Background: an optimization exercise with open tools, aiming at small area and a short achievable clock period. Do not read the settings as production practice. The series may have gaps, and a smaller design here may also do less where the tests do not look. No functional check of the RTL was part of any run shown here.

[design.v]
module IIR(clk, rst, Start, load, DIn, RAddr, data_done, WEN, Yn, WAddr, Finish);
  input clk, rst;
  input Start;
  input data_done;
  input [15:0] DIn;
  output reg WEN, load;
  output reg Finish;
  output [15:0] Yn;
  output reg [19:0] RAddr;
  output reg [19:0] WAddr;
  reg [15:0] Areg, Bsreg, yd1, yd2;
  reg [22:0] P1, P2, P3, P4, P5;
  reg [24:0] Q1;
  wire [15:0] s = DIn & {16{load}};
  wire [15:0] Y = Areg + Bsreg;
  assign Yn = Y;
  wire nzs_1 = s[15] & (|s[0:0]);
  wire nzs_2 = s[15] & (|s[1:0]);
  wire nzs_3 = s[15] & (|s[2:0]);
  wire nzs_4 = s[15] & (|s[3:0]);
  wire nzs_5 = s[15] & (|s[4:0]);
  wire nzs_6 = s[15] & (|s[5:0]);
  wire nzs_7 = s[15] & (|s[6:0]);
  wire mns_8 = s[15] & ~(|s[14:0]);
  wire nzY_9 = Y[15] & (|Y[0:0]);
  wire nzY_10 = Y[15] & (|Y[1:0]);
  wire nzY_11 = Y[15] & (|Y[2:0]);
  wire nzY_12 = Y[15] & (|Y[3:0]);
  wire nzY_13 = Y[15] & (|Y[4:0]);
  wire nzY_14 = Y[15] & (|Y[5:0]);
  wire nzY_15 = Y[15] & (|Y[6:0]);
  wire mnY_16 = Y[15] & ~(|Y[14:0]);
  wire nzyd1_17 = yd1[15] & (|yd1[0:0]);
  wire nzyd1_18 = yd1[15] & (|yd1[1:0]);
  wire nzyd1_19 = yd1[15] & (|yd1[2:0]);
  wire nzyd1_20 = yd1[15] & (|yd1[3:0]);
  wire nzyd1_21 = yd1[15] & (|yd1[4:0]);
  wire nzyd1_22 = yd1[15] & (|yd1[5:0]);
  wire nzyd1_23 = yd1[15] & (|yd1[6:0]);
  wire mnyd1_24 = yd1[15] & ~(|yd1[14:0]);
  wire nzyd2_25 = yd2[15] & (|yd2[0:0]);
  wire nzyd2_26 = yd2[15] & (|yd2[1:0]);
  wire nzyd2_27 = yd2[15] & (|yd2[2:0]);
  wire nzyd2_28 = yd2[15] & (|yd2[3:0]);
  wire nzyd2_29 = yd2[15] & (|yd2[4:0]);
  wire nzyd2_30 = yd2[15] & (|yd2[5:0]);
  wire nzyd2_31 = yd2[15] & (|yd2[6:0]);
  wire mnyd2_32 = yd2[15] & ~(|yd2[14:0]);
  wire s33 = s[2] ^ s[3] ^ s[4];
  wire c34 = (s[2] & s[3]) | (s[2] & s[4]) | (s[3] & s[4]);
  wire s35 = s[5] ^ s[6] ^ nzs_2;
  wire c36 = (s[5] & s[6]) | (s[5] & nzs_2) | (s[6] & nzs_2);
  wire s37 = nzs_3 ^ nzs_4 ^ nzs_5;
  wire c38 = (nzs_3 & nzs_4) | (nzs_3 & nzs_5) | (nzs_4 & nzs_5);
  wire s39 = nzs_6 ^ s33 ^ s35;
  wire c40 = (nzs_6 & s33) | (nzs_6 & s35) | (s33 & s35);
  wire s41 = s[0] ^ s[3] ^ s[4];
  wire c42 = (s[0] & s[3]) | (s[0] & s[4]) | (s[3] & s[4]);
  wire s43 = s[5] ^ s[6] ^ s[7];
  wire c44 = (s[5] & s[6]) | (s[5] & s[7]) | (s[6] & s[7]);
  wire s45 = c34 ^ s41 ^ s43;
  wire c46 = (c34 & s41) | (c34 & s43) | (s41 & s43);
  wire s47 = c36 ^ c38 ^ s45;
  wire c48 = (c36 & c38) | (c36 & s45) | (c38 & s45);
  wire s49 = s[1] ^ s[4] ^ s[5];
  wire c50 = (s[1] & s[4]) | (s[1] & s[5]) | (s[4] & s[5]);
  wire s51 = s[6] ^ s[7] ^ s[8];
  wire c52 = (s[6] & s[7]) | (s[6] & s[8]) | (s[7] & s[8]);
  wire s53 = c42 ^ c44 ^ s49;
  wire c54 = (c42 & c44) | (c42 & s49) | (c44 & s49);
  wire s55 = s51 ^ c46 ^ s53;
  wire c56 = (s51 & c46) | (s51 & s53) | (c46 & s53);
  wire s57 = s[2] ^ s[5] ^ s[6];
  wire c58 = (s[2] & s[5]) | (s[2] & s[6]) | (s[5] & s[6]);
  wire s59 = s[7] ^ s[8] ^ s[9];
  wire c60 = (s[7] & s[8]) | (s[7] & s[9]) | (s[8] & s[9]);
  wire s61 = c50 ^ c52 ^ s57;
  wire c62 = (c50 & c52) | (c50 & s57) | (c52 & s57);
  wire s63 = s59 ^ c54 ^ s61;
  wire c64 = (s59 & c54) | (s59 & s61) | (c54 & s61);
  wire s65 = s[3] ^ s[6] ^ s[7];
  wire c66 = (s[3] & s[6]) | (s[3] & s[7]) | (s[6] & s[7]);
  wire s67 = s[8] ^ s[9] ^ s[10];
  wire c68 = (s[8] & s[9]) | (s[8] & s[10]) | (s[9] & s[10]);
  wire s69 = c58 ^ c60 ^ s65;
  wire c70 = (c58 & c60) | (c58 & s65) | (c60 & s65);
  wire s71 = s67 ^ c62 ^ s69;
  wire c72 = (s67 & c62) | (s67 & s69) | (c62 & s69);
  wire s73 = s[4] ^ s[7] ^ s[8];
  wire c74 = (s[4] & s[7]) | (s[4] & s[8]) | (s[7] & s[8]);
  wire s75 = s[9] ^ s[10] ^ s[11];
  wire c76 = (s[9] & s[10]) | (s[9] & s[11]) | (s[10] & s[11]);
  wire s77 = c66 ^ c68 ^ s73;
  wire c78 = (c66 & c68) | (c66 & s73) | (c68 & s73);
  wire s79 = s75 ^ c70 ^ s77;
  wire c80 = (s75 & c70) | (s75 & s77) | (c70 & s77);
  wire s81 = s[5] ^ s[8] ^ s[9];
  wire c82 = (s[5] & s[8]) | (s[5] & s[9]) | (s[8] & s[9]);
  wire s83 = s[10] ^ s[11] ^ s[12];
  wire c84 = (s[10] & s[11]) | (s[10] & s[12]) | (s[11] & s[12]);
  wire s85 = c74 ^ c76 ^ s81;
  wire c86 = (c74 & c76) | (c74 & s81) | (c76 & s81);
  wire s87 = s83 ^ c78 ^ s85;
  wire c88 = (s83 & c78) | (s83 & s85) | (c78 & s85);
  wire s89 = s[6] ^ s[9] ^ s[10];
  wire c90 = (s[6] & s[9]) | (s[6] & s[10]) | (s[9] & s[10]);
  wire s91 = s[11] ^ s[12] ^ s[13];
  wire c92 = (s[11] & s[12]) | (s[11] & s[13]) | (s[12] & s[13]);
  wire s93 = c82 ^ c84 ^ s89;
  wire c94 = (c82 & c84) | (c82 & s89) | (c84 & s89);
  wire s95 = s91 ^ c86 ^ s93;
  wire c96 = (s91 & c86) | (s91 & s93) | (c86 & s93);
  wire s97 = s[7] ^ s[10] ^ s[11];
  wire c98 = (s[7] & s[10]) | (s[7] & s[11]) | (s[10] & s[11]);
  wire s99 = s[12] ^ s[13] ^ s[14];
  wire c100 = (s[12] & s[13]) | (s[12] & s[14]) | (s[13] & s[14]);
  wire s101 = c90 ^ c92 ^ s97;
  wire c102 = (c90 & c92) | (c90 & s97) | (c92 & s97);
  wire s103 = s99 ^ c94 ^ s101;
  wire c104 = (s99 & c94) | (s99 & s101) | (c94 & s101);
  wire s105 = 1'b1 ^ s[8] ^ s[11];
  wire c106 = (1'b1 & s[8]) | (1'b1 & s[11]) | (s[8] & s[11]);
  wire s107 = s[12] ^ s[13] ^ s[14];
  wire c108 = (s[12] & s[13]) | (s[12] & s[14]) | (s[13] & s[14]);
  wire s109 = ~s[15] ^ mns_8 ^ c98;
  wire c110 = (~s[15] & mns_8) | (~s[15] & c98) | (mns_8 & c98);
  wire s111 = c100 ^ s105 ^ s107;
  wire c112 = (c100 & s105) | (c100 & s107) | (s105 & s107);
  wire s113 = s109 ^ c102 ^ s111;
  wire c114 = (s109 & c102) | (s109 & s111) | (c102 & s111);
  wire s115 = s[9] ^ s[12] ^ s[13];
  wire c116 = (s[9] & s[12]) | (s[9] & s[13]) | (s[12] & s[13]);
  wire s117 = s[14] ^ ~s[15] ^ mns_8;
  wire c118 = (s[14] & ~s[15]) | (s[14] & mns_8) | (~s[15] & mns_8);
  wire s119 = c106 ^ c108 ^ s115;
  wire c120 = (c106 & c108) | (c106 & s115) | (c108 & s115);
  wire s121 = c110 ^ s117 ^ c112;
  wire c122 = (c110 & s117) | (c110 & c112) | (s117 & c112);
  wire s123 = s119 ^ c114 ^ s121;
  wire c124 = (s119 & c114) | (s119 & s121) | (c114 & s121);
  wire s125 = s[10] ^ s[13] ^ s[14];
  wire c126 = (s[10] & s[13]) | (s[10] & s[14]) | (s[13] & s[14]);
  wire s127 = ~s[15] ^ mns_8 ^ c116;
  wire c128 = (~s[15] & mns_8) | (~s[15] & c116) | (mns_8 & c116);
  wire s129 = s125 ^ c118 ^ s127;
  wire c130 = (s125 & c118) | (s125 & s127) | (c118 & s127);
  wire s131 = c120 ^ c122 ^ s129;
  wire c132 = (c120 & c122) | (c120 & s129) | (c122 & s129);
  wire s133 = s[11] ^ s[14] ^ ~s[15];
  wire c134 = (s[11] & s[14]) | (s[11] & ~s[15]) | (s[14] & ~s[15]);
  wire s135 = mns_8 ^ c126 ^ s133;
  wire c136 = (mns_8 & c126) | (mns_8 & s133) | (c126 & s133);
  wire s137 = c128 ^ s135 ^ c130;
  wire c138 = (c128 & s135) | (c128 & c130) | (s135 & c130);
  wire s139 = s[12] ^ ~s[15] ^ mns_8;
  wire c140 = (s[12] & ~s[15]) | (s[12] & mns_8) | (~s[15] & mns_8);
  wire s141 = c134 ^ s139 ^ c136;
  wire c142 = (c134 & s139) | (c134 & c136) | (s139 & c136);
  wire s143 = 1'b1 ^ s[13] ^ c140;
  wire c144 = (1'b1 & s[13]) | (1'b1 & c140) | (s[13] & c140);
  wire s145 = 1'b1 ^ s[14] ^ c144;
  wire c146 = (1'b1 & s[14]) | (1'b1 & c144) | (s[14] & c144);
  wire s147 = ~s[15] ^ mns_8 ^ c146;
  wire c148 = (~s[15] & mns_8) | (~s[15] & c146) | (mns_8 & c146);
  wire [22:0] T05_a = {1'b1, 1'b1, 1'b1, 1'b1, 1'b1, 1'b1, s147, s145, s143, s141, c132, c124, s123, c104, c96, c88, c80, c72, c64, c56, c48, c40, s37};
  wire [22:0] T05_b = {mns_8, 1'b0, 1'b0, 1'b0, 1'b0, c148, 1'b0, 1'b0, c142, c138, s137, s131, 1'b0, s113, s103, s95, s87, s79, s71, s63, s55, s47, s39};
  wire s149 = s[1] ^ s[3] ^ s[4];
  wire c150 = (s[1] & s[3]) | (s[1] & s[4]) | (s[3] & s[4]);
  wire s151 = s[7] ^ nzs_1 ^ nzs_3;
  wire c152 = (s[7] & nzs_1) | (s[7] & nzs_3) | (nzs_1 & nzs_3);
  wire s153 = nzs_4 ^ nzs_7 ^ s149;
  wire c154 = (nzs_4 & nzs_7) | (nzs_4 & s149) | (nzs_7 & s149);
  wire s155 = s[0] ^ s[2] ^ s[4];
  wire c156 = (s[0] & s[2]) | (s[0] & s[4]) | (s[2] & s[4]);
  wire s157 = s[5] ^ s[8] ^ c150;
  wire c158 = (s[5] & s[8]) | (s[5] & c150) | (s[8] & c150);
  wire s159 = s155 ^ c152 ^ s157;
  wire c160 = (s155 & c152) | (s155 & s157) | (c152 & s157);
  wire s161 = s[1] ^ s[3] ^ s[5];
  wire c162 = (s[1] & s[3]) | (s[1] & s[5]) | (s[3] & s[5]);
  wire s163 = s[6] ^ s[9] ^ c156;
  wire c164 = (s[6] & s[9]) | (s[6] & c156) | (s[9] & c156);
  wire s165 = s161 ^ c158 ^ s163;
  wire c166 = (s161 & c158) | (s161 & s163) | (c158 & s163);
  wire s167 = s[2] ^ s[4] ^ s[6];
  wire c168 = (s[2] & s[4]) | (s[2] & s[6]) | (s[4] & s[6]);
  wire s169 = s[7] ^ s[10] ^ c162;
  wire c170 = (s[7] & s[10]) | (s[7] & c162) | (s[10] & c162);
  wire s171 = s167 ^ c164 ^ s169;
  wire c172 = (s167 & c164) | (s167 & s169) | (c164 & s169);
  wire s173 = s[3] ^ s[5] ^ s[7];
  wire c174 = (s[3] & s[5]) | (s[3] & s[7]) | (s[5] & s[7]);
  wire s175 = s[8] ^ s[11] ^ c168;
  wire c176 = (s[8] & s[11]) | (s[8] & c168) | (s[11] & c168);
  wire s177 = s173 ^ c170 ^ s175;
  wire c178 = (s173 & c170) | (s173 & s175) | (c170 & s175);
  wire s179 = s[4] ^ s[6] ^ s[8];
  wire c180 = (s[4] & s[6]) | (s[4] & s[8]) | (s[6] & s[8]);
  wire s181 = s[9] ^ s[12] ^ c174;
  wire c182 = (s[9] & s[12]) | (s[9] & c174) | (s[12] & c174);
  wire s183 = s179 ^ c176 ^ s181;
  wire c184 = (s179 & c176) | (s179 & s181) | (c176 & s181);
  wire s185 = s[5] ^ s[7] ^ s[9];
  wire c186 = (s[5] & s[7]) | (s[5] & s[9]) | (s[7] & s[9]);
  wire s187 = s[10] ^ s[13] ^ c180;
  wire c188 = (s[10] & s[13]) | (s[10] & c180) | (s[13] & c180);
  wire s189 = s185 ^ c182 ^ s187;
  wire c190 = (s185 & c182) | (s185 & s187) | (c182 & s187);
  wire s191 = s[6] ^ s[8] ^ s[10];
  wire c192 = (s[6] & s[8]) | (s[6] & s[10]) | (s[8] & s[10]);
  wire s193 = s[11] ^ s[14] ^ c186;
  wire c194 = (s[11] & s[14]) | (s[11] & c186) | (s[14] & c186);
  wire s195 = s191 ^ c188 ^ s193;
  wire c196 = (s191 & c188) | (s191 & s193) | (c188 & s193);
  wire s197 = 1'b1 ^ s[7] ^ s[9];
  wire c198 = (1'b1 & s[7]) | (1'b1 & s[9]) | (s[7] & s[9]);
  wire s199 = s[11] ^ s[12] ^ ~s[15];
  wire c200 = (s[11] & s[12]) | (s[11] & ~s[15]) | (s[12] & ~s[15]);
  wire s201 = mns_8 ^ c192 ^ s197;
  wire c202 = (mns_8 & c192) | (mns_8 & s197) | (c192 & s197);
  wire s203 = s199 ^ c194 ^ s201;
  wire c204 = (s199 & c194) | (s199 & s201) | (c194 & s201);
  wire s205 = 1'b1 ^ s[8] ^ s[10];
  wire c206 = (1'b1 & s[8]) | (1'b1 & s[10]) | (s[8] & s[10]);
  wire s207 = s[12] ^ s[13] ^ c198;
  wire c208 = (s[12] & s[13]) | (s[12] & c198) | (s[13] & c198);
  wire s209 = c200 ^ s205 ^ s207;
  wire c210 = (c200 & s205) | (c200 & s207) | (s205 & s207);
  wire s211 = c202 ^ s209 ^ c204;
  wire c212 = (c202 & s209) | (c202 & c204) | (s209 & c204);
  wire s213 = 1'b1 ^ s[9] ^ s[11];
  wire c214 = (1'b1 & s[9]) | (1'b1 & s[11]) | (s[9] & s[11]);
  wire s215 = s[13] ^ s[14] ^ c206;
  wire c216 = (s[13] & s[14]) | (s[13] & c206) | (s[14] & c206);
  wire s217 = s213 ^ c208 ^ s215;
  wire c218 = (s213 & c208) | (s213 & s215) | (c208 & s215);
  wire s219 = c210 ^ s217 ^ c212;
  wire c220 = (c210 & s217) | (c210 & c212) | (s217 & c212);
  wire s221 = s[10] ^ s[12] ^ s[14];
  wire c222 = (s[10] & s[12]) | (s[10] & s[14]) | (s[12] & s[14]);
  wire s223 = ~s[15] ^ mns_8 ^ c214;
  wire c224 = (~s[15] & mns_8) | (~s[15] & c214) | (mns_8 & c214);
  wire s225 = s221 ^ c216 ^ s223;
  wire c226 = (s221 & c216) | (s221 & s223) | (c216 & s223);
  wire s227 = c218 ^ s225 ^ c220;
  wire c228 = (c218 & s225) | (c218 & c220) | (s225 & c220);
  wire s229 = s[11] ^ s[13] ^ ~s[15];
  wire c230 = (s[11] & s[13]) | (s[11] & ~s[15]) | (s[13] & ~s[15]);
  wire s231 = mns_8 ^ c222 ^ s229;
  wire c232 = (mns_8 & c222) | (mns_8 & s229) | (c222 & s229);
  wire s233 = c224 ^ s231 ^ c226;
  wire c234 = (c224 & s231) | (c224 & c226) | (s231 & c226);
  wire s235 = 1'b1 ^ s[12] ^ s[14];
  wire c236 = (1'b1 & s[12]) | (1'b1 & s[14]) | (s[12] & s[14]);
  wire s237 = c230 ^ s235 ^ c232;
  wire c238 = (c230 & s235) | (c230 & c232) | (s235 & c232);
  wire s239 = s[13] ^ ~s[15] ^ mns_8;
  wire c240 = (s[13] & ~s[15]) | (s[13] & mns_8) | (~s[15] & mns_8);
  wire s241 = c236 ^ s239 ^ c238;
  wire c242 = (c236 & s239) | (c236 & c238) | (s239 & c238);
  wire s243 = 1'b1 ^ s[14] ^ c240;
  wire c244 = (1'b1 & s[14]) | (1'b1 & c240) | (s[14] & c240);
  wire s245 = ~s[15] ^ mns_8 ^ c244;
  wire c246 = (~s[15] & mns_8) | (~s[15] & c244) | (mns_8 & c244);
  wire [22:0] T14_a = {1'b1, 1'b1, 1'b1, 1'b1, 1'b1, 1'b1, s245, s243, s241, s237, s233, s227, s219, s211, c196, c190, c184, c178, c172, c166, c160, c154, s151};
  wire [22:0] T14_b = {mns_8, 1'b0, 1'b0, 1'b0, 1'b0, c246, 1'b0, c242, 1'b0, c234, c228, 1'b0, 1'b0, 1'b0, s203, s195, s189, s183, s177, s171, s165, s159, s153};
  wire s247 = s[1] ^ s[2] ^ s[4];
  wire c248 = (s[1] & s[2]) | (s[1] & s[4]) | (s[2] & s[4]);
  wire s249 = s[7] ^ nzs_1 ^ nzs_2;
  wire c250 = (s[7] & nzs_1) | (s[7] & nzs_2) | (nzs_1 & nzs_2);
  wire s251 = nzs_4 ^ nzs_7 ^ s247;
  wire c252 = (nzs_4 & nzs_7) | (nzs_4 & s247) | (nzs_7 & s247);
  wire s253 = s[2] ^ s[3] ^ s[5];
  wire c254 = (s[2] & s[3]) | (s[2] & s[5]) | (s[3] & s[5]);
  wire s255 = s[8] ^ c248 ^ s253;
  wire c256 = (s[8] & c248) | (s[8] & s253) | (c248 & s253);
  wire s257 = c250 ^ c252 ^ s255;
  wire c258 = (c250 & c252) | (c250 & s255) | (c252 & s255);
  wire s259 = s[0] ^ s[3] ^ s[4];
  wire c260 = (s[0] & s[3]) | (s[0] & s[4]) | (s[3] & s[4]);
  wire s261 = s[6] ^ s[9] ^ c254;
  wire c262 = (s[6] & s[9]) | (s[6] & c254) | (s[9] & c254);
  wire s263 = s259 ^ s261 ^ c256;
  wire c264 = (s259 & s261) | (s259 & c256) | (s261 & c256);
  wire s265 = s[1] ^ s[4] ^ s[5];
  wire c266 = (s[1] & s[4]) | (s[1] & s[5]) | (s[4] & s[5]);
  wire s267 = s[7] ^ s[10] ^ c260;
  wire c268 = (s[7] & s[10]) | (s[7] & c260) | (s[10] & c260);
  wire s269 = s265 ^ c262 ^ s267;
  wire c270 = (s265 & c262) | (s265 & s267) | (c262 & s267);
  wire s271 = s[2] ^ s[5] ^ s[6];
  wire c272 = (s[2] & s[5]) | (s[2] & s[6]) | (s[5] & s[6]);
  wire s273 = s[8] ^ s[11] ^ c266;
  wire c274 = (s[8] & s[11]) | (s[8] & c266) | (s[11] & c266);
  wire s275 = s271 ^ c268 ^ s273;
  wire c276 = (s271 & c268) | (s271 & s273) | (c268 & s273);
  wire s277 = s[3] ^ s[6] ^ s[7];
  wire c278 = (s[3] & s[6]) | (s[3] & s[7]) | (s[6] & s[7]);
  wire s279 = s[9] ^ s[12] ^ c272;
  wire c280 = (s[9] & s[12]) | (s[9] & c272) | (s[12] & c272);
  wire s281 = s277 ^ c274 ^ s279;
  wire c282 = (s277 & c274) | (s277 & s279) | (c274 & s279);
  wire s283 = s[4] ^ s[7] ^ s[8];
  wire c284 = (s[4] & s[7]) | (s[4] & s[8]) | (s[7] & s[8]);
  wire s285 = s[10] ^ s[13] ^ c278;
  wire c286 = (s[10] & s[13]) | (s[10] & c278) | (s[13] & c278);
  wire s287 = s283 ^ c280 ^ s285;
  wire c288 = (s283 & c280) | (s283 & s285) | (c280 & s285);
  wire s289 = s[5] ^ s[8] ^ s[9];
  wire c290 = (s[5] & s[8]) | (s[5] & s[9]) | (s[8] & s[9]);
  wire s291 = s[11] ^ s[14] ^ c284;
  wire c292 = (s[11] & s[14]) | (s[11] & c284) | (s[14] & c284);
  wire s293 = s289 ^ c286 ^ s291;
  wire c294 = (s289 & c286) | (s289 & s291) | (c286 & s291);
  wire s295 = 1'b1 ^ s[6] ^ s[9];
  wire c296 = (1'b1 & s[6]) | (1'b1 & s[9]) | (s[6] & s[9]);
  wire s297 = s[10] ^ s[12] ^ ~s[15];
  wire c298 = (s[10] & s[12]) | (s[10] & ~s[15]) | (s[12] & ~s[15]);
  wire s299 = mns_8 ^ c290 ^ s295;
  wire c300 = (mns_8 & c290) | (mns_8 & s295) | (c290 & s295);
  wire s301 = s297 ^ c292 ^ s299;
  wire c302 = (s297 & c292) | (s297 & s299) | (c292 & s299);
  wire s303 = 1'b1 ^ s[7] ^ s[10];
  wire c304 = (1'b1 & s[7]) | (1'b1 & s[10]) | (s[7] & s[10]);
  wire s305 = s[11] ^ s[13] ^ c296;
  wire c306 = (s[11] & s[13]) | (s[11] & c296) | (s[13] & c296);
  wire s307 = c298 ^ s303 ^ s305;
  wire c308 = (c298 & s303) | (c298 & s305) | (s303 & s305);
  wire s309 = c300 ^ s307 ^ c302;
  wire c310 = (c300 & s307) | (c300 & c302) | (s307 & c302);
  wire s311 = 1'b1 ^ s[8] ^ s[11];
  wire c312 = (1'b1 & s[8]) | (1'b1 & s[11]) | (s[8] & s[11]);
  wire s313 = s[12] ^ s[14] ^ c304;
  wire c314 = (s[12] & s[14]) | (s[12] & c304) | (s[14] & c304);
  wire s315 = s311 ^ c306 ^ s313;
  wire c316 = (s311 & c306) | (s311 & s313) | (c306 & s313);
  wire s317 = c308 ^ s315 ^ c310;
  wire c318 = (c308 & s315) | (c308 & c310) | (s315 & c310);
  wire s319 = s[9] ^ s[12] ^ s[13];
  wire c320 = (s[9] & s[12]) | (s[9] & s[13]) | (s[12] & s[13]);
  wire s321 = ~s[15] ^ mns_8 ^ c312;
  wire c322 = (~s[15] & mns_8) | (~s[15] & c312) | (mns_8 & c312);
  wire s323 = s319 ^ c314 ^ s321;
  wire c324 = (s319 & c314) | (s319 & s321) | (c314 & s321);
  wire s325 = c316 ^ s323 ^ c318;
  wire c326 = (c316 & s323) | (c316 & c318) | (s323 & c318);
  wire s327 = 1'b1 ^ s[10] ^ s[13];
  wire c328 = (1'b1 & s[10]) | (1'b1 & s[13]) | (s[10] & s[13]);
  wire s329 = s[14] ^ c320 ^ s327;
  wire c330 = (s[14] & c320) | (s[14] & s327) | (c320 & s327);
  wire s331 = c322 ^ s329 ^ c324;
  wire c332 = (c322 & s329) | (c322 & c324) | (s329 & c324);
  wire s333 = s[11] ^ s[14] ^ ~s[15];
  wire c334 = (s[11] & s[14]) | (s[11] & ~s[15]) | (s[14] & ~s[15]);
  wire s335 = mns_8 ^ c328 ^ s333;
  wire c336 = (mns_8 & c328) | (mns_8 & s333) | (c328 & s333);
  wire s337 = c330 ^ s335 ^ c332;
  wire c338 = (c330 & s335) | (c330 & c332) | (s335 & c332);
  wire s339 = s[12] ^ ~s[15] ^ mns_8;
  wire c340 = (s[12] & ~s[15]) | (s[12] & mns_8) | (~s[15] & mns_8);
  wire s341 = c334 ^ s339 ^ c336;
  wire c342 = (c334 & s339) | (c334 & c336) | (s339 & c336);
  wire s343 = 1'b1 ^ s[13] ^ c340;
  wire c344 = (1'b1 & s[13]) | (1'b1 & c340) | (s[13] & c340);
  wire s345 = 1'b1 ^ s[14] ^ c344;
  wire c346 = (1'b1 & s[14]) | (1'b1 & c344) | (s[14] & c344);
  wire s347 = ~s[15] ^ mns_8 ^ c346;
  wire c348 = (~s[15] & mns_8) | (~s[15] & c346) | (mns_8 & c346);
  wire [22:0] T23_a = {1'b1, 1'b1, 1'b1, 1'b1, 1'b1, s347, s345, s343, s341, s337, s331, s325, s317, s309, c294, c288, c282, c276, c270, c264, c258, s257, s249};
  wire [22:0] T23_b = {mns_8, 1'b0, 1'b0, 1'b0, c348, 1'b0, 1'b0, c342, c338, 1'b0, c326, 1'b0, 1'b0, 1'b0, s301, s293, s287, s281, s275, s269, s263, 1'b0, s251};
  wire s349 = Y[1] ^ Y[4] ^ Y[6];
  wire c350 = (Y[1] & Y[4]) | (Y[1] & Y[6]) | (Y[4] & Y[6]);
  wire s351 = Y[7] ^ nzY_9 ^ nzY_12;
  wire c352 = (Y[7] & nzY_9) | (Y[7] & nzY_12) | (nzY_9 & nzY_12);
  wire s353 = nzY_14 ^ nzY_15 ^ s349;
  wire c354 = (nzY_14 & nzY_15) | (nzY_14 & s349) | (nzY_15 & s349);
  wire s355 = Y[2] ^ Y[5] ^ Y[7];
  wire c356 = (Y[2] & Y[5]) | (Y[2] & Y[7]) | (Y[5] & Y[7]);
  wire s357 = Y[8] ^ c350 ^ s355;
  wire c358 = (Y[8] & c350) | (Y[8] & s355) | (c350 & s355);
  wire s359 = c352 ^ c354 ^ s357;
  wire c360 = (c352 & c354) | (c352 & s357) | (c354 & s357);
  wire s361 = Y[3] ^ Y[6] ^ Y[8];
  wire c362 = (Y[3] & Y[6]) | (Y[3] & Y[8]) | (Y[6] & Y[8]);
  wire s363 = Y[9] ^ c356 ^ s361;
  wire c364 = (Y[9] & c356) | (Y[9] & s361) | (c356 & s361);
  wire s365 = c358 ^ s363 ^ c360;
  wire c366 = (c358 & s363) | (c358 & c360) | (s363 & c360);
  wire s367 = Y[4] ^ Y[7] ^ Y[9];
  wire c368 = (Y[4] & Y[7]) | (Y[4] & Y[9]) | (Y[7] & Y[9]);
  wire s369 = Y[10] ^ c362 ^ s367;
  wire c370 = (Y[10] & c362) | (Y[10] & s367) | (c362 & s367);
  wire s371 = c364 ^ s369 ^ c366;
  wire c372 = (c364 & s369) | (c364 & c366) | (s369 & c366);
  wire s373 = Y[0] ^ Y[5] ^ Y[8];
  wire c374 = (Y[0] & Y[5]) | (Y[0] & Y[8]) | (Y[5] & Y[8]);
  wire s375 = Y[10] ^ Y[11] ^ c368;
  wire c376 = (Y[10] & Y[11]) | (Y[10] & c368) | (Y[11] & c368);
  wire s377 = s373 ^ c370 ^ s375;
  wire c378 = (s373 & c370) | (s373 & s375) | (c370 & s375);
  wire s379 = Y[0] ^ Y[1] ^ Y[6];
  wire c380 = (Y[0] & Y[1]) | (Y[0] & Y[6]) | (Y[1] & Y[6]);
  wire s381 = Y[9] ^ Y[11] ^ Y[12];
  wire c382 = (Y[9] & Y[11]) | (Y[9] & Y[12]) | (Y[11] & Y[12]);
  wire s383 = c374 ^ s379 ^ s381;
  wire c384 = (c374 & s379) | (c374 & s381) | (s379 & s381);
  wire s385 = c376 ^ s383 ^ c378;
  wire c386 = (c376 & s383) | (c376 & c378) | (s383 & c378);
  wire s387 = Y[1] ^ Y[2] ^ Y[7];
  wire c388 = (Y[1] & Y[2]) | (Y[1] & Y[7]) | (Y[2] & Y[7]);
  wire s389 = Y[10] ^ Y[12] ^ Y[13];
  wire c390 = (Y[10] & Y[12]) | (Y[10] & Y[13]) | (Y[12] & Y[13]);
  wire s391 = c380 ^ c382 ^ s387;
  wire c392 = (c380 & c382) | (c380 & s387) | (c382 & s387);
  wire s393 = s389 ^ c384 ^ s391;
  wire c394 = (s389 & c384) | (s389 & s391) | (c384 & s391);
  wire s395 = Y[2] ^ Y[3] ^ Y[8];
  wire c396 = (Y[2] & Y[3]) | (Y[2] & Y[8]) | (Y[3] & Y[8]);
  wire s397 = Y[11] ^ Y[13] ^ Y[14];
  wire c398 = (Y[11] & Y[13]) | (Y[11] & Y[14]) | (Y[13] & Y[14]);
  wire s399 = c388 ^ c390 ^ s395;
  wire c400 = (c388 & c390) | (c388 & s395) | (c390 & s395);
  wire s401 = s397 ^ c392 ^ s399;
  wire c402 = (s397 & c392) | (s397 & s399) | (c392 & s399);
  wire s403 = 1'b1 ^ Y[3] ^ Y[4];
  wire c404 = (1'b1 & Y[3]) | (1'b1 & Y[4]) | (Y[3] & Y[4]);
  wire s405 = Y[9] ^ Y[12] ^ Y[14];
  wire c406 = (Y[9] & Y[12]) | (Y[9] & Y[14]) | (Y[12] & Y[14]);
  wire s407 = ~Y[15] ^ mnY_16 ^ c396;
  wire c408 = (~Y[15] & mnY_16) | (~Y[15] & c396) | (mnY_16 & c396);
  wire s409 = c398 ^ s403 ^ s405;
  wire c410 = (c398 & s403) | (c398 & s405) | (s403 & s405);
  wire s411 = c400 ^ s407 ^ s409;
  wire c412 = (c400 & s407) | (c400 & s409) | (s407 & s409);
  wire s413 = Y[4] ^ Y[5] ^ Y[10];
  wire c414 = (Y[4] & Y[5]) | (Y[4] & Y[10]) | (Y[5] & Y[10]);
  wire s415 = Y[13] ^ ~Y[15] ^ mnY_16;
  wire c416 = (Y[13] & ~Y[15]) | (Y[13] & mnY_16) | (~Y[15] & mnY_16);
  wire s417 = c404 ^ c406 ^ s413;
  wire c418 = (c404 & c406) | (c404 & s413) | (c406 & s413);
  wire s419 = c408 ^ s415 ^ c410;
  wire c420 = (c408 & s415) | (c408 & c410) | (s415 & c410);
  wire s421 = s417 ^ c412 ^ s419;
  wire c422 = (s417 & c412) | (s417 & s419) | (c412 & s419);
  wire s423 = 1'b1 ^ Y[5] ^ Y[6];
  wire c424 = (1'b1 & Y[5]) | (1'b1 & Y[6]) | (Y[5] & Y[6]);
  wire s425 = Y[11] ^ Y[14] ^ c414;
  wire c426 = (Y[11] & Y[14]) | (Y[11] & c414) | (Y[14] & c414);
  wire s427 = s423 ^ c416 ^ c418;
  wire c428 = (s423 & c416) | (s423 & c418) | (c416 & c418);
  wire s429 = s425 ^ c420 ^ s427;
  wire c430 = (s425 & c420) | (s425 & s427) | (c420 & s427);
  wire s431 = Y[6] ^ Y[7] ^ Y[12];
  wire c432 = (Y[6] & Y[7]) | (Y[6] & Y[12]) | (Y[7] & Y[12]);
  wire s433 = ~Y[15] ^ mnY_16 ^ c424;
  wire c434 = (~Y[15] & mnY_16) | (~Y[15] & c424) | (mnY_16 & c424);
  wire s435 = s431 ^ c426 ^ s433;
  wire c436 = (s431 & c426) | (s431 & s433) | (c426 & s433);
  wire s437 = c428 ^ s435 ^ c430;
  wire c438 = (c428 & s435) | (c428 & c430) | (s435 & c430);
  wire s439 = 1'b1 ^ Y[7] ^ Y[8];
  wire c440 = (1'b1 & Y[7]) | (1'b1 & Y[8]) | (Y[7] & Y[8]);
  wire s441 = Y[13] ^ c432 ^ s439;
  wire c442 = (Y[13] & c432) | (Y[13] & s439) | (c432 & s439);
  wire s443 = c434 ^ s441 ^ c436;
  wire c444 = (c434 & s441) | (c434 & c436) | (s441 & c436);
  wire s445 = 1'b1 ^ Y[8] ^ Y[9];
  wire c446 = (1'b1 & Y[8]) | (1'b1 & Y[9]) | (Y[8] & Y[9]);
  wire s447 = Y[14] ^ c440 ^ s445;
  wire c448 = (Y[14] & c440) | (Y[14] & s445) | (c440 & s445);
  wire s449 = c442 ^ s447 ^ c444;
  wire c450 = (c442 & s447) | (c442 & c444) | (s447 & c444);
  wire s451 = Y[9] ^ Y[10] ^ ~Y[15];
  wire c452 = (Y[9] & Y[10]) | (Y[9] & ~Y[15]) | (Y[10] & ~Y[15]);
  wire s453 = mnY_16 ^ c446 ^ s451;
  wire c454 = (mnY_16 & c446) | (mnY_16 & s451) | (c446 & s451);
  wire s455 = c448 ^ s453 ^ c450;
  wire c456 = (c448 & s453) | (c448 & c450) | (s453 & c450);
  wire s457 = 1'b1 ^ Y[10] ^ Y[11];
  wire c458 = (1'b1 & Y[10]) | (1'b1 & Y[11]) | (Y[10] & Y[11]);
  wire s459 = c452 ^ s457 ^ c454;
  wire c460 = (c452 & s457) | (c452 & c454) | (s457 & c454);
  wire s461 = 1'b1 ^ Y[11] ^ Y[12];
  wire c462 = (1'b1 & Y[11]) | (1'b1 & Y[12]) | (Y[11] & Y[12]);
  wire s463 = c458 ^ s461 ^ c460;
  wire c464 = (c458 & s461) | (c458 & c460) | (s461 & c460);
  wire s465 = 1'b1 ^ Y[12] ^ Y[13];
  wire c466 = (1'b1 & Y[12]) | (1'b1 & Y[13]) | (Y[12] & Y[13]);
  wire s467 = c462 ^ s465 ^ c464;
  wire c468 = (c462 & s465) | (c462 & c464) | (s465 & c464);
  wire s469 = 1'b1 ^ Y[13] ^ Y[14];
  wire c470 = (1'b1 & Y[13]) | (1'b1 & Y[14]) | (Y[13] & Y[14]);
  wire s471 = c466 ^ s469 ^ c468;
  wire c472 = (c466 & s469) | (c466 & c468) | (s469 & c468);
  wire s473 = Y[14] ^ ~Y[15] ^ mnY_16;
  wire c474 = (Y[14] & ~Y[15]) | (Y[14] & mnY_16) | (~Y[15] & mnY_16);
  wire s475 = c470 ^ s473 ^ c472;
  wire c476 = (c470 & s473) | (c470 & c472) | (s473 & c472);
  wire s477 = ~Y[15] ^ mnY_16 ^ c474;
  wire c478 = (~Y[15] & mnY_16) | (~Y[15] & c474) | (mnY_16 & c474);
  wire [22:0] b0_a = {1'b1, 1'b1, s477, s475, s471, s467, s463, s459, s455, s449, s443, s437, c422, s421, c402, c394, s393, s385, s377, s371, s365, s359, s351};
  wire [22:0] b0_b = {mnY_16, c478, c476, 1'b0, 1'b0, 1'b0, 1'b0, c456, 1'b0, 1'b0, c438, 1'b0, s429, 1'b0, s411, s401, c386, 1'b0, c372, 1'b0, 1'b0, 1'b0, s353};
  wire [22:0] P5n_cs_a = {T05_a[22], T05_a[21], T05_a[20], T05_a[19], T05_a[18], T05_a[17], T05_a[16], T05_a[15], T05_a[14], T05_a[13], T05_a[12], T05_a[11], T05_a[10], T05_a[9], T05_a[8], T05_a[7], T05_a[6], T05_a[5], T05_a[4], T05_a[3], T05_a[2], T05_a[1], T05_a[0]};
  wire [22:0] P5n_cs_b = {T05_b[22], T05_b[21], T05_b[20], T05_b[19], T05_b[18], T05_b[17], T05_b[16], T05_b[15], T05_b[14], T05_b[13], T05_b[12], T05_b[11], T05_b[10], T05_b[9], T05_b[8], T05_b[7], T05_b[6], T05_b[5], T05_b[4], T05_b[3], T05_b[2], T05_b[1], T05_b[0]};
  wire [22:0] P5n = P5n_cs_a + P5n_cs_b;
  wire s479 = P5[0] ^ b0_a[0] ^ b0_b[0];
  wire c480 = (P5[0] & b0_a[0]) | (P5[0] & b0_b[0]) | (b0_a[0] & b0_b[0]);
  wire s481 = s479 ^ T14_a[0] ^ T14_b[0];
  wire c482 = (s479 & T14_a[0]) | (s479 & T14_b[0]) | (T14_a[0] & T14_b[0]);
  wire s483 = P5[1] ^ b0_a[1] ^ b0_b[1];
  wire c484 = (P5[1] & b0_a[1]) | (P5[1] & b0_b[1]) | (b0_a[1] & b0_b[1]);
  wire s485 = c480 ^ s483 ^ T14_a[1];
  wire c486 = (c480 & s483) | (c480 & T14_a[1]) | (s483 & T14_a[1]);
  wire s487 = T14_b[1] ^ c482 ^ s485;
  wire c488 = (T14_b[1] & c482) | (T14_b[1] & s485) | (c482 & s485);
  wire s489 = P5[2] ^ b0_a[2] ^ b0_b[2];
  wire c490 = (P5[2] & b0_a[2]) | (P5[2] & b0_b[2]) | (b0_a[2] & b0_b[2]);
  wire s491 = c484 ^ s489 ^ T14_a[2];
  wire c492 = (c484 & s489) | (c484 & T14_a[2]) | (s489 & T14_a[2]);
  wire s493 = T14_b[2] ^ c486 ^ s491;
  wire c494 = (T14_b[2] & c486) | (T14_b[2] & s491) | (c486 & s491);
  wire s495 = P5[3] ^ b0_a[3] ^ b0_b[3];
  wire c496 = (P5[3] & b0_a[3]) | (P5[3] & b0_b[3]) | (b0_a[3] & b0_b[3]);
  wire s497 = c490 ^ s495 ^ T14_a[3];
  wire c498 = (c490 & s495) | (c490 & T14_a[3]) | (s495 & T14_a[3]);
  wire s499 = T14_b[3] ^ c492 ^ s497;
  wire c500 = (T14_b[3] & c492) | (T14_b[3] & s497) | (c492 & s497);
  wire s501 = P5[4] ^ b0_a[4] ^ b0_b[4];
  wire c502 = (P5[4] & b0_a[4]) | (P5[4] & b0_b[4]) | (b0_a[4] & b0_b[4]);
  wire s503 = c496 ^ s501 ^ T14_a[4];
  wire c504 = (c496 & s501) | (c496 & T14_a[4]) | (s501 & T14_a[4]);
  wire s505 = T14_b[4] ^ c498 ^ s503;
  wire c506 = (T14_b[4] & c498) | (T14_b[4] & s503) | (c498 & s503);
  wire s507 = P5[5] ^ b0_a[5] ^ b0_b[5];
  wire c508 = (P5[5] & b0_a[5]) | (P5[5] & b0_b[5]) | (b0_a[5] & b0_b[5]);
  wire s509 = c502 ^ s507 ^ T14_a[5];
  wire c510 = (c502 & s507) | (c502 & T14_a[5]) | (s507 & T14_a[5]);
  wire s511 = T14_b[5] ^ c504 ^ s509;
  wire c512 = (T14_b[5] & c504) | (T14_b[5] & s509) | (c504 & s509);
  wire s513 = P5[6] ^ b0_a[6] ^ b0_b[6];
  wire c514 = (P5[6] & b0_a[6]) | (P5[6] & b0_b[6]) | (b0_a[6] & b0_b[6]);
  wire s515 = c508 ^ s513 ^ T14_a[6];
  wire c516 = (c508 & s513) | (c508 & T14_a[6]) | (s513 & T14_a[6]);
  wire s517 = T14_b[6] ^ c510 ^ s515;
  wire c518 = (T14_b[6] & c510) | (T14_b[6] & s515) | (c510 & s515);
  wire s519 = P5[7] ^ b0_a[7] ^ b0_b[7];
  wire c520 = (P5[7] & b0_a[7]) | (P5[7] & b0_b[7]) | (b0_a[7] & b0_b[7]);
  wire s521 = c514 ^ s519 ^ T14_a[7];
  wire c522 = (c514 & s519) | (c514 & T14_a[7]) | (s519 & T14_a[7]);
  wire s523 = T14_b[7] ^ c516 ^ s521;
  wire c524 = (T14_b[7] & c516) | (T14_b[7] & s521) | (c516 & s521);
  wire s525 = P5[8] ^ b0_a[8] ^ b0_b[8];
  wire c526 = (P5[8] & b0_a[8]) | (P5[8] & b0_b[8]) | (b0_a[8] & b0_b[8]);
  wire s527 = c520 ^ s525 ^ T14_a[8];
  wire c528 = (c520 & s525) | (c520 & T14_a[8]) | (s525 & T14_a[8]);
  wire s529 = T14_b[8] ^ c522 ^ s527;
  wire c530 = (T14_b[8] & c522) | (T14_b[8] & s527) | (c522 & s527);
  wire s531 = P5[9] ^ b0_a[9] ^ b0_b[9];
  wire c532 = (P5[9] & b0_a[9]) | (P5[9] & b0_b[9]) | (b0_a[9] & b0_b[9]);
  wire s533 = c526 ^ s531 ^ T14_a[9];
  wire c534 = (c526 & s531) | (c526 & T14_a[9]) | (s531 & T14_a[9]);
  wire s535 = T14_b[9] ^ c528 ^ s533;
  wire c536 = (T14_b[9] & c528) | (T14_b[9] & s533) | (c528 & s533);
  wire s537 = P5[10] ^ b0_a[10] ^ b0_b[10];
  wire c538 = (P5[10] & b0_a[10]) | (P5[10] & b0_b[10]) | (b0_a[10] & b0_b[10]);
  wire s539 = c532 ^ s537 ^ T14_a[10];
  wire c540 = (c532 & s537) | (c532 & T14_a[10]) | (s537 & T14_a[10]);
  wire s541 = T14_b[10] ^ c534 ^ s539;
  wire c542 = (T14_b[10] & c534) | (T14_b[10] & s539) | (c534 & s539);
  wire s543 = P5[11] ^ b0_a[11] ^ b0_b[11];
  wire c544 = (P5[11] & b0_a[11]) | (P5[11] & b0_b[11]) | (b0_a[11] & b0_b[11]);
  wire s545 = c538 ^ s543 ^ T14_a[11];
  wire c546 = (c538 & s543) | (c538 & T14_a[11]) | (s543 & T14_a[11]);
  wire s547 = T14_b[11] ^ c540 ^ s545;
  wire c548 = (T14_b[11] & c540) | (T14_b[11] & s545) | (c540 & s545);
  wire s549 = P5[12] ^ b0_a[12] ^ b0_b[12];
  wire c550 = (P5[12] & b0_a[12]) | (P5[12] & b0_b[12]) | (b0_a[12] & b0_b[12]);
  wire s551 = c544 ^ s549 ^ T14_a[12];
  wire c552 = (c544 & s549) | (c544 & T14_a[12]) | (s549 & T14_a[12]);
  wire s553 = T14_b[12] ^ c546 ^ s551;
  wire c554 = (T14_b[12] & c546) | (T14_b[12] & s551) | (c546 & s551);
  wire s555 = P5[13] ^ b0_a[13] ^ b0_b[13];
  wire c556 = (P5[13] & b0_a[13]) | (P5[13] & b0_b[13]) | (b0_a[13] & b0_b[13]);
  wire s557 = c550 ^ s555 ^ T14_a[13];
  wire c558 = (c550 & s555) | (c550 & T14_a[13]) | (s555 & T14_a[13]);
  wire s559 = T14_b[13] ^ c552 ^ s557;
  wire c560 = (T14_b[13] & c552) | (T14_b[13] & s557) | (c552 & s557);
  wire s561 = P5[14] ^ b0_a[14] ^ b0_b[14];
  wire c562 = (P5[14] & b0_a[14]) | (P5[14] & b0_b[14]) | (b0_a[14] & b0_b[14]);
  wire s563 = c556 ^ s561 ^ T14_a[14];
  wire c564 = (c556 & s561) | (c556 & T14_a[14]) | (s561 & T14_a[14]);
  wire s565 = T14_b[14] ^ c558 ^ s563;
  wire c566 = (T14_b[14] & c558) | (T14_b[14] & s563) | (c558 & s563);
  wire s567 = P5[15] ^ b0_a[15] ^ b0_b[15];
  wire c568 = (P5[15] & b0_a[15]) | (P5[15] & b0_b[15]) | (b0_a[15] & b0_b[15]);
  wire s569 = c562 ^ s567 ^ T14_a[15];
  wire c570 = (c562 & s567) | (c562 & T14_a[15]) | (s567 & T14_a[15]);
  wire s571 = T14_b[15] ^ c564 ^ s569;
  wire c572 = (T14_b[15] & c564) | (T14_b[15] & s569) | (c564 & s569);
  wire s573 = P5[16] ^ b0_a[16] ^ b0_b[16];
  wire c574 = (P5[16] & b0_a[16]) | (P5[16] & b0_b[16]) | (b0_a[16] & b0_b[16]);
  wire s575 = c568 ^ s573 ^ T14_a[16];
  wire c576 = (c568 & s573) | (c568 & T14_a[16]) | (s573 & T14_a[16]);
  wire s577 = T14_b[16] ^ c570 ^ s575;
  wire c578 = (T14_b[16] & c570) | (T14_b[16] & s575) | (c570 & s575);
  wire s579 = P5[17] ^ b0_a[17] ^ b0_b[17];
  wire c580 = (P5[17] & b0_a[17]) | (P5[17] & b0_b[17]) | (b0_a[17] & b0_b[17]);
  wire s581 = c574 ^ s579 ^ T14_a[17];
  wire c582 = (c574 & s579) | (c574 & T14_a[17]) | (s579 & T14_a[17]);
  wire s583 = T14_b[17] ^ c576 ^ s581;
  wire c584 = (T14_b[17] & c576) | (T14_b[17] & s581) | (c576 & s581);
  wire s585 = P5[18] ^ b0_a[18] ^ b0_b[18];
  wire c586 = (P5[18] & b0_a[18]) | (P5[18] & b0_b[18]) | (b0_a[18] & b0_b[18]);
  wire s587 = c580 ^ s585 ^ T14_a[18];
  wire c588 = (c580 & s585) | (c580 & T14_a[18]) | (s585 & T14_a[18]);
  wire s589 = T14_b[18] ^ c582 ^ s587;
  wire c590 = (T14_b[18] & c582) | (T14_b[18] & s587) | (c582 & s587);
  wire s591 = P5[19] ^ b0_a[19] ^ b0_b[19];
  wire c592 = (P5[19] & b0_a[19]) | (P5[19] & b0_b[19]) | (b0_a[19] & b0_b[19]);
  wire s593 = c586 ^ s591 ^ T14_a[19];
  wire c594 = (c586 & s591) | (c586 & T14_a[19]) | (s591 & T14_a[19]);
  wire s595 = T14_b[19] ^ c588 ^ s593;
  wire c596 = (T14_b[19] & c588) | (T14_b[19] & s593) | (c588 & s593);
  wire s597 = P5[20] ^ b0_a[20] ^ b0_b[20];
  wire c598 = (P5[20] & b0_a[20]) | (P5[20] & b0_b[20]) | (b0_a[20] & b0_b[20]);
  wire s599 = c592 ^ s597 ^ T14_a[20];
  wire c600 = (c592 & s597) | (c592 & T14_a[20]) | (s597 & T14_a[20]);
  wire s601 = T14_b[20] ^ c594 ^ s599;
  wire c602 = (T14_b[20] & c594) | (T14_b[20] & s599) | (c594 & s599);
  wire s603 = P5[21] ^ b0_a[21] ^ b0_b[21];
  wire c604 = (P5[21] & b0_a[21]) | (P5[21] & b0_b[21]) | (b0_a[21] & b0_b[21]);
  wire s605 = c598 ^ s603 ^ T14_a[21];
  wire c606 = (c598 & s603) | (c598 & T14_a[21]) | (s603 & T14_a[21]);
  wire s607 = T14_b[21] ^ c600 ^ s605;
  wire c608 = (T14_b[21] & c600) | (T14_b[21] & s605) | (c600 & s605);
  wire s609 = P5[22] ^ b0_a[22] ^ b0_b[22];
  wire c610 = (P5[22] & b0_a[22]) | (P5[22] & b0_b[22]) | (b0_a[22] & b0_b[22]);
  wire s611 = c604 ^ s609 ^ T14_a[22];
  wire c612 = (c604 & s609) | (c604 & T14_a[22]) | (s609 & T14_a[22]);
  wire s613 = T14_b[22] ^ c606 ^ s611;
  wire c614 = (T14_b[22] & c606) | (T14_b[22] & s611) | (c606 & s611);
  wire [22:0] P4n_cs_a = {c608, c602, c596, c590, c584, c578, c572, c566, c560, c554, c548, c542, c536, c530, c524, c518, c512, c506, c500, c494, c488, s487, s481};
  wire [22:0] P4n_cs_b = {s613, s607, s601, s595, s589, s583, s577, s571, s565, s559, s553, s547, s541, s535, s529, s523, s517, s511, s505, s499, s493, 1'b0, 1'b0};
  wire [22:0] P4n = P4n_cs_a + P4n_cs_b;
  wire s615 = P4[0] ^ T23_a[0] ^ T23_b[0];
  wire c616 = (P4[0] & T23_a[0]) | (P4[0] & T23_b[0]) | (T23_a[0] & T23_b[0]);
  wire s617 = P4[1] ^ T23_a[1] ^ T23_b[1];
  wire c618 = (P4[1] & T23_a[1]) | (P4[1] & T23_b[1]) | (T23_a[1] & T23_b[1]);
  wire s619 = P4[2] ^ T23_a[2] ^ T23_b[2];
  wire c620 = (P4[2] & T23_a[2]) | (P4[2] & T23_b[2]) | (T23_a[2] & T23_b[2]);
  wire s621 = P4[3] ^ T23_a[3] ^ T23_b[3];
  wire c622 = (P4[3] & T23_a[3]) | (P4[3] & T23_b[3]) | (T23_a[3] & T23_b[3]);
  wire s623 = P4[4] ^ T23_a[4] ^ T23_b[4];
  wire c624 = (P4[4] & T23_a[4]) | (P4[4] & T23_b[4]) | (T23_a[4] & T23_b[4]);
  wire s625 = P4[5] ^ T23_a[5] ^ T23_b[5];
  wire c626 = (P4[5] & T23_a[5]) | (P4[5] & T23_b[5]) | (T23_a[5] & T23_b[5]);
  wire s627 = P4[6] ^ T23_a[6] ^ T23_b[6];
  wire c628 = (P4[6] & T23_a[6]) | (P4[6] & T23_b[6]) | (T23_a[6] & T23_b[6]);
  wire s629 = P4[7] ^ T23_a[7] ^ T23_b[7];
  wire c630 = (P4[7] & T23_a[7]) | (P4[7] & T23_b[7]) | (T23_a[7] & T23_b[7]);
  wire s631 = P4[8] ^ T23_a[8] ^ T23_b[8];
  wire c632 = (P4[8] & T23_a[8]) | (P4[8] & T23_b[8]) | (T23_a[8] & T23_b[8]);
  wire s633 = P4[9] ^ T23_a[9] ^ T23_b[9];
  wire c634 = (P4[9] & T23_a[9]) | (P4[9] & T23_b[9]) | (T23_a[9] & T23_b[9]);
  wire s635 = P4[10] ^ T23_a[10] ^ T23_b[10];
  wire c636 = (P4[10] & T23_a[10]) | (P4[10] & T23_b[10]) | (T23_a[10] & T23_b[10]);
  wire s637 = P4[11] ^ T23_a[11] ^ T23_b[11];
  wire c638 = (P4[11] & T23_a[11]) | (P4[11] & T23_b[11]) | (T23_a[11] & T23_b[11]);
  wire s639 = P4[12] ^ T23_a[12] ^ T23_b[12];
  wire c640 = (P4[12] & T23_a[12]) | (P4[12] & T23_b[12]) | (T23_a[12] & T23_b[12]);
  wire s641 = P4[13] ^ T23_a[13] ^ T23_b[13];
  wire c642 = (P4[13] & T23_a[13]) | (P4[13] & T23_b[13]) | (T23_a[13] & T23_b[13]);
  wire s643 = P4[14] ^ T23_a[14] ^ T23_b[14];
  wire c644 = (P4[14] & T23_a[14]) | (P4[14] & T23_b[14]) | (T23_a[14] & T23_b[14]);
  wire s645 = P4[15] ^ T23_a[15] ^ T23_b[15];
  wire c646 = (P4[15] & T23_a[15]) | (P4[15] & T23_b[15]) | (T23_a[15] & T23_b[15]);
  wire s647 = P4[16] ^ T23_a[16] ^ T23_b[16];
  wire c648 = (P4[16] & T23_a[16]) | (P4[16] & T23_b[16]) | (T23_a[16] & T23_b[16]);
  wire s649 = P4[17] ^ T23_a[17] ^ T23_b[17];
  wire c650 = (P4[17] & T23_a[17]) | (P4[17] & T23_b[17]) | (T23_a[17] & T23_b[17]);
  wire s651 = P4[18] ^ T23_a[18] ^ T23_b[18];
  wire c652 = (P4[18] & T23_a[18]) | (P4[18] & T23_b[18]) | (T23_a[18] & T23_b[18]);
  wire s653 = P4[19] ^ T23_a[19] ^ T23_b[19];
  wire c654 = (P4[19] & T23_a[19]) | (P4[19] & T23_b[19]) | (T23_a[19] & T23_b[19]);
  wire s655 = P4[20] ^ T23_a[20] ^ T23_b[20];
  wire c656 = (P4[20] & T23_a[20]) | (P4[20] & T23_b[20]) | (T23_a[20] & T23_b[20]);
  wire s657 = P4[21] ^ T23_a[21] ^ T23_b[21];
  wire c658 = (P4[21] & T23_a[21]) | (P4[21] & T23_b[21]) | (T23_a[21] & T23_b[21]);
  wire s659 = P4[22] ^ T23_a[22] ^ T23_b[22];
  wire c660 = (P4[22] & T23_a[22]) | (P4[22] & T23_b[22]) | (T23_a[22] & T23_b[22]);
  wire [22:0] P3n_cs_a = {c658, c656, c654, c652, c650, c648, c646, c644, c642, c640, c638, c636, c634, c632, c630, c628, c626, c624, c622, c620, c618, c616, s615};
  wire [22:0] P3n_cs_b = {s659, s657, s655, s653, s651, s649, s647, s645, s643, s641, s639, s637, s635, s633, s631, s629, s627, s625, s623, s621, s619, s617, 1'b0};
  wire [22:0] P3n = P3n_cs_a + P3n_cs_b;
  wire s661 = P3[0] ^ T23_a[0] ^ T23_b[0];
  wire c662 = (P3[0] & T23_a[0]) | (P3[0] & T23_b[0]) | (T23_a[0] & T23_b[0]);
  wire s663 = P3[1] ^ T23_a[1] ^ T23_b[1];
  wire c664 = (P3[1] & T23_a[1]) | (P3[1] & T23_b[1]) | (T23_a[1] & T23_b[1]);
  wire s665 = P3[2] ^ T23_a[2] ^ T23_b[2];
  wire c666 = (P3[2] & T23_a[2]) | (P3[2] & T23_b[2]) | (T23_a[2] & T23_b[2]);
  wire s667 = P3[3] ^ T23_a[3] ^ T23_b[3];
  wire c668 = (P3[3] & T23_a[3]) | (P3[3] & T23_b[3]) | (T23_a[3] & T23_b[3]);
  wire s669 = P3[4] ^ T23_a[4] ^ T23_b[4];
  wire c670 = (P3[4] & T23_a[4]) | (P3[4] & T23_b[4]) | (T23_a[4] & T23_b[4]);
  wire s671 = P3[5] ^ T23_a[5] ^ T23_b[5];
  wire c672 = (P3[5] & T23_a[5]) | (P3[5] & T23_b[5]) | (T23_a[5] & T23_b[5]);
  wire s673 = P3[6] ^ T23_a[6] ^ T23_b[6];
  wire c674 = (P3[6] & T23_a[6]) | (P3[6] & T23_b[6]) | (T23_a[6] & T23_b[6]);
  wire s675 = P3[7] ^ T23_a[7] ^ T23_b[7];
  wire c676 = (P3[7] & T23_a[7]) | (P3[7] & T23_b[7]) | (T23_a[7] & T23_b[7]);
  wire s677 = P3[8] ^ T23_a[8] ^ T23_b[8];
  wire c678 = (P3[8] & T23_a[8]) | (P3[8] & T23_b[8]) | (T23_a[8] & T23_b[8]);
  wire s679 = P3[9] ^ T23_a[9] ^ T23_b[9];
  wire c680 = (P3[9] & T23_a[9]) | (P3[9] & T23_b[9]) | (T23_a[9] & T23_b[9]);
  wire s681 = P3[10] ^ T23_a[10] ^ T23_b[10];
  wire c682 = (P3[10] & T23_a[10]) | (P3[10] & T23_b[10]) | (T23_a[10] & T23_b[10]);
  wire s683 = P3[11] ^ T23_a[11] ^ T23_b[11];
  wire c684 = (P3[11] & T23_a[11]) | (P3[11] & T23_b[11]) | (T23_a[11] & T23_b[11]);
  wire s685 = P3[12] ^ T23_a[12] ^ T23_b[12];
  wire c686 = (P3[12] & T23_a[12]) | (P3[12] & T23_b[12]) | (T23_a[12] & T23_b[12]);
  wire s687 = P3[13] ^ T23_a[13] ^ T23_b[13];
  wire c688 = (P3[13] & T23_a[13]) | (P3[13] & T23_b[13]) | (T23_a[13] & T23_b[13]);
  wire s689 = P3[14] ^ T23_a[14] ^ T23_b[14];
  wire c690 = (P3[14] & T23_a[14]) | (P3[14] & T23_b[14]) | (T23_a[14] & T23_b[14]);
  wire s691 = P3[15] ^ T23_a[15] ^ T23_b[15];
  wire c692 = (P3[15] & T23_a[15]) | (P3[15] & T23_b[15]) | (T23_a[15] & T23_b[15]);
  wire s693 = P3[16] ^ T23_a[16] ^ T23_b[16];
  wire c694 = (P3[16] & T23_a[16]) | (P3[16] & T23_b[16]) | (T23_a[16] & T23_b[16]);
  wire s695 = P3[17] ^ T23_a[17] ^ T23_b[17];
  wire c696 = (P3[17] & T23_a[17]) | (P3[17] & T23_b[17]) | (T23_a[17] & T23_b[17]);
  wire s697 = P3[18] ^ T23_a[18] ^ T23_b[18];
  wire c698 = (P3[18] & T23_a[18]) | (P3[18] & T23_b[18]) | (T23_a[18] & T23_b[18]);
  wire s699 = P3[19] ^ T23_a[19] ^ T23_b[19];
  wire c700 = (P3[19] & T23_a[19]) | (P3[19] & T23_b[19]) | (T23_a[19] & T23_b[19]);
  wire s701 = P3[20] ^ T23_a[20] ^ T23_b[20];
  wire c702 = (P3[20] & T23_a[20]) | (P3[20] & T23_b[20]) | (T23_a[20] & T23_b[20]);
  wire s703 = P3[21] ^ T23_a[21] ^ T23_b[21];
  wire c704 = (P3[21] & T23_a[21]) | (P3[21] & T23_b[21]) | (T23_a[21] & T23_b[21]);
  wire s705 = P3[22] ^ T23_a[22] ^ T23_b[22];
  wire c706 = (P3[22] & T23_a[22]) | (P3[22] & T23_b[22]) | (T23_a[22] & T23_b[22]);
  wire [22:0] P2n_cs_a = {c704, c702, c700, c698, c696, c694, c692, c690, c688, c686, c684, c682, c680, c678, c676, c674, c672, c670, c668, c666, c664, c662, s661};
  wire [22:0] P2n_cs_b = {s705, s703, s701, s699, s697, s695, s693, s691, s689, s687, s685, s683, s681, s679, s677, s675, s673, s671, s669, s667, s665, s663, 1'b0};
  wire [22:0] P2n = P2n_cs_a + P2n_cs_b;
  wire s707 = P2[0] ^ T14_a[0] ^ T14_b[0];
  wire c708 = (P2[0] & T14_a[0]) | (P2[0] & T14_b[0]) | (T14_a[0] & T14_b[0]);
  wire s709 = P2[1] ^ T14_a[1] ^ T14_b[1];
  wire c710 = (P2[1] & T14_a[1]) | (P2[1] & T14_b[1]) | (T14_a[1] & T14_b[1]);
  wire s711 = P2[2] ^ T14_a[2] ^ T14_b[2];
  wire c712 = (P2[2] & T14_a[2]) | (P2[2] & T14_b[2]) | (T14_a[2] & T14_b[2]);
  wire s713 = P2[3] ^ T14_a[3] ^ T14_b[3];
  wire c714 = (P2[3] & T14_a[3]) | (P2[3] & T14_b[3]) | (T14_a[3] & T14_b[3]);
  wire s715 = P2[4] ^ T14_a[4] ^ T14_b[4];
  wire c716 = (P2[4] & T14_a[4]) | (P2[4] & T14_b[4]) | (T14_a[4] & T14_b[4]);
  wire s717 = P2[5] ^ T14_a[5] ^ T14_b[5];
  wire c718 = (P2[5] & T14_a[5]) | (P2[5] & T14_b[5]) | (T14_a[5] & T14_b[5]);
  wire s719 = P2[6] ^ T14_a[6] ^ T14_b[6];
  wire c720 = (P2[6] & T14_a[6]) | (P2[6] & T14_b[6]) | (T14_a[6] & T14_b[6]);
  wire s721 = P2[7] ^ T14_a[7] ^ T14_b[7];
  wire c722 = (P2[7] & T14_a[7]) | (P2[7] & T14_b[7]) | (T14_a[7] & T14_b[7]);
  wire s723 = P2[8] ^ T14_a[8] ^ T14_b[8];
  wire c724 = (P2[8] & T14_a[8]) | (P2[8] & T14_b[8]) | (T14_a[8] & T14_b[8]);
  wire s725 = P2[9] ^ T14_a[9] ^ T14_b[9];
  wire c726 = (P2[9] & T14_a[9]) | (P2[9] & T14_b[9]) | (T14_a[9] & T14_b[9]);
  wire s727 = P2[10] ^ T14_a[10] ^ T14_b[10];
  wire c728 = (P2[10] & T14_a[10]) | (P2[10] & T14_b[10]) | (T14_a[10] & T14_b[10]);
  wire s729 = P2[11] ^ T14_a[11] ^ T14_b[11];
  wire c730 = (P2[11] & T14_a[11]) | (P2[11] & T14_b[11]) | (T14_a[11] & T14_b[11]);
  wire s731 = P2[12] ^ T14_a[12] ^ T14_b[12];
  wire c732 = (P2[12] & T14_a[12]) | (P2[12] & T14_b[12]) | (T14_a[12] & T14_b[12]);
  wire s733 = P2[13] ^ T14_a[13] ^ T14_b[13];
  wire c734 = (P2[13] & T14_a[13]) | (P2[13] & T14_b[13]) | (T14_a[13] & T14_b[13]);
  wire s735 = P2[14] ^ T14_a[14] ^ T14_b[14];
  wire c736 = (P2[14] & T14_a[14]) | (P2[14] & T14_b[14]) | (T14_a[14] & T14_b[14]);
  wire s737 = P2[15] ^ T14_a[15] ^ T14_b[15];
  wire c738 = (P2[15] & T14_a[15]) | (P2[15] & T14_b[15]) | (T14_a[15] & T14_b[15]);
  wire s739 = P2[16] ^ T14_a[16] ^ T14_b[16];
  wire c740 = (P2[16] & T14_a[16]) | (P2[16] & T14_b[16]) | (T14_a[16] & T14_b[16]);
  wire s741 = P2[17] ^ T14_a[17] ^ T14_b[17];
  wire c742 = (P2[17] & T14_a[17]) | (P2[17] & T14_b[17]) | (T14_a[17] & T14_b[17]);
  wire s743 = P2[18] ^ T14_a[18] ^ T14_b[18];
  wire c744 = (P2[18] & T14_a[18]) | (P2[18] & T14_b[18]) | (T14_a[18] & T14_b[18]);
  wire s745 = P2[19] ^ T14_a[19] ^ T14_b[19];
  wire c746 = (P2[19] & T14_a[19]) | (P2[19] & T14_b[19]) | (T14_a[19] & T14_b[19]);
  wire s747 = P2[20] ^ T14_a[20] ^ T14_b[20];
  wire c748 = (P2[20] & T14_a[20]) | (P2[20] & T14_b[20]) | (T14_a[20] & T14_b[20]);
  wire s749 = P2[21] ^ T14_a[21] ^ T14_b[21];
  wire c750 = (P2[21] & T14_a[21]) | (P2[21] & T14_b[21]) | (T14_a[21] & T14_b[21]);
  wire s751 = P2[22] ^ T14_a[22] ^ T14_b[22];
  wire c752 = (P2[22] & T14_a[22]) | (P2[22] & T14_b[22]) | (T14_a[22] & T14_b[22]);
  wire [22:0] P1n_cs_a = {c750, c748, c746, c744, c742, c740, c738, c736, c734, c732, c730, c728, c726, c724, c722, c720, c718, c716, c714, c712, c710, c708, s707};
  wire [22:0] P1n_cs_b = {s751, s749, s747, s745, s743, s741, s739, s737, s735, s733, s731, s729, s727, s725, s723, s721, s719, s717, s715, s713, s711, s709, 1'b0};
  wire [22:0] P1n = P1n_cs_a + P1n_cs_b;
  wire s753 = P1[0] ^ T05_a[0] ^ T05_b[0];
  wire c754 = (P1[0] & T05_a[0]) | (P1[0] & T05_b[0]) | (T05_a[0] & T05_b[0]);
  wire s755 = P1[1] ^ T05_a[1] ^ T05_b[1];
  wire c756 = (P1[1] & T05_a[1]) | (P1[1] & T05_b[1]) | (T05_a[1] & T05_b[1]);
  wire s757 = P1[2] ^ T05_a[2] ^ T05_b[2];
  wire c758 = (P1[2] & T05_a[2]) | (P1[2] & T05_b[2]) | (T05_a[2] & T05_b[2]);
  wire s759 = P1[3] ^ T05_a[3] ^ T05_b[3];
  wire c760 = (P1[3] & T05_a[3]) | (P1[3] & T05_b[3]) | (T05_a[3] & T05_b[3]);
  wire s761 = P1[4] ^ T05_a[4] ^ T05_b[4];
  wire c762 = (P1[4] & T05_a[4]) | (P1[4] & T05_b[4]) | (T05_a[4] & T05_b[4]);
  wire s763 = P1[5] ^ T05_a[5] ^ T05_b[5];
  wire c764 = (P1[5] & T05_a[5]) | (P1[5] & T05_b[5]) | (T05_a[5] & T05_b[5]);
  wire s765 = P1[6] ^ T05_a[6] ^ T05_b[6];
  wire c766 = (P1[6] & T05_a[6]) | (P1[6] & T05_b[6]) | (T05_a[6] & T05_b[6]);
  wire s767 = P1[7] ^ T05_a[7] ^ T05_b[7];
  wire c768 = (P1[7] & T05_a[7]) | (P1[7] & T05_b[7]) | (T05_a[7] & T05_b[7]);
  wire s769 = P1[8] ^ T05_a[8] ^ T05_b[8];
  wire c770 = (P1[8] & T05_a[8]) | (P1[8] & T05_b[8]) | (T05_a[8] & T05_b[8]);
  wire s771 = P1[9] ^ T05_a[9] ^ T05_b[9];
  wire c772 = (P1[9] & T05_a[9]) | (P1[9] & T05_b[9]) | (T05_a[9] & T05_b[9]);
  wire s773 = P1[10] ^ T05_a[10] ^ T05_b[10];
  wire c774 = (P1[10] & T05_a[10]) | (P1[10] & T05_b[10]) | (T05_a[10] & T05_b[10]);
  wire s775 = P1[11] ^ T05_a[11] ^ T05_b[11];
  wire c776 = (P1[11] & T05_a[11]) | (P1[11] & T05_b[11]) | (T05_a[11] & T05_b[11]);
  wire s777 = P1[12] ^ T05_a[12] ^ T05_b[12];
  wire c778 = (P1[12] & T05_a[12]) | (P1[12] & T05_b[12]) | (T05_a[12] & T05_b[12]);
  wire s779 = P1[13] ^ T05_a[13] ^ T05_b[13];
  wire c780 = (P1[13] & T05_a[13]) | (P1[13] & T05_b[13]) | (T05_a[13] & T05_b[13]);
  wire s781 = P1[14] ^ T05_a[14] ^ T05_b[14];
  wire c782 = (P1[14] & T05_a[14]) | (P1[14] & T05_b[14]) | (T05_a[14] & T05_b[14]);
  wire s783 = P1[15] ^ T05_a[15] ^ T05_b[15];
  wire c784 = (P1[15] & T05_a[15]) | (P1[15] & T05_b[15]) | (T05_a[15] & T05_b[15]);
  wire s785 = P1[16] ^ T05_a[16] ^ T05_b[16];
  wire c786 = (P1[16] & T05_a[16]) | (P1[16] & T05_b[16]) | (T05_a[16] & T05_b[16]);
  wire s787 = P1[17] ^ T05_a[17] ^ T05_b[17];
  wire c788 = (P1[17] & T05_a[17]) | (P1[17] & T05_b[17]) | (T05_a[17] & T05_b[17]);
  wire s789 = P1[18] ^ T05_a[18] ^ T05_b[18];
  wire c790 = (P1[18] & T05_a[18]) | (P1[18] & T05_b[18]) | (T05_a[18] & T05_b[18]);
  wire s791 = P1[19] ^ T05_a[19] ^ T05_b[19];
  wire c792 = (P1[19] & T05_a[19]) | (P1[19] & T05_b[19]) | (T05_a[19] & T05_b[19]);
  wire s793 = P1[20] ^ T05_a[20] ^ T05_b[20];
  wire c794 = (P1[20] & T05_a[20]) | (P1[20] & T05_b[20]) | (T05_a[20] & T05_b[20]);
  wire s795 = P1[21] ^ T05_a[21] ^ T05_b[21];
  wire c796 = (P1[21] & T05_a[21]) | (P1[21] & T05_b[21]) | (T05_a[21] & T05_b[21]);
  wire s797 = P1[22] ^ T05_a[22] ^ T05_b[22];
  wire c798 = (P1[22] & T05_a[22]) | (P1[22] & T05_b[22]) | (T05_a[22] & T05_b[22]);
  wire [22:0] An_cs_a = {c796, c794, c792, c790, c788, c786, c784, c782, c780, c778, c776, c774, c772, c770, c768, c766, c764, c762, c760, c758, c756, c754, s753};
  wire [22:0] An_cs_b = {s797, s795, s793, s791, s789, s787, s785, s783, s781, s779, s777, s775, s773, s771, s769, s767, s765, s763, s761, s759, s757, s755, 1'b0};
  wire [22:0] An = An_cs_a + An_cs_b;
  wire ovY_799 = (~Y[15] & (Y[14:0] >= 15'h7fa7)) | (Y[15] & (Y[14:0] <= 15'h0059) & (|Y[14:0]));
  wire s800 = 1'b1 ^ ~yd2[0] ^ ~yd2[1];
  wire c801 = (1'b1 & ~yd2[0]) | (1'b1 & ~yd2[1]) | (~yd2[0] & ~yd2[1]);
  wire s802 = ~yd2[3] ^ ~yd2[4] ^ ~yd2[5];
  wire c803 = (~yd2[3] & ~yd2[4]) | (~yd2[3] & ~yd2[5]) | (~yd2[4] & ~yd2[5]);
  wire s804 = ~yd2[6] ^ ~yd1[0] ^ yd1[1];
  wire c805 = (~yd2[6] & ~yd1[0]) | (~yd2[6] & yd1[1]) | (~yd1[0] & yd1[1]);
  wire s806 = ~nzyd2_25 ^ ~nzyd2_27 ^ ~nzyd2_28;
  wire c807 = (~nzyd2_25 & ~nzyd2_27) | (~nzyd2_25 & ~nzyd2_28) | (~nzyd2_27 & ~nzyd2_28);
  wire s808 = ~nzyd2_29 ^ ~nzyd2_30 ^ nzyd1_17;
  wire c809 = (~nzyd2_29 & ~nzyd2_30) | (~nzyd2_29 & nzyd1_17) | (~nzyd2_30 & nzyd1_17);
  wire s810 = s800 ^ s802 ^ s804;
  wire c811 = (s800 & s802) | (s800 & s804) | (s802 & s804);
  wire s812 = s806 ^ s808 ^ s810;
  wire c813 = (s806 & s808) | (s806 & s810) | (s808 & s810);
  wire s814 = ~Y[0] ^ ~Y[2] ^ ~Y[3];
  wire c815 = (~Y[0] & ~Y[2]) | (~Y[0] & ~Y[3]) | (~Y[2] & ~Y[3]);
  wire s816 = ~Y[5] ^ s812 ^ ~nzY_10;
  wire c817 = (~Y[5] & s812) | (~Y[5] & ~nzY_10) | (s812 & ~nzY_10);
  wire s818 = ~nzY_11 ^ ~nzY_13 ^ s814;
  wire c819 = (~nzY_11 & ~nzY_13) | (~nzY_11 & s814) | (~nzY_13 & s814);
  wire s820 = ~yd2[0] ^ ~yd2[1] ^ ~yd2[2];
  wire c821 = (~yd2[0] & ~yd2[1]) | (~yd2[0] & ~yd2[2]) | (~yd2[1] & ~yd2[2]);
  wire s822 = ~yd2[4] ^ ~yd2[5] ^ ~yd2[6];
  wire c823 = (~yd2[4] & ~yd2[5]) | (~yd2[4] & ~yd2[6]) | (~yd2[5] & ~yd2[6]);
  wire s824 = ~yd2[7] ^ ~yd1[1] ^ yd1[2];
  wire c825 = (~yd2[7] & ~yd1[1]) | (~yd2[7] & yd1[2]) | (~yd1[1] & yd1[2]);
  wire s826 = c801 ^ c803 ^ c805;
  wire c827 = (c801 & c803) | (c801 & c805) | (c803 & c805);
  wire s828 = s820 ^ s822 ^ s824;
  wire c829 = (s820 & s822) | (s820 & s824) | (s822 & s824);
  wire s830 = c807 ^ c809 ^ c811;
  wire c831 = (c807 & c809) | (c807 & c811) | (c809 & c811);
  wire s832 = s826 ^ s828 ^ ~Y[1];
  wire c833 = (s826 & s828) | (s826 & ~Y[1]) | (s828 & ~Y[1]);
  wire s834 = ~Y[3] ^ ~Y[4] ^ ~Y[6];
  wire c835 = (~Y[3] & ~Y[4]) | (~Y[3] & ~Y[6]) | (~Y[4] & ~Y[6]);
  wire s836 = c813 ^ s830 ^ c815;
  wire c837 = (c813 & s830) | (c813 & c815) | (s830 & c815);
  wire s838 = s832 ^ s834 ^ c817;
  wire c839 = (s832 & s834) | (s832 & c817) | (s834 & c817);
  wire s840 = c819 ^ s836 ^ s838;
  wire c841 = (c819 & s836) | (c819 & s838) | (s836 & s838);
  wire s842 = 1'b1 ^ ~yd2[1] ^ ~yd2[2];
  wire c843 = (1'b1 & ~yd2[1]) | (1'b1 & ~yd2[2]) | (~yd2[1] & ~yd2[2]);
  wire s844 = ~yd2[3] ^ ~yd2[5] ^ ~yd2[6];
  wire c845 = (~yd2[3] & ~yd2[5]) | (~yd2[3] & ~yd2[6]) | (~yd2[5] & ~yd2[6]);
  wire s846 = ~yd2[7] ^ ~yd2[8] ^ ~yd1[2];
  wire c847 = (~yd2[7] & ~yd2[8]) | (~yd2[7] & ~yd1[2]) | (~yd2[8] & ~yd1[2]);
  wire s848 = yd1[3] ^ c821 ^ c823;
  wire c849 = (yd1[3] & c821) | (yd1[3] & c823) | (c821 & c823);
  wire s850 = c825 ^ s842 ^ s844;
  wire c851 = (c825 & s842) | (c825 & s844) | (s842 & s844);
  wire s852 = s846 ^ c827 ^ c829;
  wire c853 = (s846 & c827) | (s846 & c829) | (c827 & c829);
  wire s854 = s848 ^ s850 ^ ~Y[2];
  wire c855 = (s848 & s850) | (s848 & ~Y[2]) | (s850 & ~Y[2]);
  wire s856 = ~Y[4] ^ ~Y[5] ^ ~Y[7];
  wire c857 = (~Y[4] & ~Y[5]) | (~Y[4] & ~Y[7]) | (~Y[5] & ~Y[7]);
  wire s858 = c831 ^ s852 ^ c833;
  wire c859 = (c831 & s852) | (c831 & c833) | (s852 & c833);
  wire s860 = c835 ^ s854 ^ s856;
  wire c861 = (c835 & s854) | (c835 & s856) | (s854 & s856);
  wire s862 = c837 ^ s858 ^ s860;
  wire c863 = (c837 & s858) | (c837 & s860) | (s858 & s860);
  wire s864 = c839 ^ s862 ^ c841;
  wire c865 = (c839 & s862) | (c839 & c841) | (s862 & c841);
  wire s866 = ~yd2[2] ^ ~yd2[3] ^ ~yd2[4];
  wire c867 = (~yd2[2] & ~yd2[3]) | (~yd2[2] & ~yd2[4]) | (~yd2[3] & ~yd2[4]);
  wire s868 = ~yd2[6] ^ ~yd2[7] ^ ~yd2[8];
  wire c869 = (~yd2[6] & ~yd2[7]) | (~yd2[6] & ~yd2[8]) | (~yd2[7] & ~yd2[8]);
  wire s870 = ~yd2[9] ^ ~yd1[3] ^ yd1[4];
  wire c871 = (~yd2[9] & ~yd1[3]) | (~yd2[9] & yd1[4]) | (~yd1[3] & yd1[4]);
  wire s872 = c843 ^ c845 ^ c847;
  wire c873 = (c843 & c845) | (c843 & c847) | (c845 & c847);
  wire s874 = s866 ^ s868 ^ s870;
  wire c875 = (s866 & s868) | (s866 & s870) | (s868 & s870);
  wire s876 = c849 ^ c851 ^ s872;
  wire c877 = (c849 & c851) | (c849 & s872) | (c851 & s872);
  wire s878 = s874 ^ ~Y[3] ^ ~Y[5];
  wire c879 = (s874 & ~Y[3]) | (s874 & ~Y[5]) | (~Y[3] & ~Y[5]);
  wire s880 = ~Y[6] ^ ~Y[8] ^ c853;
  wire c881 = (~Y[6] & ~Y[8]) | (~Y[6] & c853) | (~Y[8] & c853);
  wire s882 = s876 ^ c855 ^ c857;
  wire c883 = (s876 & c855) | (s876 & c857) | (c855 & c857);
  wire s884 = s878 ^ s880 ^ c859;
  wire c885 = (s878 & s880) | (s878 & c859) | (s880 & c859);
  wire s886 = c861 ^ s882 ^ s884;
  wire c887 = (c861 & s882) | (c861 & s884) | (s882 & s884);
  wire s888 = c863 ^ s886 ^ c865;
  wire c889 = (c863 & s886) | (c863 & c865) | (s886 & c865);
  wire s890 = ~yd2[0] ^ ~yd2[3] ^ ~yd2[4];
  wire c891 = (~yd2[0] & ~yd2[3]) | (~yd2[0] & ~yd2[4]) | (~yd2[3] & ~yd2[4]);
  wire s892 = ~yd2[5] ^ ~yd2[7] ^ ~yd2[8];
  wire c893 = (~yd2[5] & ~yd2[7]) | (~yd2[5] & ~yd2[8]) | (~yd2[7] & ~yd2[8]);
  wire s894 = ~yd2[9] ^ ~yd2[10] ^ ~yd1[0];
  wire c895 = (~yd2[9] & ~yd2[10]) | (~yd2[9] & ~yd1[0]) | (~yd2[10] & ~yd1[0]);
  wire s896 = ~yd1[4] ^ yd1[5] ^ c867;
  wire c897 = (~yd1[4] & yd1[5]) | (~yd1[4] & c867) | (yd1[5] & c867);
  wire s898 = c869 ^ c871 ^ s890;
  wire c899 = (c869 & c871) | (c869 & s890) | (c871 & s890);
  wire s900 = s892 ^ s894 ^ c873;
  wire c901 = (s892 & s894) | (s892 & c873) | (s894 & c873);
  wire s902 = c875 ^ s896 ^ s898;
  wire c903 = (c875 & s896) | (c875 & s898) | (s896 & s898);
  wire s904 = ~Y[4] ^ ~Y[6] ^ ~Y[7];
  wire c905 = (~Y[4] & ~Y[6]) | (~Y[4] & ~Y[7]) | (~Y[6] & ~Y[7]);
  wire s906 = ~Y[9] ^ s900 ^ c877;
  wire c907 = (~Y[9] & s900) | (~Y[9] & c877) | (s900 & c877);
  wire s908 = s902 ^ c879 ^ s904;
  wire c909 = (s902 & c879) | (s902 & s904) | (c879 & s904);
  wire s910 = c881 ^ s906 ^ c883;
  wire c911 = (c881 & s906) | (c881 & c883) | (s906 & c883);
  wire s912 = s908 ^ c885 ^ s910;
  wire c913 = (s908 & c885) | (s908 & s910) | (c885 & s910);
  wire s914 = c887 ^ s912 ^ c889;
  wire c915 = (c887 & s912) | (c887 & c889) | (s912 & c889);
  wire s916 = 1'b1 ^ ~yd2[1] ^ ~yd2[4];
  wire c917 = (1'b1 & ~yd2[1]) | (1'b1 & ~yd2[4]) | (~yd2[1] & ~yd2[4]);
  wire s918 = ~yd2[5] ^ ~yd2[6] ^ ~yd2[8];
  wire c919 = (~yd2[5] & ~yd2[6]) | (~yd2[5] & ~yd2[8]) | (~yd2[6] & ~yd2[8]);
  wire s920 = ~yd2[9] ^ ~yd2[10] ^ ~yd2[11];
  wire c921 = (~yd2[9] & ~yd2[10]) | (~yd2[9] & ~yd2[11]) | (~yd2[10] & ~yd2[11]);
  wire s922 = ~yd1[1] ^ ~yd1[5] ^ yd1[6];
  wire c923 = (~yd1[1] & ~yd1[5]) | (~yd1[1] & yd1[6]) | (~yd1[5] & yd1[6]);
  wire s924 = c891 ^ c893 ^ c895;
  wire c925 = (c891 & c893) | (c891 & c895) | (c893 & c895);
  wire s926 = s916 ^ s918 ^ s920;
  wire c927 = (s916 & s918) | (s916 & s920) | (s918 & s920);
  wire s928 = s922 ^ c897 ^ c899;
  wire c929 = (s922 & c897) | (s922 & c899) | (c897 & c899);
  wire s930 = s924 ^ s926 ^ ~Y[5];
  wire c931 = (s924 & s926) | (s924 & ~Y[5]) | (s926 & ~Y[5]);
  wire s932 = ~Y[7] ^ ~Y[8] ^ ~Y[10];
  wire c933 = (~Y[7] & ~Y[8]) | (~Y[7] & ~Y[10]) | (~Y[8] & ~Y[10]);
  wire s934 = c901 ^ c903 ^ s928;
  wire c935 = (c901 & c903) | (c901 & s928) | (c903 & s928);
  wire s936 = c905 ^ s930 ^ s932;
  wire c937 = (c905 & s930) | (c905 & s932) | (s930 & s932);
  wire s938 = c907 ^ s934 ^ c909;
  wire c939 = (c907 & s934) | (c907 & c909) | (s934 & c909);
  wire s940 = s936 ^ c911 ^ s938;
  wire c941 = (s936 & c911) | (s936 & s938) | (c911 & s938);
  wire s942 = c913 ^ s940 ^ c915;
  wire c943 = (c913 & s940) | (c913 & c915) | (s940 & c915);
  wire s944 = ~yd2[0] ^ ~yd2[2] ^ ~yd2[5];
  wire c945 = (~yd2[0] & ~yd2[2]) | (~yd2[0] & ~yd2[5]) | (~yd2[2] & ~yd2[5]);
  wire s946 = ~yd2[6] ^ ~yd2[7] ^ ~yd2[9];
  wire c947 = (~yd2[6] & ~yd2[7]) | (~yd2[6] & ~yd2[9]) | (~yd2[7] & ~yd2[9]);
  wire s948 = ~yd2[10] ^ ~yd2[11] ^ ~yd2[12];
  wire c949 = (~yd2[10] & ~yd2[11]) | (~yd2[10] & ~yd2[12]) | (~yd2[11] & ~yd2[12]);
  wire s950 = ~yd1[0] ^ ~yd1[2] ^ ~yd1[6];
  wire c951 = (~yd1[0] & ~yd1[2]) | (~yd1[0] & ~yd1[6]) | (~yd1[2] & ~yd1[6]);
  wire s952 = yd1[7] ^ c917 ^ c919;
  wire c953 = (yd1[7] & c917) | (yd1[7] & c919) | (c917 & c919);
  wire s954 = c921 ^ c923 ^ s944;
  wire c955 = (c921 & c923) | (c921 & s944) | (c923 & s944);
  wire s956 = s946 ^ s948 ^ s950;
  wire c957 = (s946 & s948) | (s946 & s950) | (s948 & s950);
  wire s958 = c925 ^ c927 ^ s952;
  wire c959 = (c925 & c927) | (c925 & s952) | (c927 & s952);
  wire s960 = s954 ^ s956 ^ ~Y[6];
  wire c961 = (s954 & s956) | (s954 & ~Y[6]) | (s956 & ~Y[6]);
  wire s962 = ~Y[8] ^ ~Y[9] ^ ~Y[11];
  wire c963 = (~Y[8] & ~Y[9]) | (~Y[8] & ~Y[11]) | (~Y[9] & ~Y[11]);
  wire s964 = c929 ^ s958 ^ c931;
  wire c965 = (c929 & s958) | (c929 & c931) | (s958 & c931);
  wire s966 = c933 ^ s960 ^ s962;
  wire c967 = (c933 & s960) | (c933 & s962) | (s960 & s962);
  wire s968 = c935 ^ c937 ^ s964;
  wire c969 = (c935 & c937) | (c935 & s964) | (c937 & s964);
  wire s970 = s966 ^ c939 ^ s968;
  wire c971 = (s966 & c939) | (s966 & s968) | (c939 & s968);
  wire s972 = c941 ^ s970 ^ c943;
  wire c973 = (c941 & s970) | (c941 & c943) | (s970 & c943);
  wire s974 = ~yd2[0] ^ ~yd2[1] ^ ~yd2[3];
  wire c975 = (~yd2[0] & ~yd2[1]) | (~yd2[0] & ~yd2[3]) | (~yd2[1] & ~yd2[3]);
  wire s976 = ~yd2[6] ^ ~yd2[7] ^ ~yd2[8];
  wire c977 = (~yd2[6] & ~yd2[7]) | (~yd2[6] & ~yd2[8]) | (~yd2[7] & ~yd2[8]);
  wire s978 = ~yd2[10] ^ ~yd2[11] ^ ~yd2[12];
  wire c979 = (~yd2[10] & ~yd2[11]) | (~yd2[10] & ~yd2[12]) | (~yd2[11] & ~yd2[12]);
  wire s980 = ~yd2[13] ^ ~yd1[1] ^ ~yd1[3];
  wire c981 = (~yd2[13] & ~yd1[1]) | (~yd2[13] & ~yd1[3]) | (~yd1[1] & ~yd1[3]);
  wire s982 = ~yd1[7] ^ yd1[8] ^ c945;
  wire c983 = (~yd1[7] & yd1[8]) | (~yd1[7] & c945) | (yd1[8] & c945);
  wire s984 = c947 ^ c949 ^ c951;
  wire c985 = (c947 & c949) | (c947 & c951) | (c949 & c951);
  wire s986 = s974 ^ s976 ^ s978;
  wire c987 = (s974 & s976) | (s974 & s978) | (s976 & s978);
  wire s988 = s980 ^ c953 ^ c955;
  wire c989 = (s980 & c953) | (s980 & c955) | (c953 & c955);
  wire s990 = c957 ^ s982 ^ s984;
  wire c991 = (c957 & s982) | (c957 & s984) | (s982 & s984);
  wire s992 = s986 ^ ~Y[7] ^ ~Y[9];
  wire c993 = (s986 & ~Y[7]) | (s986 & ~Y[9]) | (~Y[7] & ~Y[9]);
  wire s994 = ~Y[10] ^ ~Y[12] ^ c959;
  wire c995 = (~Y[10] & ~Y[12]) | (~Y[10] & c959) | (~Y[12] & c959);
  wire s996 = s988 ^ s990 ^ c961;
  wire c997 = (s988 & s990) | (s988 & c961) | (s990 & c961);
  wire s998 = c963 ^ s992 ^ s994;
  wire c999 = (c963 & s992) | (c963 & s994) | (s992 & s994);
  wire s1000 = c965 ^ c967 ^ s996;
  wire c1001 = (c965 & c967) | (c965 & s996) | (c967 & s996);
  wire s1002 = s998 ^ c969 ^ s1000;
  wire c1003 = (s998 & c969) | (s998 & s1000) | (c969 & s1000);
  wire s1004 = c971 ^ s1002 ^ c973;
  wire c1005 = (c971 & s1002) | (c971 & c973) | (s1002 & c973);
  wire s1006 = 1'b1 ^ ~yd2[1] ^ ~yd2[2];
  wire c1007 = (1'b1 & ~yd2[1]) | (1'b1 & ~yd2[2]) | (~yd2[1] & ~yd2[2]);
  wire s1008 = ~yd2[4] ^ ~yd2[7] ^ ~yd2[8];
  wire c1009 = (~yd2[4] & ~yd2[7]) | (~yd2[4] & ~yd2[8]) | (~yd2[7] & ~yd2[8]);
  wire s1010 = ~yd2[9] ^ ~yd2[11] ^ ~yd2[12];
  wire c1011 = (~yd2[9] & ~yd2[11]) | (~yd2[9] & ~yd2[12]) | (~yd2[11] & ~yd2[12]);
  wire s1012 = ~yd2[13] ^ ~yd2[14] ^ ~yd1[2];
  wire c1013 = (~yd2[13] & ~yd2[14]) | (~yd2[13] & ~yd1[2]) | (~yd2[14] & ~yd1[2]);
  wire s1014 = ~yd1[4] ^ ~yd1[8] ^ yd1[9];
  wire c1015 = (~yd1[4] & ~yd1[8]) | (~yd1[4] & yd1[9]) | (~yd1[8] & yd1[9]);
  wire s1016 = c975 ^ c977 ^ c979;
  wire c1017 = (c975 & c977) | (c975 & c979) | (c977 & c979);
  wire s1018 = c981 ^ s1006 ^ s1008;
  wire c1019 = (c981 & s1006) | (c981 & s1008) | (s1006 & s1008);
  wire s1020 = s1010 ^ s1012 ^ s1014;
  wire c1021 = (s1010 & s1012) | (s1010 & s1014) | (s1012 & s1014);
  wire s1022 = c983 ^ c985 ^ c987;
  wire c1023 = (c983 & c985) | (c983 & c987) | (c985 & c987);
  wire s1024 = s1016 ^ s1018 ^ s1020;
  wire c1025 = (s1016 & s1018) | (s1016 & s1020) | (s1018 & s1020);
  wire s1026 = ~Y[8] ^ ~Y[10] ^ ~Y[11];
  wire c1027 = (~Y[8] & ~Y[10]) | (~Y[8] & ~Y[11]) | (~Y[10] & ~Y[11]);
  wire s1028 = ~Y[13] ^ c989 ^ c991;
  wire c1029 = (~Y[13] & c989) | (~Y[13] & c991) | (c989 & c991);
  wire s1030 = s1022 ^ s1024 ^ c993;
  wire c1031 = (s1022 & s1024) | (s1022 & c993) | (s1024 & c993);
  wire s1032 = s1026 ^ c995 ^ s1028;
  wire c1033 = (s1026 & c995) | (s1026 & s1028) | (c995 & s1028);
  wire s1034 = c997 ^ s1030 ^ c999;
  wire c1035 = (c997 & s1030) | (c997 & c999) | (s1030 & c999);
  wire s1036 = s1032 ^ c1001 ^ s1034;
  wire c1037 = (s1032 & c1001) | (s1032 & s1034) | (c1001 & s1034);
  wire s1038 = c1003 ^ s1036 ^ c1005;
  wire c1039 = (c1003 & s1036) | (c1003 & c1005) | (s1036 & c1005);
  wire s1040 = ~yd2[2] ^ ~yd2[3] ^ ~yd2[5];
  wire c1041 = (~yd2[2] & ~yd2[3]) | (~yd2[2] & ~yd2[5]) | (~yd2[3] & ~yd2[5]);
  wire s1042 = ~yd2[8] ^ ~yd2[9] ^ ~yd2[10];
  wire c1043 = (~yd2[8] & ~yd2[9]) | (~yd2[8] & ~yd2[10]) | (~yd2[9] & ~yd2[10]);
  wire s1044 = ~yd2[12] ^ ~yd2[13] ^ ~yd2[14];
  wire c1045 = (~yd2[12] & ~yd2[13]) | (~yd2[12] & ~yd2[14]) | (~yd2[13] & ~yd2[14]);
  wire s1046 = yd2[15] ^ yd1[0] ^ ~yd1[3];
  wire c1047 = (yd2[15] & yd1[0]) | (yd2[15] & ~yd1[3]) | (yd1[0] & ~yd1[3]);
  wire s1048 = ~yd1[5] ^ ~yd1[9] ^ yd1[10];
  wire c1049 = (~yd1[5] & ~yd1[9]) | (~yd1[5] & yd1[10]) | (~yd1[9] & yd1[10]);
  wire s1050 = mnyd2_32 ^ c1007 ^ c1009;
  wire c1051 = (mnyd2_32 & c1007) | (mnyd2_32 & c1009) | (c1007 & c1009);
  wire s1052 = c1011 ^ c1013 ^ c1015;
  wire c1053 = (c1011 & c1013) | (c1011 & c1015) | (c1013 & c1015);
  wire s1054 = s1040 ^ s1042 ^ s1044;
  wire c1055 = (s1040 & s1042) | (s1040 & s1044) | (s1042 & s1044);
  wire s1056 = s1046 ^ s1048 ^ c1017;
  wire c1057 = (s1046 & s1048) | (s1046 & c1017) | (s1048 & c1017);
  wire s1058 = c1019 ^ c1021 ^ s1050;
  wire c1059 = (c1019 & c1021) | (c1019 & s1050) | (c1021 & s1050);
  wire s1060 = s1052 ^ s1054 ^ ~Y[0];
  wire c1061 = (s1052 & s1054) | (s1052 & ~Y[0]) | (s1054 & ~Y[0]);
  wire s1062 = ~Y[9] ^ ~Y[11] ^ ~Y[12];
  wire c1063 = (~Y[9] & ~Y[11]) | (~Y[9] & ~Y[12]) | (~Y[11] & ~Y[12]);
  wire s1064 = ~Y[14] ^ s1056 ^ c1023;
  wire c1065 = (~Y[14] & s1056) | (~Y[14] & c1023) | (s1056 & c1023);
  wire s1066 = c1025 ^ s1058 ^ c1027;
  wire c1067 = (c1025 & s1058) | (c1025 & c1027) | (s1058 & c1027);
  wire s1068 = s1060 ^ s1062 ^ c1029;
  wire c1069 = (s1060 & s1062) | (s1060 & c1029) | (s1062 & c1029);
  wire s1070 = s1064 ^ c1031 ^ s1066;
  wire c1071 = (s1064 & c1031) | (s1064 & s1066) | (c1031 & s1066);
  wire s1072 = c1033 ^ s1068 ^ s1070;
  wire c1073 = (c1033 & s1068) | (c1033 & s1070) | (s1068 & s1070);
  wire s1074 = c1035 ^ s1072 ^ c1037;
  wire c1075 = (c1035 & s1072) | (c1035 & c1037) | (s1072 & c1037);
  wire s1076 = ~yd2[3] ^ ~yd2[4] ^ ~yd2[6];
  wire c1077 = (~yd2[3] & ~yd2[4]) | (~yd2[3] & ~yd2[6]) | (~yd2[4] & ~yd2[6]);
  wire s1078 = ~yd2[9] ^ ~yd2[10] ^ ~yd2[11];
  wire c1079 = (~yd2[9] & ~yd2[10]) | (~yd2[9] & ~yd2[11]) | (~yd2[10] & ~yd2[11]);
  wire s1080 = ~yd2[13] ^ ~yd2[14] ^ yd2[15];
  wire c1081 = (~yd2[13] & ~yd2[14]) | (~yd2[13] & yd2[15]) | (~yd2[14] & yd2[15]);
  wire s1082 = yd1[1] ^ ~yd1[4] ^ ~yd1[6];
  wire c1083 = (yd1[1] & ~yd1[4]) | (yd1[1] & ~yd1[6]) | (~yd1[4] & ~yd1[6]);
  wire s1084 = ~yd1[10] ^ yd1[11] ^ c1041;
  wire c1085 = (~yd1[10] & yd1[11]) | (~yd1[10] & c1041) | (yd1[11] & c1041);
  wire s1086 = c1043 ^ c1045 ^ c1047;
  wire c1087 = (c1043 & c1045) | (c1043 & c1047) | (c1045 & c1047);
  wire s1088 = c1049 ^ s1076 ^ s1078;
  wire c1089 = (c1049 & s1076) | (c1049 & s1078) | (s1076 & s1078);
  wire s1090 = s1080 ^ s1082 ^ c1051;
  wire c1091 = (s1080 & s1082) | (s1080 & c1051) | (s1082 & c1051);
  wire s1092 = c1053 ^ c1055 ^ s1084;
  wire c1093 = (c1053 & c1055) | (c1053 & s1084) | (c1055 & s1084);
  wire s1094 = s1086 ^ s1088 ^ ~Y[1];
  wire c1095 = (s1086 & s1088) | (s1086 & ~Y[1]) | (s1088 & ~Y[1]);
  wire s1096 = ~Y[10] ^ ~Y[12] ^ ~Y[13];
  wire c1097 = (~Y[10] & ~Y[12]) | (~Y[10] & ~Y[13]) | (~Y[12] & ~Y[13]);
  wire s1098 = Y[15] ^ c1057 ^ s1090;
  wire c1099 = (Y[15] & c1057) | (Y[15] & s1090) | (c1057 & s1090);
  wire s1100 = c1059 ^ s1092 ^ mnY_16;
  wire c1101 = (c1059 & s1092) | (c1059 & mnY_16) | (s1092 & mnY_16);
  wire s1102 = c1061 ^ c1063 ^ s1094;
  wire c1103 = (c1061 & c1063) | (c1061 & s1094) | (c1063 & s1094);
  wire s1104 = s1096 ^ c1065 ^ s1098;
  wire c1105 = (s1096 & c1065) | (s1096 & s1098) | (c1065 & s1098);
  wire s1106 = c1067 ^ s1100 ^ c1069;
  wire c1107 = (c1067 & s1100) | (c1067 & c1069) | (s1100 & c1069);
  wire s1108 = s1102 ^ s1104 ^ c1071;
  wire c1109 = (s1102 & s1104) | (s1102 & c1071) | (s1104 & c1071);
  wire s1110 = s1106 ^ c1073 ^ s1108;
  wire c1111 = (s1106 & c1073) | (s1106 & s1108) | (c1073 & s1108);
  wire s1112 = ~yd2[4] ^ ~yd2[5] ^ ~yd2[7];
  wire c1113 = (~yd2[4] & ~yd2[5]) | (~yd2[4] & ~yd2[7]) | (~yd2[5] & ~yd2[7]);
  wire s1114 = ~yd2[10] ^ ~yd2[11] ^ ~yd2[12];
  wire c1115 = (~yd2[10] & ~yd2[11]) | (~yd2[10] & ~yd2[12]) | (~yd2[11] & ~yd2[12]);
  wire s1116 = ~yd2[14] ^ yd2[15] ^ yd1[2];
  wire c1117 = (~yd2[14] & yd2[15]) | (~yd2[14] & yd1[2]) | (yd2[15] & yd1[2]);
  wire s1118 = ~yd1[5] ^ ~yd1[7] ^ ~yd1[11];
  wire c1119 = (~yd1[5] & ~yd1[7]) | (~yd1[5] & ~yd1[11]) | (~yd1[7] & ~yd1[11]);
  wire s1120 = yd1[12] ^ c1077 ^ c1079;
  wire c1121 = (yd1[12] & c1077) | (yd1[12] & c1079) | (c1077 & c1079);
  wire s1122 = c1081 ^ c1083 ^ s1112;
  wire c1123 = (c1081 & c1083) | (c1081 & s1112) | (c1083 & s1112);
  wire s1124 = s1114 ^ s1116 ^ s1118;
  wire c1125 = (s1114 & s1116) | (s1114 & s1118) | (s1116 & s1118);
  wire s1126 = c1085 ^ c1087 ^ c1089;
  wire c1127 = (c1085 & c1087) | (c1085 & c1089) | (c1087 & c1089);
  wire s1128 = s1120 ^ s1122 ^ s1124;
  wire c1129 = (s1120 & s1122) | (s1120 & s1124) | (s1122 & s1124);
  wire s1130 = ~Y[2] ^ ~Y[11] ^ ~Y[13];
  wire c1131 = (~Y[2] & ~Y[11]) | (~Y[2] & ~Y[13]) | (~Y[11] & ~Y[13]);
  wire s1132 = ~Y[14] ^ c1091 ^ c1093;
  wire c1133 = (~Y[14] & c1091) | (~Y[14] & c1093) | (c1091 & c1093);
  wire s1134 = s1126 ^ s1128 ^ mnY_16;
  wire c1135 = (s1126 & s1128) | (s1126 & mnY_16) | (s1128 & mnY_16);
  wire s1136 = c1095 ^ c1097 ^ s1130;
  wire c1137 = (c1095 & c1097) | (c1095 & s1130) | (c1097 & s1130);
  wire s1138 = c1099 ^ s1132 ^ c1101;
  wire c1139 = (c1099 & s1132) | (c1099 & c1101) | (s1132 & c1101);
  wire s1140 = s1134 ^ c1103 ^ s1136;
  wire c1141 = (s1134 & c1103) | (s1134 & s1136) | (c1103 & s1136);
  wire s1142 = c1105 ^ s1138 ^ c1107;
  wire c1143 = (c1105 & s1138) | (c1105 & c1107) | (s1138 & c1107);
  wire s1144 = s1140 ^ c1109 ^ s1142;
  wire c1145 = (s1140 & c1109) | (s1140 & s1142) | (c1109 & s1142);
  wire s1146 = 1'b1 ^ ~yd2[5] ^ ~yd2[6];
  wire c1147 = (1'b1 & ~yd2[5]) | (1'b1 & ~yd2[6]) | (~yd2[5] & ~yd2[6]);
  wire s1148 = ~yd2[8] ^ ~yd2[11] ^ ~yd2[12];
  wire c1149 = (~yd2[8] & ~yd2[11]) | (~yd2[8] & ~yd2[12]) | (~yd2[11] & ~yd2[12]);
  wire s1150 = ~yd2[13] ^ yd2[15] ^ yd1[3];
  wire c1151 = (~yd2[13] & yd2[15]) | (~yd2[13] & yd1[3]) | (yd2[15] & yd1[3]);
  wire s1152 = ~yd1[6] ^ ~yd1[8] ^ ~yd1[12];
  wire c1153 = (~yd1[6] & ~yd1[8]) | (~yd1[6] & ~yd1[12]) | (~yd1[8] & ~yd1[12]);
  wire s1154 = yd1[13] ^ c1113 ^ c1115;
  wire c1155 = (yd1[13] & c1113) | (yd1[13] & c1115) | (c1113 & c1115);
  wire s1156 = c1117 ^ c1119 ^ s1146;
  wire c1157 = (c1117 & c1119) | (c1117 & s1146) | (c1119 & s1146);
  wire s1158 = s1148 ^ s1150 ^ s1152;
  wire c1159 = (s1148 & s1150) | (s1148 & s1152) | (s1150 & s1152);
  wire s1160 = c1121 ^ c1123 ^ c1125;
  wire c1161 = (c1121 & c1123) | (c1121 & c1125) | (c1123 & c1125);
  wire s1162 = s1154 ^ s1156 ^ s1158;
  wire c1163 = (s1154 & s1156) | (s1154 & s1158) | (s1156 & s1158);
  wire s1164 = ~Y[3] ^ ~Y[12] ^ ~Y[14];
  wire c1165 = (~Y[3] & ~Y[12]) | (~Y[3] & ~Y[14]) | (~Y[12] & ~Y[14]);
  wire s1166 = Y[15] ^ c1127 ^ c1129;
  wire c1167 = (Y[15] & c1127) | (Y[15] & c1129) | (c1127 & c1129);
  wire s1168 = s1160 ^ s1162 ^ c1131;
  wire c1169 = (s1160 & s1162) | (s1160 & c1131) | (s1162 & c1131);
  wire s1170 = s1164 ^ c1133 ^ s1166;
  wire c1171 = (s1164 & c1133) | (s1164 & s1166) | (c1133 & s1166);
  wire s1172 = c1135 ^ c1137 ^ s1168;
  wire c1173 = (c1135 & c1137) | (c1135 & s1168) | (c1137 & s1168);
  wire s1174 = s1170 ^ c1139 ^ c1141;
  wire c1175 = (s1170 & c1139) | (s1170 & c1141) | (c1139 & c1141);
  wire s1176 = s1172 ^ c1143 ^ s1174;
  wire c1177 = (s1172 & c1143) | (s1172 & s1174) | (c1143 & s1174);
  wire s1178 = 1'b1 ^ ~yd2[6] ^ ~yd2[7];
  wire c1179 = (1'b1 & ~yd2[6]) | (1'b1 & ~yd2[7]) | (~yd2[6] & ~yd2[7]);
  wire s1180 = ~yd2[9] ^ ~yd2[12] ^ ~yd2[13];
  wire c1181 = (~yd2[9] & ~yd2[12]) | (~yd2[9] & ~yd2[13]) | (~yd2[12] & ~yd2[13]);
  wire s1182 = ~yd2[14] ^ yd1[4] ^ ~yd1[7];
  wire c1183 = (~yd2[14] & yd1[4]) | (~yd2[14] & ~yd1[7]) | (yd1[4] & ~yd1[7]);
  wire s1184 = ~yd1[9] ^ ~yd1[13] ^ yd1[14];
  wire c1185 = (~yd1[9] & ~yd1[13]) | (~yd1[9] & yd1[14]) | (~yd1[13] & yd1[14]);
  wire s1186 = mnyd2_32 ^ c1147 ^ c1149;
  wire c1187 = (mnyd2_32 & c1147) | (mnyd2_32 & c1149) | (c1147 & c1149);
  wire s1188 = c1151 ^ c1153 ^ s1178;
  wire c1189 = (c1151 & c1153) | (c1151 & s1178) | (c1153 & s1178);
  wire s1190 = s1180 ^ s1182 ^ s1184;
  wire c1191 = (s1180 & s1182) | (s1180 & s1184) | (s1182 & s1184);
  wire s1192 = c1155 ^ c1157 ^ c1159;
  wire c1193 = (c1155 & c1157) | (c1155 & c1159) | (c1157 & c1159);
  wire s1194 = s1186 ^ s1188 ^ s1190;
  wire c1195 = (s1186 & s1188) | (s1186 & s1190) | (s1188 & s1190);
  wire s1196 = ~Y[4] ^ ~Y[13] ^ Y[15];
  wire c1197 = (~Y[4] & ~Y[13]) | (~Y[4] & Y[15]) | (~Y[13] & Y[15]);
  wire s1198 = c1161 ^ c1163 ^ s1192;
  wire c1199 = (c1161 & c1163) | (c1161 & s1192) | (c1163 & s1192);
  wire s1200 = s1194 ^ c1165 ^ s1196;
  wire c1201 = (s1194 & c1165) | (s1194 & s1196) | (c1165 & s1196);
  wire s1202 = c1167 ^ s1198 ^ c1169;
  wire c1203 = (c1167 & s1198) | (c1167 & c1169) | (s1198 & c1169);
  wire s1204 = s1200 ^ c1171 ^ c1173;
  wire c1205 = (s1200 & c1171) | (s1200 & c1173) | (c1171 & c1173);
  wire s1206 = s1202 ^ c1175 ^ s1204;
  wire c1207 = (s1202 & c1175) | (s1202 & s1204) | (c1175 & s1204);
  wire s1208 = ~yd2[7] ^ ~yd2[8] ^ ~yd2[10];
  wire c1209 = (~yd2[7] & ~yd2[8]) | (~yd2[7] & ~yd2[10]) | (~yd2[8] & ~yd2[10]);
  wire s1210 = ~yd2[13] ^ ~yd2[14] ^ yd2[15];
  wire c1211 = (~yd2[13] & ~yd2[14]) | (~yd2[13] & yd2[15]) | (~yd2[14] & yd2[15]);
  wire s1212 = yd1[5] ^ ~yd1[8] ^ ~yd1[10];
  wire c1213 = (yd1[5] & ~yd1[8]) | (yd1[5] & ~yd1[10]) | (~yd1[8] & ~yd1[10]);
  wire s1214 = ~yd1[14] ^ ~yd1[15] ^ mnyd1_24;
  wire c1215 = (~yd1[14] & ~yd1[15]) | (~yd1[14] & mnyd1_24) | (~yd1[15] & mnyd1_24);
  wire s1216 = c1179 ^ c1181 ^ c1183;
  wire c1217 = (c1179 & c1181) | (c1179 & c1183) | (c1181 & c1183);
  wire s1218 = c1185 ^ s1208 ^ s1210;
  wire c1219 = (c1185 & s1208) | (c1185 & s1210) | (s1208 & s1210);
  wire s1220 = s1212 ^ c1187 ^ s1214;
  wire c1221 = (s1212 & c1187) | (s1212 & s1214) | (c1187 & s1214);
  wire s1222 = c1189 ^ c1191 ^ s1216;
  wire c1223 = (c1189 & c1191) | (c1189 & s1216) | (c1191 & s1216);
  wire s1224 = s1218 ^ ~Y[5] ^ ~Y[14];
  wire c1225 = (s1218 & ~Y[5]) | (s1218 & ~Y[14]) | (~Y[5] & ~Y[14]);
  wire s1226 = s1220 ^ c1193 ^ c1195;
  wire c1227 = (s1220 & c1193) | (s1220 & c1195) | (c1193 & c1195);
  wire s1228 = s1222 ^ mnY_16 ^ c1197;
  wire c1229 = (s1222 & mnY_16) | (s1222 & c1197) | (mnY_16 & c1197);
  wire s1230 = s1224 ^ c1199 ^ s1226;
  wire c1231 = (s1224 & c1199) | (s1224 & s1226) | (c1199 & s1226);
  wire s1232 = c1201 ^ s1228 ^ s1230;
  wire c1233 = (c1201 & s1228) | (c1201 & s1230) | (s1228 & s1230);
  wire s1234 = c1203 ^ s1232 ^ c1205;
  wire c1235 = (c1203 & s1232) | (c1203 & c1205) | (s1232 & c1205);
  wire s1236 = 1'b1 ^ ~yd2[8] ^ ~yd2[9];
  wire c1237 = (1'b1 & ~yd2[8]) | (1'b1 & ~yd2[9]) | (~yd2[8] & ~yd2[9]);
  wire s1238 = ~yd2[11] ^ ~yd2[14] ^ yd2[15];
  wire c1239 = (~yd2[11] & ~yd2[14]) | (~yd2[11] & yd2[15]) | (~yd2[14] & yd2[15]);
  wire s1240 = yd1[6] ^ ~yd1[9] ^ ~yd1[11];
  wire c1241 = (yd1[6] & ~yd1[9]) | (yd1[6] & ~yd1[11]) | (~yd1[9] & ~yd1[11]);
  wire s1242 = yd1[15] ^ mnyd1_24 ^ c1209;
  wire c1243 = (yd1[15] & mnyd1_24) | (yd1[15] & c1209) | (mnyd1_24 & c1209);
  wire s1244 = c1211 ^ c1213 ^ s1236;
  wire c1245 = (c1211 & c1213) | (c1211 & s1236) | (c1213 & s1236);
  wire s1246 = s1238 ^ s1240 ^ c1215;
  wire c1247 = (s1238 & s1240) | (s1238 & c1215) | (s1240 & c1215);
  wire s1248 = c1217 ^ c1219 ^ s1242;
  wire c1249 = (c1217 & c1219) | (c1217 & s1242) | (c1219 & s1242);
  wire s1250 = s1244 ^ ~Y[6] ^ Y[15];
  wire c1251 = (s1244 & ~Y[6]) | (s1244 & Y[15]) | (~Y[6] & Y[15]);
  wire s1252 = c1221 ^ s1246 ^ c1223;
  wire c1253 = (c1221 & s1246) | (c1221 & c1223) | (s1246 & c1223);
  wire s1254 = s1248 ^ c1225 ^ s1250;
  wire c1255 = (s1248 & c1225) | (s1248 & s1250) | (c1225 & s1250);
  wire s1256 = c1227 ^ s1252 ^ c1229;
  wire c1257 = (c1227 & s1252) | (c1227 & c1229) | (s1252 & c1229);
  wire s1258 = s1254 ^ c1231 ^ s1256;
  wire c1259 = (s1254 & c1231) | (s1254 & s1256) | (c1231 & s1256);
  wire s1260 = c1233 ^ s1258 ^ c1235;
  wire c1261 = (c1233 & s1258) | (c1233 & c1235) | (s1258 & c1235);
  wire s1262 = ~yd2[9] ^ ~yd2[10] ^ ~yd2[12];
  wire c1263 = (~yd2[9] & ~yd2[10]) | (~yd2[9] & ~yd2[12]) | (~yd2[10] & ~yd2[12]);
  wire s1264 = yd2[15] ^ yd1[7] ^ ~yd1[10];
  wire c1265 = (yd2[15] & yd1[7]) | (yd2[15] & ~yd1[10]) | (yd1[7] & ~yd1[10]);
  wire s1266 = ~yd1[12] ^ mnyd1_24 ^ c1237;
  wire c1267 = (~yd1[12] & mnyd1_24) | (~yd1[12] & c1237) | (mnyd1_24 & c1237);
  wire s1268 = c1239 ^ c1241 ^ s1262;
  wire c1269 = (c1239 & c1241) | (c1239 & s1262) | (c1241 & s1262);
  wire s1270 = s1264 ^ c1243 ^ c1245;
  wire c1271 = (s1264 & c1243) | (s1264 & c1245) | (c1243 & c1245);
  wire s1272 = s1266 ^ s1268 ^ ~Y[7];
  wire c1273 = (s1266 & s1268) | (s1266 & ~Y[7]) | (s1268 & ~Y[7]);
  wire s1274 = c1247 ^ c1249 ^ s1270;
  wire c1275 = (c1247 & c1249) | (c1247 & s1270) | (c1249 & s1270);
  wire s1276 = mnY_16 ^ c1251 ^ s1272;
  wire c1277 = (mnY_16 & c1251) | (mnY_16 & s1272) | (c1251 & s1272);
  wire s1278 = c1253 ^ s1274 ^ c1255;
  wire c1279 = (c1253 & s1274) | (c1253 & c1255) | (s1274 & c1255);
  wire s1280 = s1276 ^ c1257 ^ s1278;
  wire c1281 = (s1276 & c1257) | (s1276 & s1278) | (c1257 & s1278);
  wire s1282 = c1259 ^ s1280 ^ c1261;
  wire c1283 = (c1259 & s1280) | (c1259 & c1261) | (s1280 & c1261);
  wire s1284 = ~yd2[10] ^ ~yd2[11] ^ ~yd2[13];
  wire c1285 = (~yd2[10] & ~yd2[11]) | (~yd2[10] & ~yd2[13]) | (~yd2[11] & ~yd2[13]);
  wire s1286 = yd1[8] ^ ~yd1[11] ^ ~yd1[13];
  wire c1287 = (yd1[8] & ~yd1[11]) | (yd1[8] & ~yd1[13]) | (~yd1[11] & ~yd1[13]);
  wire s1288 = mnyd2_32 ^ mnyd1_24 ^ c1263;
  wire c1289 = (mnyd2_32 & mnyd1_24) | (mnyd2_32 & c1263) | (mnyd1_24 & c1263);
  wire s1290 = c1265 ^ s1284 ^ s1286;
  wire c1291 = (c1265 & s1284) | (c1265 & s1286) | (s1284 & s1286);
  wire s1292 = c1267 ^ c1269 ^ s1288;
  wire c1293 = (c1267 & c1269) | (c1267 & s1288) | (c1269 & s1288);
  wire s1294 = s1290 ^ ~Y[8] ^ c1271;
  wire c1295 = (s1290 & ~Y[8]) | (s1290 & c1271) | (~Y[8] & c1271);
  wire s1296 = s1292 ^ mnY_16 ^ c1273;
  wire c1297 = (s1292 & mnY_16) | (s1292 & c1273) | (mnY_16 & c1273);
  wire s1298 = c1275 ^ s1294 ^ c1277;
  wire c1299 = (c1275 & s1294) | (c1275 & c1277) | (s1294 & c1277);
  wire s1300 = s1296 ^ c1279 ^ s1298;
  wire c1301 = (s1296 & c1279) | (s1296 & s1298) | (c1279 & s1298);
  wire s1302 = c1281 ^ s1300 ^ c1283;
  wire c1303 = (c1281 & s1300) | (c1281 & c1283) | (s1300 & c1283);
  wire s1304 = 1'b1 ^ ~yd2[11] ^ ~yd2[12];
  wire c1305 = (1'b1 & ~yd2[11]) | (1'b1 & ~yd2[12]) | (~yd2[11] & ~yd2[12]);
  wire s1306 = ~yd2[14] ^ yd1[9] ^ ~yd1[12];
  wire c1307 = (~yd2[14] & yd1[9]) | (~yd2[14] & ~yd1[12]) | (yd1[9] & ~yd1[12]);
  wire s1308 = ~yd1[14] ^ mnyd2_32 ^ mnyd1_24;
  wire c1309 = (~yd1[14] & mnyd2_32) | (~yd1[14] & mnyd1_24) | (mnyd2_32 & mnyd1_24);
  wire s1310 = c1285 ^ c1287 ^ s1304;
  wire c1311 = (c1285 & c1287) | (c1285 & s1304) | (c1287 & s1304);
  wire s1312 = s1306 ^ c1289 ^ s1308;
  wire c1313 = (s1306 & c1289) | (s1306 & s1308) | (c1289 & s1308);
  wire s1314 = c1291 ^ s1310 ^ ~Y[9];
  wire c1315 = (c1291 & s1310) | (c1291 & ~Y[9]) | (s1310 & ~Y[9]);
  wire s1316 = s1312 ^ c1293 ^ mnY_16;
  wire c1317 = (s1312 & c1293) | (s1312 & mnY_16) | (c1293 & mnY_16);
  wire s1318 = s1314 ^ c1295 ^ c1297;
  wire c1319 = (s1314 & c1295) | (s1314 & c1297) | (c1295 & c1297);
  wire s1320 = s1316 ^ c1299 ^ s1318;
  wire c1321 = (s1316 & c1299) | (s1316 & s1318) | (c1299 & s1318);
  wire s1322 = c1301 ^ s1320 ^ c1303;
  wire c1323 = (c1301 & s1320) | (c1301 & c1303) | (s1320 & c1303);
  wire s1324 = 1'b1 ^ ~yd2[12] ^ ~yd2[13];
  wire c1325 = (1'b1 & ~yd2[12]) | (1'b1 & ~yd2[13]) | (~yd2[12] & ~yd2[13]);
  wire s1326 = yd2[15] ^ yd1[10] ^ ~yd1[13];
  wire c1327 = (yd2[15] & yd1[10]) | (yd2[15] & ~yd1[13]) | (yd1[10] & ~yd1[13]);
  wire s1328 = yd1[15] ^ c1305 ^ c1307;
  wire c1329 = (yd1[15] & c1305) | (yd1[15] & c1307) | (c1305 & c1307);
  wire s1330 = s1324 ^ s1326 ^ c1309;
  wire c1331 = (s1324 & s1326) | (s1324 & c1309) | (s1326 & c1309);
  wire s1332 = c1311 ^ s1328 ^ ~Y[10];
  wire c1333 = (c1311 & s1328) | (c1311 & ~Y[10]) | (s1328 & ~Y[10]);
  wire s1334 = c1313 ^ s1330 ^ mnY_16;
  wire c1335 = (c1313 & s1330) | (c1313 & mnY_16) | (s1330 & mnY_16);
  wire s1336 = c1315 ^ s1332 ^ c1317;
  wire c1337 = (c1315 & s1332) | (c1315 & c1317) | (s1332 & c1317);
  wire s1338 = s1334 ^ c1319 ^ s1336;
  wire c1339 = (s1334 & c1319) | (s1334 & s1336) | (c1319 & s1336);
  wire s1340 = c1321 ^ s1338 ^ c1323;
  wire c1341 = (c1321 & s1338) | (c1321 & c1323) | (s1338 & c1323);
  wire s1342 = ~yd2[13] ^ ~yd2[14] ^ yd1[11];
  wire c1343 = (~yd2[13] & ~yd2[14]) | (~yd2[13] & yd1[11]) | (~yd2[14] & yd1[11]);
  wire s1344 = ~yd1[14] ^ mnyd2_32 ^ mnyd1_24;
  wire c1345 = (~yd1[14] & mnyd2_32) | (~yd1[14] & mnyd1_24) | (mnyd2_32 & mnyd1_24);
  wire s1346 = c1325 ^ c1327 ^ s1342;
  wire c1347 = (c1325 & c1327) | (c1325 & s1342) | (c1327 & s1342);
  wire s1348 = c1329 ^ s1344 ^ s1346;
  wire c1349 = (c1329 & s1344) | (c1329 & s1346) | (s1344 & s1346);
  wire s1350 = ~Y[11] ^ c1331 ^ s1348;
  wire c1351 = (~Y[11] & c1331) | (~Y[11] & s1348) | (c1331 & s1348);
  wire s1352 = mnY_16 ^ c1333 ^ s1350;
  wire c1353 = (mnY_16 & c1333) | (mnY_16 & s1350) | (c1333 & s1350);
  wire s1354 = c1335 ^ s1352 ^ c1337;
  wire c1355 = (c1335 & s1352) | (c1335 & c1337) | (s1352 & c1337);
  wire s1356 = c1339 ^ s1354 ^ c1341;
  wire c1357 = (c1339 & s1354) | (c1339 & c1341) | (s1354 & c1341);
  wire s1358 = 1'b1 ^ ~yd2[14] ^ yd2[15];
  wire c1359 = (1'b1 & ~yd2[14]) | (1'b1 & yd2[15]) | (~yd2[14] & yd2[15]);
  wire s1360 = yd1[12] ^ yd1[15] ^ c1343;
  wire c1361 = (yd1[12] & yd1[15]) | (yd1[12] & c1343) | (yd1[15] & c1343);
  wire s1362 = s1358 ^ c1345 ^ c1347;
  wire c1363 = (s1358 & c1345) | (s1358 & c1347) | (c1345 & c1347);
  wire s1364 = s1360 ^ ~Y[12] ^ c1349;
  wire c1365 = (s1360 & ~Y[12]) | (s1360 & c1349) | (~Y[12] & c1349);
  wire s1366 = s1362 ^ mnY_16 ^ c1351;
  wire c1367 = (s1362 & mnY_16) | (s1362 & c1351) | (mnY_16 & c1351);
  wire s1368 = s1364 ^ c1353 ^ s1366;
  wire c1369 = (s1364 & c1353) | (s1364 & s1366) | (c1353 & s1366);
  wire s1370 = s1368 ^ c1355 ^ c1357;
  wire c1371 = (s1368 & c1355) | (s1368 & c1357) | (c1355 & c1357);
  wire s1372 = 1'b1 ^ yd2[15] ^ yd1[13];
  wire c1373 = (1'b1 & yd2[15]) | (1'b1 & yd1[13]) | (yd2[15] & yd1[13]);
  wire s1374 = mnyd1_24 ^ c1359 ^ s1372;
  wire c1375 = (mnyd1_24 & c1359) | (mnyd1_24 & s1372) | (c1359 & s1372);
  wire s1376 = c1361 ^ s1374 ^ ~Y[13];
  wire c1377 = (c1361 & s1374) | (c1361 & ~Y[13]) | (s1374 & ~Y[13]);
  wire s1378 = c1363 ^ mnY_16 ^ s1376;
  wire c1379 = (c1363 & mnY_16) | (c1363 & s1376) | (mnY_16 & s1376);
  wire s1380 = c1365 ^ s1378 ^ c1367;
  wire c1381 = (c1365 & s1378) | (c1365 & c1367) | (s1378 & c1367);
  wire s1382 = c1369 ^ s1380 ^ c1371;
  wire c1383 = (c1369 & s1380) | (c1369 & c1371) | (s1380 & c1371);
  wire s1384 = yd1[14] ^ mnyd2_32 ^ mnyd1_24;
  wire c1385 = (yd1[14] & mnyd2_32) | (yd1[14] & mnyd1_24) | (mnyd2_32 & mnyd1_24);
  wire s1386 = c1373 ^ s1384 ^ c1375;
  wire c1387 = (c1373 & s1384) | (c1373 & c1375) | (s1384 & c1375);
  wire s1388 = ~Y[14] ^ s1386 ^ mnY_16;
  wire c1389 = (~Y[14] & s1386) | (~Y[14] & mnY_16) | (s1386 & mnY_16);
  wire s1390 = c1377 ^ s1388 ^ c1379;
  wire c1391 = (c1377 & s1388) | (c1377 & c1379) | (s1388 & c1379);
  wire s1392 = s1390 ^ c1381 ^ c1383;
  wire c1393 = (s1390 & c1381) | (s1390 & c1383) | (c1381 & c1383);
  wire s1394 = 1'b1 ^ ~yd1[15] ^ mnyd1_24;
  wire c1395 = (1'b1 & ~yd1[15]) | (1'b1 & mnyd1_24) | (~yd1[15] & mnyd1_24);
  wire s1396 = c1385 ^ s1394 ^ Y[15];
  wire c1397 = (c1385 & s1394) | (c1385 & Y[15]) | (s1394 & Y[15]);
  wire s1398 = c1387 ^ mnY_16 ^ s1396;
  wire c1399 = (c1387 & mnY_16) | (c1387 & s1396) | (mnY_16 & s1396);
  wire s1400 = ovY_799 ^ c1389 ^ s1398;
  wire c1401 = (ovY_799 & c1389) | (ovY_799 & s1398) | (c1389 & s1398);
  wire s1402 = c1391 ^ s1400 ^ c1393;
  wire c1403 = (c1391 & s1400) | (c1391 & c1393) | (s1400 & c1393);
  wire [24:0] Q1n_cs_a = {s1402, s1392, s1382, s1370, s1356, s1340, s1322, s1302, s1282, s1260, c1207, c1177, c1145, c1111, s1110, s1074, s1038, s1004, s972, s942, s914, s888, s864, s840, s816};
  wire [24:0] Q1n_cs_b = {1'b0, 1'b0, 1'b0, 1'b0, 1'b0, 1'b0, 1'b0, 1'b0, 1'b0, 1'b0, s1234, s1206, s1176, s1144, c1075, c1039, 1'b0, 1'b0, 1'b0, 1'b0, 1'b0, 1'b0, 1'b0, 1'b0, s818};
  wire [24:0] Q1n = Q1n_cs_a + Q1n_cs_b;
  wire s1404 = Q1[0] ^ Y[0] ^ Y[6];
  wire c1405 = (Q1[0] & Y[0]) | (Q1[0] & Y[6]) | (Y[0] & Y[6]);
  wire s1406 = Y[7] ^ nzY_14 ^ nzY_15;
  wire c1407 = (Y[7] & nzY_14) | (Y[7] & nzY_15) | (nzY_14 & nzY_15);
  wire s1408 = Q1[1] ^ Y[1] ^ Y[7];
  wire c1409 = (Q1[1] & Y[1]) | (Q1[1] & Y[7]) | (Y[1] & Y[7]);
  wire s1410 = Y[8] ^ c1405 ^ s1408;
  wire c1411 = (Y[8] & c1405) | (Y[8] & s1408) | (c1405 & s1408);
  wire s1412 = Q1[2] ^ Y[2] ^ Y[8];
  wire c1413 = (Q1[2] & Y[2]) | (Q1[2] & Y[8]) | (Y[2] & Y[8]);
  wire s1414 = Y[9] ^ c1409 ^ s1412;
  wire c1415 = (Y[9] & c1409) | (Y[9] & s1412) | (c1409 & s1412);
  wire s1416 = Q1[3] ^ Y[3] ^ Y[9];
  wire c1417 = (Q1[3] & Y[3]) | (Q1[3] & Y[9]) | (Y[3] & Y[9]);
  wire s1418 = Y[10] ^ c1413 ^ s1416;
  wire c1419 = (Y[10] & c1413) | (Y[10] & s1416) | (c1413 & s1416);
  wire s1420 = Q1[4] ^ Y[4] ^ Y[10];
  wire c1421 = (Q1[4] & Y[4]) | (Q1[4] & Y[10]) | (Y[4] & Y[10]);
  wire s1422 = Y[11] ^ c1417 ^ s1420;
  wire c1423 = (Y[11] & c1417) | (Y[11] & s1420) | (c1417 & s1420);
  wire s1424 = Q1[5] ^ Y[0] ^ Y[5];
  wire c1425 = (Q1[5] & Y[0]) | (Q1[5] & Y[5]) | (Y[0] & Y[5]);
  wire s1426 = Y[11] ^ Y[12] ^ c1421;
  wire c1427 = (Y[11] & Y[12]) | (Y[11] & c1421) | (Y[12] & c1421);
  wire s1428 = s1424 ^ c1423 ^ s1426;
  wire c1429 = (s1424 & c1423) | (s1424 & s1426) | (c1423 & s1426);
  wire s1430 = Q1[6] ^ Y[0] ^ Y[1];
  wire c1431 = (Q1[6] & Y[0]) | (Q1[6] & Y[1]) | (Y[0] & Y[1]);
  wire s1432 = Y[6] ^ Y[12] ^ Y[13];
  wire c1433 = (Y[6] & Y[12]) | (Y[6] & Y[13]) | (Y[12] & Y[13]);
  wire s1434 = c1425 ^ s1430 ^ s1432;
  wire c1435 = (c1425 & s1430) | (c1425 & s1432) | (s1430 & s1432);
  wire s1436 = c1427 ^ s1434 ^ c1429;
  wire c1437 = (c1427 & s1434) | (c1427 & c1429) | (s1434 & c1429);
  wire s1438 = Q1[7] ^ Y[1] ^ Y[2];
  wire c1439 = (Q1[7] & Y[1]) | (Q1[7] & Y[2]) | (Y[1] & Y[2]);
  wire s1440 = Y[7] ^ Y[13] ^ Y[14];
  wire c1441 = (Y[7] & Y[13]) | (Y[7] & Y[14]) | (Y[13] & Y[14]);
  wire s1442 = c1431 ^ c1433 ^ s1438;
  wire c1443 = (c1431 & c1433) | (c1431 & s1438) | (c1433 & s1438);
  wire s1444 = s1440 ^ c1435 ^ s1442;
  wire c1445 = (s1440 & c1435) | (s1440 & s1442) | (c1435 & s1442);
  wire s1446 = 1'b1 ^ Q1[8] ^ Y[0];
  wire c1447 = (1'b1 & Q1[8]) | (1'b1 & Y[0]) | (Q1[8] & Y[0]);
  wire s1448 = Y[2] ^ Y[3] ^ Y[8];
  wire c1449 = (Y[2] & Y[3]) | (Y[2] & Y[8]) | (Y[3] & Y[8]);
  wire s1450 = Y[14] ^ ~Y[15] ^ mnY_16;
  wire c1451 = (Y[14] & ~Y[15]) | (Y[14] & mnY_16) | (~Y[15] & mnY_16);
  wire s1452 = c1439 ^ c1441 ^ s1446;
  wire c1453 = (c1439 & c1441) | (c1439 & s1446) | (c1441 & s1446);
  wire s1454 = s1448 ^ s1450 ^ c1443;
  wire c1455 = (s1448 & s1450) | (s1448 & c1443) | (s1450 & c1443);
  wire s1456 = s1452 ^ c1445 ^ s1454;
  wire c1457 = (s1452 & c1445) | (s1452 & s1454) | (c1445 & s1454);
  wire s1458 = Q1[9] ^ Y[1] ^ Y[3];
  wire c1459 = (Q1[9] & Y[1]) | (Q1[9] & Y[3]) | (Y[1] & Y[3]);
  wire s1460 = Y[4] ^ Y[9] ^ ~Y[15];
  wire c1461 = (Y[4] & Y[9]) | (Y[4] & ~Y[15]) | (Y[9] & ~Y[15]);
  wire s1462 = mnY_16 ^ c1447 ^ c1449;
  wire c1463 = (mnY_16 & c1447) | (mnY_16 & c1449) | (c1447 & c1449);
  wire s1464 = s1458 ^ s1460 ^ c1451;
  wire c1465 = (s1458 & s1460) | (s1458 & c1451) | (s1460 & c1451);
  wire s1466 = c1453 ^ s1462 ^ s1464;
  wire c1467 = (c1453 & s1462) | (c1453 & s1464) | (s1462 & s1464);
  wire s1468 = c1455 ^ s1466 ^ c1457;
  wire c1469 = (c1455 & s1466) | (c1455 & c1457) | (s1466 & c1457);
  wire s1470 = 1'b1 ^ Q1[10] ^ Y[2];
  wire c1471 = (1'b1 & Q1[10]) | (1'b1 & Y[2]) | (Q1[10] & Y[2]);
  wire s1472 = Y[4] ^ Y[5] ^ Y[10];
  wire c1473 = (Y[4] & Y[5]) | (Y[4] & Y[10]) | (Y[5] & Y[10]);
  wire s1474 = c1459 ^ c1461 ^ s1470;
  wire c1475 = (c1459 & c1461) | (c1459 & s1470) | (c1461 & s1470);
  wire s1476 = s1472 ^ c1463 ^ s1474;
  wire c1477 = (s1472 & c1463) | (s1472 & s1474) | (c1463 & s1474);
  wire s1478 = c1465 ^ s1476 ^ c1467;
  wire c1479 = (c1465 & s1476) | (c1465 & c1467) | (s1476 & c1467);
  wire s1480 = 1'b1 ^ Q1[11] ^ Y[3];
  wire c1481 = (1'b1 & Q1[11]) | (1'b1 & Y[3]) | (Q1[11] & Y[3]);
  wire s1482 = Y[5] ^ Y[6] ^ Y[11];
  wire c1483 = (Y[5] & Y[6]) | (Y[5] & Y[11]) | (Y[6] & Y[11]);
  wire s1484 = c1471 ^ c1473 ^ s1480;
  wire c1485 = (c1471 & c1473) | (c1471 & s1480) | (c1473 & s1480);
  wire s1486 = s1482 ^ c1475 ^ s1484;
  wire c1487 = (s1482 & c1475) | (s1482 & s1484) | (c1475 & s1484);
  wire s1488 = c1477 ^ s1486 ^ c1479;
  wire c1489 = (c1477 & s1486) | (c1477 & c1479) | (s1486 & c1479);
  wire s1490 = 1'b1 ^ Q1[12] ^ Y[4];
  wire c1491 = (1'b1 & Q1[12]) | (1'b1 & Y[4]) | (Q1[12] & Y[4]);
  wire s1492 = Y[6] ^ Y[7] ^ Y[12];
  wire c1493 = (Y[6] & Y[7]) | (Y[6] & Y[12]) | (Y[7] & Y[12]);
  wire s1494 = c1481 ^ c1483 ^ s1490;
  wire c1495 = (c1481 & c1483) | (c1481 & s1490) | (c1483 & s1490);
  wire s1496 = s1492 ^ c1485 ^ s1494;
  wire c1497 = (s1492 & c1485) | (s1492 & s1494) | (c1485 & s1494);
  wire s1498 = c1487 ^ s1496 ^ c1489;
  wire c1499 = (c1487 & s1496) | (c1487 & c1489) | (s1496 & c1489);
  wire s1500 = 1'b1 ^ Q1[13] ^ Y[5];
  wire c1501 = (1'b1 & Q1[13]) | (1'b1 & Y[5]) | (Q1[13] & Y[5]);
  wire s1502 = Y[7] ^ Y[8] ^ Y[13];
  wire c1503 = (Y[7] & Y[8]) | (Y[7] & Y[13]) | (Y[8] & Y[13]);
  wire s1504 = c1491 ^ c1493 ^ s1500;
  wire c1505 = (c1491 & c1493) | (c1491 & s1500) | (c1493 & s1500);
  wire s1506 = s1502 ^ c1495 ^ s1504;
  wire c1507 = (s1502 & c1495) | (s1502 & s1504) | (c1495 & s1504);
  wire s1508 = c1497 ^ s1506 ^ c1499;
  wire c1509 = (c1497 & s1506) | (c1497 & c1499) | (s1506 & c1499);
  wire s1510 = 1'b1 ^ Q1[14] ^ Y[6];
  wire c1511 = (1'b1 & Q1[14]) | (1'b1 & Y[6]) | (Q1[14] & Y[6]);
  wire s1512 = Y[8] ^ Y[9] ^ Y[14];
  wire c1513 = (Y[8] & Y[9]) | (Y[8] & Y[14]) | (Y[9] & Y[14]);
  wire s1514 = c1501 ^ c1503 ^ s1510;
  wire c1515 = (c1501 & c1503) | (c1501 & s1510) | (c1503 & s1510);
  wire s1516 = s1512 ^ c1505 ^ s1514;
  wire c1517 = (s1512 & c1505) | (s1512 & s1514) | (c1505 & s1514);
  wire s1518 = c1507 ^ s1516 ^ c1509;
  wire c1519 = (c1507 & s1516) | (c1507 & c1509) | (s1516 & c1509);
  wire s1520 = Q1[15] ^ Y[7] ^ Y[9];
  wire c1521 = (Q1[15] & Y[7]) | (Q1[15] & Y[9]) | (Y[7] & Y[9]);
  wire s1522 = Y[10] ^ ~Y[15] ^ mnY_16;
  wire c1523 = (Y[10] & ~Y[15]) | (Y[10] & mnY_16) | (~Y[15] & mnY_16);
  wire s1524 = c1511 ^ c1513 ^ s1520;
  wire c1525 = (c1511 & c1513) | (c1511 & s1520) | (c1513 & s1520);
  wire s1526 = s1522 ^ c1515 ^ s1524;
  wire c1527 = (s1522 & c1515) | (s1522 & s1524) | (c1515 & s1524);
  wire s1528 = c1517 ^ s1526 ^ c1519;
  wire c1529 = (c1517 & s1526) | (c1517 & c1519) | (s1526 & c1519);
  wire s1530 = 1'b1 ^ Q1[16] ^ Y[8];
  wire c1531 = (1'b1 & Q1[16]) | (1'b1 & Y[8]) | (Q1[16] & Y[8]);
  wire s1532 = Y[10] ^ Y[11] ^ c1521;
  wire c1533 = (Y[10] & Y[11]) | (Y[10] & c1521) | (Y[11] & c1521);
  wire s1534 = s1530 ^ c1523 ^ c1525;
  wire c1535 = (s1530 & c1523) | (s1530 & c1525) | (c1523 & c1525);
  wire s1536 = s1532 ^ c1527 ^ s1534;
  wire c1537 = (s1532 & c1527) | (s1532 & s1534) | (c1527 & s1534);
  wire s1538 = 1'b1 ^ Q1[17] ^ Y[9];
  wire c1539 = (1'b1 & Q1[17]) | (1'b1 & Y[9]) | (Q1[17] & Y[9]);
  wire s1540 = Y[11] ^ Y[12] ^ c1531;
  wire c1541 = (Y[11] & Y[12]) | (Y[11] & c1531) | (Y[12] & c1531);
  wire s1542 = s1538 ^ c1533 ^ s1540;
  wire c1543 = (s1538 & c1533) | (s1538 & s1540) | (c1533 & s1540);
  wire s1544 = c1535 ^ s1542 ^ c1537;
  wire c1545 = (c1535 & s1542) | (c1535 & c1537) | (s1542 & c1537);
  wire s1546 = 1'b1 ^ Q1[18] ^ Y[10];
  wire c1547 = (1'b1 & Q1[18]) | (1'b1 & Y[10]) | (Q1[18] & Y[10]);
  wire s1548 = Y[12] ^ Y[13] ^ c1539;
  wire c1549 = (Y[12] & Y[13]) | (Y[12] & c1539) | (Y[13] & c1539);
  wire s1550 = s1546 ^ c1541 ^ s1548;
  wire c1551 = (s1546 & c1541) | (s1546 & s1548) | (c1541 & s1548);
  wire s1552 = c1543 ^ s1550 ^ c1545;
  wire c1553 = (c1543 & s1550) | (c1543 & c1545) | (s1550 & c1545);
  wire s1554 = 1'b1 ^ Q1[19] ^ Y[11];
  wire c1555 = (1'b1 & Q1[19]) | (1'b1 & Y[11]) | (Q1[19] & Y[11]);
  wire s1556 = Y[13] ^ Y[14] ^ c1547;
  wire c1557 = (Y[13] & Y[14]) | (Y[13] & c1547) | (Y[14] & c1547);
  wire s1558 = s1554 ^ c1549 ^ s1556;
  wire c1559 = (s1554 & c1549) | (s1554 & s1556) | (c1549 & s1556);
  wire s1560 = c1551 ^ s1558 ^ c1553;
  wire c1561 = (c1551 & s1558) | (c1551 & c1553) | (s1558 & c1553);
  wire s1562 = Q1[20] ^ Y[12] ^ Y[14];
  wire c1563 = (Q1[20] & Y[12]) | (Q1[20] & Y[14]) | (Y[12] & Y[14]);
  wire s1564 = ~Y[15] ^ mnY_16 ^ c1555;
  wire c1565 = (~Y[15] & mnY_16) | (~Y[15] & c1555) | (mnY_16 & c1555);
  wire s1566 = s1562 ^ c1557 ^ s1564;
  wire c1567 = (s1562 & c1557) | (s1562 & s1564) | (c1557 & s1564);
  wire s1568 = c1559 ^ s1566 ^ c1561;
  wire c1569 = (c1559 & s1566) | (c1559 & c1561) | (s1566 & c1561);
  wire s1570 = Q1[21] ^ Y[13] ^ ~Y[15];
  wire c1571 = (Q1[21] & Y[13]) | (Q1[21] & ~Y[15]) | (Y[13] & ~Y[15]);
  wire s1572 = mnY_16 ^ c1563 ^ s1570;
  wire c1573 = (mnY_16 & c1563) | (mnY_16 & s1570) | (c1563 & s1570);
  wire s1574 = c1565 ^ s1572 ^ c1567;
  wire c1575 = (c1565 & s1572) | (c1565 & c1567) | (s1572 & c1567);
  wire s1576 = 1'b1 ^ Q1[22] ^ Y[14];
  wire c1577 = (1'b1 & Q1[22]) | (1'b1 & Y[14]) | (Q1[22] & Y[14]);
  wire s1578 = c1571 ^ s1576 ^ c1573;
  wire c1579 = (c1571 & s1576) | (c1571 & c1573) | (s1576 & c1573);
  wire s1580 = Q1[23] ^ ~Y[15] ^ mnY_16;
  wire c1581 = (Q1[23] & ~Y[15]) | (Q1[23] & mnY_16) | (~Y[15] & mnY_16);
  wire s1582 = c1577 ^ s1580 ^ c1579;
  wire c1583 = (c1577 & s1580) | (c1577 & c1579) | (s1580 & c1579);
  wire s1584 = 1'b1 ^ Q1[24] ^ mnY_16;
  wire c1585 = (1'b1 & Q1[24]) | (1'b1 & mnY_16) | (Q1[24] & mnY_16);
  wire s1586 = c1581 ^ s1584 ^ c1583;
  wire c1587 = (c1581 & s1584) | (c1581 & c1583) | (s1584 & c1583);
  wire [24:0] Bn_cs_a = {s1586, s1582, s1578, s1574, s1568, s1560, s1552, s1544, s1536, s1528, s1518, s1508, s1498, s1488, s1478, s1468, s1456, s1444, s1436, s1428, c1419, c1415, c1411, c1407, s1404};
  wire [24:0] Bn_cs_b = {1'b0, 1'b0, c1575, c1569, 1'b0, 1'b0, 1'b0, 1'b0, c1529, 1'b0, 1'b0, 1'b0, 1'b0, 1'b0, c1469, 1'b0, 1'b0, c1437, 1'b0, 1'b0, s1422, s1418, s1414, s1410, s1406};
  wire [24:0] Bn = Bn_cs_a + Bn_cs_b;
  always @(posedge clk or posedge rst) begin
    if (rst) begin
      load <= 1'b0; RAddr <= 20'd0; WEN <= 1'b0; WAddr <= 20'd0; Finish <= 1'b0;
      Areg <= 16'd0; Bsreg <= 16'd0; yd1 <= 16'd0; yd2 <= 16'd0;
      P1 <= 23'd0; P2 <= 23'd0; P3 <= 23'd0; P4 <= 23'd0; P5 <= 23'd0; Q1 <= 25'd0;
    end else begin
      load <= load ? ~data_done : Start;
      RAddr <= (load & ~data_done) ? RAddr + 20'd1 : 20'd0;
      WEN <= load;
      WAddr <= RAddr;
      Finish <= WEN & ~load;
      P5 <= P5n; P4 <= P4n; P3 <= P3n; P2 <= P2n; P1 <= P1n;
      Areg <= An[22:7];
      Q1 <= Q1n;
      Bsreg <= {Bn[24], Bn[21:7]};
      yd1 <= Y; yd2 <= yd1;
    end
  end
endmodule
[run.sh]
#!/bin/bash
# synth_recipe.tcl (not shown) runs the flow's synth.tcl, then flattens the netlist and writes it again
# the make line also repeats each setting of config.mk as NAME=value (left out here)
make -C /OpenROAD-flow-scripts/flow DESIGN_CONFIG=/design/flow/config.mk WORK_HOME=/design/flow/orfs CLKGATE_MAP_FILE= SYNTH_SCRIPT=/design/flow/synth_recipe.tcl finish
[config.mk]
export PLATFORM = sky130hd
export DESIGN_NAME = IIR
export DESIGN_NICKNAME = IIR
export VERILOG_FILES = /design/flow/design.v
export SDC_FILE = /design/flow/constraint.sdc
export NUM_CORES = 4
export LEC_CHECK = 0
export CAP_MARGIN = 20
export CORE_MARGIN = 2
export CORE_UTILIZATION = 40
export SLEW_MARGIN = 20
[constraint.sdc]
create_clock -name core_clock -period 16.0 [get_ports {clk}]
set_input_delay 3.2000 -clock core_clock [delete_from_list [all_inputs] [get_ports {clk}]]
set_output_delay 3.2000 -clock core_clock [all_outputs]
set_load 0.01 [all_outputs]
### Full-chip view from the flow's report step, run 1

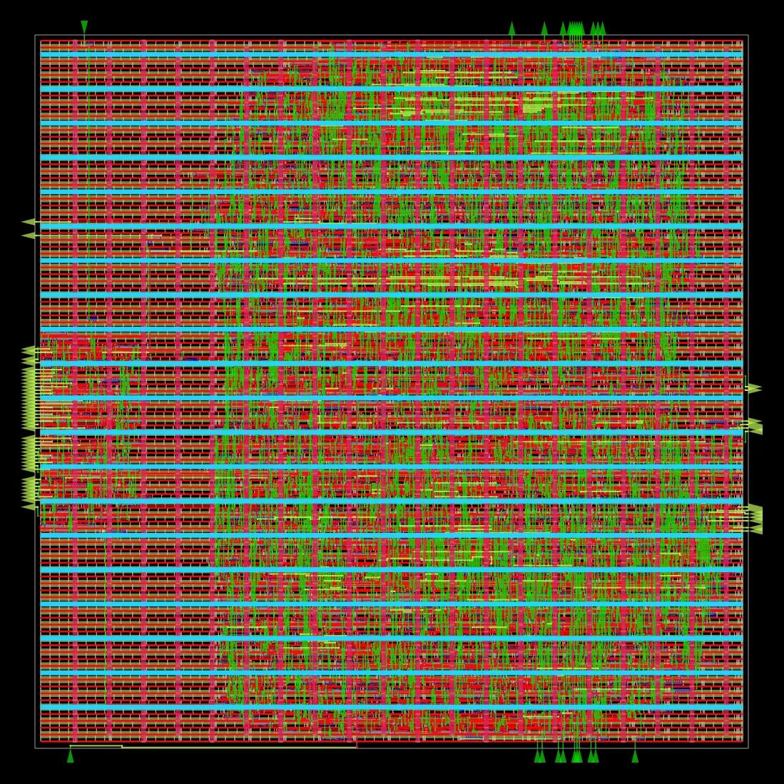
Die Width: 282 um
Finished Core Util: 0.448
cell area after layout: 34,600 um2
Post-Route WL: 73,900 um

### Routed metal per tile, run 1

The die is cut into 28 by 28 equal tiles; dark purple is low, yellow is high, scaled to the fullest tile. Values are wire area over tile area, all layers added.
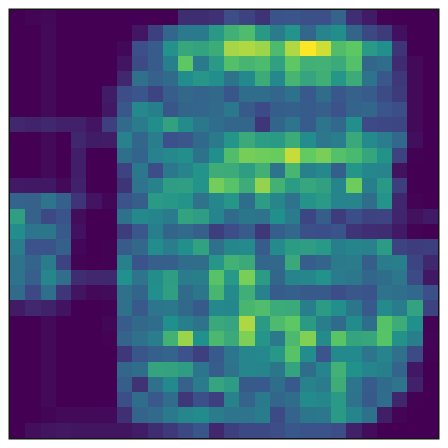
fullest tile: 0.49
tiles over half the peak: 18%
mean over tiles: 0.14

==> results.yml, run 1 <==
sta:
  hold_slack_ns: 0.425
  hold_violations: 0
  final_critical_path_setup_slack_ns: 5.18
  finalClockSkew_ns: 0.0465
  fmax_mhz: 92.4
  timing_max_transition_violations_final: 0
  rsz0062_at_grt: "no"
  final_min_period_over_clock_period: 0.676
  relSlewSlack: 0.289
  finalSetupViolations: 0
logic_synthesis:
  synth-seq-area-share: 0.199
  synthesized_area_fraction_occupied_by_adder_cells: 0.519
  synth-compound-area-share: 0.0642
  post_synth_and_or_nand_nor_area_fraction: 0.0606
  synth-async-reset-ratio: 1.00
  syn-cell-area_um2: 31000
  syn_nets: 3804
  netlist_instances: 2872
  synth-edff-count: 0
  yosys-mux-area-fraction: 0.000646
  combinational_family_with_the_most_area_after_synthesis: "adder cells"
  synth_cell_types: 69
  yosys.area_share.xor_xnor: 0.0579
  per_instance_average_area_after_synthesis_um2: 10.8
  yosys_register_bits: 247
  main_synth_ff_type: "sky130_fd_sc_hd__dfrtp_1"
grt:
  grt_first_pass_wirelength_um: 121000
  initial_antenna_violation_count: 0
  globalRouteTotalUtil: 0.200
  grt_start_max_net_pins: 136
  first_global_vias: 21300
routing:
  post-route-drc-count: 0
  ant_nets: 0
  drt-pass1-iter-count: 5
  vias_per_cell: 4.78
  vias: 19400
  drt_first_iter_violations: 990
  routedWlPerCell_um: 18.1
hold_path:
  holdPathEnd: "yd2[12]"
  hold_class: "flip-flop to flip-flop"
  worst_hold_path.num_cells: 0
  hold_path_startpoint: "yd1[12]"
clock_tree:
  postCtsResizedCells: 0
  ctsHtreeMaxLevel: 2
  cts.sink_count: 247
  clk_latency_ns: 0.59
  post_cts_hold_buffer_count: 0
  ctsLongestPathBuffers: 3
  tritoncts: "done"
  post_cts.repair.setup_buffers: 0
  cts_buffers: 36
  cts_root_buf: "sky130_fd_sc_hd__clkbuf_16"
worst_setup_path:
  startpoint: "DIn[0]"
  slowest_stage_cell_cp: "sky130_fd_sc_hd__nor4_4"
  classification_of_the_worst_setup_path: "input pin to flip-flop"
  startpoint_type: "input pin"
  timing.critical_path.slowest_cell_delay_ns: 0.92
  cp.buffers_inverters: 5
  r2r.worst_path.cells: 33
  critical_path.endpoint_type: "flip-flop"
  worst_path_dominant_cell_family: "adder cells"
  r2r-start: "yd1[11]"
  worst_path_most_repeated_cell: "sky130_fd_sc_hd__fa_1"
  crit_path_cell_trace: "clkdlybuf4s50_1 -> o41ai_1 -> nand2_1 -> nor4_4 -> inv_1 -> fa_1 -> inv_1 -> fa_1 -> fa_1 -> fa_1 -> fa_1 -> fa_1 -> inv_1 -> fa_1 -> inv_1 -> ha_1 -> and2_1 -> a31o_2 -> o31ai_1 -> o21ai_1 -> a21o_1 -> a21oi_1 -> xnor2_1"
  worst_ep_arrival_time_ns: 11.32
  path_max_fanout: 10
  worstPathRequired_ns: 16.50
  timing.rr.end: "Q1[24]"
place:
  placed_cells: 4010
  portBuffers: 78
  placed_cell_area_um2: 33300
  pre_cts_ws_ns: 4.60
  gp_congestion: 0.900
  hpwl_um: 60100
die:
  std_cell_rows: 102
  start_util: 0.402
  core_area_um2: 77100
  top_level_ports: 79
  dieArea_um2: 79800
finish:
  finalNetCount: 3940
  max_flop_register: "Q1"
  flow.area_growth_from_synthesis_pct: 11.5
  final_layout_size_suffix_gt1_frac: 0.0396
  commonest_cells_after_routing_fill_and_taps_aside: "sky130_fd_sc_hd__inv_1, sky130_fd_sc_hd__fa_1, sky130_fd_sc_hd__ha_1"
  antenna_cells: 0
  largest_register_ffs: 25
run_status:
  outcome: "no timing/DRC/antenna violations"
run:
  timing.max_cap.violations: 0
### The worst timing path, run 1

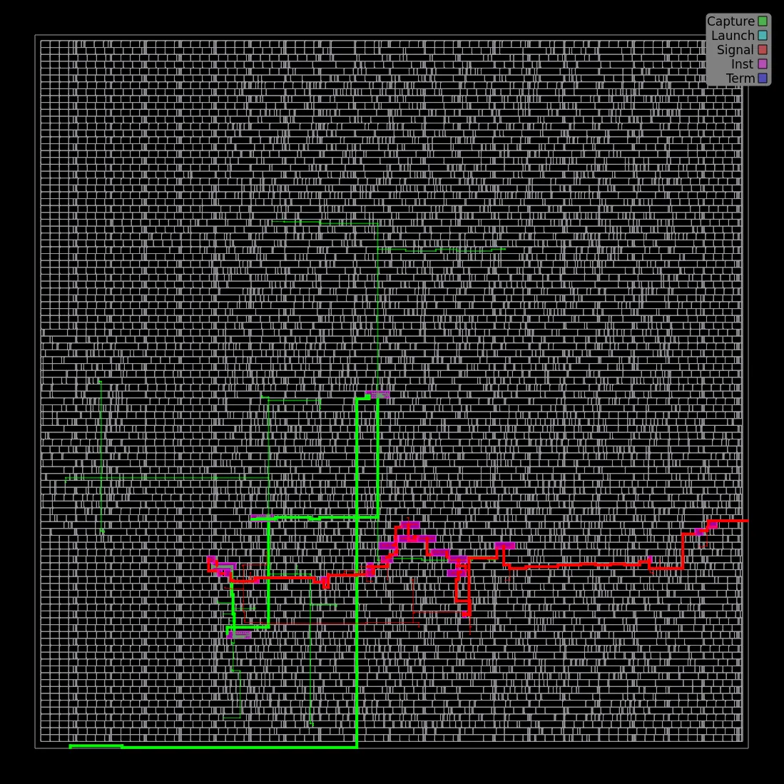
Final Critical Period: 10.82 ns
accumulated negative setup slack: 0 ns

### Power grid, run 1

Bar = 100 um. Pins as bars on the die edge. Tap cells in gray.
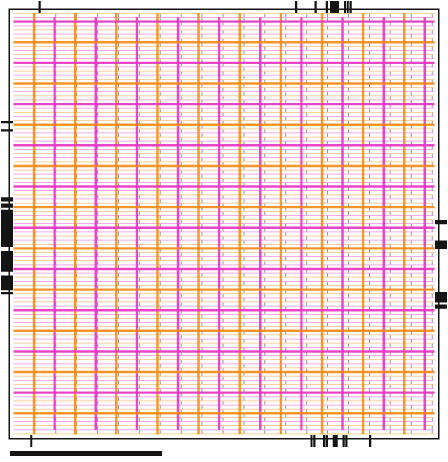
[orange] VSS
[magenta] VDD
met4 straps: 20
rows: 102
tap cells: 1,040
met1 rails: 103
signal pins: 79

## run 1: area by class of cell
class,count,area (um2)
Clock buffer,48,1070
Clock inverter,14,168
Fill cell,7311,42500
Inverter,802,3020
Multi-Input combinational cell,1815,21800
Sequential cell,247,6180
Tap cell,1040,1300
Timing Repair Buffer,106,1000
## run 1: layer usage
| metal | share of wire | vias to the layer above | wire, um | track usage |
|---|---|---|---|---|
| met3 | 0.047 | 70 | 3440 | 0.0314 |
| met5 | 0 | - | 0 | 0 |
| li1 | - | 8989 | - | - |
| met2 | 0.48 | 351 | 35800 | 0.329 |
| met1 | 0.45 | 10000 | 33300 | 0.281 |
| met4 | 0.019 | 0 | 1380 | 0.0410 |
## run 1: cell usage after synthesis (7+ instances only)
cell / n / share of area
sky130_fd_sc_hd__a21o_1: 53 / 0.013
sky130_fd_sc_hd__a21oi_1: 85 / 0.014
sky130_fd_sc_hd__a31o_2: 7 / 0.0020
sky130_fd_sc_hd__a31oi_1: 12 / 0.0024
sky130_fd_sc_hd__and3_1: 18 / 0.0036
sky130_fd_sc_hd__and4_1: 7 / 0.0020
sky130_fd_sc_hd__dfrtp_1: 247 / 0.20
sky130_fd_sc_hd__fa_1: 617 / 0.40
sky130_fd_sc_hd__ha_1: 295 / 0.12
sky130_fd_sc_hd__inv_1: 798 / 0.097
sky130_fd_sc_hd__nand2_1: 95 / 0.012
sky130_fd_sc_hd__nand2b_1: 13 / 0.0026
sky130_fd_sc_hd__nand3_1: 36 / 0.0058
sky130_fd_sc_hd__nand4_1: 15 / 0.0030
sky130_fd_sc_hd__nor2_1: 113 / 0.014
sky130_fd_sc_hd__nor2b_1: 17 / 0.0034
sky130_fd_sc_hd__nor3_1: 33 / 0.0053
sky130_fd_sc_hd__o21a_1: 23 / 0.0056
sky130_fd_sc_hd__o21ai_0: 40 / 0.0065
sky130_fd_sc_hd__o21ai_1: 12 / 0.0019
sky130_fd_sc_hd__o21bai_1: 16 / 0.0039
sky130_fd_sc_hd__or3_1: 8 / 0.0016
sky130_fd_sc_hd__xnor2_1: 137 / 0.039
sky130_fd_sc_hd__xor2_1: 68 / 0.019
### Gate families picked out, run 1

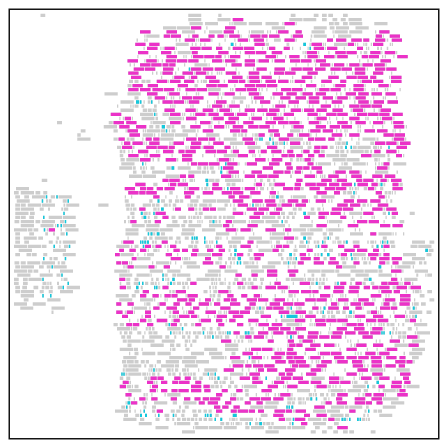

## Run 2: large edit since run 1, in outline
design.v: 1654 -> 1654 lines; modules unchanged: 0
  IIR: edited, 1654 -> 1654 lines
### Gate families picked out, run 2

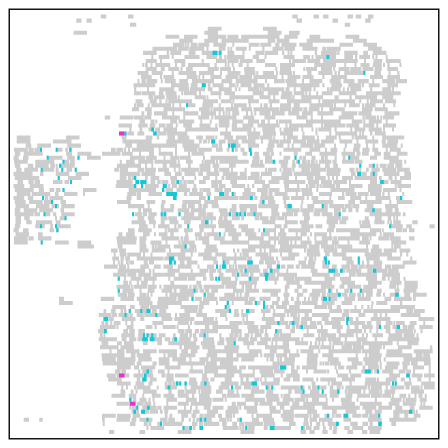
[magenta] mux cells | cells: 3 | most used: mux2i_1
[cyan] nor cells | cells: 217 | most used: nor2_1

### Power grid, run 2

Bar = 100 um. Pins as bars on the die edge. Tap cells in gray.
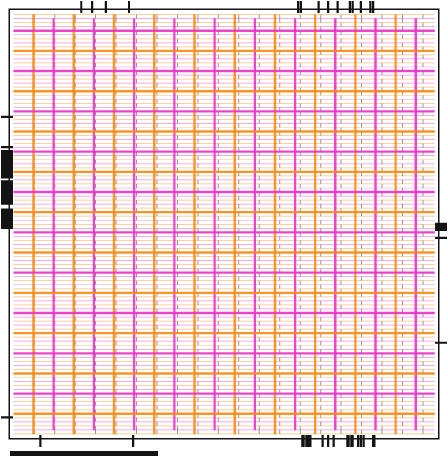
[magenta] VDD
[orange] VSS
rows: 104
signal pins: 79
met1 rails: 105

### Routed metal per tile, run 2

The die is cut into 29 by 29 equal tiles; dark purple is low, yellow is high, scaled to the fullest tile. Values are wire area over tile area, all layers added.
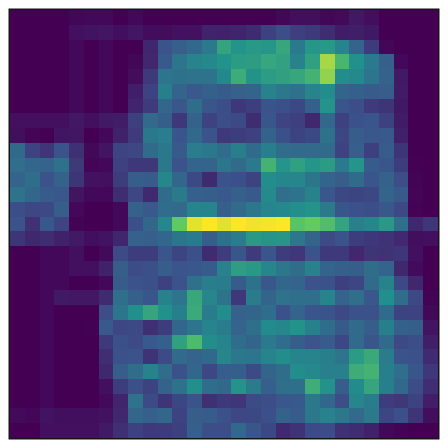
mean over tiles: 0.15
nearly empty tiles: 18%
fullest tile: 0.65
tiles over half the peak: 7.5%
emptiest ninth of the die: upper left

==> run 2 against run 1 <==
- still clean on timing, DRC and antenna
- fmax increased by 5.7%
- routed wire length increased by 5.2%
- sequential share of layout area decreased by 0.70 points
- register-to-register slack improved by 1.2 ns
- setup slack improved by 0.59 ns
- critical path type unchanged
- critical endpoint is now Areg[15]
==> results.yml, run 2 <==
run_status:
  outcome: "no timing/DRC/antenna violations"
logic_synthesis:
  synth.top_cells.by_area: "sky130_fd_sc_hd__fa_1, sky130_fd_sc_hd__dfrtp_1, sky130_fd_sc_hd__ha_1"
  netlist.top_cell.by_area: "sky130_fd_sc_hd__fa_1"
  main_synth_ff_type: "sky130_fd_sc_hd__dfrtp_1"
  netlist_instances: 3132
  synth_largest_type_area_fraction: 0.365
  synth_cell_types: 80
  synthMostInstantiatedCell: "sky130_fd_sc_hd__inv_1"
  syn_nets: 4102
  per_instance_average_area_after_synthesis_um2: 10.4
  yosys-top-cells-count: "sky130_fd_sc_hd__inv_1, sky130_fd_sc_hd__fa_1, sky130_fd_sc_hd__ha_1, sky130_fd_sc_hd__dfrtp_1, sky130_fd_sc_hd__nor2_1"
  yosys_register_bits: 247
  synth-edff-count: 0
  synth-seq-area-share: 0.191
  syn-cell-area_um2: 32400
  synthesis_warnings: 1
  synth-async-reset-ratio: 1.00
place:
  pre_cts_ws_ns: 5.23
  portBuffers: 78
  gp_congestion: 0.934
  hpwl_um: 63200
finish:
  antenna_cells: 0
  finalNetCount: 4243
  final_common_cell: "sky130_fd_sc_hd__inv_1"
  final_layout_size_suffix_gt1_frac: 0.0394
  num-fill-cells: 7715
  finalCoreUtilization: 0.447
  flow.area_growth_from_synthesis_pct: 11.0
  commonest_cells_after_routing_fill_and_taps_aside: "sky130_fd_sc_hd__inv_1, sky130_fd_sc_hd__fa_1, sky130_fd_sc_hd__ha_1"
  largest_register_ffs: 25
  max_flop_register: "Q1"
sta:
  transition_time_at_the_pin_with_the_least_slew_margin_ns: 0.991
  rsz0062_at_grt: "no"
  final.setup.tns_ns: 0
  period_needed_ns: 10.24
  timing_max_transition_violations_final: 0
  finalClockSkew_ns: 0.0289
  final_critical_path_setup_slack_ns: 5.76
  hold_slack_ns: 0.437
  finalSetupViolations: 0
  final_min_period_over_clock_period: 0.640
  fmax_mhz: 97.7
  relSlewSlack: 0.340
  hold_violations: 0
die:
  core_area_um2: 80400
  start_util: 0.403
  std_cell_rows: 104
  top_level_ports: 79
  dieWidth_um: 289
  die_y_um: 289
  dieArea_um2: 83300
clock_tree:
  post_cts_hold_buffer_count: 0
  ctsLongestPathBuffers: 3
  cts_buffers: 37
  post_cts.repair.setup_buffers: 0
  tritoncts: "done"
  ctsHtreeMaxLevel: 2
  postCtsResizedCells: 0
  clk_transition_reported_paths_ns: 0.05
  cts.sink_count: 247
  cts_root_buf: "sky130_fd_sc_hd__clkbuf_16"
  clk_latency_ns: 0.57
worst_setup_path:
  critical_path_cell_count: 26
  timing.rr.end: "P4[22]"
  worst_ep_arrival_time_ns: 10.71
  classification_of_the_worst_setup_path: "input pin to flip-flop"
  r2r-start: "Areg[0]"
  startpoint_type: "input pin"
  worst_path_dominant_cell_family: "adder cells"
  timing.critical_path.slowest_cell_delay_ns: 0.67
  r2r.worst_path.cells: 27
  critical_path.endpoint_type: "flip-flop"
  crit_end: "Areg[15]"
  worstPathRequired_ns: 16.47
  startpoint: "DIn[6]"
  cp.buffers_inverters: 6
  worst_path_most_repeated_cell: "sky130_fd_sc_hd__inv_1"
  slowest_stage_cell_cp: "sky130_fd_sc_hd__fa_1"
  path_max_fanout: 12
  regToRegSetupSlack_ns: 7.04
grt:
  grt_first_pass_wirelength_um: 127000
  globalRouteTotalUtil: 0.200
  grt_start_max_net_pins: 118
  global_route_overflow: 0
  grt-busiest-layer: "met2"
  global_route.usage.met2: 0.318
  groute.layer.met3.usage: 0.0363
  initial_antenna_violation_count: 1
  first_global_vias: 22200
  use_met1: 0.285
routing:
  ant_nets: 0
  drt-pass1-iter-count: 6
  vias: 21000
  drt-total-wl_um: 77800
  post-route-drc-count: 0
  routedWlPerCell_um: 17.8
  drt_first_iter_violations: 1173
  vias_per_cell: 4.83
hold_path:
  hold_path_startpoint: "RAddr[1]"
  hold_class: "flip-flop to flip-flop"
run:
  timing.max_cap.violations: 0
[run 2: cell types whose count changed after synthesis, moves of 17 or more]
cell,change
sky130_fd_sc_hd__fa_1,-26
sky130_fd_sc_hd__ha_1,+64
sky130_fd_sc_hd__o21a_1,+17
sky130_fd_sc_hd__inv_1,+86
sky130_fd_sc_hd__o21ai_0,+32
sky130_fd_sc_hd__nor2_1,+43
sky130_fd_sc_hd__a21oi_1,+23
[run 2: per-layer routing]
layer | share of wire | wire, um | up-vias
li1 | - | - | 9877
met1 | 0.45 | 34700 | 10600
met2 | 0.47 | 36400 | 500
met3 | 0.062 | 4790 | 96
met4 | 0.023 | 1790 | 2
met5 | 0.0014 | 112 | -
[run 2: cells by family (layout without fill, tap and decap cells)]
family / Yosys count / count (layout) / synth area share
flip-flops: 247 / 247 / 0.191
buffers and inverters: 895 / 1061 / 0.104
AO/OA/AOI/OAI: 393 / 393 / 0.0816
XOR/XNOR: 198 / 198 / 0.0537
multiplexers: 3 / 3 / 0.000926
adder cells (fa/ha/maj): 952 / 952 / 0.504
other: 1 / 1 / 0.000116
AND/OR/NAND/NOR: 443 / 443 / 0.0652
[run 2: layout make-up]
| class | count | area, um2 | share of cell area |
|---|---|---|---|
| Sequential cell | 247 | 6180 | 0.172 |
| Timing Repair Buffer | 112 | 1040 | 0.0289 |
| Tap cell | 1060 | 1330 | 0.0369 |
| Multi-Input combinational cell | 1990 | 22900 | 0.638 |
| Clock buffer | 51 | 1050 | 0.0292 |
| Inverter | 885 | 3330 | 0.0925 |
| Clock inverter | 13 | 113 | 0.00313 |
[run 2: worst min-delay path by stage]
stage	to	slack, ns	cells past startpoint
6_report	WAddr[1]	0.44	0
3_3_place_gp	WAddr[1]	0.42	0
5_1_grt	WAddr[1]	0.45	0
4_1_cts	WAddr[1]	0.44	0
2_1_floorplan	yd2[15]	0.40	0
3_5_place_dp	WAddr[1]	0.42	0
[run 2: per-stage QoR]
step	cell area [um2]	instances
after floorplan	32400	3132
after global placement	34800	4294
after detailed placement	34800	4294
after CTS	36000	4358
after global routing	36000	4358
final	36000	4358

==> static timing again, ports no longer ideal <==
The flow's constraints put no driver on any port. The routed layouts listed below were extracted and timed again, unchanged, in two steps.
Step 1 sets driving cells, clkbuf_16 on the clock port and buf_2 on the other inputs (assumed; they add their load-dependent delay and slew).
Step 2 times the ports against the registers' clock, not the clock port: input delays grow and output delays shrink by t, the midpoint of the rising clock arrivals with the driver on.
a / b / c = ideal / step 1 / step 2; a / b = the first two.
| run | t (ns) | slack for setup (ns) | slew at the worst register clock pin (ns) |
|---|---|---|---|
| run 1 | 0.625 | 5.177 / 5.204 / 4.579 | 0.06 / 0.06 |
| run 2 | 0.619 | 5.763 / 5.805 / 5.187 | 0.06 / 0.06 |
After both steps setup and hold are still met in every run listed. For run 1, which loses most, drivers alone change the setup slack by +0.027 ns; drivers and shift together by -0.598 ns.
